Background: an optimization exercise with open tools, aiming at a short achievable clock period and few clock cycles. Do not read the settings as production practice.
Where RTL was checked, it was by simulation tests only, not by an equivalence proof against the original.
The series may have gaps, and a smaller design here may also do less where the tests do not look.
Only the layout flow was run in runs 4 to 12; the RTL was not checked for function there.
Power and IR drop assume default switching activity.

run_1/layer_met3.png
Drawn at 1 px/um.
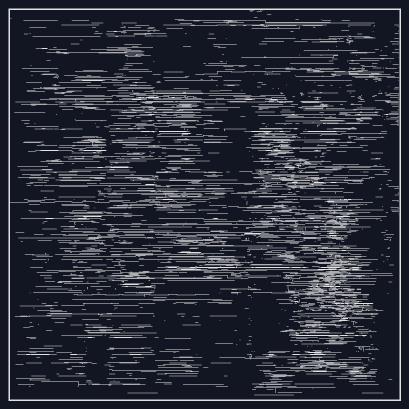
run_1/io_fan.png
Drawn at 1.5 px/um.
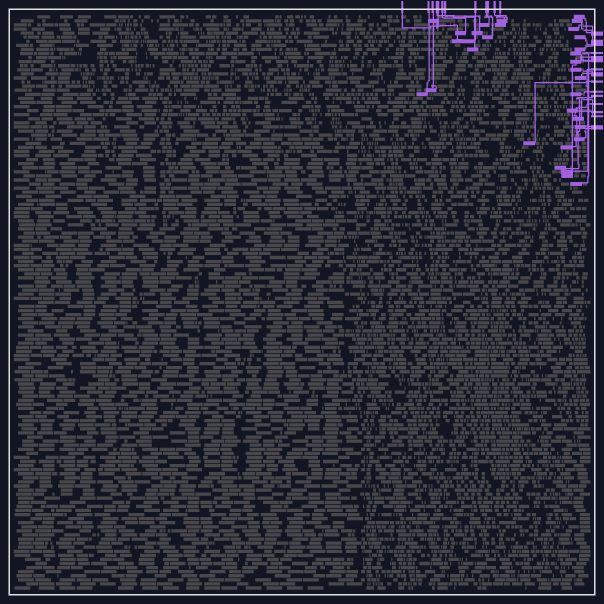
run_1/placement.png
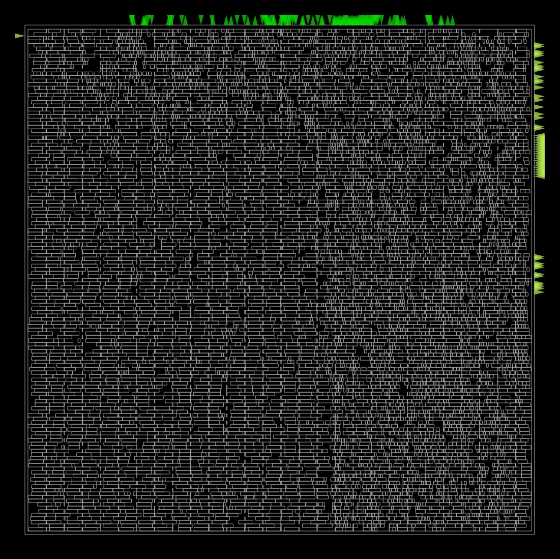
[design/flow/flow/run.sh]
#!/bin/bash
# The standard layout, with timing repair aiming past the 12 ns clock:
# repair_timing treats any path with less than SETUP_SLACK_MARGIN of slack
# as failing, so it keeps sizing and buffering the longest paths.
set -euo pipefail
bash standard.sh SETUP_SLACK_MARGIN=8.3 finish > standard_flow.log 2>&1
[design/flow/config.mk]
export PLATFORM = sky130hd
export DESIGN_NAME = MIPSProcessor
export DESIGN_NICKNAME = MIPSProcessor
export VERILOG_FILES = /design/flow/design.v
export SDC_FILE = /design/flow/constraint.sdc
export NUM_CORES = 8
export LEC_CHECK = 0
export ABC_CLOCK_PERIOD_IN_PS = 3000
export CAP_MARGIN = 20
export CELL_PAD_IN_SITES_DETAIL_PLACEMENT = 0
export CELL_PAD_IN_SITES_GLOBAL_PLACEMENT = 0
export CORE_MARGIN = 2
export CORE_UTILIZATION = 60
export CTS_BUF_LIST = sky130_fd_sc_hd__clkbuf_16
export CTS_CLUSTER_DIAMETER = 120
export CTS_CLUSTER_SIZE = 20
export SETUP_SLACK_MARGIN = 5
export SLEW_MARGIN = 20
[design/flow/standard.sh]
#!/bin/bash
# synth_recipe.tcl (not shown) runs the flow's synth.tcl, then flattens the netlist and writes it again
# the make line also repeats each setting of config.mk as NAME=value (left out here)
make -C /OpenROAD-flow-scripts/flow DESIGN_CONFIG=/design/flow/config.mk WORK_HOME=/design/flow/orfs CLKGATE_MAP_FILE= SYNTH_SCRIPT=/design/flow/synth_recipe.tcl "${@:-finish}"
[design/flow/design.v]
module mul_stage1 (
    input  wire [31:0] a, b,
    output wire [99:0] rows
);
    wire [31:0] an = ~a;
    wire p1_0 = ~b[1] & (b[0] ^ 1'b0);
    wire n1_0 =  b[1] & (b[0] ^ 1'b0);
    wire p2_0 = ~b[1] &  b[0] &  1'b0;
    wire n2_0 =  b[1] & ~b[0] & ~1'b0;
    wire neg0 = n1_0 | n2_0;
    wire pp0_0 = (p1_0 & a[0]) | (n1_0 & an[0]) | n2_0;
    wire pp0_1 = (p1_0 & a[1]) | (n1_0 & an[1]) | (p2_0 & a[0]) | (n2_0 & an[0]);
    wire pp0_2 = (p1_0 & a[2]) | (n1_0 & an[2]) | (p2_0 & a[1]) | (n2_0 & an[1]);
    wire pp0_3 = (p1_0 & a[3]) | (n1_0 & an[3]) | (p2_0 & a[2]) | (n2_0 & an[2]);
    wire pp0_4 = (p1_0 & a[4]) | (n1_0 & an[4]) | (p2_0 & a[3]) | (n2_0 & an[3]);
    wire pp0_5 = (p1_0 & a[5]) | (n1_0 & an[5]) | (p2_0 & a[4]) | (n2_0 & an[4]);
    wire pp0_6 = (p1_0 & a[6]) | (n1_0 & an[6]) | (p2_0 & a[5]) | (n2_0 & an[5]);
    wire pp0_7 = (p1_0 & a[7]) | (n1_0 & an[7]) | (p2_0 & a[6]) | (n2_0 & an[6]);
    wire pp0_8 = (p1_0 & a[8]) | (n1_0 & an[8]) | (p2_0 & a[7]) | (n2_0 & an[7]);
    wire pp0_9 = (p1_0 & a[9]) | (n1_0 & an[9]) | (p2_0 & a[8]) | (n2_0 & an[8]);
    wire pp0_10 = (p1_0 & a[10]) | (n1_0 & an[10]) | (p2_0 & a[9]) | (n2_0 & an[9]);
    wire pp0_11 = (p1_0 & a[11]) | (n1_0 & an[11]) | (p2_0 & a[10]) | (n2_0 & an[10]);
    wire pp0_12 = (p1_0 & a[12]) | (n1_0 & an[12]) | (p2_0 & a[11]) | (n2_0 & an[11]);
    wire pp0_13 = (p1_0 & a[13]) | (n1_0 & an[13]) | (p2_0 & a[12]) | (n2_0 & an[12]);
    wire pp0_14 = (p1_0 & a[14]) | (n1_0 & an[14]) | (p2_0 & a[13]) | (n2_0 & an[13]);
    wire pp0_15 = (p1_0 & a[15]) | (n1_0 & an[15]) | (p2_0 & a[14]) | (n2_0 & an[14]);
    wire pp0_16 = (p1_0 & a[16]) | (n1_0 & an[16]) | (p2_0 & a[15]) | (n2_0 & an[15]);
    wire pp0_17 = (p1_0 & a[17]) | (n1_0 & an[17]) | (p2_0 & a[16]) | (n2_0 & an[16]);
    wire pp0_18 = (p1_0 & a[18]) | (n1_0 & an[18]) | (p2_0 & a[17]) | (n2_0 & an[17]);
    wire pp0_19 = (p1_0 & a[19]) | (n1_0 & an[19]) | (p2_0 & a[18]) | (n2_0 & an[18]);
    wire pp0_20 = (p1_0 & a[20]) | (n1_0 & an[20]) | (p2_0 & a[19]) | (n2_0 & an[19]);
    wire pp0_21 = (p1_0 & a[21]) | (n1_0 & an[21]) | (p2_0 & a[20]) | (n2_0 & an[20]);
    wire pp0_22 = (p1_0 & a[22]) | (n1_0 & an[22]) | (p2_0 & a[21]) | (n2_0 & an[21]);
    wire pp0_23 = (p1_0 & a[23]) | (n1_0 & an[23]) | (p2_0 & a[22]) | (n2_0 & an[22]);
    wire pp0_24 = (p1_0 & a[24]) | (n1_0 & an[24]) | (p2_0 & a[23]) | (n2_0 & an[23]);
    wire pp0_25 = (p1_0 & a[25]) | (n1_0 & an[25]) | (p2_0 & a[24]) | (n2_0 & an[24]);
    wire pp0_26 = (p1_0 & a[26]) | (n1_0 & an[26]) | (p2_0 & a[25]) | (n2_0 & an[25]);
    wire pp0_27 = (p1_0 & a[27]) | (n1_0 & an[27]) | (p2_0 & a[26]) | (n2_0 & an[26]);
    wire pp0_28 = (p1_0 & a[28]) | (n1_0 & an[28]) | (p2_0 & a[27]) | (n2_0 & an[27]);
    wire pp0_29 = (p1_0 & a[29]) | (n1_0 & an[29]) | (p2_0 & a[28]) | (n2_0 & an[28]);
    wire pp0_30 = (p1_0 & a[30]) | (n1_0 & an[30]) | (p2_0 & a[29]) | (n2_0 & an[29]);
    wire pp0_31 = (p1_0 & a[31]) | (n1_0 & an[31]) | (p2_0 & a[30]) | (n2_0 & an[30]);
    wire p1_1 = ~b[3] & (b[2] ^ b[1]);
    wire n1_1 =  b[3] & (b[2] ^ b[1]);
    wire p2_1 = ~b[3] &  b[2] &  b[1];
    wire n2_1 =  b[3] & ~b[2] & ~b[1];
    wire neg1 = n1_1 | n2_1;
    wire pp1_0 = (p1_1 & a[0]) | (n1_1 & an[0]) | n2_1;
    wire pp1_1 = (p1_1 & a[1]) | (n1_1 & an[1]) | (p2_1 & a[0]) | (n2_1 & an[0]);
    wire pp1_2 = (p1_1 & a[2]) | (n1_1 & an[2]) | (p2_1 & a[1]) | (n2_1 & an[1]);
    wire pp1_3 = (p1_1 & a[3]) | (n1_1 & an[3]) | (p2_1 & a[2]) | (n2_1 & an[2]);
    wire pp1_4 = (p1_1 & a[4]) | (n1_1 & an[4]) | (p2_1 & a[3]) | (n2_1 & an[3]);
    wire pp1_5 = (p1_1 & a[5]) | (n1_1 & an[5]) | (p2_1 & a[4]) | (n2_1 & an[4]);
    wire pp1_6 = (p1_1 & a[6]) | (n1_1 & an[6]) | (p2_1 & a[5]) | (n2_1 & an[5]);
    wire pp1_7 = (p1_1 & a[7]) | (n1_1 & an[7]) | (p2_1 & a[6]) | (n2_1 & an[6]);
    wire pp1_8 = (p1_1 & a[8]) | (n1_1 & an[8]) | (p2_1 & a[7]) | (n2_1 & an[7]);
    wire pp1_9 = (p1_1 & a[9]) | (n1_1 & an[9]) | (p2_1 & a[8]) | (n2_1 & an[8]);
    wire pp1_10 = (p1_1 & a[10]) | (n1_1 & an[10]) | (p2_1 & a[9]) | (n2_1 & an[9]);
    wire pp1_11 = (p1_1 & a[11]) | (n1_1 & an[11]) | (p2_1 & a[10]) | (n2_1 & an[10]);
    wire pp1_12 = (p1_1 & a[12]) | (n1_1 & an[12]) | (p2_1 & a[11]) | (n2_1 & an[11]);
    wire pp1_13 = (p1_1 & a[13]) | (n1_1 & an[13]) | (p2_1 & a[12]) | (n2_1 & an[12]);
    wire pp1_14 = (p1_1 & a[14]) | (n1_1 & an[14]) | (p2_1 & a[13]) | (n2_1 & an[13]);
    wire pp1_15 = (p1_1 & a[15]) | (n1_1 & an[15]) | (p2_1 & a[14]) | (n2_1 & an[14]);
    wire pp1_16 = (p1_1 & a[16]) | (n1_1 & an[16]) | (p2_1 & a[15]) | (n2_1 & an[15]);
    wire pp1_17 = (p1_1 & a[17]) | (n1_1 & an[17]) | (p2_1 & a[16]) | (n2_1 & an[16]);
    wire pp1_18 = (p1_1 & a[18]) | (n1_1 & an[18]) | (p2_1 & a[17]) | (n2_1 & an[17]);
    wire pp1_19 = (p1_1 & a[19]) | (n1_1 & an[19]) | (p2_1 & a[18]) | (n2_1 & an[18]);
    wire pp1_20 = (p1_1 & a[20]) | (n1_1 & an[20]) | (p2_1 & a[19]) | (n2_1 & an[19]);
    wire pp1_21 = (p1_1 & a[21]) | (n1_1 & an[21]) | (p2_1 & a[20]) | (n2_1 & an[20]);
    wire pp1_22 = (p1_1 & a[22]) | (n1_1 & an[22]) | (p2_1 & a[21]) | (n2_1 & an[21]);
    wire pp1_23 = (p1_1 & a[23]) | (n1_1 & an[23]) | (p2_1 & a[22]) | (n2_1 & an[22]);
    wire pp1_24 = (p1_1 & a[24]) | (n1_1 & an[24]) | (p2_1 & a[23]) | (n2_1 & an[23]);
    wire pp1_25 = (p1_1 & a[25]) | (n1_1 & an[25]) | (p2_1 & a[24]) | (n2_1 & an[24]);
    wire pp1_26 = (p1_1 & a[26]) | (n1_1 & an[26]) | (p2_1 & a[25]) | (n2_1 & an[25]);
    wire pp1_27 = (p1_1 & a[27]) | (n1_1 & an[27]) | (p2_1 & a[26]) | (n2_1 & an[26]);
    wire pp1_28 = (p1_1 & a[28]) | (n1_1 & an[28]) | (p2_1 & a[27]) | (n2_1 & an[27]);
    wire pp1_29 = (p1_1 & a[29]) | (n1_1 & an[29]) | (p2_1 & a[28]) | (n2_1 & an[28]);
    wire p1_2 = ~b[5] & (b[4] ^ b[3]);
    wire n1_2 =  b[5] & (b[4] ^ b[3]);
    wire p2_2 = ~b[5] &  b[4] &  b[3];
    wire n2_2 =  b[5] & ~b[4] & ~b[3];
    wire neg2 = n1_2 | n2_2;
    wire pp2_0 = (p1_2 & a[0]) | (n1_2 & an[0]) | n2_2;
    wire pp2_1 = (p1_2 & a[1]) | (n1_2 & an[1]) | (p2_2 & a[0]) | (n2_2 & an[0]);
    wire pp2_2 = (p1_2 & a[2]) | (n1_2 & an[2]) | (p2_2 & a[1]) | (n2_2 & an[1]);
    wire pp2_3 = (p1_2 & a[3]) | (n1_2 & an[3]) | (p2_2 & a[2]) | (n2_2 & an[2]);
    wire pp2_4 = (p1_2 & a[4]) | (n1_2 & an[4]) | (p2_2 & a[3]) | (n2_2 & an[3]);
    wire pp2_5 = (p1_2 & a[5]) | (n1_2 & an[5]) | (p2_2 & a[4]) | (n2_2 & an[4]);
    wire pp2_6 = (p1_2 & a[6]) | (n1_2 & an[6]) | (p2_2 & a[5]) | (n2_2 & an[5]);
    wire pp2_7 = (p1_2 & a[7]) | (n1_2 & an[7]) | (p2_2 & a[6]) | (n2_2 & an[6]);
    wire pp2_8 = (p1_2 & a[8]) | (n1_2 & an[8]) | (p2_2 & a[7]) | (n2_2 & an[7]);
    wire pp2_9 = (p1_2 & a[9]) | (n1_2 & an[9]) | (p2_2 & a[8]) | (n2_2 & an[8]);
    wire pp2_10 = (p1_2 & a[10]) | (n1_2 & an[10]) | (p2_2 & a[9]) | (n2_2 & an[9]);
    wire pp2_11 = (p1_2 & a[11]) | (n1_2 & an[11]) | (p2_2 & a[10]) | (n2_2 & an[10]);
    wire pp2_12 = (p1_2 & a[12]) | (n1_2 & an[12]) | (p2_2 & a[11]) | (n2_2 & an[11]);
    wire pp2_13 = (p1_2 & a[13]) | (n1_2 & an[13]) | (p2_2 & a[12]) | (n2_2 & an[12]);
    wire pp2_14 = (p1_2 & a[14]) | (n1_2 & an[14]) | (p2_2 & a[13]) | (n2_2 & an[13]);
    wire pp2_15 = (p1_2 & a[15]) | (n1_2 & an[15]) | (p2_2 & a[14]) | (n2_2 & an[14]);
    wire pp2_16 = (p1_2 & a[16]) | (n1_2 & an[16]) | (p2_2 & a[15]) | (n2_2 & an[15]);
    wire pp2_17 = (p1_2 & a[17]) | (n1_2 & an[17]) | (p2_2 & a[16]) | (n2_2 & an[16]);
    wire pp2_18 = (p1_2 & a[18]) | (n1_2 & an[18]) | (p2_2 & a[17]) | (n2_2 & an[17]);
    wire pp2_19 = (p1_2 & a[19]) | (n1_2 & an[19]) | (p2_2 & a[18]) | (n2_2 & an[18]);
    wire pp2_20 = (p1_2 & a[20]) | (n1_2 & an[20]) | (p2_2 & a[19]) | (n2_2 & an[19]);
    wire pp2_21 = (p1_2 & a[21]) | (n1_2 & an[21]) | (p2_2 & a[20]) | (n2_2 & an[20]);
    wire pp2_22 = (p1_2 & a[22]) | (n1_2 & an[22]) | (p2_2 & a[21]) | (n2_2 & an[21]);
    wire pp2_23 = (p1_2 & a[23]) | (n1_2 & an[23]) | (p2_2 & a[22]) | (n2_2 & an[22]);
    wire pp2_24 = (p1_2 & a[24]) | (n1_2 & an[24]) | (p2_2 & a[23]) | (n2_2 & an[23]);
    wire pp2_25 = (p1_2 & a[25]) | (n1_2 & an[25]) | (p2_2 & a[24]) | (n2_2 & an[24]);
    wire pp2_26 = (p1_2 & a[26]) | (n1_2 & an[26]) | (p2_2 & a[25]) | (n2_2 & an[25]);
    wire pp2_27 = (p1_2 & a[27]) | (n1_2 & an[27]) | (p2_2 & a[26]) | (n2_2 & an[26]);
    wire p1_3 = ~b[7] & (b[6] ^ b[5]);
    wire n1_3 =  b[7] & (b[6] ^ b[5]);
    wire p2_3 = ~b[7] &  b[6] &  b[5];
    wire n2_3 =  b[7] & ~b[6] & ~b[5];
    wire neg3 = n1_3 | n2_3;
    wire pp3_0 = (p1_3 & a[0]) | (n1_3 & an[0]) | n2_3;
    wire pp3_1 = (p1_3 & a[1]) | (n1_3 & an[1]) | (p2_3 & a[0]) | (n2_3 & an[0]);
    wire pp3_2 = (p1_3 & a[2]) | (n1_3 & an[2]) | (p2_3 & a[1]) | (n2_3 & an[1]);
    wire pp3_3 = (p1_3 & a[3]) | (n1_3 & an[3]) | (p2_3 & a[2]) | (n2_3 & an[2]);
    wire pp3_4 = (p1_3 & a[4]) | (n1_3 & an[4]) | (p2_3 & a[3]) | (n2_3 & an[3]);
    wire pp3_5 = (p1_3 & a[5]) | (n1_3 & an[5]) | (p2_3 & a[4]) | (n2_3 & an[4]);
    wire pp3_6 = (p1_3 & a[6]) | (n1_3 & an[6]) | (p2_3 & a[5]) | (n2_3 & an[5]);
    wire pp3_7 = (p1_3 & a[7]) | (n1_3 & an[7]) | (p2_3 & a[6]) | (n2_3 & an[6]);
    wire pp3_8 = (p1_3 & a[8]) | (n1_3 & an[8]) | (p2_3 & a[7]) | (n2_3 & an[7]);
    wire pp3_9 = (p1_3 & a[9]) | (n1_3 & an[9]) | (p2_3 & a[8]) | (n2_3 & an[8]);
    wire pp3_10 = (p1_3 & a[10]) | (n1_3 & an[10]) | (p2_3 & a[9]) | (n2_3 & an[9]);
    wire pp3_11 = (p1_3 & a[11]) | (n1_3 & an[11]) | (p2_3 & a[10]) | (n2_3 & an[10]);
    wire pp3_12 = (p1_3 & a[12]) | (n1_3 & an[12]) | (p2_3 & a[11]) | (n2_3 & an[11]);
    wire pp3_13 = (p1_3 & a[13]) | (n1_3 & an[13]) | (p2_3 & a[12]) | (n2_3 & an[12]);
    wire pp3_14 = (p1_3 & a[14]) | (n1_3 & an[14]) | (p2_3 & a[13]) | (n2_3 & an[13]);
    wire pp3_15 = (p1_3 & a[15]) | (n1_3 & an[15]) | (p2_3 & a[14]) | (n2_3 & an[14]);
    wire pp3_16 = (p1_3 & a[16]) | (n1_3 & an[16]) | (p2_3 & a[15]) | (n2_3 & an[15]);
    wire pp3_17 = (p1_3 & a[17]) | (n1_3 & an[17]) | (p2_3 & a[16]) | (n2_3 & an[16]);
    wire pp3_18 = (p1_3 & a[18]) | (n1_3 & an[18]) | (p2_3 & a[17]) | (n2_3 & an[17]);
    wire pp3_19 = (p1_3 & a[19]) | (n1_3 & an[19]) | (p2_3 & a[18]) | (n2_3 & an[18]);
    wire pp3_20 = (p1_3 & a[20]) | (n1_3 & an[20]) | (p2_3 & a[19]) | (n2_3 & an[19]);
    wire pp3_21 = (p1_3 & a[21]) | (n1_3 & an[21]) | (p2_3 & a[20]) | (n2_3 & an[20]);
    wire pp3_22 = (p1_3 & a[22]) | (n1_3 & an[22]) | (p2_3 & a[21]) | (n2_3 & an[21]);
    wire pp3_23 = (p1_3 & a[23]) | (n1_3 & an[23]) | (p2_3 & a[22]) | (n2_3 & an[22]);
    wire pp3_24 = (p1_3 & a[24]) | (n1_3 & an[24]) | (p2_3 & a[23]) | (n2_3 & an[23]);
    wire pp3_25 = (p1_3 & a[25]) | (n1_3 & an[25]) | (p2_3 & a[24]) | (n2_3 & an[24]);
    wire p1_4 = ~b[9] & (b[8] ^ b[7]);
    wire n1_4 =  b[9] & (b[8] ^ b[7]);
    wire p2_4 = ~b[9] &  b[8] &  b[7];
    wire n2_4 =  b[9] & ~b[8] & ~b[7];
    wire neg4 = n1_4 | n2_4;
    wire pp4_0 = (p1_4 & a[0]) | (n1_4 & an[0]) | n2_4;
    wire pp4_1 = (p1_4 & a[1]) | (n1_4 & an[1]) | (p2_4 & a[0]) | (n2_4 & an[0]);
    wire pp4_2 = (p1_4 & a[2]) | (n1_4 & an[2]) | (p2_4 & a[1]) | (n2_4 & an[1]);
    wire pp4_3 = (p1_4 & a[3]) | (n1_4 & an[3]) | (p2_4 & a[2]) | (n2_4 & an[2]);
    wire pp4_4 = (p1_4 & a[4]) | (n1_4 & an[4]) | (p2_4 & a[3]) | (n2_4 & an[3]);
    wire pp4_5 = (p1_4 & a[5]) | (n1_4 & an[5]) | (p2_4 & a[4]) | (n2_4 & an[4]);
    wire pp4_6 = (p1_4 & a[6]) | (n1_4 & an[6]) | (p2_4 & a[5]) | (n2_4 & an[5]);
    wire pp4_7 = (p1_4 & a[7]) | (n1_4 & an[7]) | (p2_4 & a[6]) | (n2_4 & an[6]);
    wire pp4_8 = (p1_4 & a[8]) | (n1_4 & an[8]) | (p2_4 & a[7]) | (n2_4 & an[7]);
    wire pp4_9 = (p1_4 & a[9]) | (n1_4 & an[9]) | (p2_4 & a[8]) | (n2_4 & an[8]);
    wire pp4_10 = (p1_4 & a[10]) | (n1_4 & an[10]) | (p2_4 & a[9]) | (n2_4 & an[9]);
    wire pp4_11 = (p1_4 & a[11]) | (n1_4 & an[11]) | (p2_4 & a[10]) | (n2_4 & an[10]);
    wire pp4_12 = (p1_4 & a[12]) | (n1_4 & an[12]) | (p2_4 & a[11]) | (n2_4 & an[11]);
    wire pp4_13 = (p1_4 & a[13]) | (n1_4 & an[13]) | (p2_4 & a[12]) | (n2_4 & an[12]);
    wire pp4_14 = (p1_4 & a[14]) | (n1_4 & an[14]) | (p2_4 & a[13]) | (n2_4 & an[13]);
    wire pp4_15 = (p1_4 & a[15]) | (n1_4 & an[15]) | (p2_4 & a[14]) | (n2_4 & an[14]);
    wire pp4_16 = (p1_4 & a[16]) | (n1_4 & an[16]) | (p2_4 & a[15]) | (n2_4 & an[15]);
    wire pp4_17 = (p1_4 & a[17]) | (n1_4 & an[17]) | (p2_4 & a[16]) | (n2_4 & an[16]);
    wire pp4_18 = (p1_4 & a[18]) | (n1_4 & an[18]) | (p2_4 & a[17]) | (n2_4 & an[17]);
    wire pp4_19 = (p1_4 & a[19]) | (n1_4 & an[19]) | (p2_4 & a[18]) | (n2_4 & an[18]);
    wire pp4_20 = (p1_4 & a[20]) | (n1_4 & an[20]) | (p2_4 & a[19]) | (n2_4 & an[19]);
    wire pp4_21 = (p1_4 & a[21]) | (n1_4 & an[21]) | (p2_4 & a[20]) | (n2_4 & an[20]);
    wire pp4_22 = (p1_4 & a[22]) | (n1_4 & an[22]) | (p2_4 & a[21]) | (n2_4 & an[21]);
    wire pp4_23 = (p1_4 & a[23]) | (n1_4 & an[23]) | (p2_4 & a[22]) | (n2_4 & an[22]);
    wire p1_5 = ~b[11] & (b[10] ^ b[9]);
    wire n1_5 =  b[11] & (b[10] ^ b[9]);
    wire p2_5 = ~b[11] &  b[10] &  b[9];
    wire n2_5 =  b[11] & ~b[10] & ~b[9];
    wire neg5 = n1_5 | n2_5;
    wire pp5_0 = (p1_5 & a[0]) | (n1_5 & an[0]) | n2_5;
    wire pp5_1 = (p1_5 & a[1]) | (n1_5 & an[1]) | (p2_5 & a[0]) | (n2_5 & an[0]);
    wire pp5_2 = (p1_5 & a[2]) | (n1_5 & an[2]) | (p2_5 & a[1]) | (n2_5 & an[1]);
    wire pp5_3 = (p1_5 & a[3]) | (n1_5 & an[3]) | (p2_5 & a[2]) | (n2_5 & an[2]);
    wire pp5_4 = (p1_5 & a[4]) | (n1_5 & an[4]) | (p2_5 & a[3]) | (n2_5 & an[3]);
    wire pp5_5 = (p1_5 & a[5]) | (n1_5 & an[5]) | (p2_5 & a[4]) | (n2_5 & an[4]);
    wire pp5_6 = (p1_5 & a[6]) | (n1_5 & an[6]) | (p2_5 & a[5]) | (n2_5 & an[5]);
    wire pp5_7 = (p1_5 & a[7]) | (n1_5 & an[7]) | (p2_5 & a[6]) | (n2_5 & an[6]);
    wire pp5_8 = (p1_5 & a[8]) | (n1_5 & an[8]) | (p2_5 & a[7]) | (n2_5 & an[7]);
    wire pp5_9 = (p1_5 & a[9]) | (n1_5 & an[9]) | (p2_5 & a[8]) | (n2_5 & an[8]);
    wire pp5_10 = (p1_5 & a[10]) | (n1_5 & an[10]) | (p2_5 & a[9]) | (n2_5 & an[9]);
    wire pp5_11 = (p1_5 & a[11]) | (n1_5 & an[11]) | (p2_5 & a[10]) | (n2_5 & an[10]);
    wire pp5_12 = (p1_5 & a[12]) | (n1_5 & an[12]) | (p2_5 & a[11]) | (n2_5 & an[11]);
    wire pp5_13 = (p1_5 & a[13]) | (n1_5 & an[13]) | (p2_5 & a[12]) | (n2_5 & an[12]);
    wire pp5_14 = (p1_5 & a[14]) | (n1_5 & an[14]) | (p2_5 & a[13]) | (n2_5 & an[13]);
    wire pp5_15 = (p1_5 & a[15]) | (n1_5 & an[15]) | (p2_5 & a[14]) | (n2_5 & an[14]);
    wire pp5_16 = (p1_5 & a[16]) | (n1_5 & an[16]) | (p2_5 & a[15]) | (n2_5 & an[15]);
    wire pp5_17 = (p1_5 & a[17]) | (n1_5 & an[17]) | (p2_5 & a[16]) | (n2_5 & an[16]);
    wire pp5_18 = (p1_5 & a[18]) | (n1_5 & an[18]) | (p2_5 & a[17]) | (n2_5 & an[17]);
    wire pp5_19 = (p1_5 & a[19]) | (n1_5 & an[19]) | (p2_5 & a[18]) | (n2_5 & an[18]);
    wire pp5_20 = (p1_5 & a[20]) | (n1_5 & an[20]) | (p2_5 & a[19]) | (n2_5 & an[19]);
    wire pp5_21 = (p1_5 & a[21]) | (n1_5 & an[21]) | (p2_5 & a[20]) | (n2_5 & an[20]);
    wire p1_6 = ~b[13] & (b[12] ^ b[11]);
    wire n1_6 =  b[13] & (b[12] ^ b[11]);
    wire p2_6 = ~b[13] &  b[12] &  b[11];
    wire n2_6 =  b[13] & ~b[12] & ~b[11];
    wire neg6 = n1_6 | n2_6;
    wire pp6_0 = (p1_6 & a[0]) | (n1_6 & an[0]) | n2_6;
    wire pp6_1 = (p1_6 & a[1]) | (n1_6 & an[1]) | (p2_6 & a[0]) | (n2_6 & an[0]);
    wire pp6_2 = (p1_6 & a[2]) | (n1_6 & an[2]) | (p2_6 & a[1]) | (n2_6 & an[1]);
    wire pp6_3 = (p1_6 & a[3]) | (n1_6 & an[3]) | (p2_6 & a[2]) | (n2_6 & an[2]);
    wire pp6_4 = (p1_6 & a[4]) | (n1_6 & an[4]) | (p2_6 & a[3]) | (n2_6 & an[3]);
    wire pp6_5 = (p1_6 & a[5]) | (n1_6 & an[5]) | (p2_6 & a[4]) | (n2_6 & an[4]);
    wire pp6_6 = (p1_6 & a[6]) | (n1_6 & an[6]) | (p2_6 & a[5]) | (n2_6 & an[5]);
    wire pp6_7 = (p1_6 & a[7]) | (n1_6 & an[7]) | (p2_6 & a[6]) | (n2_6 & an[6]);
    wire pp6_8 = (p1_6 & a[8]) | (n1_6 & an[8]) | (p2_6 & a[7]) | (n2_6 & an[7]);
    wire pp6_9 = (p1_6 & a[9]) | (n1_6 & an[9]) | (p2_6 & a[8]) | (n2_6 & an[8]);
    wire pp6_10 = (p1_6 & a[10]) | (n1_6 & an[10]) | (p2_6 & a[9]) | (n2_6 & an[9]);
    wire pp6_11 = (p1_6 & a[11]) | (n1_6 & an[11]) | (p2_6 & a[10]) | (n2_6 & an[10]);
    wire pp6_12 = (p1_6 & a[12]) | (n1_6 & an[12]) | (p2_6 & a[11]) | (n2_6 & an[11]);
    wire pp6_13 = (p1_6 & a[13]) | (n1_6 & an[13]) | (p2_6 & a[12]) | (n2_6 & an[12]);
    wire pp6_14 = (p1_6 & a[14]) | (n1_6 & an[14]) | (p2_6 & a[13]) | (n2_6 & an[13]);
    wire pp6_15 = (p1_6 & a[15]) | (n1_6 & an[15]) | (p2_6 & a[14]) | (n2_6 & an[14]);
    wire pp6_16 = (p1_6 & a[16]) | (n1_6 & an[16]) | (p2_6 & a[15]) | (n2_6 & an[15]);
    wire pp6_17 = (p1_6 & a[17]) | (n1_6 & an[17]) | (p2_6 & a[16]) | (n2_6 & an[16]);
    wire pp6_18 = (p1_6 & a[18]) | (n1_6 & an[18]) | (p2_6 & a[17]) | (n2_6 & an[17]);
    wire pp6_19 = (p1_6 & a[19]) | (n1_6 & an[19]) | (p2_6 & a[18]) | (n2_6 & an[18]);
    wire p1_7 = ~b[15] & (b[14] ^ b[13]);
    wire n1_7 =  b[15] & (b[14] ^ b[13]);
    wire p2_7 = ~b[15] &  b[14] &  b[13];
    wire n2_7 =  b[15] & ~b[14] & ~b[13];
    wire neg7 = n1_7 | n2_7;
    wire pp7_0 = (p1_7 & a[0]) | (n1_7 & an[0]) | n2_7;
    wire pp7_1 = (p1_7 & a[1]) | (n1_7 & an[1]) | (p2_7 & a[0]) | (n2_7 & an[0]);
    wire pp7_2 = (p1_7 & a[2]) | (n1_7 & an[2]) | (p2_7 & a[1]) | (n2_7 & an[1]);
    wire pp7_3 = (p1_7 & a[3]) | (n1_7 & an[3]) | (p2_7 & a[2]) | (n2_7 & an[2]);
    wire pp7_4 = (p1_7 & a[4]) | (n1_7 & an[4]) | (p2_7 & a[3]) | (n2_7 & an[3]);
    wire pp7_5 = (p1_7 & a[5]) | (n1_7 & an[5]) | (p2_7 & a[4]) | (n2_7 & an[4]);
    wire pp7_6 = (p1_7 & a[6]) | (n1_7 & an[6]) | (p2_7 & a[5]) | (n2_7 & an[5]);
    wire pp7_7 = (p1_7 & a[7]) | (n1_7 & an[7]) | (p2_7 & a[6]) | (n2_7 & an[6]);
    wire pp7_8 = (p1_7 & a[8]) | (n1_7 & an[8]) | (p2_7 & a[7]) | (n2_7 & an[7]);
    wire pp7_9 = (p1_7 & a[9]) | (n1_7 & an[9]) | (p2_7 & a[8]) | (n2_7 & an[8]);
    wire pp7_10 = (p1_7 & a[10]) | (n1_7 & an[10]) | (p2_7 & a[9]) | (n2_7 & an[9]);
    wire pp7_11 = (p1_7 & a[11]) | (n1_7 & an[11]) | (p2_7 & a[10]) | (n2_7 & an[10]);
    wire pp7_12 = (p1_7 & a[12]) | (n1_7 & an[12]) | (p2_7 & a[11]) | (n2_7 & an[11]);
    wire pp7_13 = (p1_7 & a[13]) | (n1_7 & an[13]) | (p2_7 & a[12]) | (n2_7 & an[12]);
    wire pp7_14 = (p1_7 & a[14]) | (n1_7 & an[14]) | (p2_7 & a[13]) | (n2_7 & an[13]);
    wire pp7_15 = (p1_7 & a[15]) | (n1_7 & an[15]) | (p2_7 & a[14]) | (n2_7 & an[14]);
    wire pp7_16 = (p1_7 & a[16]) | (n1_7 & an[16]) | (p2_7 & a[15]) | (n2_7 & an[15]);
    wire pp7_17 = (p1_7 & a[17]) | (n1_7 & an[17]) | (p2_7 & a[16]) | (n2_7 & an[16]);
    wire p1_8 = ~b[17] & (b[16] ^ b[15]);
    wire n1_8 =  b[17] & (b[16] ^ b[15]);
    wire p2_8 = ~b[17] &  b[16] &  b[15];
    wire n2_8 =  b[17] & ~b[16] & ~b[15];
    wire neg8 = n1_8 | n2_8;
    wire pp8_0 = (p1_8 & a[0]) | (n1_8 & an[0]) | n2_8;
    wire pp8_1 = (p1_8 & a[1]) | (n1_8 & an[1]) | (p2_8 & a[0]) | (n2_8 & an[0]);
    wire pp8_2 = (p1_8 & a[2]) | (n1_8 & an[2]) | (p2_8 & a[1]) | (n2_8 & an[1]);
    wire pp8_3 = (p1_8 & a[3]) | (n1_8 & an[3]) | (p2_8 & a[2]) | (n2_8 & an[2]);
    wire pp8_4 = (p1_8 & a[4]) | (n1_8 & an[4]) | (p2_8 & a[3]) | (n2_8 & an[3]);
    wire pp8_5 = (p1_8 & a[5]) | (n1_8 & an[5]) | (p2_8 & a[4]) | (n2_8 & an[4]);
    wire pp8_6 = (p1_8 & a[6]) | (n1_8 & an[6]) | (p2_8 & a[5]) | (n2_8 & an[5]);
    wire pp8_7 = (p1_8 & a[7]) | (n1_8 & an[7]) | (p2_8 & a[6]) | (n2_8 & an[6]);
    wire pp8_8 = (p1_8 & a[8]) | (n1_8 & an[8]) | (p2_8 & a[7]) | (n2_8 & an[7]);
    wire pp8_9 = (p1_8 & a[9]) | (n1_8 & an[9]) | (p2_8 & a[8]) | (n2_8 & an[8]);
    wire pp8_10 = (p1_8 & a[10]) | (n1_8 & an[10]) | (p2_8 & a[9]) | (n2_8 & an[9]);
    wire pp8_11 = (p1_8 & a[11]) | (n1_8 & an[11]) | (p2_8 & a[10]) | (n2_8 & an[10]);
    wire pp8_12 = (p1_8 & a[12]) | (n1_8 & an[12]) | (p2_8 & a[11]) | (n2_8 & an[11]);
    wire pp8_13 = (p1_8 & a[13]) | (n1_8 & an[13]) | (p2_8 & a[12]) | (n2_8 & an[12]);
    wire pp8_14 = (p1_8 & a[14]) | (n1_8 & an[14]) | (p2_8 & a[13]) | (n2_8 & an[13]);
    wire pp8_15 = (p1_8 & a[15]) | (n1_8 & an[15]) | (p2_8 & a[14]) | (n2_8 & an[14]);
    wire p1_9 = ~b[19] & (b[18] ^ b[17]);
    wire n1_9 =  b[19] & (b[18] ^ b[17]);
    wire p2_9 = ~b[19] &  b[18] &  b[17];
    wire n2_9 =  b[19] & ~b[18] & ~b[17];
    wire neg9 = n1_9 | n2_9;
    wire pp9_0 = (p1_9 & a[0]) | (n1_9 & an[0]) | n2_9;
    wire pp9_1 = (p1_9 & a[1]) | (n1_9 & an[1]) | (p2_9 & a[0]) | (n2_9 & an[0]);
    wire pp9_2 = (p1_9 & a[2]) | (n1_9 & an[2]) | (p2_9 & a[1]) | (n2_9 & an[1]);
    wire pp9_3 = (p1_9 & a[3]) | (n1_9 & an[3]) | (p2_9 & a[2]) | (n2_9 & an[2]);
    wire pp9_4 = (p1_9 & a[4]) | (n1_9 & an[4]) | (p2_9 & a[3]) | (n2_9 & an[3]);
    wire pp9_5 = (p1_9 & a[5]) | (n1_9 & an[5]) | (p2_9 & a[4]) | (n2_9 & an[4]);
    wire pp9_6 = (p1_9 & a[6]) | (n1_9 & an[6]) | (p2_9 & a[5]) | (n2_9 & an[5]);
    wire pp9_7 = (p1_9 & a[7]) | (n1_9 & an[7]) | (p2_9 & a[6]) | (n2_9 & an[6]);
    wire pp9_8 = (p1_9 & a[8]) | (n1_9 & an[8]) | (p2_9 & a[7]) | (n2_9 & an[7]);
    wire pp9_9 = (p1_9 & a[9]) | (n1_9 & an[9]) | (p2_9 & a[8]) | (n2_9 & an[8]);
    wire pp9_10 = (p1_9 & a[10]) | (n1_9 & an[10]) | (p2_9 & a[9]) | (n2_9 & an[9]);
    wire pp9_11 = (p1_9 & a[11]) | (n1_9 & an[11]) | (p2_9 & a[10]) | (n2_9 & an[10]);
    wire pp9_12 = (p1_9 & a[12]) | (n1_9 & an[12]) | (p2_9 & a[11]) | (n2_9 & an[11]);
    wire pp9_13 = (p1_9 & a[13]) | (n1_9 & an[13]) | (p2_9 & a[12]) | (n2_9 & an[12]);
    wire p1_10 = ~b[21] & (b[20] ^ b[19]);
    wire n1_10 =  b[21] & (b[20] ^ b[19]);
    wire p2_10 = ~b[21] &  b[20] &  b[19];
    wire n2_10 =  b[21] & ~b[20] & ~b[19];
    wire neg10 = n1_10 | n2_10;
    wire pp10_0 = (p1_10 & a[0]) | (n1_10 & an[0]) | n2_10;
    wire pp10_1 = (p1_10 & a[1]) | (n1_10 & an[1]) | (p2_10 & a[0]) | (n2_10 & an[0]);
    wire pp10_2 = (p1_10 & a[2]) | (n1_10 & an[2]) | (p2_10 & a[1]) | (n2_10 & an[1]);
    wire pp10_3 = (p1_10 & a[3]) | (n1_10 & an[3]) | (p2_10 & a[2]) | (n2_10 & an[2]);
    wire pp10_4 = (p1_10 & a[4]) | (n1_10 & an[4]) | (p2_10 & a[3]) | (n2_10 & an[3]);
    wire pp10_5 = (p1_10 & a[5]) | (n1_10 & an[5]) | (p2_10 & a[4]) | (n2_10 & an[4]);
    wire pp10_6 = (p1_10 & a[6]) | (n1_10 & an[6]) | (p2_10 & a[5]) | (n2_10 & an[5]);
    wire pp10_7 = (p1_10 & a[7]) | (n1_10 & an[7]) | (p2_10 & a[6]) | (n2_10 & an[6]);
    wire pp10_8 = (p1_10 & a[8]) | (n1_10 & an[8]) | (p2_10 & a[7]) | (n2_10 & an[7]);
    wire pp10_9 = (p1_10 & a[9]) | (n1_10 & an[9]) | (p2_10 & a[8]) | (n2_10 & an[8]);
    wire pp10_10 = (p1_10 & a[10]) | (n1_10 & an[10]) | (p2_10 & a[9]) | (n2_10 & an[9]);
    wire pp10_11 = (p1_10 & a[11]) | (n1_10 & an[11]) | (p2_10 & a[10]) | (n2_10 & an[10]);
    wire p1_11 = ~b[23] & (b[22] ^ b[21]);
    wire n1_11 =  b[23] & (b[22] ^ b[21]);
    wire p2_11 = ~b[23] &  b[22] &  b[21];
    wire n2_11 =  b[23] & ~b[22] & ~b[21];
    wire neg11 = n1_11 | n2_11;
    wire pp11_0 = (p1_11 & a[0]) | (n1_11 & an[0]) | n2_11;
    wire pp11_1 = (p1_11 & a[1]) | (n1_11 & an[1]) | (p2_11 & a[0]) | (n2_11 & an[0]);
    wire pp11_2 = (p1_11 & a[2]) | (n1_11 & an[2]) | (p2_11 & a[1]) | (n2_11 & an[1]);
    wire pp11_3 = (p1_11 & a[3]) | (n1_11 & an[3]) | (p2_11 & a[2]) | (n2_11 & an[2]);
    wire pp11_4 = (p1_11 & a[4]) | (n1_11 & an[4]) | (p2_11 & a[3]) | (n2_11 & an[3]);
    wire pp11_5 = (p1_11 & a[5]) | (n1_11 & an[5]) | (p2_11 & a[4]) | (n2_11 & an[4]);
    wire pp11_6 = (p1_11 & a[6]) | (n1_11 & an[6]) | (p2_11 & a[5]) | (n2_11 & an[5]);
    wire pp11_7 = (p1_11 & a[7]) | (n1_11 & an[7]) | (p2_11 & a[6]) | (n2_11 & an[6]);
    wire pp11_8 = (p1_11 & a[8]) | (n1_11 & an[8]) | (p2_11 & a[7]) | (n2_11 & an[7]);
    wire pp11_9 = (p1_11 & a[9]) | (n1_11 & an[9]) | (p2_11 & a[8]) | (n2_11 & an[8]);
    wire p1_12 = ~b[25] & (b[24] ^ b[23]);
    wire n1_12 =  b[25] & (b[24] ^ b[23]);
    wire p2_12 = ~b[25] &  b[24] &  b[23];
    wire n2_12 =  b[25] & ~b[24] & ~b[23];
    wire neg12 = n1_12 | n2_12;
    wire pp12_0 = (p1_12 & a[0]) | (n1_12 & an[0]) | n2_12;
    wire pp12_1 = (p1_12 & a[1]) | (n1_12 & an[1]) | (p2_12 & a[0]) | (n2_12 & an[0]);
    wire pp12_2 = (p1_12 & a[2]) | (n1_12 & an[2]) | (p2_12 & a[1]) | (n2_12 & an[1]);
    wire pp12_3 = (p1_12 & a[3]) | (n1_12 & an[3]) | (p2_12 & a[2]) | (n2_12 & an[2]);
    wire pp12_4 = (p1_12 & a[4]) | (n1_12 & an[4]) | (p2_12 & a[3]) | (n2_12 & an[3]);
    wire pp12_5 = (p1_12 & a[5]) | (n1_12 & an[5]) | (p2_12 & a[4]) | (n2_12 & an[4]);
    wire pp12_6 = (p1_12 & a[6]) | (n1_12 & an[6]) | (p2_12 & a[5]) | (n2_12 & an[5]);
    wire pp12_7 = (p1_12 & a[7]) | (n1_12 & an[7]) | (p2_12 & a[6]) | (n2_12 & an[6]);
    wire p1_13 = ~b[27] & (b[26] ^ b[25]);
    wire n1_13 =  b[27] & (b[26] ^ b[25]);
    wire p2_13 = ~b[27] &  b[26] &  b[25];
    wire n2_13 =  b[27] & ~b[26] & ~b[25];
    wire neg13 = n1_13 | n2_13;
    wire pp13_0 = (p1_13 & a[0]) | (n1_13 & an[0]) | n2_13;
    wire pp13_1 = (p1_13 & a[1]) | (n1_13 & an[1]) | (p2_13 & a[0]) | (n2_13 & an[0]);
    wire pp13_2 = (p1_13 & a[2]) | (n1_13 & an[2]) | (p2_13 & a[1]) | (n2_13 & an[1]);
    wire pp13_3 = (p1_13 & a[3]) | (n1_13 & an[3]) | (p2_13 & a[2]) | (n2_13 & an[2]);
    wire pp13_4 = (p1_13 & a[4]) | (n1_13 & an[4]) | (p2_13 & a[3]) | (n2_13 & an[3]);
    wire pp13_5 = (p1_13 & a[5]) | (n1_13 & an[5]) | (p2_13 & a[4]) | (n2_13 & an[4]);
    wire p1_14 = ~b[29] & (b[28] ^ b[27]);
    wire n1_14 =  b[29] & (b[28] ^ b[27]);
    wire p2_14 = ~b[29] &  b[28] &  b[27];
    wire n2_14 =  b[29] & ~b[28] & ~b[27];
    wire neg14 = n1_14 | n2_14;
    wire pp14_0 = (p1_14 & a[0]) | (n1_14 & an[0]) | n2_14;
    wire pp14_1 = (p1_14 & a[1]) | (n1_14 & an[1]) | (p2_14 & a[0]) | (n2_14 & an[0]);
    wire pp14_2 = (p1_14 & a[2]) | (n1_14 & an[2]) | (p2_14 & a[1]) | (n2_14 & an[1]);
    wire pp14_3 = (p1_14 & a[3]) | (n1_14 & an[3]) | (p2_14 & a[2]) | (n2_14 & an[2]);
    wire p1_15 = ~b[31] & (b[30] ^ b[29]);
    wire n1_15 =  b[31] & (b[30] ^ b[29]);
    wire p2_15 = ~b[31] &  b[30] &  b[29];
    wire n2_15 =  b[31] & ~b[30] & ~b[29];
    wire neg15 = n1_15 | n2_15;
    wire pp15_0 = (p1_15 & a[0]) | (n1_15 & an[0]) | n2_15;
    wire pp15_1 = (p1_15 & a[1]) | (n1_15 & an[1]) | (p2_15 & a[0]) | (n2_15 & an[0]);
    wire s1_0 = pp0_2 ^ pp1_0 ^ neg1;
    wire s1_1 = (pp0_2 & pp1_0) | (pp0_2 & neg1) | (pp1_0 & neg1);
    wire s1_2 = pp0_4 ^ pp1_2 ^ pp2_0;
    wire s1_3 = (pp0_4 & pp1_2) | (pp0_4 & pp2_0) | (pp1_2 & pp2_0);
    wire s1_4 = pp0_5 ^ pp1_3 ^ pp2_1;
    wire s1_5 = (pp0_5 & pp1_3) | (pp0_5 & pp2_1) | (pp1_3 & pp2_1);
    wire s1_6 = pp0_6 ^ pp1_4 ^ pp2_2;
    wire s1_7 = (pp0_6 & pp1_4) | (pp0_6 & pp2_2) | (pp1_4 & pp2_2);
    wire s1_8 = pp3_0 ^ neg3;
    wire s1_9 = pp3_0 & neg3;
    wire s1_10 = pp0_7 ^ pp1_5 ^ pp2_3;
    wire s1_11 = (pp0_7 & pp1_5) | (pp0_7 & pp2_3) | (pp1_5 & pp2_3);
    wire s1_12 = pp0_8 ^ pp1_6 ^ pp2_4;
    wire s1_13 = (pp0_8 & pp1_6) | (pp0_8 & pp2_4) | (pp1_6 & pp2_4);
    wire s1_14 = pp3_2 ^ pp4_0 ^ neg4;
    wire s1_15 = (pp3_2 & pp4_0) | (pp3_2 & neg4) | (pp4_0 & neg4);
    wire s1_16 = pp0_9 ^ pp1_7 ^ pp2_5;
    wire s1_17 = (pp0_9 & pp1_7) | (pp0_9 & pp2_5) | (pp1_7 & pp2_5);
    wire s1_18 = pp3_3 ^ pp4_1;
    wire s1_19 = pp3_3 & pp4_1;
    wire s1_20 = pp0_10 ^ pp1_8 ^ pp2_6;
    wire s1_21 = (pp0_10 & pp1_8) | (pp0_10 & pp2_6) | (pp1_8 & pp2_6);
    wire s1_22 = pp3_4 ^ pp4_2 ^ pp5_0;
    wire s1_23 = (pp3_4 & pp4_2) | (pp3_4 & pp5_0) | (pp4_2 & pp5_0);
    wire s1_24 = pp0_11 ^ pp1_9 ^ pp2_7;
    wire s1_25 = (pp0_11 & pp1_9) | (pp0_11 & pp2_7) | (pp1_9 & pp2_7);
    wire s1_26 = pp3_5 ^ pp4_3 ^ pp5_1;
    wire s1_27 = (pp3_5 & pp4_3) | (pp3_5 & pp5_1) | (pp4_3 & pp5_1);
    wire s1_28 = pp0_12 ^ pp1_10 ^ pp2_8;
    wire s1_29 = (pp0_12 & pp1_10) | (pp0_12 & pp2_8) | (pp1_10 & pp2_8);
    wire s1_30 = pp3_6 ^ pp4_4 ^ pp5_2;
    wire s1_31 = (pp3_6 & pp4_4) | (pp3_6 & pp5_2) | (pp4_4 & pp5_2);
    wire s1_32 = pp6_0 ^ neg6;
    wire s1_33 = pp6_0 & neg6;
    wire s1_34 = pp0_13 ^ pp1_11 ^ pp2_9;
    wire s1_35 = (pp0_13 & pp1_11) | (pp0_13 & pp2_9) | (pp1_11 & pp2_9);
    wire s1_36 = pp3_7 ^ pp4_5 ^ pp5_3;
    wire s1_37 = (pp3_7 & pp4_5) | (pp3_7 & pp5_3) | (pp4_5 & pp5_3);
    wire s1_38 = pp0_14 ^ pp1_12 ^ pp2_10;
    wire s1_39 = (pp0_14 & pp1_12) | (pp0_14 & pp2_10) | (pp1_12 & pp2_10);
    wire s1_40 = pp3_8 ^ pp4_6 ^ pp5_4;
    wire s1_41 = (pp3_8 & pp4_6) | (pp3_8 & pp5_4) | (pp4_6 & pp5_4);
    wire s1_42 = pp6_2 ^ pp7_0 ^ neg7;
    wire s1_43 = (pp6_2 & pp7_0) | (pp6_2 & neg7) | (pp7_0 & neg7);
    wire s1_44 = pp0_15 ^ pp1_13 ^ pp2_11;
    wire s1_45 = (pp0_15 & pp1_13) | (pp0_15 & pp2_11) | (pp1_13 & pp2_11);
    wire s1_46 = pp3_9 ^ pp4_7 ^ pp5_5;
    wire s1_47 = (pp3_9 & pp4_7) | (pp3_9 & pp5_5) | (pp4_7 & pp5_5);
    wire s1_48 = pp6_3 ^ pp7_1;
    wire s1_49 = pp6_3 & pp7_1;
    wire s1_50 = pp0_16 ^ pp1_14 ^ pp2_12;
    wire s1_51 = (pp0_16 & pp1_14) | (pp0_16 & pp2_12) | (pp1_14 & pp2_12);
    wire s1_52 = pp3_10 ^ pp4_8 ^ pp5_6;
    wire s1_53 = (pp3_10 & pp4_8) | (pp3_10 & pp5_6) | (pp4_8 & pp5_6);
    wire s1_54 = pp6_4 ^ pp7_2 ^ pp8_0;
    wire s1_55 = (pp6_4 & pp7_2) | (pp6_4 & pp8_0) | (pp7_2 & pp8_0);
    wire s1_56 = pp0_17 ^ pp1_15 ^ pp2_13;
    wire s1_57 = (pp0_17 & pp1_15) | (pp0_17 & pp2_13) | (pp1_15 & pp2_13);
    wire s1_58 = pp3_11 ^ pp4_9 ^ pp5_7;
    wire s1_59 = (pp3_11 & pp4_9) | (pp3_11 & pp5_7) | (pp4_9 & pp5_7);
    wire s1_60 = pp6_5 ^ pp7_3 ^ pp8_1;
    wire s1_61 = (pp6_5 & pp7_3) | (pp6_5 & pp8_1) | (pp7_3 & pp8_1);
    wire s1_62 = pp0_18 ^ pp1_16 ^ pp2_14;
    wire s1_63 = (pp0_18 & pp1_16) | (pp0_18 & pp2_14) | (pp1_16 & pp2_14);
    wire s1_64 = pp3_12 ^ pp4_10 ^ pp5_8;
    wire s1_65 = (pp3_12 & pp4_10) | (pp3_12 & pp5_8) | (pp4_10 & pp5_8);
    wire s1_66 = pp6_6 ^ pp7_4 ^ pp8_2;
    wire s1_67 = (pp6_6 & pp7_4) | (pp6_6 & pp8_2) | (pp7_4 & pp8_2);
    wire s1_68 = pp9_0 ^ neg9;
    wire s1_69 = pp9_0 & neg9;
    wire s1_70 = pp0_19 ^ pp1_17 ^ pp2_15;
    wire s1_71 = (pp0_19 & pp1_17) | (pp0_19 & pp2_15) | (pp1_17 & pp2_15);
    wire s1_72 = pp3_13 ^ pp4_11 ^ pp5_9;
    wire s1_73 = (pp3_13 & pp4_11) | (pp3_13 & pp5_9) | (pp4_11 & pp5_9);
    wire s1_74 = pp6_7 ^ pp7_5 ^ pp8_3;
    wire s1_75 = (pp6_7 & pp7_5) | (pp6_7 & pp8_3) | (pp7_5 & pp8_3);
    wire s1_76 = pp0_20 ^ pp1_18 ^ pp2_16;
    wire s1_77 = (pp0_20 & pp1_18) | (pp0_20 & pp2_16) | (pp1_18 & pp2_16);
    wire s1_78 = pp3_14 ^ pp4_12 ^ pp5_10;
    wire s1_79 = (pp3_14 & pp4_12) | (pp3_14 & pp5_10) | (pp4_12 & pp5_10);
    wire s1_80 = pp6_8 ^ pp7_6 ^ pp8_4;
    wire s1_81 = (pp6_8 & pp7_6) | (pp6_8 & pp8_4) | (pp7_6 & pp8_4);
    wire s1_82 = pp9_2 ^ pp10_0 ^ neg10;
    wire s1_83 = (pp9_2 & pp10_0) | (pp9_2 & neg10) | (pp10_0 & neg10);
    wire s1_84 = pp0_21 ^ pp1_19 ^ pp2_17;
    wire s1_85 = (pp0_21 & pp1_19) | (pp0_21 & pp2_17) | (pp1_19 & pp2_17);
    wire s1_86 = pp3_15 ^ pp4_13 ^ pp5_11;
    wire s1_87 = (pp3_15 & pp4_13) | (pp3_15 & pp5_11) | (pp4_13 & pp5_11);
    wire s1_88 = pp6_9 ^ pp7_7 ^ pp8_5;
    wire s1_89 = (pp6_9 & pp7_7) | (pp6_9 & pp8_5) | (pp7_7 & pp8_5);
    wire s1_90 = pp9_3 ^ pp10_1;
    wire s1_91 = pp9_3 & pp10_1;
    wire s1_92 = pp0_22 ^ pp1_20 ^ pp2_18;
    wire s1_93 = (pp0_22 & pp1_20) | (pp0_22 & pp2_18) | (pp1_20 & pp2_18);
    wire s1_94 = pp3_16 ^ pp4_14 ^ pp5_12;
    wire s1_95 = (pp3_16 & pp4_14) | (pp3_16 & pp5_12) | (pp4_14 & pp5_12);
    wire s1_96 = pp6_10 ^ pp7_8 ^ pp8_6;
    wire s1_97 = (pp6_10 & pp7_8) | (pp6_10 & pp8_6) | (pp7_8 & pp8_6);
    wire s1_98 = pp9_4 ^ pp10_2 ^ pp11_0;
    wire s1_99 = (pp9_4 & pp10_2) | (pp9_4 & pp11_0) | (pp10_2 & pp11_0);
    wire s1_100 = pp0_23 ^ pp1_21 ^ pp2_19;
    wire s1_101 = (pp0_23 & pp1_21) | (pp0_23 & pp2_19) | (pp1_21 & pp2_19);
    wire s1_102 = pp3_17 ^ pp4_15 ^ pp5_13;
    wire s1_103 = (pp3_17 & pp4_15) | (pp3_17 & pp5_13) | (pp4_15 & pp5_13);
    wire s1_104 = pp6_11 ^ pp7_9 ^ pp8_7;
    wire s1_105 = (pp6_11 & pp7_9) | (pp6_11 & pp8_7) | (pp7_9 & pp8_7);
    wire s1_106 = pp9_5 ^ pp10_3 ^ pp11_1;
    wire s1_107 = (pp9_5 & pp10_3) | (pp9_5 & pp11_1) | (pp10_3 & pp11_1);
    wire s1_108 = pp0_24 ^ pp1_22 ^ pp2_20;
    wire s1_109 = (pp0_24 & pp1_22) | (pp0_24 & pp2_20) | (pp1_22 & pp2_20);
    wire s1_110 = pp3_18 ^ pp4_16 ^ pp5_14;
    wire s1_111 = (pp3_18 & pp4_16) | (pp3_18 & pp5_14) | (pp4_16 & pp5_14);
    wire s1_112 = pp6_12 ^ pp7_10 ^ pp8_8;
    wire s1_113 = (pp6_12 & pp7_10) | (pp6_12 & pp8_8) | (pp7_10 & pp8_8);
    wire s1_114 = pp9_6 ^ pp10_4 ^ pp11_2;
    wire s1_115 = (pp9_6 & pp10_4) | (pp9_6 & pp11_2) | (pp10_4 & pp11_2);
    wire s1_116 = pp12_0 ^ neg12;
    wire s1_117 = pp12_0 & neg12;
    wire s1_118 = pp0_25 ^ pp1_23 ^ pp2_21;
    wire s1_119 = (pp0_25 & pp1_23) | (pp0_25 & pp2_21) | (pp1_23 & pp2_21);
    wire s1_120 = pp3_19 ^ pp4_17 ^ pp5_15;
    wire s1_121 = (pp3_19 & pp4_17) | (pp3_19 & pp5_15) | (pp4_17 & pp5_15);
    wire s1_122 = pp6_13 ^ pp7_11 ^ pp8_9;
    wire s1_123 = (pp6_13 & pp7_11) | (pp6_13 & pp8_9) | (pp7_11 & pp8_9);
    wire s1_124 = pp9_7 ^ pp10_5 ^ pp11_3;
    wire s1_125 = (pp9_7 & pp10_5) | (pp9_7 & pp11_3) | (pp10_5 & pp11_3);
    wire s1_126 = pp0_26 ^ pp1_24 ^ pp2_22;
    wire s1_127 = (pp0_26 & pp1_24) | (pp0_26 & pp2_22) | (pp1_24 & pp2_22);
    wire s1_128 = pp3_20 ^ pp4_18 ^ pp5_16;
    wire s1_129 = (pp3_20 & pp4_18) | (pp3_20 & pp5_16) | (pp4_18 & pp5_16);
    wire s1_130 = pp6_14 ^ pp7_12 ^ pp8_10;
    wire s1_131 = (pp6_14 & pp7_12) | (pp6_14 & pp8_10) | (pp7_12 & pp8_10);
    wire s1_132 = pp9_8 ^ pp10_6 ^ pp11_4;
    wire s1_133 = (pp9_8 & pp10_6) | (pp9_8 & pp11_4) | (pp10_6 & pp11_4);
    wire s1_134 = pp12_2 ^ pp13_0 ^ neg13;
    wire s1_135 = (pp12_2 & pp13_0) | (pp12_2 & neg13) | (pp13_0 & neg13);
    wire s1_136 = pp0_27 ^ pp1_25 ^ pp2_23;
    wire s1_137 = (pp0_27 & pp1_25) | (pp0_27 & pp2_23) | (pp1_25 & pp2_23);
    wire s1_138 = pp3_21 ^ pp4_19 ^ pp5_17;
    wire s1_139 = (pp3_21 & pp4_19) | (pp3_21 & pp5_17) | (pp4_19 & pp5_17);
    wire s1_140 = pp6_15 ^ pp7_13 ^ pp8_11;
    wire s1_141 = (pp6_15 & pp7_13) | (pp6_15 & pp8_11) | (pp7_13 & pp8_11);
    wire s1_142 = pp9_9 ^ pp10_7 ^ pp11_5;
    wire s1_143 = (pp9_9 & pp10_7) | (pp9_9 & pp11_5) | (pp10_7 & pp11_5);
    wire s1_144 = pp12_3 ^ pp13_1;
    wire s1_145 = pp12_3 & pp13_1;
    wire s1_146 = pp0_28 ^ pp1_26 ^ pp2_24;
    wire s1_147 = (pp0_28 & pp1_26) | (pp0_28 & pp2_24) | (pp1_26 & pp2_24);
    wire s1_148 = pp3_22 ^ pp4_20 ^ pp5_18;
    wire s1_149 = (pp3_22 & pp4_20) | (pp3_22 & pp5_18) | (pp4_20 & pp5_18);
    wire s1_150 = pp6_16 ^ pp7_14 ^ pp8_12;
    wire s1_151 = (pp6_16 & pp7_14) | (pp6_16 & pp8_12) | (pp7_14 & pp8_12);
    wire s1_152 = pp9_10 ^ pp10_8 ^ pp11_6;
    wire s1_153 = (pp9_10 & pp10_8) | (pp9_10 & pp11_6) | (pp10_8 & pp11_6);
    wire s1_154 = pp12_4 ^ pp13_2 ^ pp14_0;
    wire s1_155 = (pp12_4 & pp13_2) | (pp12_4 & pp14_0) | (pp13_2 & pp14_0);
    wire s1_156 = pp0_29 ^ pp1_27 ^ pp2_25;
    wire s1_157 = (pp0_29 & pp1_27) | (pp0_29 & pp2_25) | (pp1_27 & pp2_25);
    wire s1_158 = pp3_23 ^ pp4_21 ^ pp5_19;
    wire s1_159 = (pp3_23 & pp4_21) | (pp3_23 & pp5_19) | (pp4_21 & pp5_19);
    wire s1_160 = pp6_17 ^ pp7_15 ^ pp8_13;
    wire s1_161 = (pp6_17 & pp7_15) | (pp6_17 & pp8_13) | (pp7_15 & pp8_13);
    wire s1_162 = pp9_11 ^ pp10_9 ^ pp11_7;
    wire s1_163 = (pp9_11 & pp10_9) | (pp9_11 & pp11_7) | (pp10_9 & pp11_7);
    wire s1_164 = pp12_5 ^ pp13_3 ^ pp14_1;
    wire s1_165 = (pp12_5 & pp13_3) | (pp12_5 & pp14_1) | (pp13_3 & pp14_1);
    wire s1_166 = pp0_30 ^ pp1_28 ^ pp2_26;
    wire s1_167 = (pp0_30 & pp1_28) | (pp0_30 & pp2_26) | (pp1_28 & pp2_26);
    wire s1_168 = pp3_24 ^ pp4_22 ^ pp5_20;
    wire s1_169 = (pp3_24 & pp4_22) | (pp3_24 & pp5_20) | (pp4_22 & pp5_20);
    wire s1_170 = pp6_18 ^ pp7_16 ^ pp8_14;
    wire s1_171 = (pp6_18 & pp7_16) | (pp6_18 & pp8_14) | (pp7_16 & pp8_14);
    wire s1_172 = pp9_12 ^ pp10_10 ^ pp11_8;
    wire s1_173 = (pp9_12 & pp10_10) | (pp9_12 & pp11_8) | (pp10_10 & pp11_8);
    wire s1_174 = pp12_6 ^ pp13_4 ^ pp14_2;
    wire s1_175 = (pp12_6 & pp13_4) | (pp12_6 & pp14_2) | (pp13_4 & pp14_2);
    wire s1_176 = pp15_0 ^ neg15;
    wire s1_177 = pp15_0 & neg15;
    wire s1_178 = pp0_31 ^ pp1_29 ^ pp2_27;
    wire s1_179 = pp3_25 ^ pp4_23 ^ pp5_21;
    wire s1_180 = pp6_19 ^ pp7_17 ^ pp8_15;
    wire s1_181 = pp9_13 ^ pp10_11 ^ pp11_9;
    wire s1_182 = pp12_7 ^ pp13_5 ^ pp14_3;
    wire s1_183 = s1_1 ^ pp0_3 ^ pp1_1;
    wire s1_184 = (s1_1 & pp0_3) | (s1_1 & pp1_1) | (pp0_3 & pp1_1);
    wire s1_185 = s1_5 ^ s1_6 ^ s1_8;
    wire s1_186 = (s1_5 & s1_6) | (s1_5 & s1_8) | (s1_6 & s1_8);
    wire s1_187 = s1_7 ^ s1_9 ^ s1_10;
    wire s1_188 = (s1_7 & s1_9) | (s1_7 & s1_10) | (s1_9 & s1_10);
    wire s1_189 = s1_11 ^ s1_12 ^ s1_14;
    wire s1_190 = (s1_11 & s1_12) | (s1_11 & s1_14) | (s1_12 & s1_14);
    wire s1_191 = s1_13 ^ s1_15 ^ s1_16;
    wire s1_192 = (s1_13 & s1_15) | (s1_13 & s1_16) | (s1_15 & s1_16);
    wire s1_193 = s1_17 ^ s1_19 ^ s1_20;
    wire s1_194 = (s1_17 & s1_19) | (s1_17 & s1_20) | (s1_19 & s1_20);
    wire s1_195 = s1_22 ^ neg5;
    wire s1_196 = s1_22 & neg5;
    wire s1_197 = s1_21 ^ s1_23 ^ s1_24;
    wire s1_198 = (s1_21 & s1_23) | (s1_21 & s1_24) | (s1_23 & s1_24);
    wire s1_199 = s1_25 ^ s1_27 ^ s1_28;
    wire s1_200 = (s1_25 & s1_27) | (s1_25 & s1_28) | (s1_27 & s1_28);
    wire s1_201 = s1_30 ^ s1_32;
    wire s1_202 = s1_30 & s1_32;
    wire s1_203 = s1_29 ^ s1_31 ^ s1_33;
    wire s1_204 = (s1_29 & s1_31) | (s1_29 & s1_33) | (s1_31 & s1_33);
    wire s1_205 = s1_34 ^ s1_36 ^ pp6_1;
    wire s1_206 = (s1_34 & s1_36) | (s1_34 & pp6_1) | (s1_36 & pp6_1);
    wire s1_207 = s1_35 ^ s1_37 ^ s1_38;
    wire s1_208 = (s1_35 & s1_37) | (s1_35 & s1_38) | (s1_37 & s1_38);
    wire s1_209 = s1_40 ^ s1_42;
    wire s1_210 = s1_40 & s1_42;
    wire s1_211 = s1_39 ^ s1_41 ^ s1_43;
    wire s1_212 = (s1_39 & s1_41) | (s1_39 & s1_43) | (s1_41 & s1_43);
    wire s1_213 = s1_44 ^ s1_46 ^ s1_48;
    wire s1_214 = (s1_44 & s1_46) | (s1_44 & s1_48) | (s1_46 & s1_48);
    wire s1_215 = s1_45 ^ s1_47 ^ s1_49;
    wire s1_216 = (s1_45 & s1_47) | (s1_45 & s1_49) | (s1_47 & s1_49);
    wire s1_217 = s1_50 ^ s1_52 ^ s1_54;
    wire s1_218 = (s1_50 & s1_52) | (s1_50 & s1_54) | (s1_52 & s1_54);
    wire s1_219 = s1_51 ^ s1_53 ^ s1_55;
    wire s1_220 = (s1_51 & s1_53) | (s1_51 & s1_55) | (s1_53 & s1_55);
    wire s1_221 = s1_56 ^ s1_58 ^ s1_60;
    wire s1_222 = (s1_56 & s1_58) | (s1_56 & s1_60) | (s1_58 & s1_60);
    wire s1_223 = s1_57 ^ s1_59 ^ s1_61;
    wire s1_224 = (s1_57 & s1_59) | (s1_57 & s1_61) | (s1_59 & s1_61);
    wire s1_225 = s1_62 ^ s1_64 ^ s1_66;
    wire s1_226 = (s1_62 & s1_64) | (s1_62 & s1_66) | (s1_64 & s1_66);
    wire s1_227 = s1_63 ^ s1_65 ^ s1_67;
    wire s1_228 = (s1_63 & s1_65) | (s1_63 & s1_67) | (s1_65 & s1_67);
    wire s1_229 = s1_69 ^ s1_70 ^ s1_72;
    wire s1_230 = (s1_69 & s1_70) | (s1_69 & s1_72) | (s1_70 & s1_72);
    wire s1_231 = s1_74 ^ pp9_1;
    wire s1_232 = s1_74 & pp9_1;
    wire s1_233 = s1_71 ^ s1_73 ^ s1_75;
    wire s1_234 = (s1_71 & s1_73) | (s1_71 & s1_75) | (s1_73 & s1_75);
    wire s1_235 = s1_76 ^ s1_78 ^ s1_80;
    wire s1_236 = (s1_76 & s1_78) | (s1_76 & s1_80) | (s1_78 & s1_80);
    wire s1_237 = s1_77 ^ s1_79 ^ s1_81;
    wire s1_238 = (s1_77 & s1_79) | (s1_77 & s1_81) | (s1_79 & s1_81);
    wire s1_239 = s1_83 ^ s1_84 ^ s1_86;
    wire s1_240 = (s1_83 & s1_84) | (s1_83 & s1_86) | (s1_84 & s1_86);
    wire s1_241 = s1_88 ^ s1_90;
    wire s1_242 = s1_88 & s1_90;
    wire s1_243 = s1_85 ^ s1_87 ^ s1_89;
    wire s1_244 = (s1_85 & s1_87) | (s1_85 & s1_89) | (s1_87 & s1_89);
    wire s1_245 = s1_91 ^ s1_92 ^ s1_94;
    wire s1_246 = (s1_91 & s1_92) | (s1_91 & s1_94) | (s1_92 & s1_94);
    wire s1_247 = s1_96 ^ s1_98 ^ neg11;
    wire s1_248 = (s1_96 & s1_98) | (s1_96 & neg11) | (s1_98 & neg11);
    wire s1_249 = s1_93 ^ s1_95 ^ s1_97;
    wire s1_250 = (s1_93 & s1_95) | (s1_93 & s1_97) | (s1_95 & s1_97);
    wire s1_251 = s1_99 ^ s1_100 ^ s1_102;
    wire s1_252 = (s1_99 & s1_100) | (s1_99 & s1_102) | (s1_100 & s1_102);
    wire s1_253 = s1_104 ^ s1_106;
    wire s1_254 = s1_104 & s1_106;
    wire s1_255 = s1_101 ^ s1_103 ^ s1_105;
    wire s1_256 = (s1_101 & s1_103) | (s1_101 & s1_105) | (s1_103 & s1_105);
    wire s1_257 = s1_107 ^ s1_108 ^ s1_110;
    wire s1_258 = (s1_107 & s1_108) | (s1_107 & s1_110) | (s1_108 & s1_110);
    wire s1_259 = s1_112 ^ s1_114 ^ s1_116;
    wire s1_260 = (s1_112 & s1_114) | (s1_112 & s1_116) | (s1_114 & s1_116);
    wire s1_261 = s1_109 ^ s1_111 ^ s1_113;
    wire s1_262 = (s1_109 & s1_111) | (s1_109 & s1_113) | (s1_111 & s1_113);
    wire s1_263 = s1_115 ^ s1_117 ^ s1_118;
    wire s1_264 = (s1_115 & s1_117) | (s1_115 & s1_118) | (s1_117 & s1_118);
    wire s1_265 = s1_120 ^ s1_122 ^ s1_124;
    wire s1_266 = (s1_120 & s1_122) | (s1_120 & s1_124) | (s1_122 & s1_124);
    wire s1_267 = s1_119 ^ s1_121 ^ s1_123;
    wire s1_268 = (s1_119 & s1_121) | (s1_119 & s1_123) | (s1_121 & s1_123);
    wire s1_269 = s1_125 ^ s1_126 ^ s1_128;
    wire s1_270 = (s1_125 & s1_126) | (s1_125 & s1_128) | (s1_126 & s1_128);
    wire s1_271 = s1_130 ^ s1_132 ^ s1_134;
    wire s1_272 = (s1_130 & s1_132) | (s1_130 & s1_134) | (s1_132 & s1_134);
    wire s1_273 = s1_127 ^ s1_129 ^ s1_131;
    wire s1_274 = (s1_127 & s1_129) | (s1_127 & s1_131) | (s1_129 & s1_131);
    wire s1_275 = s1_133 ^ s1_135 ^ s1_136;
    wire s1_276 = (s1_133 & s1_135) | (s1_133 & s1_136) | (s1_135 & s1_136);
    wire s1_277 = s1_138 ^ s1_140 ^ s1_142;
    wire s1_278 = (s1_138 & s1_140) | (s1_138 & s1_142) | (s1_140 & s1_142);
    wire s1_279 = s1_137 ^ s1_139 ^ s1_141;
    wire s1_280 = (s1_137 & s1_139) | (s1_137 & s1_141) | (s1_139 & s1_141);
    wire s1_281 = s1_143 ^ s1_145 ^ s1_146;
    wire s1_282 = (s1_143 & s1_145) | (s1_143 & s1_146) | (s1_145 & s1_146);
    wire s1_283 = s1_148 ^ s1_150 ^ s1_152;
    wire s1_284 = (s1_148 & s1_150) | (s1_148 & s1_152) | (s1_150 & s1_152);
    wire s1_285 = s1_154 ^ neg14;
    wire s1_286 = s1_154 & neg14;
    wire s1_287 = s1_147 ^ s1_149 ^ s1_151;
    wire s1_288 = (s1_147 & s1_149) | (s1_147 & s1_151) | (s1_149 & s1_151);
    wire s1_289 = s1_153 ^ s1_155 ^ s1_156;
    wire s1_290 = (s1_153 & s1_155) | (s1_153 & s1_156) | (s1_155 & s1_156);
    wire s1_291 = s1_158 ^ s1_160 ^ s1_162;
    wire s1_292 = (s1_158 & s1_160) | (s1_158 & s1_162) | (s1_160 & s1_162);
    wire s1_293 = s1_157 ^ s1_159 ^ s1_161;
    wire s1_294 = (s1_157 & s1_159) | (s1_157 & s1_161) | (s1_159 & s1_161);
    wire s1_295 = s1_163 ^ s1_165 ^ s1_166;
    wire s1_296 = (s1_163 & s1_165) | (s1_163 & s1_166) | (s1_165 & s1_166);
    wire s1_297 = s1_168 ^ s1_170 ^ s1_172;
    wire s1_298 = (s1_168 & s1_170) | (s1_168 & s1_172) | (s1_170 & s1_172);
    wire s1_299 = s1_174 ^ s1_176;
    wire s1_300 = s1_174 & s1_176;
    wire s1_301 = s1_167 ^ s1_169 ^ s1_171;
    wire s1_302 = s1_173 ^ s1_175 ^ s1_177;
    wire s1_303 = s1_178 ^ s1_179 ^ s1_180;
    wire s1_304 = s1_181 ^ s1_182 ^ pp15_1;
    wire s1_305 = s1_184 ^ s1_2 ^ neg2;
    wire s1_306 = (s1_184 & s1_2) | (s1_184 & neg2) | (s1_2 & neg2);
    wire s1_307 = s1_186 ^ s1_187 ^ pp3_1;
    wire s1_308 = (s1_186 & s1_187) | (s1_186 & pp3_1) | (s1_187 & pp3_1);
    wire s1_309 = s1_190 ^ s1_191 ^ s1_18;
    wire s1_310 = (s1_190 & s1_191) | (s1_190 & s1_18) | (s1_191 & s1_18);
    wire s1_311 = s1_192 ^ s1_193 ^ s1_195;
    wire s1_312 = (s1_192 & s1_193) | (s1_192 & s1_195) | (s1_193 & s1_195);
    wire s1_313 = s1_194 ^ s1_196 ^ s1_197;
    wire s1_314 = (s1_194 & s1_196) | (s1_194 & s1_197) | (s1_196 & s1_197);
    wire s1_315 = s1_198 ^ s1_199 ^ s1_201;
    wire s1_316 = (s1_198 & s1_199) | (s1_198 & s1_201) | (s1_199 & s1_201);
    wire s1_317 = s1_200 ^ s1_202 ^ s1_203;
    wire s1_318 = (s1_200 & s1_202) | (s1_200 & s1_203) | (s1_202 & s1_203);
    wire s1_319 = s1_204 ^ s1_206 ^ s1_207;
    wire s1_320 = (s1_204 & s1_206) | (s1_204 & s1_207) | (s1_206 & s1_207);
    wire s1_321 = s1_208 ^ s1_210 ^ s1_211;
    wire s1_322 = (s1_208 & s1_210) | (s1_208 & s1_211) | (s1_210 & s1_211);
    wire s1_323 = s1_212 ^ s1_214 ^ s1_215;
    wire s1_324 = (s1_212 & s1_214) | (s1_212 & s1_215) | (s1_214 & s1_215);
    wire s1_325 = s1_217 ^ neg8;
    wire s1_326 = s1_217 & neg8;
    wire s1_327 = s1_216 ^ s1_218 ^ s1_219;
    wire s1_328 = (s1_216 & s1_218) | (s1_216 & s1_219) | (s1_218 & s1_219);
    wire s1_329 = s1_220 ^ s1_222 ^ s1_223;
    wire s1_330 = (s1_220 & s1_222) | (s1_220 & s1_223) | (s1_222 & s1_223);
    wire s1_331 = s1_225 ^ s1_68;
    wire s1_332 = s1_225 & s1_68;
    wire s1_333 = s1_224 ^ s1_226 ^ s1_227;
    wire s1_334 = (s1_224 & s1_226) | (s1_224 & s1_227) | (s1_226 & s1_227);
    wire s1_335 = s1_229 ^ s1_231;
    wire s1_336 = s1_229 & s1_231;
    wire s1_337 = s1_228 ^ s1_230 ^ s1_232;
    wire s1_338 = (s1_228 & s1_230) | (s1_228 & s1_232) | (s1_230 & s1_232);
    wire s1_339 = s1_233 ^ s1_235 ^ s1_82;
    wire s1_340 = (s1_233 & s1_235) | (s1_233 & s1_82) | (s1_235 & s1_82);
    wire s1_341 = s1_234 ^ s1_236 ^ s1_237;
    wire s1_342 = (s1_234 & s1_236) | (s1_234 & s1_237) | (s1_236 & s1_237);
    wire s1_343 = s1_239 ^ s1_241;
    wire s1_344 = s1_239 & s1_241;
    wire s1_345 = s1_238 ^ s1_240 ^ s1_242;
    wire s1_346 = (s1_238 & s1_240) | (s1_238 & s1_242) | (s1_240 & s1_242);
    wire s1_347 = s1_243 ^ s1_245 ^ s1_247;
    wire s1_348 = (s1_243 & s1_245) | (s1_243 & s1_247) | (s1_245 & s1_247);
    wire s1_349 = s1_244 ^ s1_246 ^ s1_248;
    wire s1_350 = (s1_244 & s1_246) | (s1_244 & s1_248) | (s1_246 & s1_248);
    wire s1_351 = s1_249 ^ s1_251 ^ s1_253;
    wire s1_352 = (s1_249 & s1_251) | (s1_249 & s1_253) | (s1_251 & s1_253);
    wire s1_353 = s1_250 ^ s1_252 ^ s1_254;
    wire s1_354 = (s1_250 & s1_252) | (s1_250 & s1_254) | (s1_252 & s1_254);
    wire s1_355 = s1_255 ^ s1_257 ^ s1_259;
    wire s1_356 = (s1_255 & s1_257) | (s1_255 & s1_259) | (s1_257 & s1_259);
    wire s1_357 = s1_256 ^ s1_258 ^ s1_260;
    wire s1_358 = (s1_256 & s1_258) | (s1_256 & s1_260) | (s1_258 & s1_260);
    wire s1_359 = s1_261 ^ s1_263 ^ s1_265;
    wire s1_360 = (s1_261 & s1_263) | (s1_261 & s1_265) | (s1_263 & s1_265);
    wire s1_361 = s1_262 ^ s1_264 ^ s1_266;
    wire s1_362 = (s1_262 & s1_264) | (s1_262 & s1_266) | (s1_264 & s1_266);
    wire s1_363 = s1_267 ^ s1_269 ^ s1_271;
    wire s1_364 = (s1_267 & s1_269) | (s1_267 & s1_271) | (s1_269 & s1_271);
    wire s1_365 = s1_268 ^ s1_270 ^ s1_272;
    wire s1_366 = (s1_268 & s1_270) | (s1_268 & s1_272) | (s1_270 & s1_272);
    wire s1_367 = s1_273 ^ s1_275 ^ s1_277;
    wire s1_368 = (s1_273 & s1_275) | (s1_273 & s1_277) | (s1_275 & s1_277);
    wire s1_369 = s1_274 ^ s1_276 ^ s1_278;
    wire s1_370 = (s1_274 & s1_276) | (s1_274 & s1_278) | (s1_276 & s1_278);
    wire s1_371 = s1_279 ^ s1_281 ^ s1_283;
    wire s1_372 = (s1_279 & s1_281) | (s1_279 & s1_283) | (s1_281 & s1_283);
    wire s1_373 = s1_280 ^ s1_282 ^ s1_284;
    wire s1_374 = (s1_280 & s1_282) | (s1_280 & s1_284) | (s1_282 & s1_284);
    wire s1_375 = s1_286 ^ s1_287 ^ s1_289;
    wire s1_376 = (s1_286 & s1_287) | (s1_286 & s1_289) | (s1_287 & s1_289);
    wire s1_377 = s1_291 ^ s1_164;
    wire s1_378 = s1_291 & s1_164;
    wire s1_379 = s1_288 ^ s1_290 ^ s1_292;
    wire s1_380 = (s1_288 & s1_290) | (s1_288 & s1_292) | (s1_290 & s1_292);
    wire s1_381 = s1_293 ^ s1_295 ^ s1_297;
    wire s1_382 = (s1_293 & s1_295) | (s1_293 & s1_297) | (s1_295 & s1_297);
    wire s1_383 = s1_294 ^ s1_296 ^ s1_298;
    wire s1_384 = s1_300 ^ s1_301 ^ s1_302;
    wire s1_385 = s1_303 ^ s1_304;
    assign rows[0] = pp0_0;
    assign rows[1] = neg0;
    assign rows[2] = pp0_1;
    assign rows[3] = s1_0;
    assign rows[4] = s1_183;
    assign rows[5] = s1_305;
    assign rows[6] = s1_306;
    assign rows[7] = s1_3;
    assign rows[8] = s1_4;
    assign rows[9] = s1_185;
    assign rows[10] = s1_307;
    assign rows[11] = s1_308;
    assign rows[12] = s1_188;
    assign rows[13] = s1_189;
    assign rows[14] = s1_309;
    assign rows[15] = s1_310;
    assign rows[16] = s1_311;
    assign rows[17] = s1_312;
    assign rows[18] = s1_313;
    assign rows[19] = s1_26;
    assign rows[20] = s1_314;
    assign rows[21] = s1_315;
    assign rows[22] = s1_316;
    assign rows[23] = s1_317;
    assign rows[24] = s1_205;
    assign rows[25] = s1_318;
    assign rows[26] = s1_319;
    assign rows[27] = s1_209;
    assign rows[28] = s1_320;
    assign rows[29] = s1_321;
    assign rows[30] = s1_213;
    assign rows[31] = s1_322;
    assign rows[32] = s1_323;
    assign rows[33] = s1_325;
    assign rows[34] = s1_324;
    assign rows[35] = s1_326;
    assign rows[36] = s1_327;
    assign rows[37] = s1_221;
    assign rows[38] = s1_328;
    assign rows[39] = s1_329;
    assign rows[40] = s1_331;
    assign rows[41] = s1_330;
    assign rows[42] = s1_332;
    assign rows[43] = s1_333;
    assign rows[44] = s1_335;
    assign rows[45] = s1_334;
    assign rows[46] = s1_336;
    assign rows[47] = s1_337;
    assign rows[48] = s1_339;
    assign rows[49] = s1_338;
    assign rows[50] = s1_340;
    assign rows[51] = s1_341;
    assign rows[52] = s1_343;
    assign rows[53] = s1_342;
    assign rows[54] = s1_344;
    assign rows[55] = s1_345;
    assign rows[56] = s1_347;
    assign rows[57] = s1_346;
    assign rows[58] = s1_348;
    assign rows[59] = s1_349;
    assign rows[60] = s1_351;
    assign rows[61] = s1_350;
    assign rows[62] = s1_352;
    assign rows[63] = s1_353;
    assign rows[64] = s1_355;
    assign rows[65] = s1_354;
    assign rows[66] = s1_356;
    assign rows[67] = s1_357;
    assign rows[68] = s1_359;
    assign rows[69] = pp12_1;
    assign rows[70] = s1_358;
    assign rows[71] = s1_360;
    assign rows[72] = s1_361;
    assign rows[73] = s1_363;
    assign rows[74] = s1_362;
    assign rows[75] = s1_364;
    assign rows[76] = s1_365;
    assign rows[77] = s1_367;
    assign rows[78] = s1_144;
    assign rows[79] = s1_366;
    assign rows[80] = s1_368;
    assign rows[81] = s1_369;
    assign rows[82] = s1_371;
    assign rows[83] = s1_285;
    assign rows[84] = s1_370;
    assign rows[85] = s1_372;
    assign rows[86] = s1_373;
    assign rows[87] = s1_375;
    assign rows[88] = s1_377;
    assign rows[89] = s1_374;
    assign rows[90] = s1_376;
    assign rows[91] = s1_378;
    assign rows[92] = s1_379;
    assign rows[93] = s1_381;
    assign rows[94] = s1_299;
    assign rows[95] = s1_380;
    assign rows[96] = s1_382;
    assign rows[97] = s1_383;
    assign rows[98] = s1_384;
    assign rows[99] = s1_385;
endmodule
module mul_stage2 (
    input  wire [99:0] rows,
    output wire [31:0] p
);
    wire s2_0 = rows[6] ^ rows[7] ^ rows[8];
    wire s2_1 = (rows[6] & rows[7]) | (rows[6] & rows[8]) | (rows[7] & rows[8]);
    wire s2_2 = rows[11] ^ rows[12] ^ rows[13];
    wire s2_3 = (rows[11] & rows[12]) | (rows[11] & rows[13]) | (rows[12] & rows[13]);
    wire s2_4 = rows[17] ^ rows[18] ^ rows[19];
    wire s2_5 = (rows[17] & rows[18]) | (rows[17] & rows[19]) | (rows[18] & rows[19]);
    wire s2_6 = rows[22] ^ rows[23] ^ rows[24];
    wire s2_7 = (rows[22] & rows[23]) | (rows[22] & rows[24]) | (rows[23] & rows[24]);
    wire s2_8 = rows[25] ^ rows[26] ^ rows[27];
    wire s2_9 = (rows[25] & rows[26]) | (rows[25] & rows[27]) | (rows[26] & rows[27]);
    wire s2_10 = rows[28] ^ rows[29] ^ rows[30];
    wire s2_11 = (rows[28] & rows[29]) | (rows[28] & rows[30]) | (rows[29] & rows[30]);
    wire s2_12 = rows[31] ^ rows[32] ^ rows[33];
    wire s2_13 = (rows[31] & rows[32]) | (rows[31] & rows[33]) | (rows[32] & rows[33]);
    wire s2_14 = rows[34] ^ rows[35] ^ rows[36];
    wire s2_15 = (rows[34] & rows[35]) | (rows[34] & rows[36]) | (rows[35] & rows[36]);
    wire s2_16 = rows[38] ^ rows[39] ^ rows[40];
    wire s2_17 = (rows[38] & rows[39]) | (rows[38] & rows[40]) | (rows[39] & rows[40]);
    wire s2_18 = rows[41] ^ rows[42] ^ rows[43];
    wire s2_19 = (rows[41] & rows[42]) | (rows[41] & rows[43]) | (rows[42] & rows[43]);
    wire s2_20 = rows[45] ^ rows[46] ^ rows[47];
    wire s2_21 = (rows[45] & rows[46]) | (rows[45] & rows[47]) | (rows[46] & rows[47]);
    wire s2_22 = rows[49] ^ rows[50] ^ rows[51];
    wire s2_23 = (rows[49] & rows[50]) | (rows[49] & rows[51]) | (rows[50] & rows[51]);
    wire s2_24 = rows[53] ^ rows[54] ^ rows[55];
    wire s2_25 = (rows[53] & rows[54]) | (rows[53] & rows[55]) | (rows[54] & rows[55]);
    wire s2_26 = rows[57] ^ rows[58] ^ rows[59];
    wire s2_27 = (rows[57] & rows[58]) | (rows[57] & rows[59]) | (rows[58] & rows[59]);
    wire s2_28 = rows[61] ^ rows[62] ^ rows[63];
    wire s2_29 = (rows[61] & rows[62]) | (rows[61] & rows[63]) | (rows[62] & rows[63]);
    wire s2_30 = rows[65] ^ rows[66] ^ rows[67];
    wire s2_31 = (rows[65] & rows[66]) | (rows[65] & rows[67]) | (rows[66] & rows[67]);
    wire s2_32 = rows[68] ^ rows[69];
    wire s2_33 = rows[68] & rows[69];
    wire s2_34 = rows[70] ^ rows[71] ^ rows[72];
    wire s2_35 = (rows[70] & rows[71]) | (rows[70] & rows[72]) | (rows[71] & rows[72]);
    wire s2_36 = rows[74] ^ rows[75] ^ rows[76];
    wire s2_37 = (rows[74] & rows[75]) | (rows[74] & rows[76]) | (rows[75] & rows[76]);
    wire s2_38 = rows[77] ^ rows[78];
    wire s2_39 = rows[77] & rows[78];
    wire s2_40 = rows[79] ^ rows[80] ^ rows[81];
    wire s2_41 = (rows[79] & rows[80]) | (rows[79] & rows[81]) | (rows[80] & rows[81]);
    wire s2_42 = rows[82] ^ rows[83];
    wire s2_43 = rows[82] & rows[83];
    wire s2_44 = rows[84] ^ rows[85] ^ rows[86];
    wire s2_45 = (rows[84] & rows[85]) | (rows[84] & rows[86]) | (rows[85] & rows[86]);
    wire s2_46 = rows[87] ^ rows[88];
    wire s2_47 = rows[87] & rows[88];
    wire s2_48 = rows[89] ^ rows[90] ^ rows[91];
    wire s2_49 = (rows[89] & rows[90]) | (rows[89] & rows[91]) | (rows[90] & rows[91]);
    wire s2_50 = rows[92] ^ rows[93] ^ rows[94];
    wire s2_51 = (rows[92] & rows[93]) | (rows[92] & rows[94]) | (rows[93] & rows[94]);
    wire s2_52 = rows[95] ^ rows[96] ^ rows[97];
    wire s2_53 = rows[98] ^ rows[99];
    wire s2_54 = s2_5 ^ rows[20] ^ rows[21];
    wire s2_55 = (s2_5 & rows[20]) | (s2_5 & rows[21]) | (rows[20] & rows[21]);
    wire s2_56 = s2_13 ^ s2_14 ^ rows[37];
    wire s2_57 = (s2_13 & s2_14) | (s2_13 & rows[37]) | (s2_14 & rows[37]);
    wire s2_58 = s2_17 ^ s2_18 ^ rows[44];
    wire s2_59 = (s2_17 & s2_18) | (s2_17 & rows[44]) | (s2_18 & rows[44]);
    wire s2_60 = s2_19 ^ s2_20 ^ rows[48];
    wire s2_61 = (s2_19 & s2_20) | (s2_19 & rows[48]) | (s2_20 & rows[48]);
    wire s2_62 = s2_21 ^ s2_22 ^ rows[52];
    wire s2_63 = (s2_21 & s2_22) | (s2_21 & rows[52]) | (s2_22 & rows[52]);
    wire s2_64 = s2_23 ^ s2_24 ^ rows[56];
    wire s2_65 = (s2_23 & s2_24) | (s2_23 & rows[56]) | (s2_24 & rows[56]);
    wire s2_66 = s2_25 ^ s2_26 ^ rows[60];
    wire s2_67 = (s2_25 & s2_26) | (s2_25 & rows[60]) | (s2_26 & rows[60]);
    wire s2_68 = s2_27 ^ s2_28 ^ rows[64];
    wire s2_69 = (s2_27 & s2_28) | (s2_27 & rows[64]) | (s2_28 & rows[64]);
    wire s2_70 = s2_29 ^ s2_30 ^ s2_32;
    wire s2_71 = (s2_29 & s2_30) | (s2_29 & s2_32) | (s2_30 & s2_32);
    wire s2_72 = s2_31 ^ s2_33 ^ s2_34;
    wire s2_73 = (s2_31 & s2_33) | (s2_31 & s2_34) | (s2_33 & s2_34);
    wire s2_74 = s2_35 ^ s2_36 ^ s2_38;
    wire s2_75 = (s2_35 & s2_36) | (s2_35 & s2_38) | (s2_36 & s2_38);
    wire s2_76 = s2_37 ^ s2_39 ^ s2_40;
    wire s2_77 = (s2_37 & s2_39) | (s2_37 & s2_40) | (s2_39 & s2_40);
    wire s2_78 = s2_41 ^ s2_43 ^ s2_44;
    wire s2_79 = (s2_41 & s2_43) | (s2_41 & s2_44) | (s2_43 & s2_44);
    wire s2_80 = s2_45 ^ s2_47 ^ s2_48;
    wire s2_81 = (s2_45 & s2_47) | (s2_45 & s2_48) | (s2_47 & s2_48);
    wire s2_82 = s2_49 ^ s2_51 ^ s2_52;
    wire s2_83 = s2_57 ^ s2_15 ^ s2_16;
    wire s2_84 = (s2_57 & s2_15) | (s2_57 & s2_16) | (s2_15 & s2_16);
    wire s2_85 = s2_71 ^ s2_72 ^ rows[73];
    wire s2_86 = (s2_71 & s2_72) | (s2_71 & rows[73]) | (s2_72 & rows[73]);
    wire s2_87 = s2_75 ^ s2_76 ^ s2_42;
    wire s2_88 = (s2_75 & s2_76) | (s2_75 & s2_42) | (s2_76 & s2_42);
    wire s2_89 = s2_77 ^ s2_78 ^ s2_46;
    wire s2_90 = (s2_77 & s2_78) | (s2_77 & s2_46) | (s2_78 & s2_46);
    wire s2_91 = s2_79 ^ s2_80 ^ s2_50;
    wire s2_92 = (s2_79 & s2_80) | (s2_79 & s2_50) | (s2_80 & s2_50);
    wire s2_93 = s2_81 ^ s2_82 ^ s2_53;
    wire s2_94 = s2_86 ^ s2_73 ^ s2_74;
    wire s2_95 = (s2_86 & s2_73) | (s2_86 & s2_74) | (s2_73 & s2_74);
    wire [31:0] x = {s2_92, s2_90, s2_88, s2_95, s2_94, s2_85, s2_69, s2_67, s2_65, s2_63, s2_61, s2_59, s2_84, s2_83, s2_56, s2_11, s2_9, s2_7, s2_55, s2_54, s2_4, rows[15], s2_3, s2_2, rows[10], s2_1, s2_0, rows[5], rows[4], rows[3], rows[2], rows[0]};
    wire [31:0] y = {s2_93, s2_91, s2_89, s2_87, 1'b0, 1'b0, s2_70, s2_68, s2_66, s2_64, s2_62, s2_60, s2_58, 1'b0, 1'b0, s2_12, s2_10, s2_8, s2_6, 1'b0, 1'b0, rows[16], rows[14], 1'b0, 1'b0, rows[9], 1'b0, 1'b0, 1'b0, 1'b0, 1'b0, rows[1]};
    assign p = x + y;
endmodule
module MIPSProcessor (
    input    wire               clk, rst,
    output   wire    [31:0]     imem_addr,
    input    wire    [31:0]     imem_rdata,
    output   wire    [31:0]     dmem_addr,
    output   wire    [31:0]     dmem_wdata,
    output   wire               dmem_we,
    input    wire    [31:0]     dmem_rdata
);
localparam MULW = 100;
localparam OP_R    = 6'b000000,
           OP_ADDI = 6'b001000,
           OP_LW   = 6'b100011,
           OP_SW   = 6'b101011,
           OP_BEQ  = 6'b000100,
           OP_J    = 6'b000010;
reg  [31:0] pcF;
reg         vD;
reg  [31:0] irD;
reg  [31:0] pc4D;
reg         wenE, ldE, eldE, mulE, swE, brE;
reg  [4:0]  dstE;
reg  [1:0]  aluE;                
reg  [31:0] opAE, opBE, sdE, tgtE;
reg         fAME, fBME, fSME, fSXE;
reg  [31:0] mAE, mBE;
reg         mfAME, mfBME;
reg         wenM, ldM, mulM, weM;
reg  [4:0]  dstM;
reg  [31:0] resM, sdM, addrM;
reg         wenW;
reg  [4:0]  dstW;
reg  [31:0] resW;
reg  [31:0] rf [0:31];
reg  [31:0] rfv;
wire        stallD, redirE;
wire [31:0] instF = imem_rdata;
wire        jF    = (instF[31:26] == OP_J);
wire [31:0] pc4F  = pcF + 32'd4;
wire [8:0]  btLo  = {1'b0, pc4F[9:2]} + {1'b0, instF[7:0]};
wire        bsF   = (instF[31:26] == OP_BEQ) & (instF[25:21] == instF[20:16]) &
                    (instF[15:8] == 8'd0) & ~btLo[8];
wire [31:0] btF   = {pc4F[31:10], btLo[7:0], pc4F[1:0]};
assign imem_addr = pcF;
wire [31:0] resMnext;
wire [5:0]  opD  = irD[31:26];
wire [5:0]  fnD  = irD[5:0];
wire [4:0]  rsD  = irD[25:21];
wire [4:0]  rtD  = irD[20:16];
wire [4:0]  rdD  = irD[15:11];
wire [31:0] immD = {{16{irD[15]}}, irD[15:0]};
wire isR   = (opD == OP_R);
wire isAdi = (opD == OP_ADDI);
wire isLw  = (opD == OP_LW);
wire isSw  = (opD == OP_SW);
wire isBeq = (opD == OP_BEQ);
wire [4:0] dstD  = isR ? rdD : rtD;
wire       wenD  = vD & (isR | isAdi | isLw) & (dstD != 5'd0);
wire       useRs = vD & (isR | isAdi | isLw | isSw | isBeq) & (rsD != 5'd0);
wire       useRt = vD & (isR | isSw | isBeq) & (rtD != 5'd0);
wire       useImm = isAdi | isLw | isSw;
wire       mulD  = isR & (fnD == 6'b011100);
wire [1:0] aluD  = (isR & (fnD == 6'b100010)) ? 2'd1 :
                   (isR & (fnD == 6'b101010)) ? 2'd2 : 2'd0;
wire [31:0] tgtD = pc4D + {immD[29:0], 2'b00};
wire memE = ldE | swE;
wire eldD = isLw & (rsD == 5'd0) & ~memE;
wire esD  = vD & isSw & (rsD == 5'd0) & ~memE &
            ~(useRt & ((wenE & (rtD == dstE)) | (wenM & (rtD == dstM))));
wire esGo = esD & ~redirE;
wire hazE   = wenE & (ldE | mulE);
wire rsHit  = useRs & (rsD == dstE);
wire rtHit  = useRt & (rtD == dstE);
assign stallD = hazE & (rsHit | (rtHit & ~isSw));
wire aME = useRs & wenE & (rsD == dstE);
wire aWE = useRs & wenM & (rsD == dstM) & ~aME;
wire bME = useRt & wenE & (rtD == dstE);
wire bWE = useRt & wenM & (rtD == dstM) & ~bME;
wire [31:0] rfA = (wenW & (dstW == rsD)) ? resW : (rf[rsD] & {32{rfv[rsD]}});
wire [31:0] rfB = (wenW & (dstW == rtD)) ? resW : (rf[rtD] & {32{rfv[rtD]}});
wire [31:0] opA = aWE ? resMnext : rfA;
wire [31:0] opB = bWE ? resMnext : rfB;
wire [31:0] A  = fAME ? resM : opAE;
wire [31:0] B  = fBME ? resM : opBE;
wire [31:0] SD = fSME ? resM : sdE;
wire [31:0] MA = mfAME ? resM : mAE;
wire [31:0] MB = mfBME ? resM : mBE;
wire [31:0] sumE  = A + B;
wire [32:0] difE  = {1'b0, A} - {1'b0, B};
wire [31:0] aluOut = eldE          ? dmem_rdata :
                     (aluE == 2'd1) ? difE[31:0] :
                     (aluE == 2'd2) ? {31'd0, difE[32]} : sumE;
assign redirE = brE & (A == SD);
wire [MULW-1:0] mulRowsE;
mul_stage1 U_mul1 (.a(MA), .b(MB), .rows(mulRowsE));
reg  [MULW-1:0] mulRowsM;
wire [31:0] mulP;
mul_stage2 U_mul2 (.rows(mulRowsM), .p(mulP));
assign dmem_addr  = addrM;
assign dmem_wdata = sdM;
assign dmem_we    = weM;
assign resMnext = mulM ? mulP : ldM ? dmem_rdata : resM;
always @(posedge clk) begin
    if (!rst) begin
        pcF <= 32'd0;
    end else if (redirE) begin
        pcF <= tgtE;
    end else if (!stallD) begin
        pcF <= jF  ? {4'b0000, instF[25:0], 2'b00} :
               bsF ? btF : pc4F;
    end
end
always @(posedge clk or negedge rst) begin
    if (!rst) begin
        vD <= 1'b0;
    end else if (redirE) begin
        vD <= 1'b0;
    end else if (!stallD) begin
        vD <= ~(jF | bsF);
    end
end
always @(posedge clk) begin
    if (!stallD) begin
        irD  <= instF;
        pc4D <= pc4F;
    end
end
wire killE = stallD | redirE | ~vD;
always @(posedge clk or negedge rst) begin
    if (!rst) begin
        wenE <= 1'b0; ldE <= 1'b0; eldE <= 1'b0; mulE <= 1'b0;
        swE <= 1'b0; brE <= 1'b0;
    end else if (killE) begin
        wenE <= 1'b0; ldE <= 1'b0; eldE <= 1'b0; mulE <= 1'b0;
        swE <= 1'b0; brE <= 1'b0;
    end else begin
        wenE <= wenD;
        ldE  <= isLw & ~eldD;
        eldE <= eldD;
        mulE <= mulD & wenD;
        swE  <= isSw & ~esD;
        brE  <= isBeq;
    end
end
always @(posedge clk) begin
    dstE <= dstD;
    aluE <= aluD;
    opAE <= opA;
    opBE <= useImm ? immD : opB;
    sdE  <= opB;
    tgtE <= tgtD;
    fAME <= aME;
    fBME <= bME & ~useImm;
    fSME <= bME;
    fSXE <= hazE & rtHit & isSw;
end
always @(posedge clk) begin
    mAE   <= opA & {32{mulD}};
    mBE   <= opB & {32{mulD}};
    mfAME <= aME & mulD;
    mfBME <= bME & mulD;
end
always @(posedge clk or negedge rst) begin
    if (!rst) begin
        wenM <= 1'b0; ldM <= 1'b0; mulM <= 1'b0; weM <= 1'b0;
    end else begin
        wenM <= wenE;
        ldM  <= ldE;
        mulM <= mulE;
        weM  <= swE | esGo;
    end
end
always @(posedge clk) begin
    dstM     <= dstE;
    resM     <= aluOut;
    sdM      <= esD ? rfB : fSXE ? resMnext : SD;
    addrM    <= ((vD & eldD) | esD) ? immD : sumE;
    mulRowsM <= mulRowsE;
end
always @(posedge clk or negedge rst) begin
    if (!rst) begin
        wenW <= 1'b0;
    end else begin
        wenW <= wenM;
    end
end
always @(posedge clk) begin
    dstW <= dstM;
    resW <= resMnext;
end
always @(posedge clk) begin
    if (wenW) rf[dstW] <= resW;
end
always @(posedge clk or negedge rst) begin
    if (!rst) begin
        rfv <= 32'd0;
    end else if (wenW) begin
        rfv[dstW] <= 1'b1;
    end
end
endmodule
[design/flow/constraint.sdc]
create_clock -name core_clock -period 12.0 [get_ports {clk}]
set_input_delay 2.4000 -clock core_clock [delete_from_list [all_inputs] [get_ports {clk}]]
set_output_delay 2.4000 -clock core_clock [all_outputs]
set_load 0.01 [all_outputs]
==> flow_summary.ini, run 1 <==
[final_layout]
multi_input_gates = 4285
mostFrequentLayoutCells = 1,088 x edfxtp_1, 629 x mux4_2, 384 x dfxtp_1, 381 x nor2_1, 360 x inv_1
stdcell_count = 8944
biggestCellCategory = multi-input combinational cells
antennaDiodeCount = 2
design_area_um2 = 102000
sh_seq_area_pct = 42.9

[global_routing]
use_met1_pct = 53.5
grt_first_pass_wirelength_um = 434000
grt_overflow = 0
grtUsageTotal_pct = 39.9
globalRouteMet3Util_pct = 7.93

[cts]
cts-resized-gates = 940
postCtsHoldBufs = 0
cts-buffers-inserted = 90

[power]
seq_power_w = 0.00641
p_total_w = 0.0112
power_density_nw_per_um2 = 110
p_clk_share_pct = 29.3
p_leak_nw = 37.6
ir_drop_uv = 148
switchingPower_w = 0.00301

[critical_path]
worstReg2RegEnd = opBE[29]
worst_ep_arrival_time_ns = 4.71
startpoint_type = flop
critPathMaxStageDelay_ns = 0.55

[drt]
vias = 63800
wl_met2_um = 143000
drtPass1Iterations = 10
dr_wl_met3_um = 35500
wl_um = 312000

[floorplanning]
ios = 163
num_rows = 141
die_w_um = 389

[logic_synthesis]
syn_area_um2 = 89100
syn_area_per_cell_um2 = 13.2
synth_cell_types = 85
ys_ff_latch = 1617
synth_commonest_cells = 1,088 x edfxtp_1, 629 x mux4_2, 485 x dfxtp_1
synth_top_family_by_area = multiplexers
synth_compound_area_share_pct = 9.31
synth-edff-count = 1088
ys_async_sr_fraction_pct = 2.72
ys_dominant_reg_cell = edfxtp_1
synth_fa_ha_area_share_pct = 6.85

[min_path]
holdPathEnd = tgtE[1]
hold_path_class = reg2reg
hp-start = pc4D[1]

[sta]
rsz0062_at_grt = yes
setup_slack_ns = 7.97
maxSlewHeadroom_pct = 25.4
fmax_ghz = 0.248
setup_tns_ns = 0

[placement]
place_ws_ns = 6.79
place_hpwl_um = 189000

[run_status]
outcome = no timing/DRC/antenna violations

[job]
cap_violations = 0
Testbench counts for the RTL of run 1, summed over its fixed seeds: cycles 37,178.
-- layer_met3.png (at the start) --
nets with wire on the layer: 1,117
share of all routed wire: 11%

-- io_fan.png (at the start) --
| port | colour | bits | direction | end cells | buffers | wire |
|---|---|---|---|---|---|---|
| dmem_addr | purple | 32 | output | 32 | 32 | 1,050 um |

-- placement.png (at the start) --
fin util: 69.0%
Seq Cell Count: 1,617
Core ar.: 148,000 um2
tap cells: 1,930
Fillers: 10,300

## Run 2: what changed since run 1
--- a/design/flow/config.mk
+++ b/design/flow/config.mk
@@ -10,7 +10,7 @@
 export CELL_PAD_IN_SITES_DETAIL_PLACEMENT = 0
 export CELL_PAD_IN_SITES_GLOBAL_PLACEMENT = 0
 export CORE_MARGIN = 2
-export CORE_UTILIZATION = 60
+export CORE_UTILIZATION = 55
 export CTS_BUF_LIST = sky130_fd_sc_hd__clkbuf_16
 export CTS_CLUSTER_DIAMETER = 120
 export CTS_CLUSTER_SIZE = 20
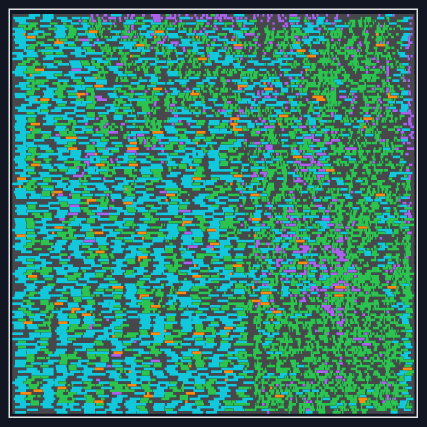
run_2/placement_by_type.png
Drawn at 1 px/um. Fill, decap, tap and diode cells in grey.
| class | colour | cells | share of their area |
|---|---|---|---|
| sequential cells | cyan | 1,617 | 44% |
| remaining buffers and delay cells | purple | 622 | 6.3% |
| clock drivers and dummy loads | orange | 157 | 2.7% |
| combinational and other logic | green | 4,618 | 47% |

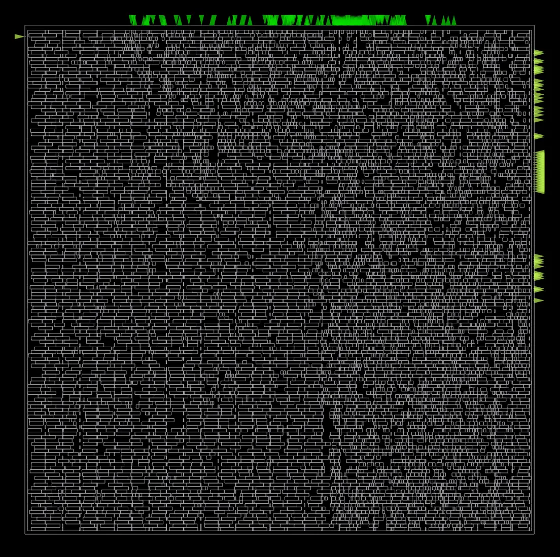
run_2/placement.png
row count: 147
Fillers: 12,300
sequential cell area share: 42.8%

==> run 2 against run 1 <==
  * Final area rose by 0.27%
  * Cell count rose by 2.6%
  * Synthesized area did not move
  * Global-route usage fell by 2.5 points
  * Maximum frequency rose by 4.3%
  * Count of clock-buffer cells in the layout did not move
  * Flip-flop and latch count did not move
  * Critical path depth fell by 1
  * Utilization fell by 5.4 points
  * Via count fell by 1.4%
  * Critical path type unchanged
  * Critical endpoint unchanged
==> flow_summary.ini, run 2 <==
[cts]
cts-resized-gates = 969
postCtsHoldBufs = 0

[placement]
place_ws_ns = 6.87
place_hpwl_um = 197000

[logic_synthesis]
ys_ff_latch = 1617
syn_area_per_cell_um2 = 13.2
ys_async_sr_fraction_pct = 2.72
synth_cell_types = 85
synth_top_family_by_area = multiplexers
synth_fa_ha_area_share_pct = 6.85
synth_compound_area_share_pct = 9.31
ys_dominant_reg_cell = edfxtp_1
synth-edff-count = 1088
syn_area_um2 = 89100
synth_commonest_cells = 1,088 x edfxtp_1, 629 x mux4_2, 485 x dfxtp_1

[critical_path]
startpoint_type = flop
critPathMaxStageDelay_ns = 0.59
worstReg2RegEnd = opBE[29]

[final_layout]
nFlopsAndLatches = 1617
stdcell_count = 9177
design_area_um2 = 102000
biggestCellCategory = multi-input combinational cells
multi_input_gates = 4287
antennaDiodeCount = 3
mostFrequentLayoutCells = 1,088 x edfxtp_1, 629 x mux4_2, 392 x dfxtp_1, 380 x nor2_1, 365 x inv_1
utilization_pct = 63.5

[sta]
setup_tns_ns = 0
fmax_ghz = 0.259
maxSlewHeadroom_pct = 25.3
rsz0062_at_grt = yes

[floorplanning]
ios = 163
nWellTaps = 2160
core_region_area_um2 = 161000
die_w_um = 407

[power]
ir_drop_uv = 136
seq_power_w = 0.00638
p_clk_share_pct = 29.6
power_density_nw_per_um2 = 111
p_leak_nw = 37.5

[global_routing]
grtUsageTotal_pct = 37.4
use_met1_pct = 50.6
grt_first_pass_wirelength_um = 439000
globalRouteMet3Util_pct = 6.78
grt_overflow = 0

[drt]
drtPass1Iterations = 8
wl_met2_um = 145000
dr_wl_met3_um = 32200
wl_um = 318000
vias = 62900

[min_path]
hold_path_class = reg2reg
holdPathEnd = tgtE[0]

[run_status]
outcome = no timing/DRC/antenna violations
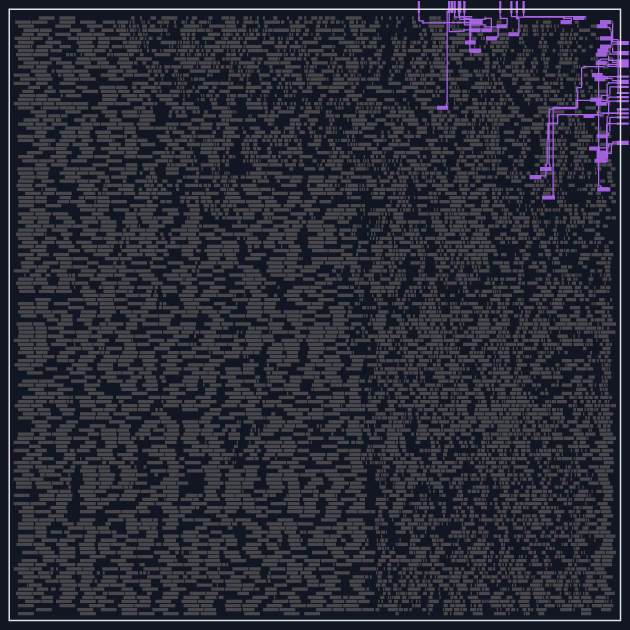
run_2/io_fan.png
Drawn at 1.5 px/um.
| port | colour | bits | direction | end cells | buffers | wire |
|---|---|---|---|---|---|---|
| dmem_addr | purple | 32 | output | 32 | 32 | 1,180 um |

## Run 3: what changed since run 2
==> design/flow/flow/run.sh (replaced) <==
#!/bin/bash
# The standard layout, with timing repair aiming past the 12 ns clock:
# repair_timing treats any path with less than SETUP_SLACK_MARGIN of slack
# as failing, so it keeps sizing and buffering the longest paths.
set -euo pipefail
bash standard.sh SETUP_SLACK_MARGIN=8.6 finish > standard_flow.log 2>&1
--- a/design/flow/config.mk
+++ b/design/flow/config.mk
@@ -10,9 +10,9 @@
 export CELL_PAD_IN_SITES_DETAIL_PLACEMENT = 0
 export CELL_PAD_IN_SITES_GLOBAL_PLACEMENT = 0
 export CORE_MARGIN = 2
-export CORE_UTILIZATION = 55
+export CORE_UTILIZATION = 50
 export CTS_BUF_LIST = sky130_fd_sc_hd__clkbuf_16
-export CTS_CLUSTER_DIAMETER = 120
-export CTS_CLUSTER_SIZE = 20
+export CTS_CLUSTER_DIAMETER = 100
+export CTS_CLUSTER_SIZE = 25
 export SETUP_SLACK_MARGIN = 5
 export SLEW_MARGIN = 20
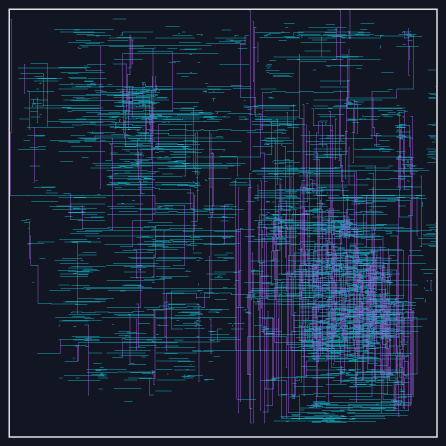
run_3/wires.png
Drawn at 1 px/um. Only two layers are drawn.
| layer | colour | wire length |
|---|---|---|
| metal 3 | cyan | 36.6 mm |
| metal 4 | purple | 21.6 mm |

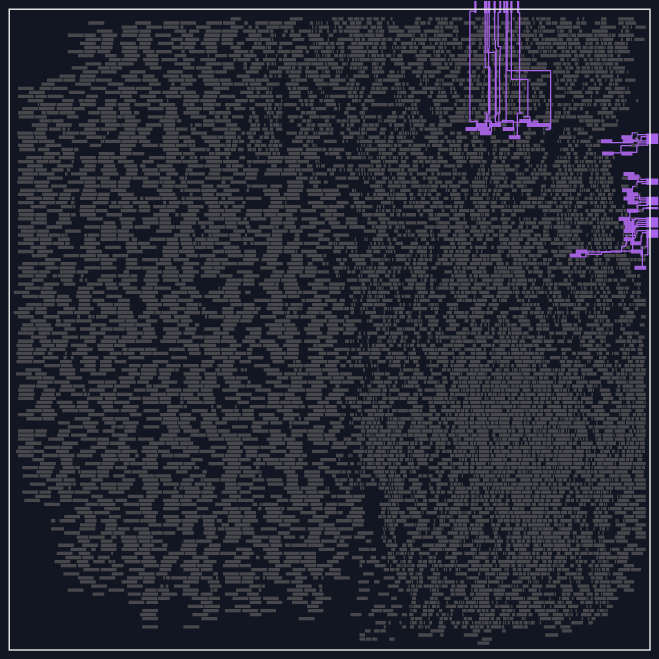
run_3/io_fan.png
Drawn at 1.5 px/um.
| port | colour | bits | direction | end cells | buffers | wire |
|---|---|---|---|---|---|---|
| dmem_addr | purple | 32 | output | 32 | 32 | 1,330 um |

==> run 3 against run 2 <==
  * Still clean
  * Die area is 9.9% higher
  * Clock skew is 0.0072 ns lower
  * Global-route usage is 2.2 points lower
  * Maximum frequency is 5.7% lower
  * Hold slack better by 0.012 ns
  * Utilization is 1.6 points lower
  * Final area is 7.2% higher
  * Cell count is 4.2% higher
  * Synthesized area stayed put
  * First-iteration DRC count is 5.0% higher
  * Critical path depth is 3 higher
  * Largest cell class unchanged
  * Largest power group unchanged
  * Highest routed layer unchanged
==> flow_summary.ini, run 3 <==
[logic_synthesis]
syn_area_per_cell_um2 = 13.2
syn_area_um2 = 89100
synth-edff-count = 1088
synth_cell_types = 85
synth_commonest_cells = 1,088 x edfxtp_1, 629 x mux4_2, 485 x dfxtp_1
ys_async_sr_fraction_pct = 2.72
synth_fa_ha_area_share_pct = 6.85
synth_compound_area_share_pct = 9.31
synth_top_family_by_area = multiplexers
ys_dominant_reg_cell = edfxtp_1

[floorplanning]
ios = 163
core_region_area_um2 = 177000
nWellTaps = 2340

[global_routing]
globalRouteMet3Util_pct = 8.60
use_met1_pct = 45.5
grt_first_pass_wirelength_um = 459000
grtUsageTotal_pct = 35.2
grt_overflow = 0

[drt]
wl_met2_um = 154000
drtPass1Iterations = 12
vias = 65200
wl_um = 334000

[critical_path]
worstReg2RegEnd = opBE[31]
startpoint_type = flop
worst_ep_arrival_time_ns = 4.79
critPathMaxStageDelay_ns = 0.58

[job]
cap_violations = 0

[cts]
postCtsHoldBufs = 0
cts-resized-gates = 1766
cts-buffers-inserted = 78

[sta]
setup_tns_ns = 0
maxSlewHeadroom_pct = 21.4
setup_slack_ns = 7.90
rsz0062_at_grt = yes

[power]
p_leak_nw = 39.5
switchingPower_w = 0.00310
power_density_nw_per_um2 = 103
p_clk_share_pct = 27.7
seq_power_w = 0.00643
ir_drop_uv = 125

[final_layout]
utilization_pct = 62.0
antennaDiodeCount = 7
nFillCells = 13000
sh_seq_area_pct = 40.0
design_area_um2 = 109000
multi_input_gates = 4292
biggestCellCategory = multi-input combinational cells

[min_path]
hp-start = pc4D[0]
hold_path_class = reg2reg

[placement]
place_ws_ns = 6.76
place_hpwl_um = 189000

[run_status]
outcome = no timing/DRC/antenna violations
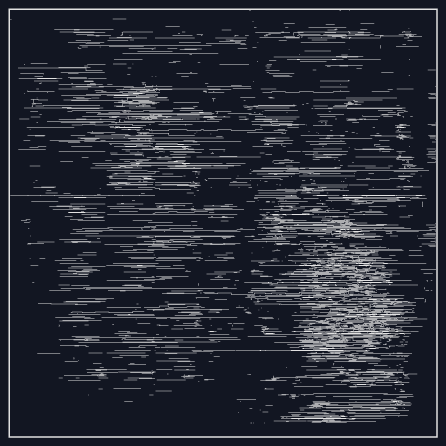
run_3/layer_met3.png
Drawn at 1 px/um.
longest straight run: 176 um
main direction: horizontal
share of all routed wire: 11%
wire length on this layer: 36.6 mm
nets with wire on the layer: 1,164

## Run 4: what changed since run 3
--- a/design/flow/design.v
+++ b/design/flow/design.v
@@ -1012,7 +1012,8 @@
                    (isR & (fnD == 6'b101010)) ? 2'd2 : 2'd0;
 wire [31:0] tgtD = pc4D + {immD[29:0], 2'b00};
 wire memE = ldE | swE;
-wire eldD = isLw & (rsD == 5'd0) & ~memE;
+wire rsRF = ~(useRs & ((wenE & (rsD == dstE)) | (wenM & (rsD == dstM))));
+wire eldD = isLw & rsRF & ~memE;
 wire esD  = vD & isSw & (rsD == 5'd0) & ~memE &
             ~(useRt & ((wenE & (rtD == dstE)) | (wenM & (rtD == dstM))));
 wire esGo = esD & ~redirE;
@@ -1026,6 +1027,7 @@
 wire bWE = useRt & wenM & (rtD == dstM) & ~bME;
 wire [31:0] rfA = (wenW & (dstW == rsD)) ? resW : (rf[rsD] & {32{rfv[rsD]}});
 wire [31:0] rfB = (wenW & (dstW == rtD)) ? resW : (rf[rtD] & {32{rfv[rtD]}});
+wire [31:0] eaD = rfA + immD;
 wire [31:0] opA = aWE ? resMnext : rfA;
 wire [31:0] opB = bWE ? resMnext : rfB;
 wire [31:0] A  = fAME ? resM : opAE;
@@ -1122,7 +1124,7 @@
     dstM     <= dstE;
     resM     <= aluOut;
     sdM      <= esD ? rfB : fSXE ? resMnext : SD;
-    addrM    <= ((vD & eldD) | esD) ? immD : sumE;
+    addrM    <= (vD & eldD) ? eaD : esD ? immD : sumE;
     mulRowsM <= mulRowsE;
 end
 always @(posedge clk or negedge rst) begin
==> design/flow/flow/run.sh (replaced) <==
#!/bin/bash
# The standard layout, with timing repair aiming past the 12 ns clock:
# repair_timing treats any path with less than SETUP_SLACK_MARGIN of slack
# as failing, so it keeps sizing and buffering the longest paths.
set -euo pipefail
bash standard.sh SETUP_SLACK_MARGIN=8.3 finish > standard_flow.log 2>&1
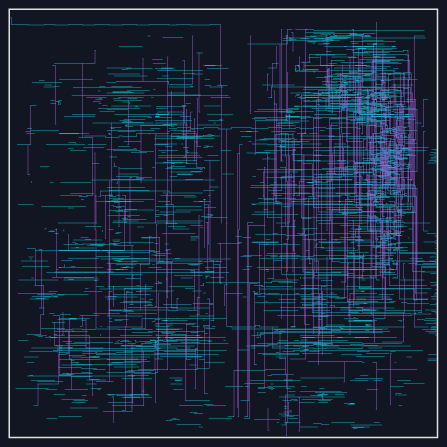
run_4/wires.png
Drawn at 1 px/um. Only two layers are drawn.
| layer | colour | wire length |
|---|---|---|
| metal 3 | cyan | 32.5 mm |
| metal 4 | purple | 19,600 um |

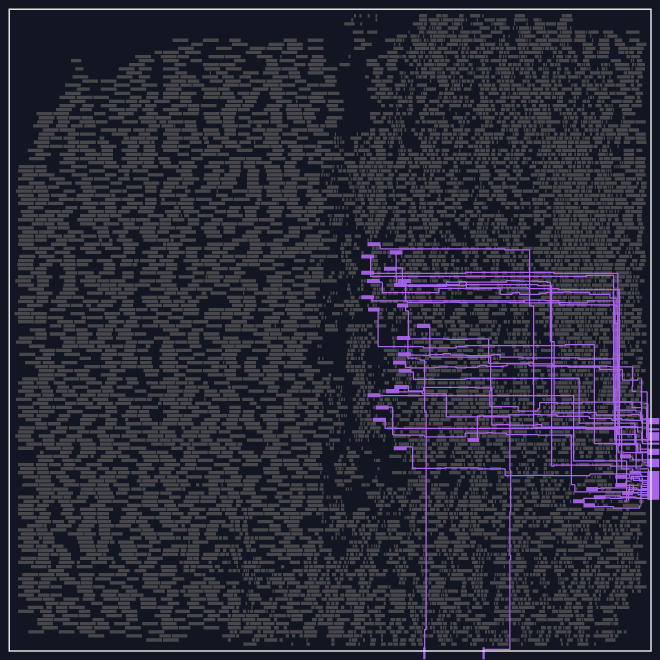
run_4/io_fan.png
Drawn at 1.5 px/um.
| port | colour | bits | direction | end cells | buffers | wire |
|---|---|---|---|---|---|---|
| dmem_addr | purple | 32 | output | 32 | 32 | 6,080 um |

==> run 4 against run 3 <==
  * Hold slack got worse by 0.0035 ns
  * Still clean on timing, DRC and antenna
  * Non-clock buffer count fell by 67
  * Critical endpoint is now addrM[31]
  * Cell count fell by 0.29%
  * Clock skew rose by 0.031 ns
  * First-iteration DRC count fell by 2.3%
  * Count of clock-buffer cells in the layout rose by 1
  * Maximum frequency fell by 16%
  * Via count fell by 2.5%
  * Largest cell class unchanged
  * Global-route usage fell by 0.085 points
  * Routed wire length fell by 1.3%
==> flow_summary.ini, run 4 <==
[critical_path]
worstReg2RegEnd = addrM[31]

[logic_synthesis]
synth_fa_ha_area_share_pct = 7.28
syn_area_um2 = 89400
synth_commonest_cells = 1,088 x edfxtp_1, 656 x mux4_2, 485 x dfxtp_1

[floorplanning]
core_region_area_um2 = 178000
die_w_um = 427

[power]
power_density_nw_per_um2 = 106
switchingPower_w = 0.00316
p_leak_nw = 39.4
seq_power_w = 0.00641

[drt]
drtPass1Iterations = 8
wl_met2_um = 152000
wl_um = 330000

[sta]
setup_tns_ns = 0
fmax_ghz = 0.205
setup_slack_ns = 7.13
maxSlewHeadroom_pct = 11.1

[placement]
place_hpwl_um = 195000

[global_routing]
grtUsageTotal_pct = 35.1

[final_layout]
design_area_um2 = 108000
nFlopsAndLatches = 1617
biggestCellCategory = multi-input combinational cells
antennaDiodeCount = 10

[cts]
cts-buffers-inserted = 80
cts-resized-gates = 1362

[run_status]
outcome = no timing/DRC/antenna violations

[min_path]
hold_path_class = reg2reg
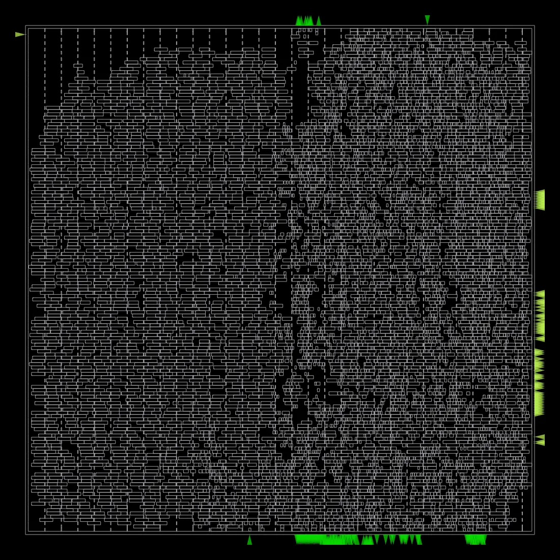
run_4/placement.png
sequential cell area share: 40.6%
row count: 155

## Run 5: what changed since run 4
--- a/design/flow/design.v
+++ b/design/flow/design.v
@@ -1012,8 +1012,7 @@
                    (isR & (fnD == 6'b101010)) ? 2'd2 : 2'd0;
 wire [31:0] tgtD = pc4D + {immD[29:0], 2'b00};
 wire memE = ldE | swE;
-wire rsRF = ~(useRs & ((wenE & (rsD == dstE)) | (wenM & (rsD == dstM))));
-wire eldD = isLw & rsRF & ~memE;
+wire eldD = isLw & (rsD == 5'd0) & ~memE;
 wire esD  = vD & isSw & (rsD == 5'd0) & ~memE &
             ~(useRt & ((wenE & (rtD == dstE)) | (wenM & (rtD == dstM))));
 wire esGo = esD & ~redirE;
@@ -1027,7 +1026,6 @@
 wire bWE = useRt & wenM & (rtD == dstM) & ~bME;
 wire [31:0] rfA = (wenW & (dstW == rsD)) ? resW : (rf[rsD] & {32{rfv[rsD]}});
 wire [31:0] rfB = (wenW & (dstW == rtD)) ? resW : (rf[rtD] & {32{rfv[rtD]}});
-wire [31:0] eaD = rfA + immD;
 wire [31:0] opA = aWE ? resMnext : rfA;
 wire [31:0] opB = bWE ? resMnext : rfB;
 wire [31:0] A  = fAME ? resM : opAE;
@@ -1050,14 +1048,14 @@
 assign dmem_wdata = sdM;
 assign dmem_we    = weM;
 assign resMnext = mulM ? mulP : ldM ? dmem_rdata : resM;
+wire [31:0] pcSlow = redirE ? tgtE : stallD ? pcF : pc4F;
+wire        useF   = (jF | bsF) & ~redirE & ~stallD;
+wire [31:0] tgtF   = jF ? {4'b0000, instF[25:0], 2'b00} : btF;
 always @(posedge clk) begin
     if (!rst) begin
         pcF <= 32'd0;
-    end else if (redirE) begin
-        pcF <= tgtE;
-    end else if (!stallD) begin
-        pcF <= jF  ? {4'b0000, instF[25:0], 2'b00} :
-               bsF ? btF : pc4F;
+    end else begin
+        pcF <= useF ? tgtF : pcSlow;
     end
 end
 always @(posedge clk or negedge rst) begin
@@ -1124,7 +1122,7 @@
     dstM     <= dstE;
     resM     <= aluOut;
     sdM      <= esD ? rfB : fSXE ? resMnext : SD;
-    addrM    <= (vD & eldD) ? eaD : esD ? immD : sumE;
+    addrM    <= ((vD & eldD) | esD) ? immD : sumE;
     mulRowsM <= mulRowsE;
 end
 always @(posedge clk or negedge rst) begin
--- a/design/flow/config.mk
+++ b/design/flow/config.mk
@@ -7,8 +7,8 @@
 export LEC_CHECK = 0
 export ABC_CLOCK_PERIOD_IN_PS = 3000
 export CAP_MARGIN = 20
-export CELL_PAD_IN_SITES_DETAIL_PLACEMENT = 0
-export CELL_PAD_IN_SITES_GLOBAL_PLACEMENT = 0
+export CELL_PAD_IN_SITES_DETAIL_PLACEMENT = 1
+export CELL_PAD_IN_SITES_GLOBAL_PLACEMENT = 1
 export CORE_MARGIN = 2
 export CORE_UTILIZATION = 50
 export CTS_BUF_LIST = sky130_fd_sc_hd__clkbuf_16
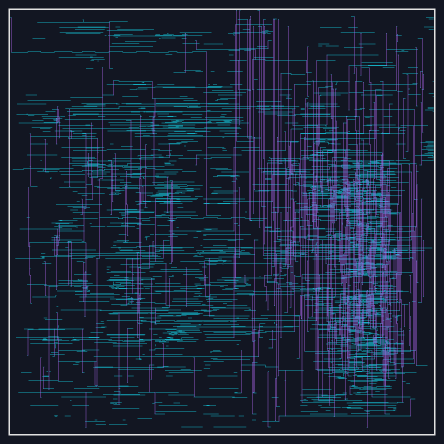
run_5/wires.png
Drawn at 1 px/um. Only two layers are drawn.
| layer | colour | wire length |
|---|---|---|
| metal 3 | cyan | 31.1 mm |
| metal 4 | purple | 24.3 mm |

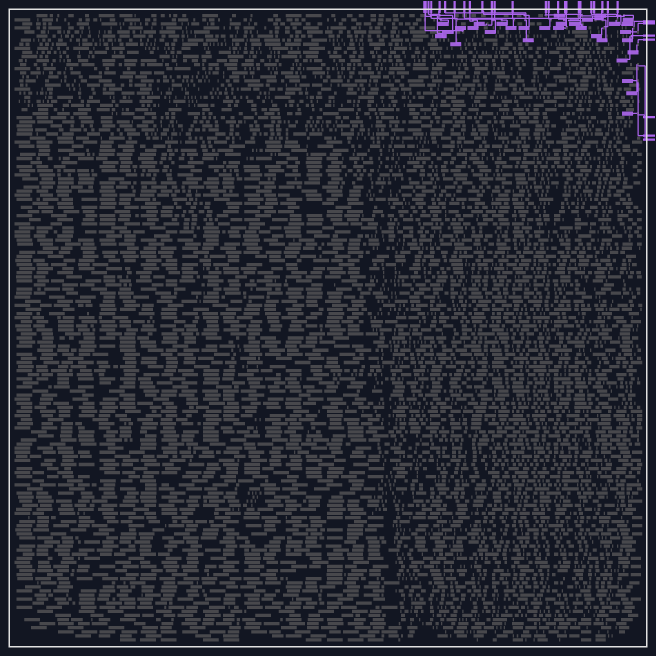
run_5/io_fan.png
Drawn at 1.5 px/um.
| port | colour | bits | direction | end cells | buffers | wire |
|---|---|---|---|---|---|---|
| dmem_addr | purple | 32 | output | 32 | 32 | 949 um |

==> run 5 against run 4 <==
  * First-iteration DRC count fell by 13%
  * Global-route usage rose by 1.8 points
  * Sequential power barely moved
  * Sequential share of layout area rose by 1.2 points
  * Flip-flop and latch count did not move
  * Synthesized area fell by 1.3%
  * Maximum frequency rose by 8.4%
  * Critical endpoint is now opBE[29]
  * Via count rose by 0.19%
  * The layout now fails its checks (capacitance limit, slew limit)
  * Synthesized cell count fell by 1.1%
  * Clock skew fell by 0.032 ns
==> flow_summary.ini, run 5 <==
[logic_synthesis]
syn_area_um2 = 88200
ys_async_sr_fraction_pct = 2.72
synth_fa_ha_area_share_pct = 6.92
synth_top_family_by_area = multiplexers
ys_dominant_reg_cell = edfxtp_1
ys_ff_latch = 1617
synth_compound_area_share_pct = 8.49
syn_area_per_cell_um2 = 13.3
synth_commonest_cells = 1,088 x edfxtp_1, 631 x mux4_2, 493 x nor2_1
synth_cell_types = 97

[floorplanning]
ios = 163
die_w_um = 424
core_region_area_um2 = 176000

[drt]
dr_wl_met3_um = 31100
drtPass1Iterations = 8
vias = 63700
wl_met2_um = 162000

[min_path]
holdPathEnd = tgtE[1]
hold_path_class = reg2reg
hp-start = pc4D[1]

[critical_path]
startpoint_type = input port
worst_ep_arrival_time_ns = 5.15
critPathMaxStageDelay_ns = 1.32
worstReg2RegEnd = opBE[30]

[global_routing]
grt_overflow = 0
use_met1_pct = 48.9
grtUsageTotal_pct = 36.9

[cts]
cts-buffers-inserted = 79
cts-resized-gates = 1094

[placement]
place_ws_ns = 6.45
place_hpwl_um = 214000

[sta]
maxSlewHeadroom_pct = -5.98
slew_viol_final = 2
rsz0062_at_grt = yes
setup_slack_ns = 7.51
fmax_ghz = 0.223

[power]
p_total_w = 0.0114
ir_drop_uv = 172
p_clk_share_pct = 28.3
p_leak_nw = 38.4
power_density_nw_per_um2 = 109

[final_layout]
multi_input_gates = 4222
stdcell_count = 9406
design_area_um2 = 105000
nFlopsAndLatches = 1617
antennaDiodeCount = 3
nFillCells = 16600
sh_seq_area_pct = 41.8

[run_status]
outcome = complete, but fails checks
violations = capacitance limit, slew limit

[job]
cap_violations = 1
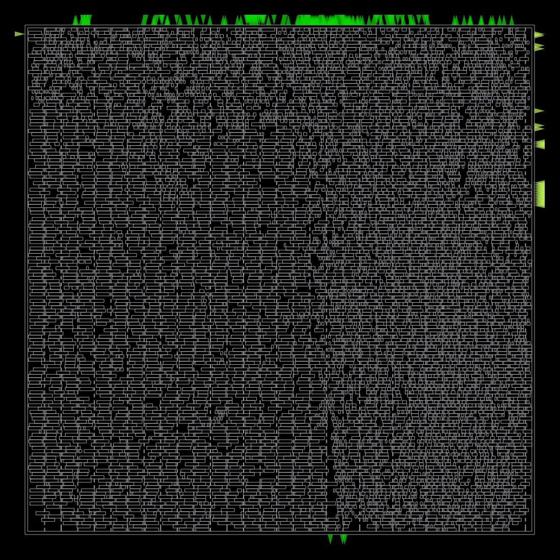
run_5/placement.png
row count: 154
tap cells: 2,340
fin util: 59.5%

## Run 6: what changed since run 5
--- a/design/flow/design.v
+++ b/design/flow/design.v
@@ -981,7 +981,7 @@
 reg  [31:0] resW;
 reg  [31:0] rf [0:31];
 reg  [31:0] rfv;
-wire        stallD, redirE;
+wire        stallD, redirD, redirE;
 wire [31:0] instF = imem_rdata;
 wire        jF    = (instF[31:26] == OP_J);
 wire [31:0] pc4F  = pcF + 32'd4;
@@ -1024,8 +1024,12 @@
 wire aWE = useRs & wenM & (rsD == dstM) & ~aME;
 wire bME = useRt & wenE & (rtD == dstE);
 wire bWE = useRt & wenM & (rtD == dstM) & ~bME;
+wire rfOnlyD = ~((useRs & ((wenE & (rsD == dstE)) | (wenM & (rsD == dstM)))) |
+                 (useRt & ((wenE & (rtD == dstE)) | (wenM & (rtD == dstM)))));
 wire [31:0] rfA = (wenW & (dstW == rsD)) ? resW : (rf[rsD] & {32{rfv[rsD]}});
 wire [31:0] rfB = (wenW & (dstW == rtD)) ? resW : (rf[rtD] & {32{rfv[rtD]}});
+wire brD    = vD & isBeq & rfOnlyD;
+assign redirD = brD & (rfA == rfB) & ~redirE;
 wire [31:0] opA = aWE ? resMnext : rfA;
 wire [31:0] opB = bWE ? resMnext : rfB;
 wire [31:0] A  = fAME ? resM : opAE;
@@ -1048,20 +1052,22 @@
 assign dmem_wdata = sdM;
 assign dmem_we    = weM;
 assign resMnext = mulM ? mulP : ldM ? dmem_rdata : resM;
-wire [31:0] pcSlow = redirE ? tgtE : stallD ? pcF : pc4F;
-wire        useF   = (jF | bsF) & ~redirE & ~stallD;
-wire [31:0] tgtF   = jF ? {4'b0000, instF[25:0], 2'b00} : btF;
 always @(posedge clk) begin
     if (!rst) begin
         pcF <= 32'd0;
-    end else begin
-        pcF <= useF ? tgtF : pcSlow;
+    end else if (redirE) begin
+        pcF <= tgtE;
+    end else if (redirD) begin
+        pcF <= tgtD;
+    end else if (!stallD) begin
+        pcF <= jF  ? {4'b0000, instF[25:0], 2'b00} :
+               bsF ? btF : pc4F;
     end
 end
 always @(posedge clk or negedge rst) begin
     if (!rst) begin
         vD <= 1'b0;
-    end else if (redirE) begin
+    end else if (redirE | redirD) begin
         vD <= 1'b0;
     end else if (!stallD) begin
         vD <= ~(jF | bsF);
@@ -1087,7 +1093,7 @@
         eldE <= eldD;
         mulE <= mulD & wenD;
         swE  <= isSw & ~esD;
-        brE  <= isBeq;
+        brE  <= isBeq & ~rfOnlyD;
     end
 end
 always @(posedge clk) begin
--- a/design/flow/config.mk
+++ b/design/flow/config.mk
@@ -7,8 +7,8 @@
 export LEC_CHECK = 0
 export ABC_CLOCK_PERIOD_IN_PS = 3000
 export CAP_MARGIN = 20
-export CELL_PAD_IN_SITES_DETAIL_PLACEMENT = 1
-export CELL_PAD_IN_SITES_GLOBAL_PLACEMENT = 1
+export CELL_PAD_IN_SITES_DETAIL_PLACEMENT = 0
+export CELL_PAD_IN_SITES_GLOBAL_PLACEMENT = 0
 export CORE_MARGIN = 2
 export CORE_UTILIZATION = 50
 export CTS_BUF_LIST = sky130_fd_sc_hd__clkbuf_16
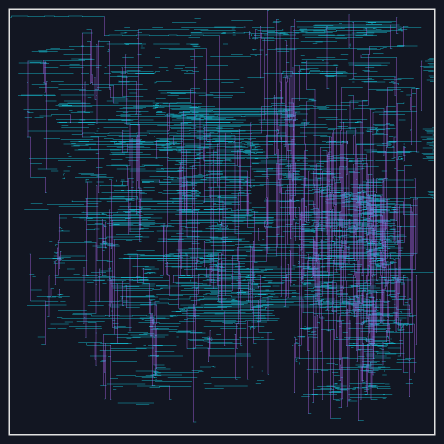
run_6/wires.png
Drawn at 1 px/um. Only two layers are drawn.
| layer | colour | wire length |
|---|---|---|
| metal 3 | cyan | 36.7 mm |
| metal 4 | purple | 23.1 mm |

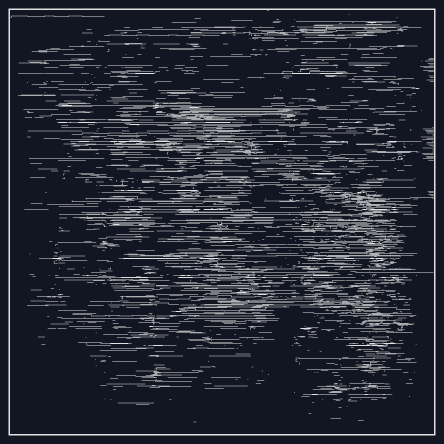
run_6/layer_met3.png
Drawn at 1 px/um.
main direction: horizontal
longest straight run: 186 um
wire length on this layer: 36.7 mm
share of all routed wire: 11%

==> run 6 against run 5 <==
  * Now clean on timing, DRC and antenna
  * Synthesized cell count is 0.41% lower
  * Die area barely moved
  * Combinational power hardly changed
  * Global-route usage down 0.52 points
  * Largest power group unchanged
==> flow_summary.ini, run 6 <==
[run_status]
outcome = no timing/DRC/antenna violations

[drt]
drtPass1Iterations = 5
dr_wl_met3_um = 36700
wl_met2_um = 154000
vias = 64200

[final_layout]
multi_input_gates = 4206
stdcell_count = 9417
sh_seq_area_pct = 41.4
biggestCellCategory = multi-input combinational cells
antennaDiodeCount = 4
nFlopsAndLatches = 1617
utilization_pct = 60.1
design_area_um2 = 106000

[global_routing]
globalRouteMet3Util_pct = 7.80
use_met1_pct = 48.2
grtUsageTotal_pct = 36.4

[logic_synthesis]
syn_area_per_cell_um2 = 13.3
synth-edff-count = 1088
synth_top_family_by_area = multiplexers
synth_cell_types = 88

[placement]
place_hpwl_um = 197000

[power]
p_total_w = 0.0113
switchingPower_w = 0.00310
p_leak_nw = 38.8
seq_power_w = 0.00641
p_clk_share_pct = 27.6

[critical_path]
worst_ep_arrival_time_ns = 5.24

[sta]
fmax_ghz = 0.219
setup_slack_ns = 7.43
rsz0062_at_grt = yes

[cts]
postCtsHoldBufs = 0

[floorplanning]
num_rows = 154
die_w_um = 424
core_region_area_um2 = 176000

[job]
cap_violations = 0

[min_path]
holdPathEnd = tgtE[1]
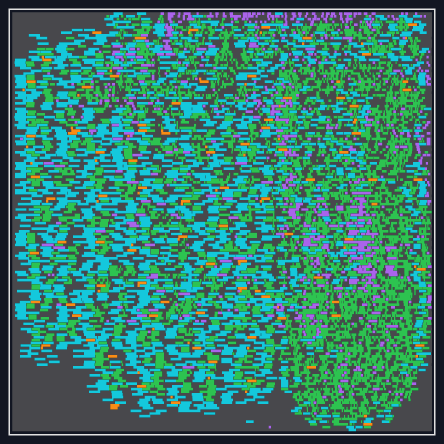
run_6/placement_by_type.png
Drawn at 1 px/um. Fill, decap, tap and diode cells in grey.
| class | colour | cells | share of their area |
|---|---|---|---|
| sequential cells | cyan | 1,617 | 43% |
| remaining buffers and delay cells | purple | 794 | 8.8% |
| clock drivers and dummy loads | orange | 136 | 2.3% |
| combinational and other logic | green | 4,526 | 46% |

## Run 7: what changed since run 6
--- a/design/flow/design.v
+++ b/design/flow/design.v
@@ -846,104 +846,98 @@
     input  wire [99:0] rows,
     output wire [31:0] p
 );
-    wire s2_0 = rows[6] ^ rows[7] ^ rows[8];
-    wire s2_1 = (rows[6] & rows[7]) | (rows[6] & rows[8]) | (rows[7] & rows[8]);
-    wire s2_2 = rows[11] ^ rows[12] ^ rows[13];
-    wire s2_3 = (rows[11] & rows[12]) | (rows[11] & rows[13]) | (rows[12] & rows[13]);
-    wire s2_4 = rows[17] ^ rows[18] ^ rows[19];
-    wire s2_5 = (rows[17] & rows[18]) | (rows[17] & rows[19]) | (rows[18] & rows[19]);
-    wire s2_6 = rows[22] ^ rows[23] ^ rows[24];
-    wire s2_7 = (rows[22] & rows[23]) | (rows[22] & rows[24]) | (rows[23] & rows[24]);
-    wire s2_8 = rows[25] ^ rows[26] ^ rows[27];
-    wire s2_9 = (rows[25] & rows[26]) | (rows[25] & rows[27]) | (rows[26] & rows[27]);
-    wire s2_10 = rows[28] ^ rows[29] ^ rows[30];
-    wire s2_11 = (rows[28] & rows[29]) | (rows[28] & rows[30]) | (rows[29] & rows[30]);
-    wire s2_12 = rows[31] ^ rows[32] ^ rows[33];
-    wire s2_13 = (rows[31] & rows[32]) | (rows[31] & rows[33]) | (rows[32] & rows[33]);
-    wire s2_14 = rows[34] ^ rows[35] ^ rows[36];
-    wire s2_15 = (rows[34] & rows[35]) | (rows[34] & rows[36]) | (rows[35] & rows[36]);
-    wire s2_16 = rows[38] ^ rows[39] ^ rows[40];
-    wire s2_17 = (rows[38] & rows[39]) | (rows[38] & rows[40]) | (rows[39] & rows[40]);
-    wire s2_18 = rows[41] ^ rows[42] ^ rows[43];
-    wire s2_19 = (rows[41] & rows[42]) | (rows[41] & rows[43]) | (rows[42] & rows[43]);
-    wire s2_20 = rows[45] ^ rows[46] ^ rows[47];
-    wire s2_21 = (rows[45] & rows[46]) | (rows[45] & rows[47]) | (rows[46] & rows[47]);
-    wire s2_22 = rows[49] ^ rows[50] ^ rows[51];
-    wire s2_23 = (rows[49] & rows[50]) | (rows[49] & rows[51]) | (rows[50] & rows[51]);
-    wire s2_24 = rows[53] ^ rows[54] ^ rows[55];
-    wire s2_25 = (rows[53] & rows[54]) | (rows[53] & rows[55]) | (rows[54] & rows[55]);
-    wire s2_26 = rows[57] ^ rows[58] ^ rows[59];
-    wire s2_27 = (rows[57] & rows[58]) | (rows[57] & rows[59]) | (rows[58] & rows[59]);
-    wire s2_28 = rows[61] ^ rows[62] ^ rows[63];
-    wire s2_29 = (rows[61] & rows[62]) | (rows[61] & rows[63]) | (rows[62] & rows[63]);
-    wire s2_30 = rows[65] ^ rows[66] ^ rows[67];
-    wire s2_31 = (rows[65] & rows[66]) | (rows[65] & rows[67]) | (rows[66] & rows[67]);
-    wire s2_32 = rows[68] ^ rows[69];
-    wire s2_33 = rows[68] & rows[69];
-    wire s2_34 = rows[70] ^ rows[71] ^ rows[72];
-    wire s2_35 = (rows[70] & rows[71]) | (rows[70] & rows[72]) | (rows[71] & rows[72]);
-    wire s2_36 = rows[74] ^ rows[75] ^ rows[76];
-    wire s2_37 = (rows[74] & rows[75]) | (rows[74] & rows[76]) | (rows[75] & rows[76]);
-    wire s2_38 = rows[77] ^ rows[78];
-    wire s2_39 = rows[77] & rows[78];
-    wire s2_40 = rows[79] ^ rows[80] ^ rows[81];
-    wire s2_41 = (rows[79] & rows[80]) | (rows[79] & rows[81]) | (rows[80] & rows[81]);
-    wire s2_42 = rows[82] ^ rows[83];
-    wire s2_43 = rows[82] & rows[83];
-    wire s2_44 = rows[84] ^ rows[85] ^ rows[86];
-    wire s2_45 = (rows[84] & rows[85]) | (rows[84] & rows[86]) | (rows[85] & rows[86]);
-    wire s2_46 = rows[87] ^ rows[88];
-    wire s2_47 = rows[87] & rows[88];
-    wire s2_48 = rows[89] ^ rows[90] ^ rows[91];
-    wire s2_49 = (rows[89] & rows[90]) | (rows[89] & rows[91]) | (rows[90] & rows[91]);
-    wire s2_50 = rows[92] ^ rows[93] ^ rows[94];
-    wire s2_51 = (rows[92] & rows[93]) | (rows[92] & rows[94]) | (rows[93] & rows[94]);
-    wire s2_52 = rows[95] ^ rows[96] ^ rows[97];
-    wire s2_53 = rows[98] ^ rows[99];
-    wire s2_54 = s2_5 ^ rows[20] ^ rows[21];
-    wire s2_55 = (s2_5 & rows[20]) | (s2_5 & rows[21]) | (rows[20] & rows[21]);
-    wire s2_56 = s2_13 ^ s2_14 ^ rows[37];
-    wire s2_57 = (s2_13 & s2_14) | (s2_13 & rows[37]) | (s2_14 & rows[37]);
-    wire s2_58 = s2_17 ^ s2_18 ^ rows[44];
-    wire s2_59 = (s2_17 & s2_18) | (s2_17 & rows[44]) | (s2_18 & rows[44]);
-    wire s2_60 = s2_19 ^ s2_20 ^ rows[48];
-    wire s2_61 = (s2_19 & s2_20) | (s2_19 & rows[48]) | (s2_20 & rows[48]);
-    wire s2_62 = s2_21 ^ s2_22 ^ rows[52];
-    wire s2_63 = (s2_21 & s2_22) | (s2_21 & rows[52]) | (s2_22 & rows[52]);
-    wire s2_64 = s2_23 ^ s2_24 ^ rows[56];
-    wire s2_65 = (s2_23 & s2_24) | (s2_23 & rows[56]) | (s2_24 & rows[56]);
-    wire s2_66 = s2_25 ^ s2_26 ^ rows[60];
-    wire s2_67 = (s2_25 & s2_26) | (s2_25 & rows[60]) | (s2_26 & rows[60]);
-    wire s2_68 = s2_27 ^ s2_28 ^ rows[64];
-    wire s2_69 = (s2_27 & s2_28) | (s2_27 & rows[64]) | (s2_28 & rows[64]);
-    wire s2_70 = s2_29 ^ s2_30 ^ s2_32;
-    wire s2_71 = (s2_29 & s2_30) | (s2_29 & s2_32) | (s2_30 & s2_32);
-    wire s2_72 = s2_31 ^ s2_33 ^ s2_34;
-    wire s2_73 = (s2_31 & s2_33) | (s2_31 & s2_34) | (s2_33 & s2_34);
-    wire s2_74 = s2_35 ^ s2_36 ^ s2_38;
-    wire s2_75 = (s2_35 & s2_36) | (s2_35 & s2_38) | (s2_36 & s2_38);
-    wire s2_76 = s2_37 ^ s2_39 ^ s2_40;
-    wire s2_77 = (s2_37 & s2_39) | (s2_37 & s2_40) | (s2_39 & s2_40);
-    wire s2_78 = s2_41 ^ s2_43 ^ s2_44;
-    wire s2_79 = (s2_41 & s2_43) | (s2_41 & s2_44) | (s2_43 & s2_44);
-    wire s2_80 = s2_45 ^ s2_47 ^ s2_48;
-    wire s2_81 = (s2_45 & s2_47) | (s2_45 & s2_48) | (s2_47 & s2_48);
-    wire s2_82 = s2_49 ^ s2_51 ^ s2_52;
-    wire s2_83 = s2_57 ^ s2_15 ^ s2_16;
-    wire s2_84 = (s2_57 & s2_15) | (s2_57 & s2_16) | (s2_15 & s2_16);
-    wire s2_85 = s2_71 ^ s2_72 ^ rows[73];
-    wire s2_86 = (s2_71 & s2_72) | (s2_71 & rows[73]) | (s2_72 & rows[73]);
-    wire s2_87 = s2_75 ^ s2_76 ^ s2_42;
-    wire s2_88 = (s2_75 & s2_76) | (s2_75 & s2_42) | (s2_76 & s2_42);
-    wire s2_89 = s2_77 ^ s2_78 ^ s2_46;
-    wire s2_90 = (s2_77 & s2_78) | (s2_77 & s2_46) | (s2_78 & s2_46);
-    wire s2_91 = s2_79 ^ s2_80 ^ s2_50;
-    wire s2_92 = (s2_79 & s2_80) | (s2_79 & s2_50) | (s2_80 & s2_50);
-    wire s2_93 = s2_81 ^ s2_82 ^ s2_53;
-    wire s2_94 = s2_86 ^ s2_73 ^ s2_74;
-    wire s2_95 = (s2_86 & s2_73) | (s2_86 & s2_74) | (s2_73 & s2_74);
-    wire [31:0] x = {s2_92, s2_90, s2_88, s2_95, s2_94, s2_85, s2_69, s2_67, s2_65, s2_63, s2_61, s2_59, s2_84, s2_83, s2_56, s2_11, s2_9, s2_7, s2_55, s2_54, s2_4, rows[15], s2_3, s2_2, rows[10], s2_1, s2_0, rows[5], rows[4], rows[3], rows[2], rows[0]};
-    wire [31:0] y = {s2_93, s2_91, s2_89, s2_87, 1'b0, 1'b0, s2_70, s2_68, s2_66, s2_64, s2_62, s2_60, s2_58, 1'b0, 1'b0, s2_12, s2_10, s2_8, s2_6, 1'b0, 1'b0, rows[16], rows[14], 1'b0, 1'b0, rows[9], 1'b0, 1'b0, 1'b0, 1'b0, 1'b0, rows[1]};
+    wire s2_0 = rows[65] ^ rows[66];
+    wire s2_1 = rows[65] & rows[66];
+    wire s2_2 = rows[70] ^ rows[71];
+    wire s2_3 = rows[70] & rows[71];
+    wire s2_4 = rows[74] ^ rows[75] ^ rows[76];
+    wire s2_5 = (rows[74] & rows[75]) | (rows[74] & rows[76]) | (rows[75] & rows[76]);
+    wire s2_6 = rows[79] ^ rows[80] ^ rows[81];
+    wire s2_7 = (rows[79] & rows[80]) | (rows[79] & rows[81]) | (rows[80] & rows[81]);
+    wire s2_8 = rows[84] ^ rows[85] ^ rows[86];
+    wire s2_9 = (rows[84] & rows[85]) | (rows[84] & rows[86]) | (rows[85] & rows[86]);
+    wire s2_10 = rows[89] ^ rows[90] ^ rows[91];
+    wire s2_11 = (rows[89] & rows[90]) | (rows[89] & rows[91]) | (rows[90] & rows[91]);
+    wire s2_12 = rows[92] ^ rows[93];
+    wire s2_13 = rows[92] & rows[93];
+    wire s2_14 = rows[95] ^ rows[96] ^ rows[97];
+    wire s2_15 = rows[98] ^ rows[99];
+    wire s2_16 = rows[34] ^ rows[35];
+    wire s2_17 = rows[34] & rows[35];
+    wire s2_18 = rows[38] ^ rows[39];
+    wire s2_19 = rows[38] & rows[39];
+    wire s2_20 = rows[41] ^ rows[42] ^ rows[43];
+    wire s2_21 = (rows[41] & rows[42]) | (rows[41] & rows[43]) | (rows[42] & rows[43]);
+    wire s2_22 = rows[45] ^ rows[46] ^ rows[47];
+    wire s2_23 = (rows[45] & rows[46]) | (rows[45] & rows[47]) | (rows[46] & rows[47]);
+    wire s2_24 = rows[49] ^ rows[50] ^ rows[51];
+    wire s2_25 = (rows[49] & rows[50]) | (rows[49] & rows[51]) | (rows[50] & rows[51]);
+    wire s2_26 = rows[53] ^ rows[54] ^ rows[55];
+    wire s2_27 = (rows[53] & rows[54]) | (rows[53] & rows[55]) | (rows[54] & rows[55]);
+    wire s2_28 = rows[57] ^ rows[58] ^ rows[59];
+    wire s2_29 = (rows[57] & rows[58]) | (rows[57] & rows[59]) | (rows[58] & rows[59]);
+    wire s2_30 = rows[61] ^ rows[62] ^ rows[63];
+    wire s2_31 = (rows[61] & rows[62]) | (rows[61] & rows[63]) | (rows[62] & rows[63]);
+    wire s2_32 = s2_0 ^ rows[67] ^ rows[68];
+    wire s2_33 = (s2_0 & rows[67]) | (s2_0 & rows[68]) | (rows[67] & rows[68]);
+    wire s2_34 = s2_1 ^ s2_2 ^ rows[72];
+    wire s2_35 = (s2_1 & s2_2) | (s2_1 & rows[72]) | (s2_2 & rows[72]);
+    wire s2_36 = s2_3 ^ s2_4 ^ rows[77];
+    wire s2_37 = (s2_3 & s2_4) | (s2_3 & rows[77]) | (s2_4 & rows[77]);
+    wire s2_38 = s2_5 ^ s2_6 ^ rows[82];
+    wire s2_39 = (s2_5 & s2_6) | (s2_5 & rows[82]) | (s2_6 & rows[82]);
+    wire s2_40 = s2_7 ^ s2_8 ^ rows[87];
+    wire s2_41 = (s2_7 & s2_8) | (s2_7 & rows[87]) | (s2_8 & rows[87]);
+    wire s2_42 = s2_9 ^ s2_10 ^ s2_12;
+    wire s2_43 = (s2_9 & s2_10) | (s2_9 & s2_12) | (s2_10 & s2_12);
+    wire s2_44 = s2_11 ^ s2_13 ^ s2_14;
+    wire s2_45 = rows[6] ^ rows[7];
+    wire s2_46 = rows[6] & rows[7];
+    wire s2_47 = rows[11] ^ rows[12];
+    wire s2_48 = rows[11] & rows[12];
+    wire s2_49 = rows[17] ^ rows[18];
+    wire s2_50 = rows[17] & rows[18];
+    wire s2_51 = rows[20] ^ rows[21];
+    wire s2_52 = rows[20] & rows[21];
+    wire s2_53 = rows[22] ^ rows[23] ^ rows[24];
+    wire s2_54 = (rows[22] & rows[23]) | (rows[22] & rows[24]) | (rows[23] & rows[24]);
+    wire s2_55 = rows[25] ^ rows[26] ^ rows[27];
+    wire s2_56 = (rows[25] & rows[26]) | (rows[25] & rows[27]) | (rows[26] & rows[27]);
+    wire s2_57 = rows[28] ^ rows[29] ^ rows[30];
+    wire s2_58 = (rows[28] & rows[29]) | (rows[28] & rows[30]) | (rows[29] & rows[30]);
+    wire s2_59 = rows[31] ^ rows[32] ^ rows[33];
+    wire s2_60 = (rows[31] & rows[32]) | (rows[31] & rows[33]) | (rows[32] & rows[33]);
+    wire s2_61 = s2_16 ^ rows[36] ^ rows[37];
+    wire s2_62 = (s2_16 & rows[36]) | (s2_16 & rows[37]) | (rows[36] & rows[37]);
+    wire s2_63 = s2_17 ^ s2_18 ^ rows[40];
+    wire s2_64 = (s2_17 & s2_18) | (s2_17 & rows[40]) | (s2_18 & rows[40]);
+    wire s2_65 = s2_19 ^ s2_20 ^ rows[44];
+    wire s2_66 = (s2_19 & s2_20) | (s2_19 & rows[44]) | (s2_20 & rows[44]);
+    wire s2_67 = s2_21 ^ s2_22 ^ rows[48];
+    wire s2_68 = (s2_21 & s2_22) | (s2_21 & rows[48]) | (s2_22 & rows[48]);
+    wire s2_69 = s2_23 ^ s2_24 ^ rows[52];
+    wire s2_70 = (s2_23 & s2_24) | (s2_23 & rows[52]) | (s2_24 & rows[52]);
+    wire s2_71 = s2_25 ^ s2_26 ^ rows[56];
+    wire s2_72 = (s2_25 & s2_26) | (s2_25 & rows[56]) | (s2_26 & rows[56]);
+    wire s2_73 = s2_27 ^ s2_28 ^ rows[60];
+    wire s2_74 = (s2_27 & s2_28) | (s2_27 & rows[60]) | (s2_28 & rows[60]);
+    wire s2_75 = s2_29 ^ s2_30 ^ rows[64];
+    wire s2_76 = (s2_29 & s2_30) | (s2_29 & rows[64]) | (s2_30 & rows[64]);
+    wire s2_77 = s2_31 ^ s2_32 ^ rows[69];
+    wire s2_78 = (s2_31 & s2_32) | (s2_31 & rows[69]) | (s2_32 & rows[69]);
+    wire s2_79 = s2_33 ^ s2_34 ^ rows[73];
+    wire s2_80 = (s2_33 & s2_34) | (s2_33 & rows[73]) | (s2_34 & rows[73]);
+    wire s2_81 = s2_35 ^ s2_36 ^ rows[78];
+    wire s2_82 = (s2_35 & s2_36) | (s2_35 & rows[78]) | (s2_36 & rows[78]);
+    wire s2_83 = s2_37 ^ s2_38 ^ rows[83];
+    wire s2_84 = (s2_37 & s2_38) | (s2_37 & rows[83]) | (s2_38 & rows[83]);
+    wire s2_85 = s2_39 ^ s2_40 ^ rows[88];
+    wire s2_86 = (s2_39 & s2_40) | (s2_39 & rows[88]) | (s2_40 & rows[88]);
+    wire s2_87 = s2_41 ^ s2_42 ^ rows[94];
+    wire s2_88 = (s2_41 & s2_42) | (s2_41 & rows[94]) | (s2_42 & rows[94]);
+    wire s2_89 = s2_43 ^ s2_44 ^ s2_15;
+    wire [31:0] x = {s2_88, s2_86, s2_84, s2_82, s2_80, s2_78, s2_76, s2_74, s2_72, s2_70, s2_68, s2_66, s2_64, s2_62, s2_60, s2_58, s2_56, s2_54, s2_52, s2_50, s2_49, rows[15], s2_48, s2_47, rows[10], s2_46, s2_45, rows[5], rows[4], rows[3], rows[2], rows[0]};
+    wire [31:0] y = {s2_89, s2_87, s2_85, s2_83, s2_81, s2_79, s2_77, s2_75, s2_73, s2_71, s2_69, s2_67, s2_65, s2_63, s2_61, s2_59, s2_57, s2_55, s2_53, s2_51, rows[19], rows[16], rows[14], rows[13], 1'b0, rows[9], rows[8], 1'b0, 1'b0, 1'b0, 1'b0, rows[1]};
     assign p = x + y;
 endmodule
 module MIPSProcessor (
@@ -1007,29 +1001,24 @@
 wire       useRs = vD & (isR | isAdi | isLw | isSw | isBeq) & (rsD != 5'd0);
 wire       useRt = vD & (isR | isSw | isBeq) & (rtD != 5'd0);
 wire       useImm = isAdi | isLw | isSw;
+wire       beqSame = isBeq & (rsD == rtD);
 wire       mulD  = isR & (fnD == 6'b011100);
 wire [1:0] aluD  = (isR & (fnD == 6'b100010)) ? 2'd1 :
                    (isR & (fnD == 6'b101010)) ? 2'd2 : 2'd0;
 wire [31:0] tgtD = pc4D + {immD[29:0], 2'b00};
 wire memE = ldE | swE;
 wire eldD = isLw & (rsD == 5'd0) & ~memE;
-wire esD  = vD & isSw & (rsD == 5'd0) & ~memE &
-            ~(useRt & ((wenE & (rtD == dstE)) | (wenM & (rtD == dstM))));
-wire esGo = esD & ~redirE;
 wire hazE   = wenE & (ldE | mulE);
 wire rsHit  = useRs & (rsD == dstE);
 wire rtHit  = useRt & (rtD == dstE);
 assign stallD = hazE & (rsHit | (rtHit & ~isSw));
+assign redirD = vD & beqSame & ~redirE;
 wire aME = useRs & wenE & (rsD == dstE);
 wire aWE = useRs & wenM & (rsD == dstM) & ~aME;
 wire bME = useRt & wenE & (rtD == dstE);
 wire bWE = useRt & wenM & (rtD == dstM) & ~bME;
-wire rfOnlyD = ~((useRs & ((wenE & (rsD == dstE)) | (wenM & (rsD == dstM)))) |
-                 (useRt & ((wenE & (rtD == dstE)) | (wenM & (rtD == dstM)))));
 wire [31:0] rfA = (wenW & (dstW == rsD)) ? resW : (rf[rsD] & {32{rfv[rsD]}});
 wire [31:0] rfB = (wenW & (dstW == rtD)) ? resW : (rf[rtD] & {32{rfv[rtD]}});
-wire brD    = vD & isBeq & rfOnlyD;
-assign redirD = brD & (rfA == rfB) & ~redirE;
 wire [31:0] opA = aWE ? resMnext : rfA;
 wire [31:0] opB = bWE ? resMnext : rfB;
 wire [31:0] A  = fAME ? resM : opAE;
@@ -1092,8 +1081,8 @@
         ldE  <= isLw & ~eldD;
         eldE <= eldD;
         mulE <= mulD & wenD;
-        swE  <= isSw & ~esD;
-        brE  <= isBeq & ~rfOnlyD;
+        swE  <= isSw;
+        brE  <= isBeq & ~beqSame;
     end
 end
 always @(posedge clk) begin
@@ -1121,14 +1110,14 @@
         wenM <= wenE;
         ldM  <= ldE;
         mulM <= mulE;
-        weM  <= swE | esGo;
+        weM  <= swE;
     end
 end
 always @(posedge clk) begin
     dstM     <= dstE;
     resM     <= aluOut;
-    sdM      <= esD ? rfB : fSXE ? resMnext : SD;
-    addrM    <= ((vD & eldD) | esD) ? immD : sumE;
+    sdM      <= fSXE ? resMnext : SD;
+    addrM    <= (vD & eldD) ? immD : sumE;
     mulRowsM <= mulRowsE;
 end
 always @(posedge clk or negedge rst) begin
--- a/design/flow/config.mk
+++ b/design/flow/config.mk
@@ -7,8 +7,8 @@
 export LEC_CHECK = 0
 export ABC_CLOCK_PERIOD_IN_PS = 3000
 export CAP_MARGIN = 20
-export CELL_PAD_IN_SITES_DETAIL_PLACEMENT = 0
-export CELL_PAD_IN_SITES_GLOBAL_PLACEMENT = 0
+export CELL_PAD_IN_SITES_DETAIL_PLACEMENT = 1
+export CELL_PAD_IN_SITES_GLOBAL_PLACEMENT = 1
 export CORE_MARGIN = 2
 export CORE_UTILIZATION = 50
 export CTS_BUF_LIST = sky130_fd_sc_hd__clkbuf_16
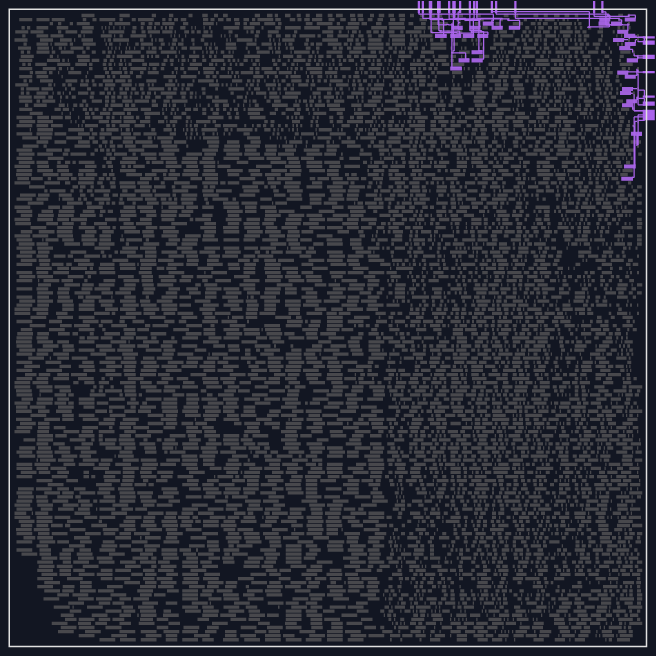
run_7/io_fan.png
Drawn at 1.5 px/um.
| port | colour | bits | direction | end cells | buffers | wire |
|---|---|---|---|---|---|---|
| dmem_addr | purple | 32 | output | 32 | 32 | 1,130 um |

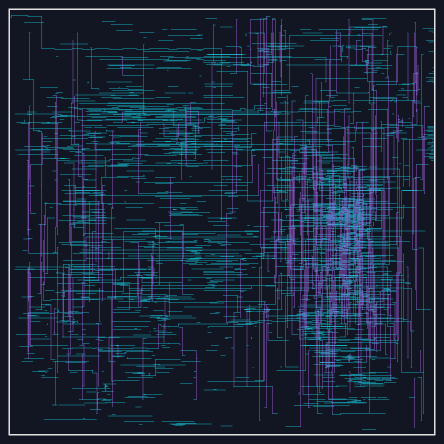
run_7/wires.png
Drawn at 1 px/um. Only two layers are drawn.
| layer | colour | wire length |
|---|---|---|
| metal 4 | purple | 23.9 mm |
| metal 3 | cyan | 32.0 mm |

==> run 7 against run 6 <==
  * Synthesized cell count shrank 1.6%
  * Count of clock-buffer cells in the layout rose by 1
  * Routed wire length rose by 5.3%
  * Non-clock buffer count rose by 52
  * Total power rose by 0.60%
  * Flip-flop and latch count unchanged
  * Sequential share of layout area shrank 0.29 points
  * Sequential power up 1%
  * Critical path type is now in2reg
  * Critical endpoint is now pcF[6]
  * Largest cell class unchanged
==> flow_summary.ini, run 7 <==
[logic_synthesis]
synth-edff-count = 1088
synth_compound_area_share_pct = 9.16
syn_area_um2 = 88200
ys_ff_latch = 1617
ys_async_sr_fraction_pct = 2.72
synth_commonest_cells = 1,088 x edfxtp_1, 659 x mux4_2, 485 x dfxtp_1
synth_fa_ha_area_share_pct = 6.92
synth_top_family_by_area = multiplexers

[sta]
setup_tns_ns = 0
rsz0062_at_grt = yes
slew_viol_final = 0
setup_slack_ns = 7.85
fin_hold_ws_ns = 0.391
maxSlewHeadroom_pct = 21.2
fmax_ghz = 0.241

[final_layout]
multi_input_gates = 4036
mostFrequentLayoutCells = 1,088 x edfxtp_1, 659 x mux4_2, 432 x buf_4, 375 x dfxtp_1, 349 x inv_1
antennaDiodeCount = 3
biggestCellCategory = multi-input combinational cells
design_area_um2 = 106000
stdcell_count = 9356
nFlopsAndLatches = 1617
sh_seq_area_pct = 41.1
nFillCells = 16300
utilization_pct = 60.5

[floorplanning]
nWellTaps = 2340
core_region_area_um2 = 176000
ios = 163
die_w_um = 424
num_rows = 154

[drt]
drtPass1Iterations = 8
wl_met2_um = 167000
wl_um = 355000
dr_wl_met3_um = 32000

[min_path]
hp-start = swE
hold_path_class = reg2reg
holdPathEnd = weM

[placement]
place_ws_ns = 6.15
place_hpwl_um = 213000
place.gp.congestion = 0.911

[run_status]
outcome = no timing/DRC/antenna violations

[critical_path]
critPathMaxStageDelay_ns = 0.53
r2r_cells = 16
worstReg2RegEnd = mAE[26]

[power]
seq_power_w = 0.00649
power_clock_w = 0.00327
p_clk_share_pct = 28.8
switchingPower_w = 0.00320
p_total_w = 0.0114
power_density_nw_per_um2 = 107
ir_drop_uv = 120
p_leak_nw = 38.4

[job]
cap_violations = 0

[global_routing]
globalRouteMet3Util_pct = 7.15
grt_first_pass_wirelength_um = 482000
grt_overflow = 0
use_met1_pct = 48.9

[cts]
cts-buffers-inserted = 80
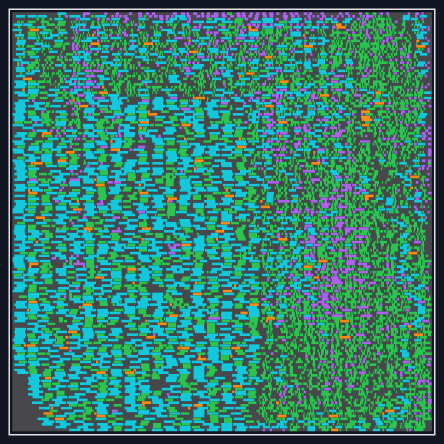
run_7/placement_by_type.png
Drawn at 1 px/um. Fill, decap, tap and diode cells in grey.
| class | colour | cells | share of their area |
|---|---|---|---|
| combinational and other logic | green | 4,401 | 46% |
| sequential cells | cyan | 1,617 | 42% |
| clock drivers and dummy loads | orange | 149 | 2.4% |
| remaining buffers and delay cells | purple | 846 | 8.9% |

## Run 8: what changed since run 7
--- a/design/flow/design.v
+++ b/design/flow/design.v
@@ -1041,16 +1041,14 @@
 assign dmem_wdata = sdM;
 assign dmem_we    = weM;
 assign resMnext = mulM ? mulP : ldM ? dmem_rdata : resM;
+wire [31:0] pcSlow = redirE ? tgtE : redirD ? tgtD : stallD ? pcF : pc4F;
+wire        useF   = (jF | bsF) & ~redirE & ~redirD & ~stallD;
+wire [31:0] tgtF   = jF ? {4'b0000, instF[25:0], 2'b00} : btF;
 always @(posedge clk) begin
     if (!rst) begin
         pcF <= 32'd0;
-    end else if (redirE) begin
-        pcF <= tgtE;
-    end else if (redirD) begin
-        pcF <= tgtD;
-    end else if (!stallD) begin
-        pcF <= jF  ? {4'b0000, instF[25:0], 2'b00} :
-               bsF ? btF : pc4F;
+    end else begin
+        pcF <= useF ? tgtF : pcSlow;
     end
 end
 always @(posedge clk or negedge rst) begin
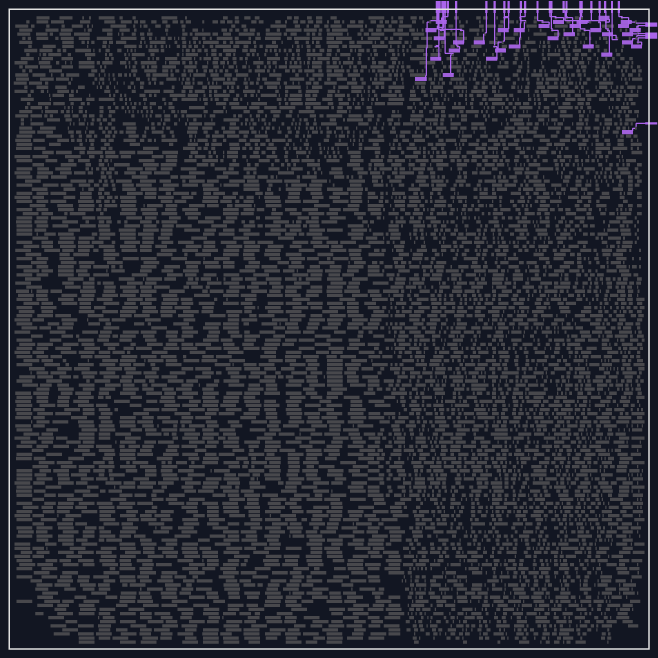
run_8/io_fan.png
Drawn at 1.5 px/um.
| port | colour | bits | direction | end cells | buffers | wire |
|---|---|---|---|---|---|---|
| dmem_addr | purple | 32 | output | 32 | 32 | 740 um |

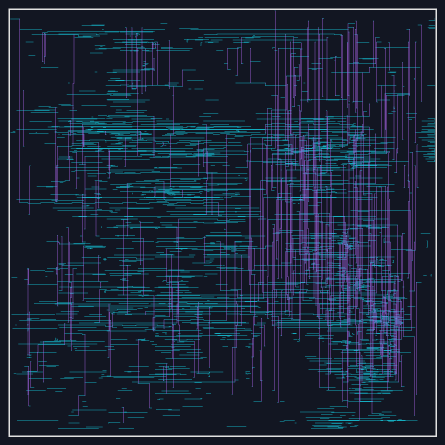
run_8/wires.png
Drawn at 1 px/um. Only two layers are drawn.
| layer | colour | wire length |
|---|---|---|
| metal 4 | purple | 21.5 mm |
| metal 3 | cyan | 28.7 mm |

==> run 8 against run 7 <==
  * Still clean on timing, DRC and antenna
  * Worst setup slack worse by 0.084 ns
  * Critical path type unchanged
  * First-iteration DRC count is 4.4% lower
  * Clock skew is 0.033 ns higher
  * Cell count is 0.51% lower
  * Utilization is 0.95 points lower
  * Routed wire length is 2.3% lower
  * Largest cell class unchanged
  * Global-route usage is 0.49 points lower
  * Maximum frequency is 2.0% lower
==> flow_summary.ini, run 8 <==
[final_layout]
biggestCellCategory = multi-input combinational cells
antennaDiodeCount = 4
utilization_pct = 59.6
mostFrequentLayoutCells = 1,088 x edfxtp_1, 659 x mux4_2, 383 x dfxtp_1, 369 x inv_1, 358 x buf_4
design_area_um2 = 105000
inverters = 368
nFlopsAndLatches = 1617
multi_input_gates = 4077
nFillCells = 16400

[placement]
place.gp.congestion = 0.910
place_hpwl_um = 210000
place_ws_ns = 6.15

[floorplanning]
die_w_um = 425
nWellTaps = 2340
ios = 163
num_rows = 154
core_region_area_um2 = 176000

[logic_synthesis]
synth_cell_types = 97
ys_async_sr_fraction_pct = 2.72
ys_ff_latch = 1617
ys_dominant_reg_cell = edfxtp_1
syn_area_per_cell_um2 = 13.6
synth_compound_area_share_pct = 9.15
synth_fa_ha_area_share_pct = 6.87
synth_top_family_by_area = multiplexers
syn_area_um2 = 88800
synth-edff-count = 1088

[drt]
vias = 63300
wl_met2_um = 166000
dr_wl_met3_um = 28700
wl_um = 347000

[min_path]
hp-start = pc4D[0]
holdPathEnd = tgtE[0]
hold_path_class = reg2reg

[critical_path]
startpoint_type = input port
critPathMaxStageDelay_ns = 0.51
worst_ep_arrival_time_ns = 4.93
r2r_cells = 14

[cts]
cts-resized-gates = 1113
postCtsHoldBufs = 0
cts-buffers-inserted = 80

[run_status]
outcome = no timing/DRC/antenna violations

[global_routing]
use_met1_pct = 48.1
globalRouteMet3Util_pct = 6.71
grtUsageTotal_pct = 37.2
grt_first_pass_wirelength_um = 478000
grt_overflow = 0

[power]
p_leak_nw = 38.3
ir_drop_uv = 163
seq_power_w = 0.00644
switchingPower_w = 0.00320
p_clk_share_pct = 28.7
power_density_nw_per_um2 = 109
p_total_w = 0.0114

[job]
cap_violations = 0

[sta]
setup_tns_ns = 0
fmax_ghz = 0.236
fin_hold_ws_ns = 0.383
setup_slack_ns = 7.76
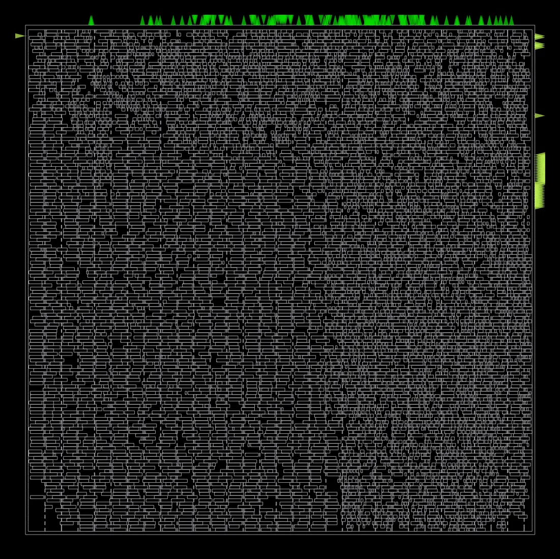
run_8/placement.png
sequential cell area share: 41.6%
final non-filler cell total: 9,308

## Run 9: what changed since run 8
--- a/design/flow/design.v
+++ b/design/flow/design.v
@@ -975,7 +975,7 @@
 reg  [31:0] resW;
 reg  [31:0] rf [0:31];
 reg  [31:0] rfv;
-wire        stallD, redirD, redirE;
+wire        stallD, redirE;
 wire [31:0] instF = imem_rdata;
 wire        jF    = (instF[31:26] == OP_J);
 wire [31:0] pc4F  = pcF + 32'd4;
@@ -1001,18 +1001,19 @@
 wire       useRs = vD & (isR | isAdi | isLw | isSw | isBeq) & (rsD != 5'd0);
 wire       useRt = vD & (isR | isSw | isBeq) & (rtD != 5'd0);
 wire       useImm = isAdi | isLw | isSw;
-wire       beqSame = isBeq & (rsD == rtD);
 wire       mulD  = isR & (fnD == 6'b011100);
 wire [1:0] aluD  = (isR & (fnD == 6'b100010)) ? 2'd1 :
                    (isR & (fnD == 6'b101010)) ? 2'd2 : 2'd0;
 wire [31:0] tgtD = pc4D + {immD[29:0], 2'b00};
 wire memE = ldE | swE;
 wire eldD = isLw & (rsD == 5'd0) & ~memE;
+wire esD  = vD & isSw & (rsD == 5'd0) & ~memE &
+            ~(useRt & ((wenE & (rtD == dstE)) | (wenM & (rtD == dstM))));
+wire esGo = esD & ~redirE;
 wire hazE   = wenE & (ldE | mulE);
 wire rsHit  = useRs & (rsD == dstE);
 wire rtHit  = useRt & (rtD == dstE);
 assign stallD = hazE & (rsHit | (rtHit & ~isSw));
-assign redirD = vD & beqSame & ~redirE;
 wire aME = useRs & wenE & (rsD == dstE);
 wire aWE = useRs & wenM & (rsD == dstM) & ~aME;
 wire bME = useRt & wenE & (rtD == dstE);
@@ -1041,20 +1042,20 @@
 assign dmem_wdata = sdM;
 assign dmem_we    = weM;
 assign resMnext = mulM ? mulP : ldM ? dmem_rdata : resM;
-wire [31:0] pcSlow = redirE ? tgtE : redirD ? tgtD : stallD ? pcF : pc4F;
-wire        useF   = (jF | bsF) & ~redirE & ~redirD & ~stallD;
-wire [31:0] tgtF   = jF ? {4'b0000, instF[25:0], 2'b00} : btF;
 always @(posedge clk) begin
     if (!rst) begin
         pcF <= 32'd0;
-    end else begin
-        pcF <= useF ? tgtF : pcSlow;
+    end else if (redirE) begin
+        pcF <= tgtE;
+    end else if (!stallD) begin
+        pcF <= jF  ? {4'b0000, instF[25:0], 2'b00} :
+               bsF ? btF : pc4F;
     end
 end
 always @(posedge clk or negedge rst) begin
     if (!rst) begin
         vD <= 1'b0;
-    end else if (redirE | redirD) begin
+    end else if (redirE) begin
         vD <= 1'b0;
     end else if (!stallD) begin
         vD <= ~(jF | bsF);
@@ -1079,8 +1080,8 @@
         ldE  <= isLw & ~eldD;
         eldE <= eldD;
         mulE <= mulD & wenD;
-        swE  <= isSw;
-        brE  <= isBeq & ~beqSame;
+        swE  <= isSw & ~esD;
+        brE  <= isBeq;
     end
 end
 always @(posedge clk) begin
@@ -1108,14 +1109,14 @@
         wenM <= wenE;
         ldM  <= ldE;
         mulM <= mulE;
-        weM  <= swE;
+        weM  <= swE | esGo;
     end
 end
 always @(posedge clk) begin
     dstM     <= dstE;
     resM     <= aluOut;
-    sdM      <= fSXE ? resMnext : SD;
-    addrM    <= (vD & eldD) ? immD : sumE;
+    sdM      <= esD ? rfB : fSXE ? resMnext : SD;
+    addrM    <= ((vD & eldD) | esD) ? immD : sumE;
     mulRowsM <= mulRowsE;
 end
 always @(posedge clk or negedge rst) begin
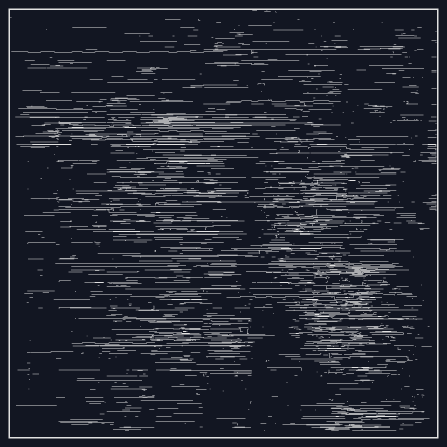
run_9/layer_met3.png
Drawn at 1 px/um.
longest straight run: 173 um
share of all routed wire: 8.7%
main direction: horizontal
nets with wire on the layer: 917

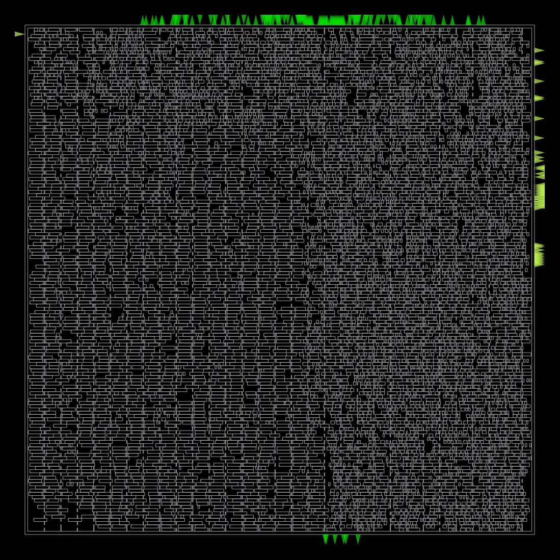
run_9/placement.png
Core ar.: 178,000 um2
final non-filler cell total: 9,565
sequential cell area share: 41.5%
tap cells: 2,355
fin util: 59.2%

==> run 9 against run 8 <==
  * Maximum frequency shrank 1.8%
  * Hold slack lost 0.031 ns
  * Worst setup slack lost 0.078 ns
  * Total power is essentially flat
  * Die area grew 0.66%
  * Register-to-register slack lost 0.40 ns
  * Largest power group unchanged
  * Highest routed layer unchanged
==> flow_summary.ini, run 9 <==
[global_routing]
grt_overflow = 0
grt_first_pass_wirelength_um = 483000

[logic_synthesis]
synth_fa_ha_area_share_pct = 6.83
synth_commonest_cells = 1,088 x edfxtp_1, 632 x mux4_2, 485 x dfxtp_1
synth_cell_types = 102
ys_ff_latch = 1617
synth_top_family_by_area = multiplexers

[drt]
wl_um = 350000
dr_wl_met3_um = 30300
wl_met2_um = 164000

[power]
p_total_w = 0.0114
seq_power_w = 0.00641
switchingPower_w = 0.00325
p_leak_nw = 38.6
ir_drop_uv = 125

[run_status]
outcome = no timing/DRC/antenna violations

[final_layout]
mostFrequentLayoutCells = 1,088 x edfxtp_1, 632 x mux4_2, 400 x inv_1, 386 x buf_4, 380 x dfxtp_1
inverters = 394
multi_input_gates = 4291

[sta]
slew_viol_final = 0

[placement]
place_ws_ns = 6.58
place.gp.congestion = 0.941

[min_path]
hold_path_class = reg2reg
holdPathEnd = tgtE[0]

[cts]
cts-resized-gates = 1129
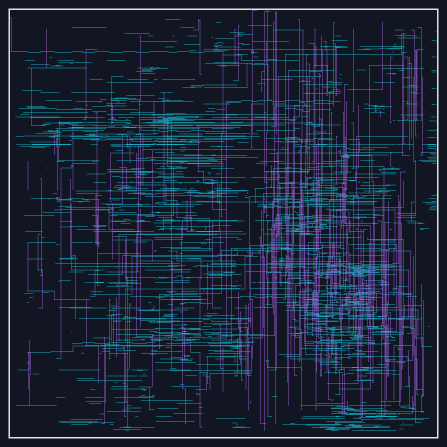
run_9/wires.png
Drawn at 1 px/um. Only two layers are drawn.
| layer | colour | wire length |
|---|---|---|
| metal 4 | purple | 24.0 mm |
| metal 3 | cyan | 30.3 mm |

--- run 10: outline of the changes from run 9 ---
design/flow/design.v: 1143 -> 1200 lines; modules unchanged: 0
  mul_stage1: edited, 844 -> 778 lines
  mul_stage2: edited, 98 -> 220 lines
  MIPSProcessor: edited, 201 -> 202 lines
==> module MIPSProcessor as of run 10 <==
module MIPSProcessor (
    input    wire               clk, rst,
    output   wire    [31:0]     imem_addr,
    input    wire    [31:0]     imem_rdata,
    output   wire    [31:0]     dmem_addr,
    output   wire    [31:0]     dmem_wdata,
    output   wire               dmem_we,
    input    wire    [31:0]     dmem_rdata
);
localparam MULW = 167;
localparam OP_R    = 6'b000000,
           OP_ADDI = 6'b001000,
           OP_LW   = 6'b100011,
           OP_SW   = 6'b101011,
           OP_BEQ  = 6'b000100,
           OP_J    = 6'b000010;
reg  [31:0] pcF;
reg         vD;
reg  [31:0] irD;
reg  [31:0] pc4D;
reg         wenE, ldE, eldE, mulE, swE, brE;
reg  [4:0]  dstE;
reg  [1:0]  aluE;                
reg  [31:0] opAE, opBE, sdE, tgtE;
reg         fAME, fBME, fSME, fSXE;
reg  [31:0] mAE, mBE;
reg         mfAME, mfBME;
reg         wenM, ldM, mulM, weM;
reg  [4:0]  dstM;
reg  [31:0] resM, sdM, addrM;
reg         wenW;
reg  [4:0]  dstW;
reg  [31:0] resW;
reg  [31:0] rf [0:31];
reg  [31:0] rfv;
wire        stallD, redirD, redirE;
wire [31:0] instF = imem_rdata;
wire        jF    = (instF[31:26] == OP_J);
wire [31:0] pc4F  = pcF + 32'd4;
wire [8:0]  btLo  = {1'b0, pc4F[9:2]} + {1'b0, instF[7:0]};
wire        bsF   = (instF[31:26] == OP_BEQ) & (instF[25:21] == instF[20:16]) &
                    (instF[15:8] == 8'd0) & ~btLo[8];
wire [31:0] btF   = {pc4F[31:10], btLo[7:0], pc4F[1:0]};
assign imem_addr = pcF;
wire [31:0] resMnext;
wire [5:0]  opD  = irD[31:26];
wire [5:0]  fnD  = irD[5:0];
wire [4:0]  rsD  = irD[25:21];
wire [4:0]  rtD  = irD[20:16];
wire [4:0]  rdD  = irD[15:11];
wire [31:0] immD = {{16{irD[15]}}, irD[15:0]};
wire isR   = (opD == OP_R);
wire isAdi = (opD == OP_ADDI);
wire isLw  = (opD == OP_LW);
wire isSw  = (opD == OP_SW);
wire isBeq = (opD == OP_BEQ);
wire [4:0] dstD  = isR ? rdD : rtD;
wire       wenD  = vD & (isR | isAdi | isLw) & (dstD != 5'd0);
wire       useRs = vD & (isR | isAdi | isLw | isSw | isBeq) & (rsD != 5'd0);
wire       useRt = vD & (isR | isSw | isBeq) & (rtD != 5'd0);
wire       useImm = isAdi | isLw | isSw;
wire       beqSame = isBeq & (rsD == rtD);
wire       mulD  = isR & (fnD == 6'b011100);
wire [1:0] aluD  = (isR & (fnD == 6'b100010)) ? 2'd1 :
                   (isR & (fnD == 6'b101010)) ? 2'd2 : 2'd0;
wire [31:0] tgtD = pc4D + {immD[29:0], 2'b00};
wire memE = ldE | swE;
wire eldD = isLw & (rsD == 5'd0) & ~memE;
wire hazE   = wenE & (ldE | mulE);
wire rsHit  = useRs & (rsD == dstE);
wire rtHit  = useRt & (rtD == dstE);
assign stallD = hazE & (rsHit | (rtHit & ~isSw));
assign redirD = vD & beqSame & ~redirE;
wire aME = useRs & wenE & (rsD == dstE);
wire aWE = useRs & wenM & (rsD == dstM) & ~aME;
wire bME = useRt & wenE & (rtD == dstE);
wire bWE = useRt & wenM & (rtD == dstM) & ~bME;
wire [31:0] rfA = (wenW & (dstW == rsD)) ? resW : (rf[rsD] & {32{rfv[rsD]}});
wire [31:0] rfB = (wenW & (dstW == rtD)) ? resW : (rf[rtD] & {32{rfv[rtD]}});
wire [31:0] opA = aWE ? resMnext : rfA;
wire [31:0] opB = bWE ? resMnext : rfB;
wire [31:0] A  = fAME ? resM : opAE;
wire [31:0] B  = fBME ? resM : opBE;
wire [31:0] SD = fSME ? resM : sdE;
wire [31:0] MA = mfAME ? resM : mAE;
wire [31:0] MB = mfBME ? resM : mBE;
wire [31:0] sumE  = A + B;
wire [32:0] difE  = {1'b0, A} - {1'b0, B};
wire [31:0] aluOut = eldE          ? dmem_rdata :
                     (aluE == 2'd1) ? difE[31:0] :
                     (aluE == 2'd2) ? {31'd0, difE[32]} : sumE;
assign redirE = brE & (A == SD);
wire [MULW-1:0] mulRowsE;
mul_stage1 U_mul1 (.a(MA), .b(MB), .rows(mulRowsE));
reg  [MULW-1:0] mulRowsM;
wire [31:0] mulP;
mul_stage2 U_mul2 (.rows(mulRowsM), .p(mulP));
assign dmem_addr  = addrM;
assign dmem_wdata = sdM;
assign dmem_we    = weM;
assign resMnext = mulM ? mulP : ldM ? dmem_rdata : resM;
always @(posedge clk) begin
    if (!rst) begin
        pcF <= 32'd0;
    end else if (redirE) begin
        pcF <= tgtE;
    end else if (redirD) begin
        pcF <= tgtD;
    end else if (!stallD) begin
        pcF <= jF  ? {4'b0000, instF[25:0], 2'b00} :
               bsF ? btF : pc4F;
    end
end
always @(posedge clk or negedge rst) begin
    if (!rst) begin
        vD <= 1'b0;
    end else if (redirE | redirD) begin
        vD <= 1'b0;
    end else if (!stallD) begin
        vD <= ~(jF | bsF);
    end
end
always @(posedge clk) begin
    if (!stallD) begin
        irD  <= instF;
        pc4D <= pc4F;
    end
end
wire killE = stallD | redirE | ~vD;
always @(posedge clk or negedge rst) begin
    if (!rst) begin
        wenE <= 1'b0; ldE <= 1'b0; eldE <= 1'b0; mulE <= 1'b0;
        swE <= 1'b0; brE <= 1'b0;
    end else if (killE) begin
        wenE <= 1'b0; ldE <= 1'b0; eldE <= 1'b0; mulE <= 1'b0;
        swE <= 1'b0; brE <= 1'b0;
    end else begin
        wenE <= wenD;
        ldE  <= isLw & ~eldD;
        eldE <= eldD;
        mulE <= mulD & wenD;
        swE  <= isSw;
        brE  <= isBeq & ~beqSame;
    end
end
always @(posedge clk) begin
    dstE <= dstD;
    aluE <= aluD;
    opAE <= opA;
    opBE <= useImm ? immD : opB;
    sdE  <= opB;
    tgtE <= tgtD;
    fAME <= aME;
    fBME <= bME & ~useImm;
    fSME <= bME;
    fSXE <= hazE & rtHit & isSw;
end
always @(posedge clk) begin
    mAE   <= opA & {32{mulD}};
    mBE   <= opB & {32{mulD}};
    mfAME <= aME & mulD;
    mfBME <= bME & mulD;
end
always @(posedge clk or negedge rst) begin
    if (!rst) begin
        wenM <= 1'b0; ldM <= 1'b0; mulM <= 1'b0; weM <= 1'b0;
    end else begin
        wenM <= wenE;
        ldM  <= ldE;
        mulM <= mulE;
        weM  <= swE;
    end
end
always @(posedge clk) begin
    dstM     <= dstE;
    resM     <= aluOut;
    sdM      <= fSXE ? resMnext : SD;
    addrM    <= (vD & eldD) ? immD : sumE;
    mulRowsM <= mulRowsE;
end
always @(posedge clk or negedge rst) begin
    if (!rst) begin
        wenW <= 1'b0;
    end else begin
        wenW <= wenM;
    end
end
always @(posedge clk) begin
    dstW <= dstM;
    resW <= resMnext;
end
always @(posedge clk) begin
    if (wenW) rf[dstW] <= resW;
end
always @(posedge clk or negedge rst) begin
    if (!rst) begin
        rfv <= 32'd0;
    end else if (wenW) begin
        rfv[dstW] <= 1'b1;
    end
end
endmodule
==> design/flow/flow/run.sh (replaced) <==
#!/bin/bash
# The standard layout, with two changes:
# - timing repair aims past the 12 ns clock: repair_timing treats any path
#   with less than SETUP_SLACK_MARGIN of slack as failing, so it keeps
#   sizing and buffering the longest paths;
# - no full/half adder cells (ADDER_MAP_FILE empty): the multiplier's
#   carry-save tree is mapped to plain gates, which are faster here.
# Registers are untouched: synthesis is otherwise the standard flow's own.
set -euo pipefail
bash standard.sh SETUP_SLACK_MARGIN=8.3 ADDER_MAP_FILE= finish > standard_flow.log 2>&1
--- a/design/flow/config.mk
+++ b/design/flow/config.mk
@@ -6,5 +6,5 @@
 export NUM_CORES = 8
 export LEC_CHECK = 0
-export ABC_CLOCK_PERIOD_IN_PS = 3000
+export ABC_CLOCK_PERIOD_IN_PS = 1000
 export CAP_MARGIN = 20
 export CELL_PAD_IN_SITES_DETAIL_PLACEMENT = 1
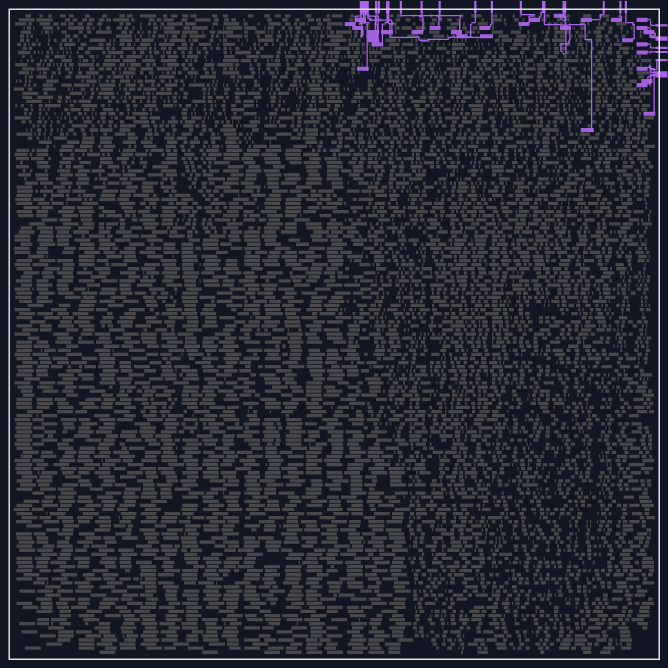
run_10/io_fan.png
Drawn at 1.5 px/um.
| port | colour | bits | direction | end cells | buffers | wire |
|---|---|---|---|---|---|---|
| dmem_addr | purple | 32 | output | 32 | 32 | 817 um |

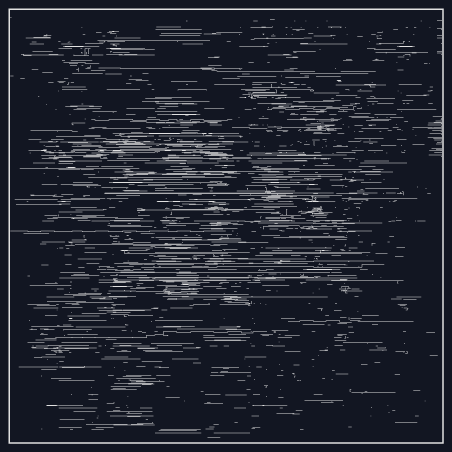
run_10/layer_met3.png
Drawn at 1 px/um.
share of all routed wire: 7.4%
nets with wire on the layer: 864
main direction: horizontal
longest straight run: 230 um
wire length on this layer: 25.7 mm

==> run 10 against run 9 <==
  * Sequential power grew 3%
  * Global-route usage shrank 1.0 points
  * Clock power is 4% higher
  * Maximum frequency fell by 8.6%
  * Routed wire length is 0.55% lower
  * Register-to-register slack got worse by 0.40 ns
  * Final area up 2.0%
  * First-iteration DRC count is 11% lower
  * Count of clock-buffer cells in the layout increased by 3
==> flow_summary.ini, run 10 <==
[floorplanning]
nWellTaps = 2385
num_rows = 157
die_w_um = 432
ios = 163

[drt]
vias = 66600
wl_met2_um = 170000
drtPass1Iterations = 6

[run_status]
outcome = no timing/DRC/antenna violations

[critical_path]
r2r_cells = 13
worstReg2RegEnd = resW[31]

[final_layout]
utilization_pct = 58.8
stdcell_count = 9837
biggestCellCategory = multi-input combinational cells

[sta]
fin_hold_ws_ns = 0.372
rsz0062_at_grt = yes
slew_viol_final = 0
setup_tns_ns = 0

[min_path]
hp-start = pc4D[1]
hold_path_class = reg2reg

[power]
p_leak_nw = 36.6
ir_drop_uv = 157
p_total_w = 0.0116
switchingPower_w = 0.00317
seq_power_w = 0.00660

[global_routing]
globalRouteMet3Util_pct = 5.23
grt_overflow = 0
grt_first_pass_wirelength_um = 485000

[logic_synthesis]
syn_area_um2 = 91700
synth_commonest_cells = 1,088 x edfxtp_1, 660 x mux4_2, 559 x nor2_1
synth_compound_area_share_pct = 9.20
ys_dominant_reg_cell = edfxtp_1
ys_ff_latch = 1684

[job]
cap_violations = 0
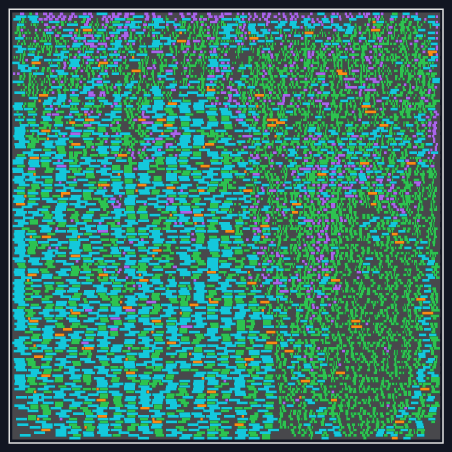
run_10/placement_by_type.png
Drawn at 1 px/um. Fill, decap, tap and diode cells in grey.
| class | colour | cells | share of their area |
|---|---|---|---|
| combinational and other logic | green | 4,836 | 47% |
| sequential cells | cyan | 1,684 | 43% |
| clock drivers and dummy loads | orange | 151 | 2.5% |
| remaining buffers and delay cells | purple | 780 | 7.2% |

## Run 11: what changed since run 10
--- a/design/flow/config.mk
+++ b/design/flow/config.mk
@@ -5,7 +5,7 @@
 export SDC_FILE = /design/flow/constraint.sdc
 export NUM_CORES = 8
 export LEC_CHECK = 0
-export ABC_CLOCK_PERIOD_IN_PS = 1000
+export ABC_CLOCK_PERIOD_IN_PS = 2000
 export CAP_MARGIN = 20
 export CELL_PAD_IN_SITES_DETAIL_PLACEMENT = 1
 export CELL_PAD_IN_SITES_GLOBAL_PLACEMENT = 1
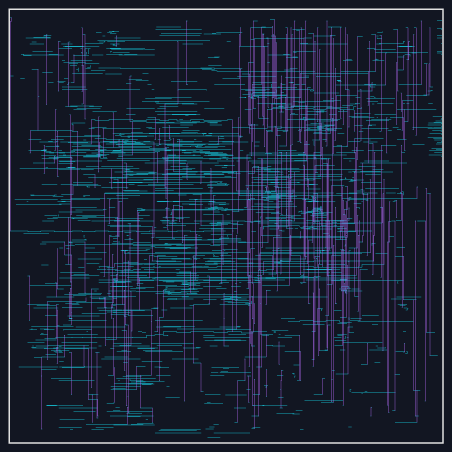
run_11/wires.png
Drawn at 1 px/um. Only two layers are drawn.
| layer | colour | wire length |
|---|---|---|
| metal 4 | purple | 21.1 mm |
| metal 3 | cyan | 25.7 mm |

==> run 11 against run 10 <==
  * Synthesized cell count unchanged
  * Sequential power is essentially flat
  * Flip-flop and latch count unchanged
  * Maximum frequency unchanged
  * Critical path depth stayed put
  * Worst setup slack is the same
  * Routed wire length unchanged
  * Final area stayed put
  * Clock skew is the same
  * Largest power group unchanged
  * Highest routed layer unchanged
==> flow_summary.ini, run 11 <==
[power]
power_clock_w = 0.00340
switchingPower_w = 0.00317
ir_drop_uv = 157
p_total_w = 0.0116
power_density_nw_per_um2 = 108
p_leak_nw = 36.6
p_clk_share_pct = 29.3

[global_routing]
grt.met2_usage_pct = 61.0
grt_first_pass_wirelength_um = 485000
grtUsageTotal_pct = 36.1
globalRouteMet3Util_pct = 5.23
use_met1_pct = 45.7

[logic_synthesis]
synth_compound_area_share_pct = 9.20
syn_area_per_cell_um2 = 13.0
synth_top_family_by_area = multiplexers
ys_async_sr_fraction_pct = 2.61
synth_commonest_cells = 1,088 x edfxtp_1, 660 x mux4_2, 559 x nor2_1
ys_ff_latch = 1684
synth_fa_ha_area_share_pct = 2.46

[critical_path]
critPathMaxStageDelay_ns = 0.56
cp_num_buf_inv = 1
worstReg2RegEnd = resW[31]
r2r_cells = 13
worst_ep_arrival_time_ns = 5.32

[placement]
place_ws_ns = 5.84
place_hpwl_um = 219000
dp_cells = 9269
place.gp.congestion = 0.924

[floorplanning]
die_w_um = 432
num_rows = 157

[drt]
avgRoutedWirePerCell_um = 35.4
vias = 66600
wl_met2_um = 170000
drtAntennaViolNets = 0
dr_wl_met3_um = 25700
wl_um = 348000

[final_layout]
antennaDiodeCount = 1
design_area_um2 = 107000
multi_input_gates = 4696
sh_seq_area_pct = 41.9
biggestCellCategory = multi-input combinational cells
mostFrequentLayoutCells = 1,088 x edfxtp_1, 660 x mux4_2, 507 x xnor2_1, 486 x nor2_1, 437 x dfxtp_1
nFlopsAndLatches = 1684

[cts]
postCtsHoldBufs = 0
cts-resized-gates = 1098
cts.sinks = 1684

[run_status]
outcome = no timing/DRC/antenna violations

[sta]
slew_viol_final = 0
setup_tns_ns = 0
rsz0062_at_grt = yes
maxSlewHeadroom_pct = 15.2
fin_hold_ws_ns = 0.372

[min_path]
hold_path_class = reg2reg
holdPathEnd = tgtE[1]
hp-start = pc4D[1]

[job]
cap_violations = 0
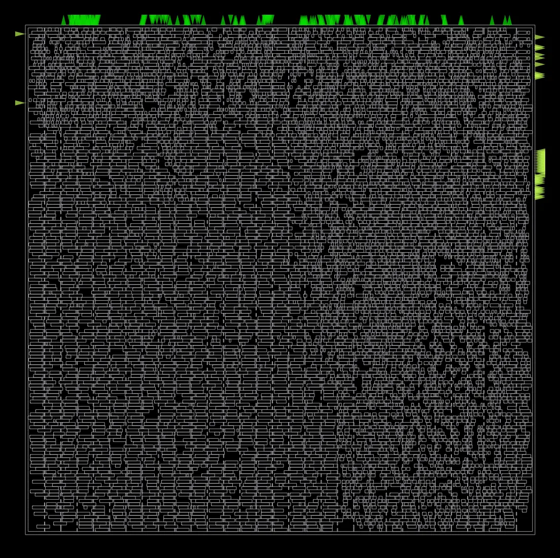
run_11/placement.png
final non-filler cell total: 9,837
tap cells: 2,385
Fillers: 17,400
fin util: 58.8%
Core ar.: 183,000 um2

## Run 12: what changed since run 11
==> design/flow/flow/run.sh (replaced) <==
#!/bin/bash
# The standard layout, with timing repair aiming past the 12 ns clock:
# repair_timing treats any path with less than SETUP_SLACK_MARGIN of slack
# as failing, so it keeps sizing and buffering the longest paths.
set -euo pipefail
bash standard.sh SETUP_SLACK_MARGIN=8.3 finish > standard_flow.log 2>&1
--- a/design/flow/config.mk
+++ b/design/flow/config.mk
@@ -5,7 +5,7 @@
 export SDC_FILE = /design/flow/constraint.sdc
 export NUM_CORES = 8
 export LEC_CHECK = 0
-export ABC_CLOCK_PERIOD_IN_PS = 2000
+export ABC_CLOCK_PERIOD_IN_PS = 3000
 export CAP_MARGIN = 20
 export CELL_PAD_IN_SITES_DETAIL_PLACEMENT = 1
 export CELL_PAD_IN_SITES_GLOBAL_PLACEMENT = 1
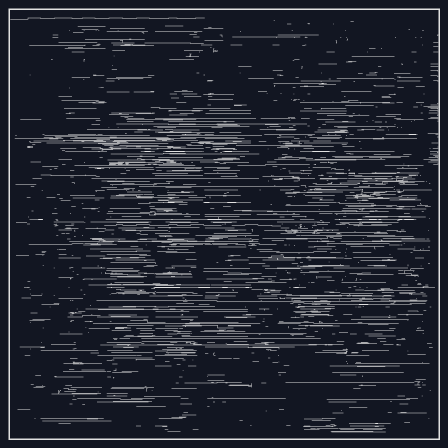
run_12/layer_met3.png
Drawn at 1 px/um.
share of all routed wire: 8.0%
nets with wire on the layer: 795

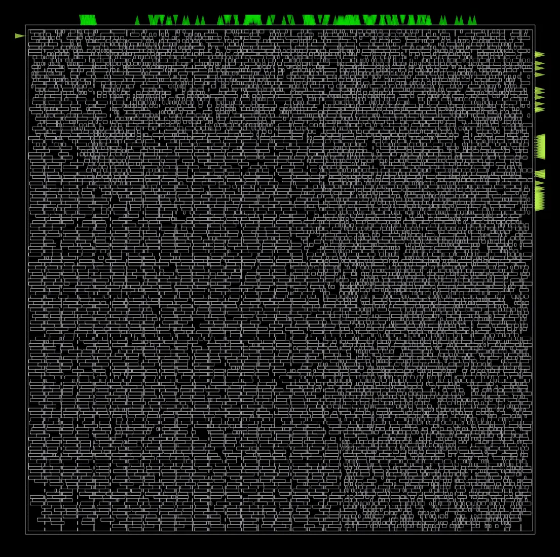
run_12/placement.png
Fillers: 16,800
final non-filler cell total: 9,357
row count: 155
Core ar.: 179,000 um2

==> run 12 against run 11 <==
  * Still clean
  * Synthesized area is 1.8% lower
  * Utilization is 0.12 points lower
  * Synthesized cell count is 5.6% lower
  * Hold slack better by 0.011 ns
  * First-iteration DRC count is 3.3% lower
  * Sequential share of layout area is 1.0 points higher
  * Sequential power is 0.8% higher
  * Clock skew hardly changed
  * Combinational power is 5% higher
  * Global-route usage is 0.78 points higher
  * Via count is 5.0% lower
  * Register-to-register slack better by 0.17 ns
  * Largest power group unchanged
==> flow_summary.ini, run 12 <==
[run_status]
outcome = no timing/DRC/antenna violations

[sta]
slew_viol_final = 0
setup_slack_ns = 7.45
rsz0062_at_grt = yes
fin_hold_ws_ns = 0.383

[power]
power_density_nw_per_um2 = 111
ir_drop_uv = 150
seq_power_w = 0.00665
switchingPower_w = 0.00322
p_leak_nw = 38.0

[floorplanning]
nWellTaps = 2355
ios = 163
die_w_um = 428

[critical_path]
r2r_cells = 16
startpoint_type = flop
critPathMaxStageDelay_ns = 0.58
worstReg2RegEnd = sdM[31]

[logic_synthesis]
ys_async_sr_fraction_pct = 2.61
synth_compound_area_share_pct = 9.39
synth_commonest_cells = 1,088 x edfxtp_1, 659 x mux4_2, 552 x dfxtp_1
ys_dominant_reg_cell = edfxtp_1
synth_fa_ha_area_share_pct = 6.74
syn_area_per_cell_um2 = 13.6
ys_ff_latch = 1684

[placement]
place_hpwl_um = 216000
place.gp.congestion = 0.924
dp_cells = 8837

[job]
cap_violations = 0

[final_layout]
biggestCellCategory = multi-input combinational cells
design_area_um2 = 105000
utilization_pct = 58.7
antennaDiodeCount = 6

[min_path]
hp-start = pc4D[1]

[global_routing]
grtUsageTotal_pct = 36.9
grt.met2_usage_pct = 60.2

[drt]
drtAntennaViolNets = 0
wl_um = 347000
dr_wl_met3_um = 27700

[cts]
cts-buffers-inserted = 82
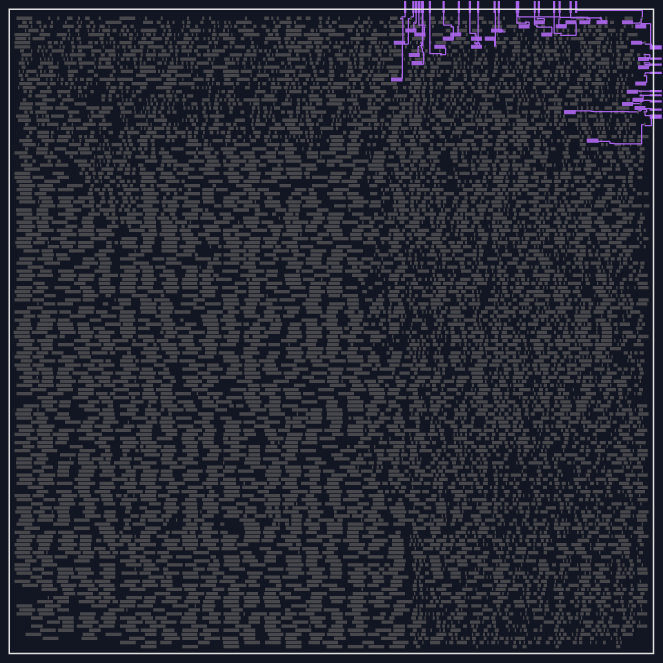
run_12/io_fan.png
Drawn at 1.5 px/um.
| port | colour | bits | direction | end cells | buffers | wire |
|---|---|---|---|---|---|---|
| dmem_addr | purple | 32 | output | 32 | 32 | 866 um |

-- separate check: timing with driven ports --
Ports are ideal in the flow. The routed layouts listed here were re-timed in OpenROAD. Step 1, drivers: a clkbuf_16 drives clk and a buf_2 each remaining input, both assumed. Step 2, shift: input delay + t, output delay - t, t = (earliest + latest rising clock arrival at the registers) / 2. This alone moves slack from input paths to output paths. Three values: no drivers, after step 1, after step 2; two values: the first two.
run | t, ns | setup slack, ns | worst setup path at the end | pins driven straight from the clock port
run 1 | 0.835 | 7.967 / 7.967 / 7.349 | input to register | 1
run 2 | 0.843 | 8.133 / 8.133 / 7.391 | input to register | 1
run 3 | 0.832 | 7.901 / 7.901 / 7.343 | input to register | 1
run 4 | 0.841 | 7.130 / 7.130 / 7.130 | register to register | 1
run 5 | 0.845 | 7.506 / 7.564 / 6.720 | input to register | 1
run 6 | 0.826 | 7.430 / 7.430 / 6.814 | input to register | 1
run 7 | 0.875 | 7.846 / 7.925 / 7.050 | input to register | 1
run 8 | 0.840 | 7.762 / 7.831 / 6.991 | input to register | 1
run 9 | 0.859 | 7.684 / 7.684 / 7.198 | input to register | 1
run 10 | 0.863 | 7.279 / 7.279 / 6.596 | input to register | 1
run 11 | 0.863 | 7.279 / 7.279 / 6.596 | input to register | 1
run 12 | 0.859 | 7.450 / 7.450 / 7.211 | input to register | 1
For run 7, which loses most, drivers alone change the setup slack by +0.079 ns; drivers and shift together by -0.796 ns.
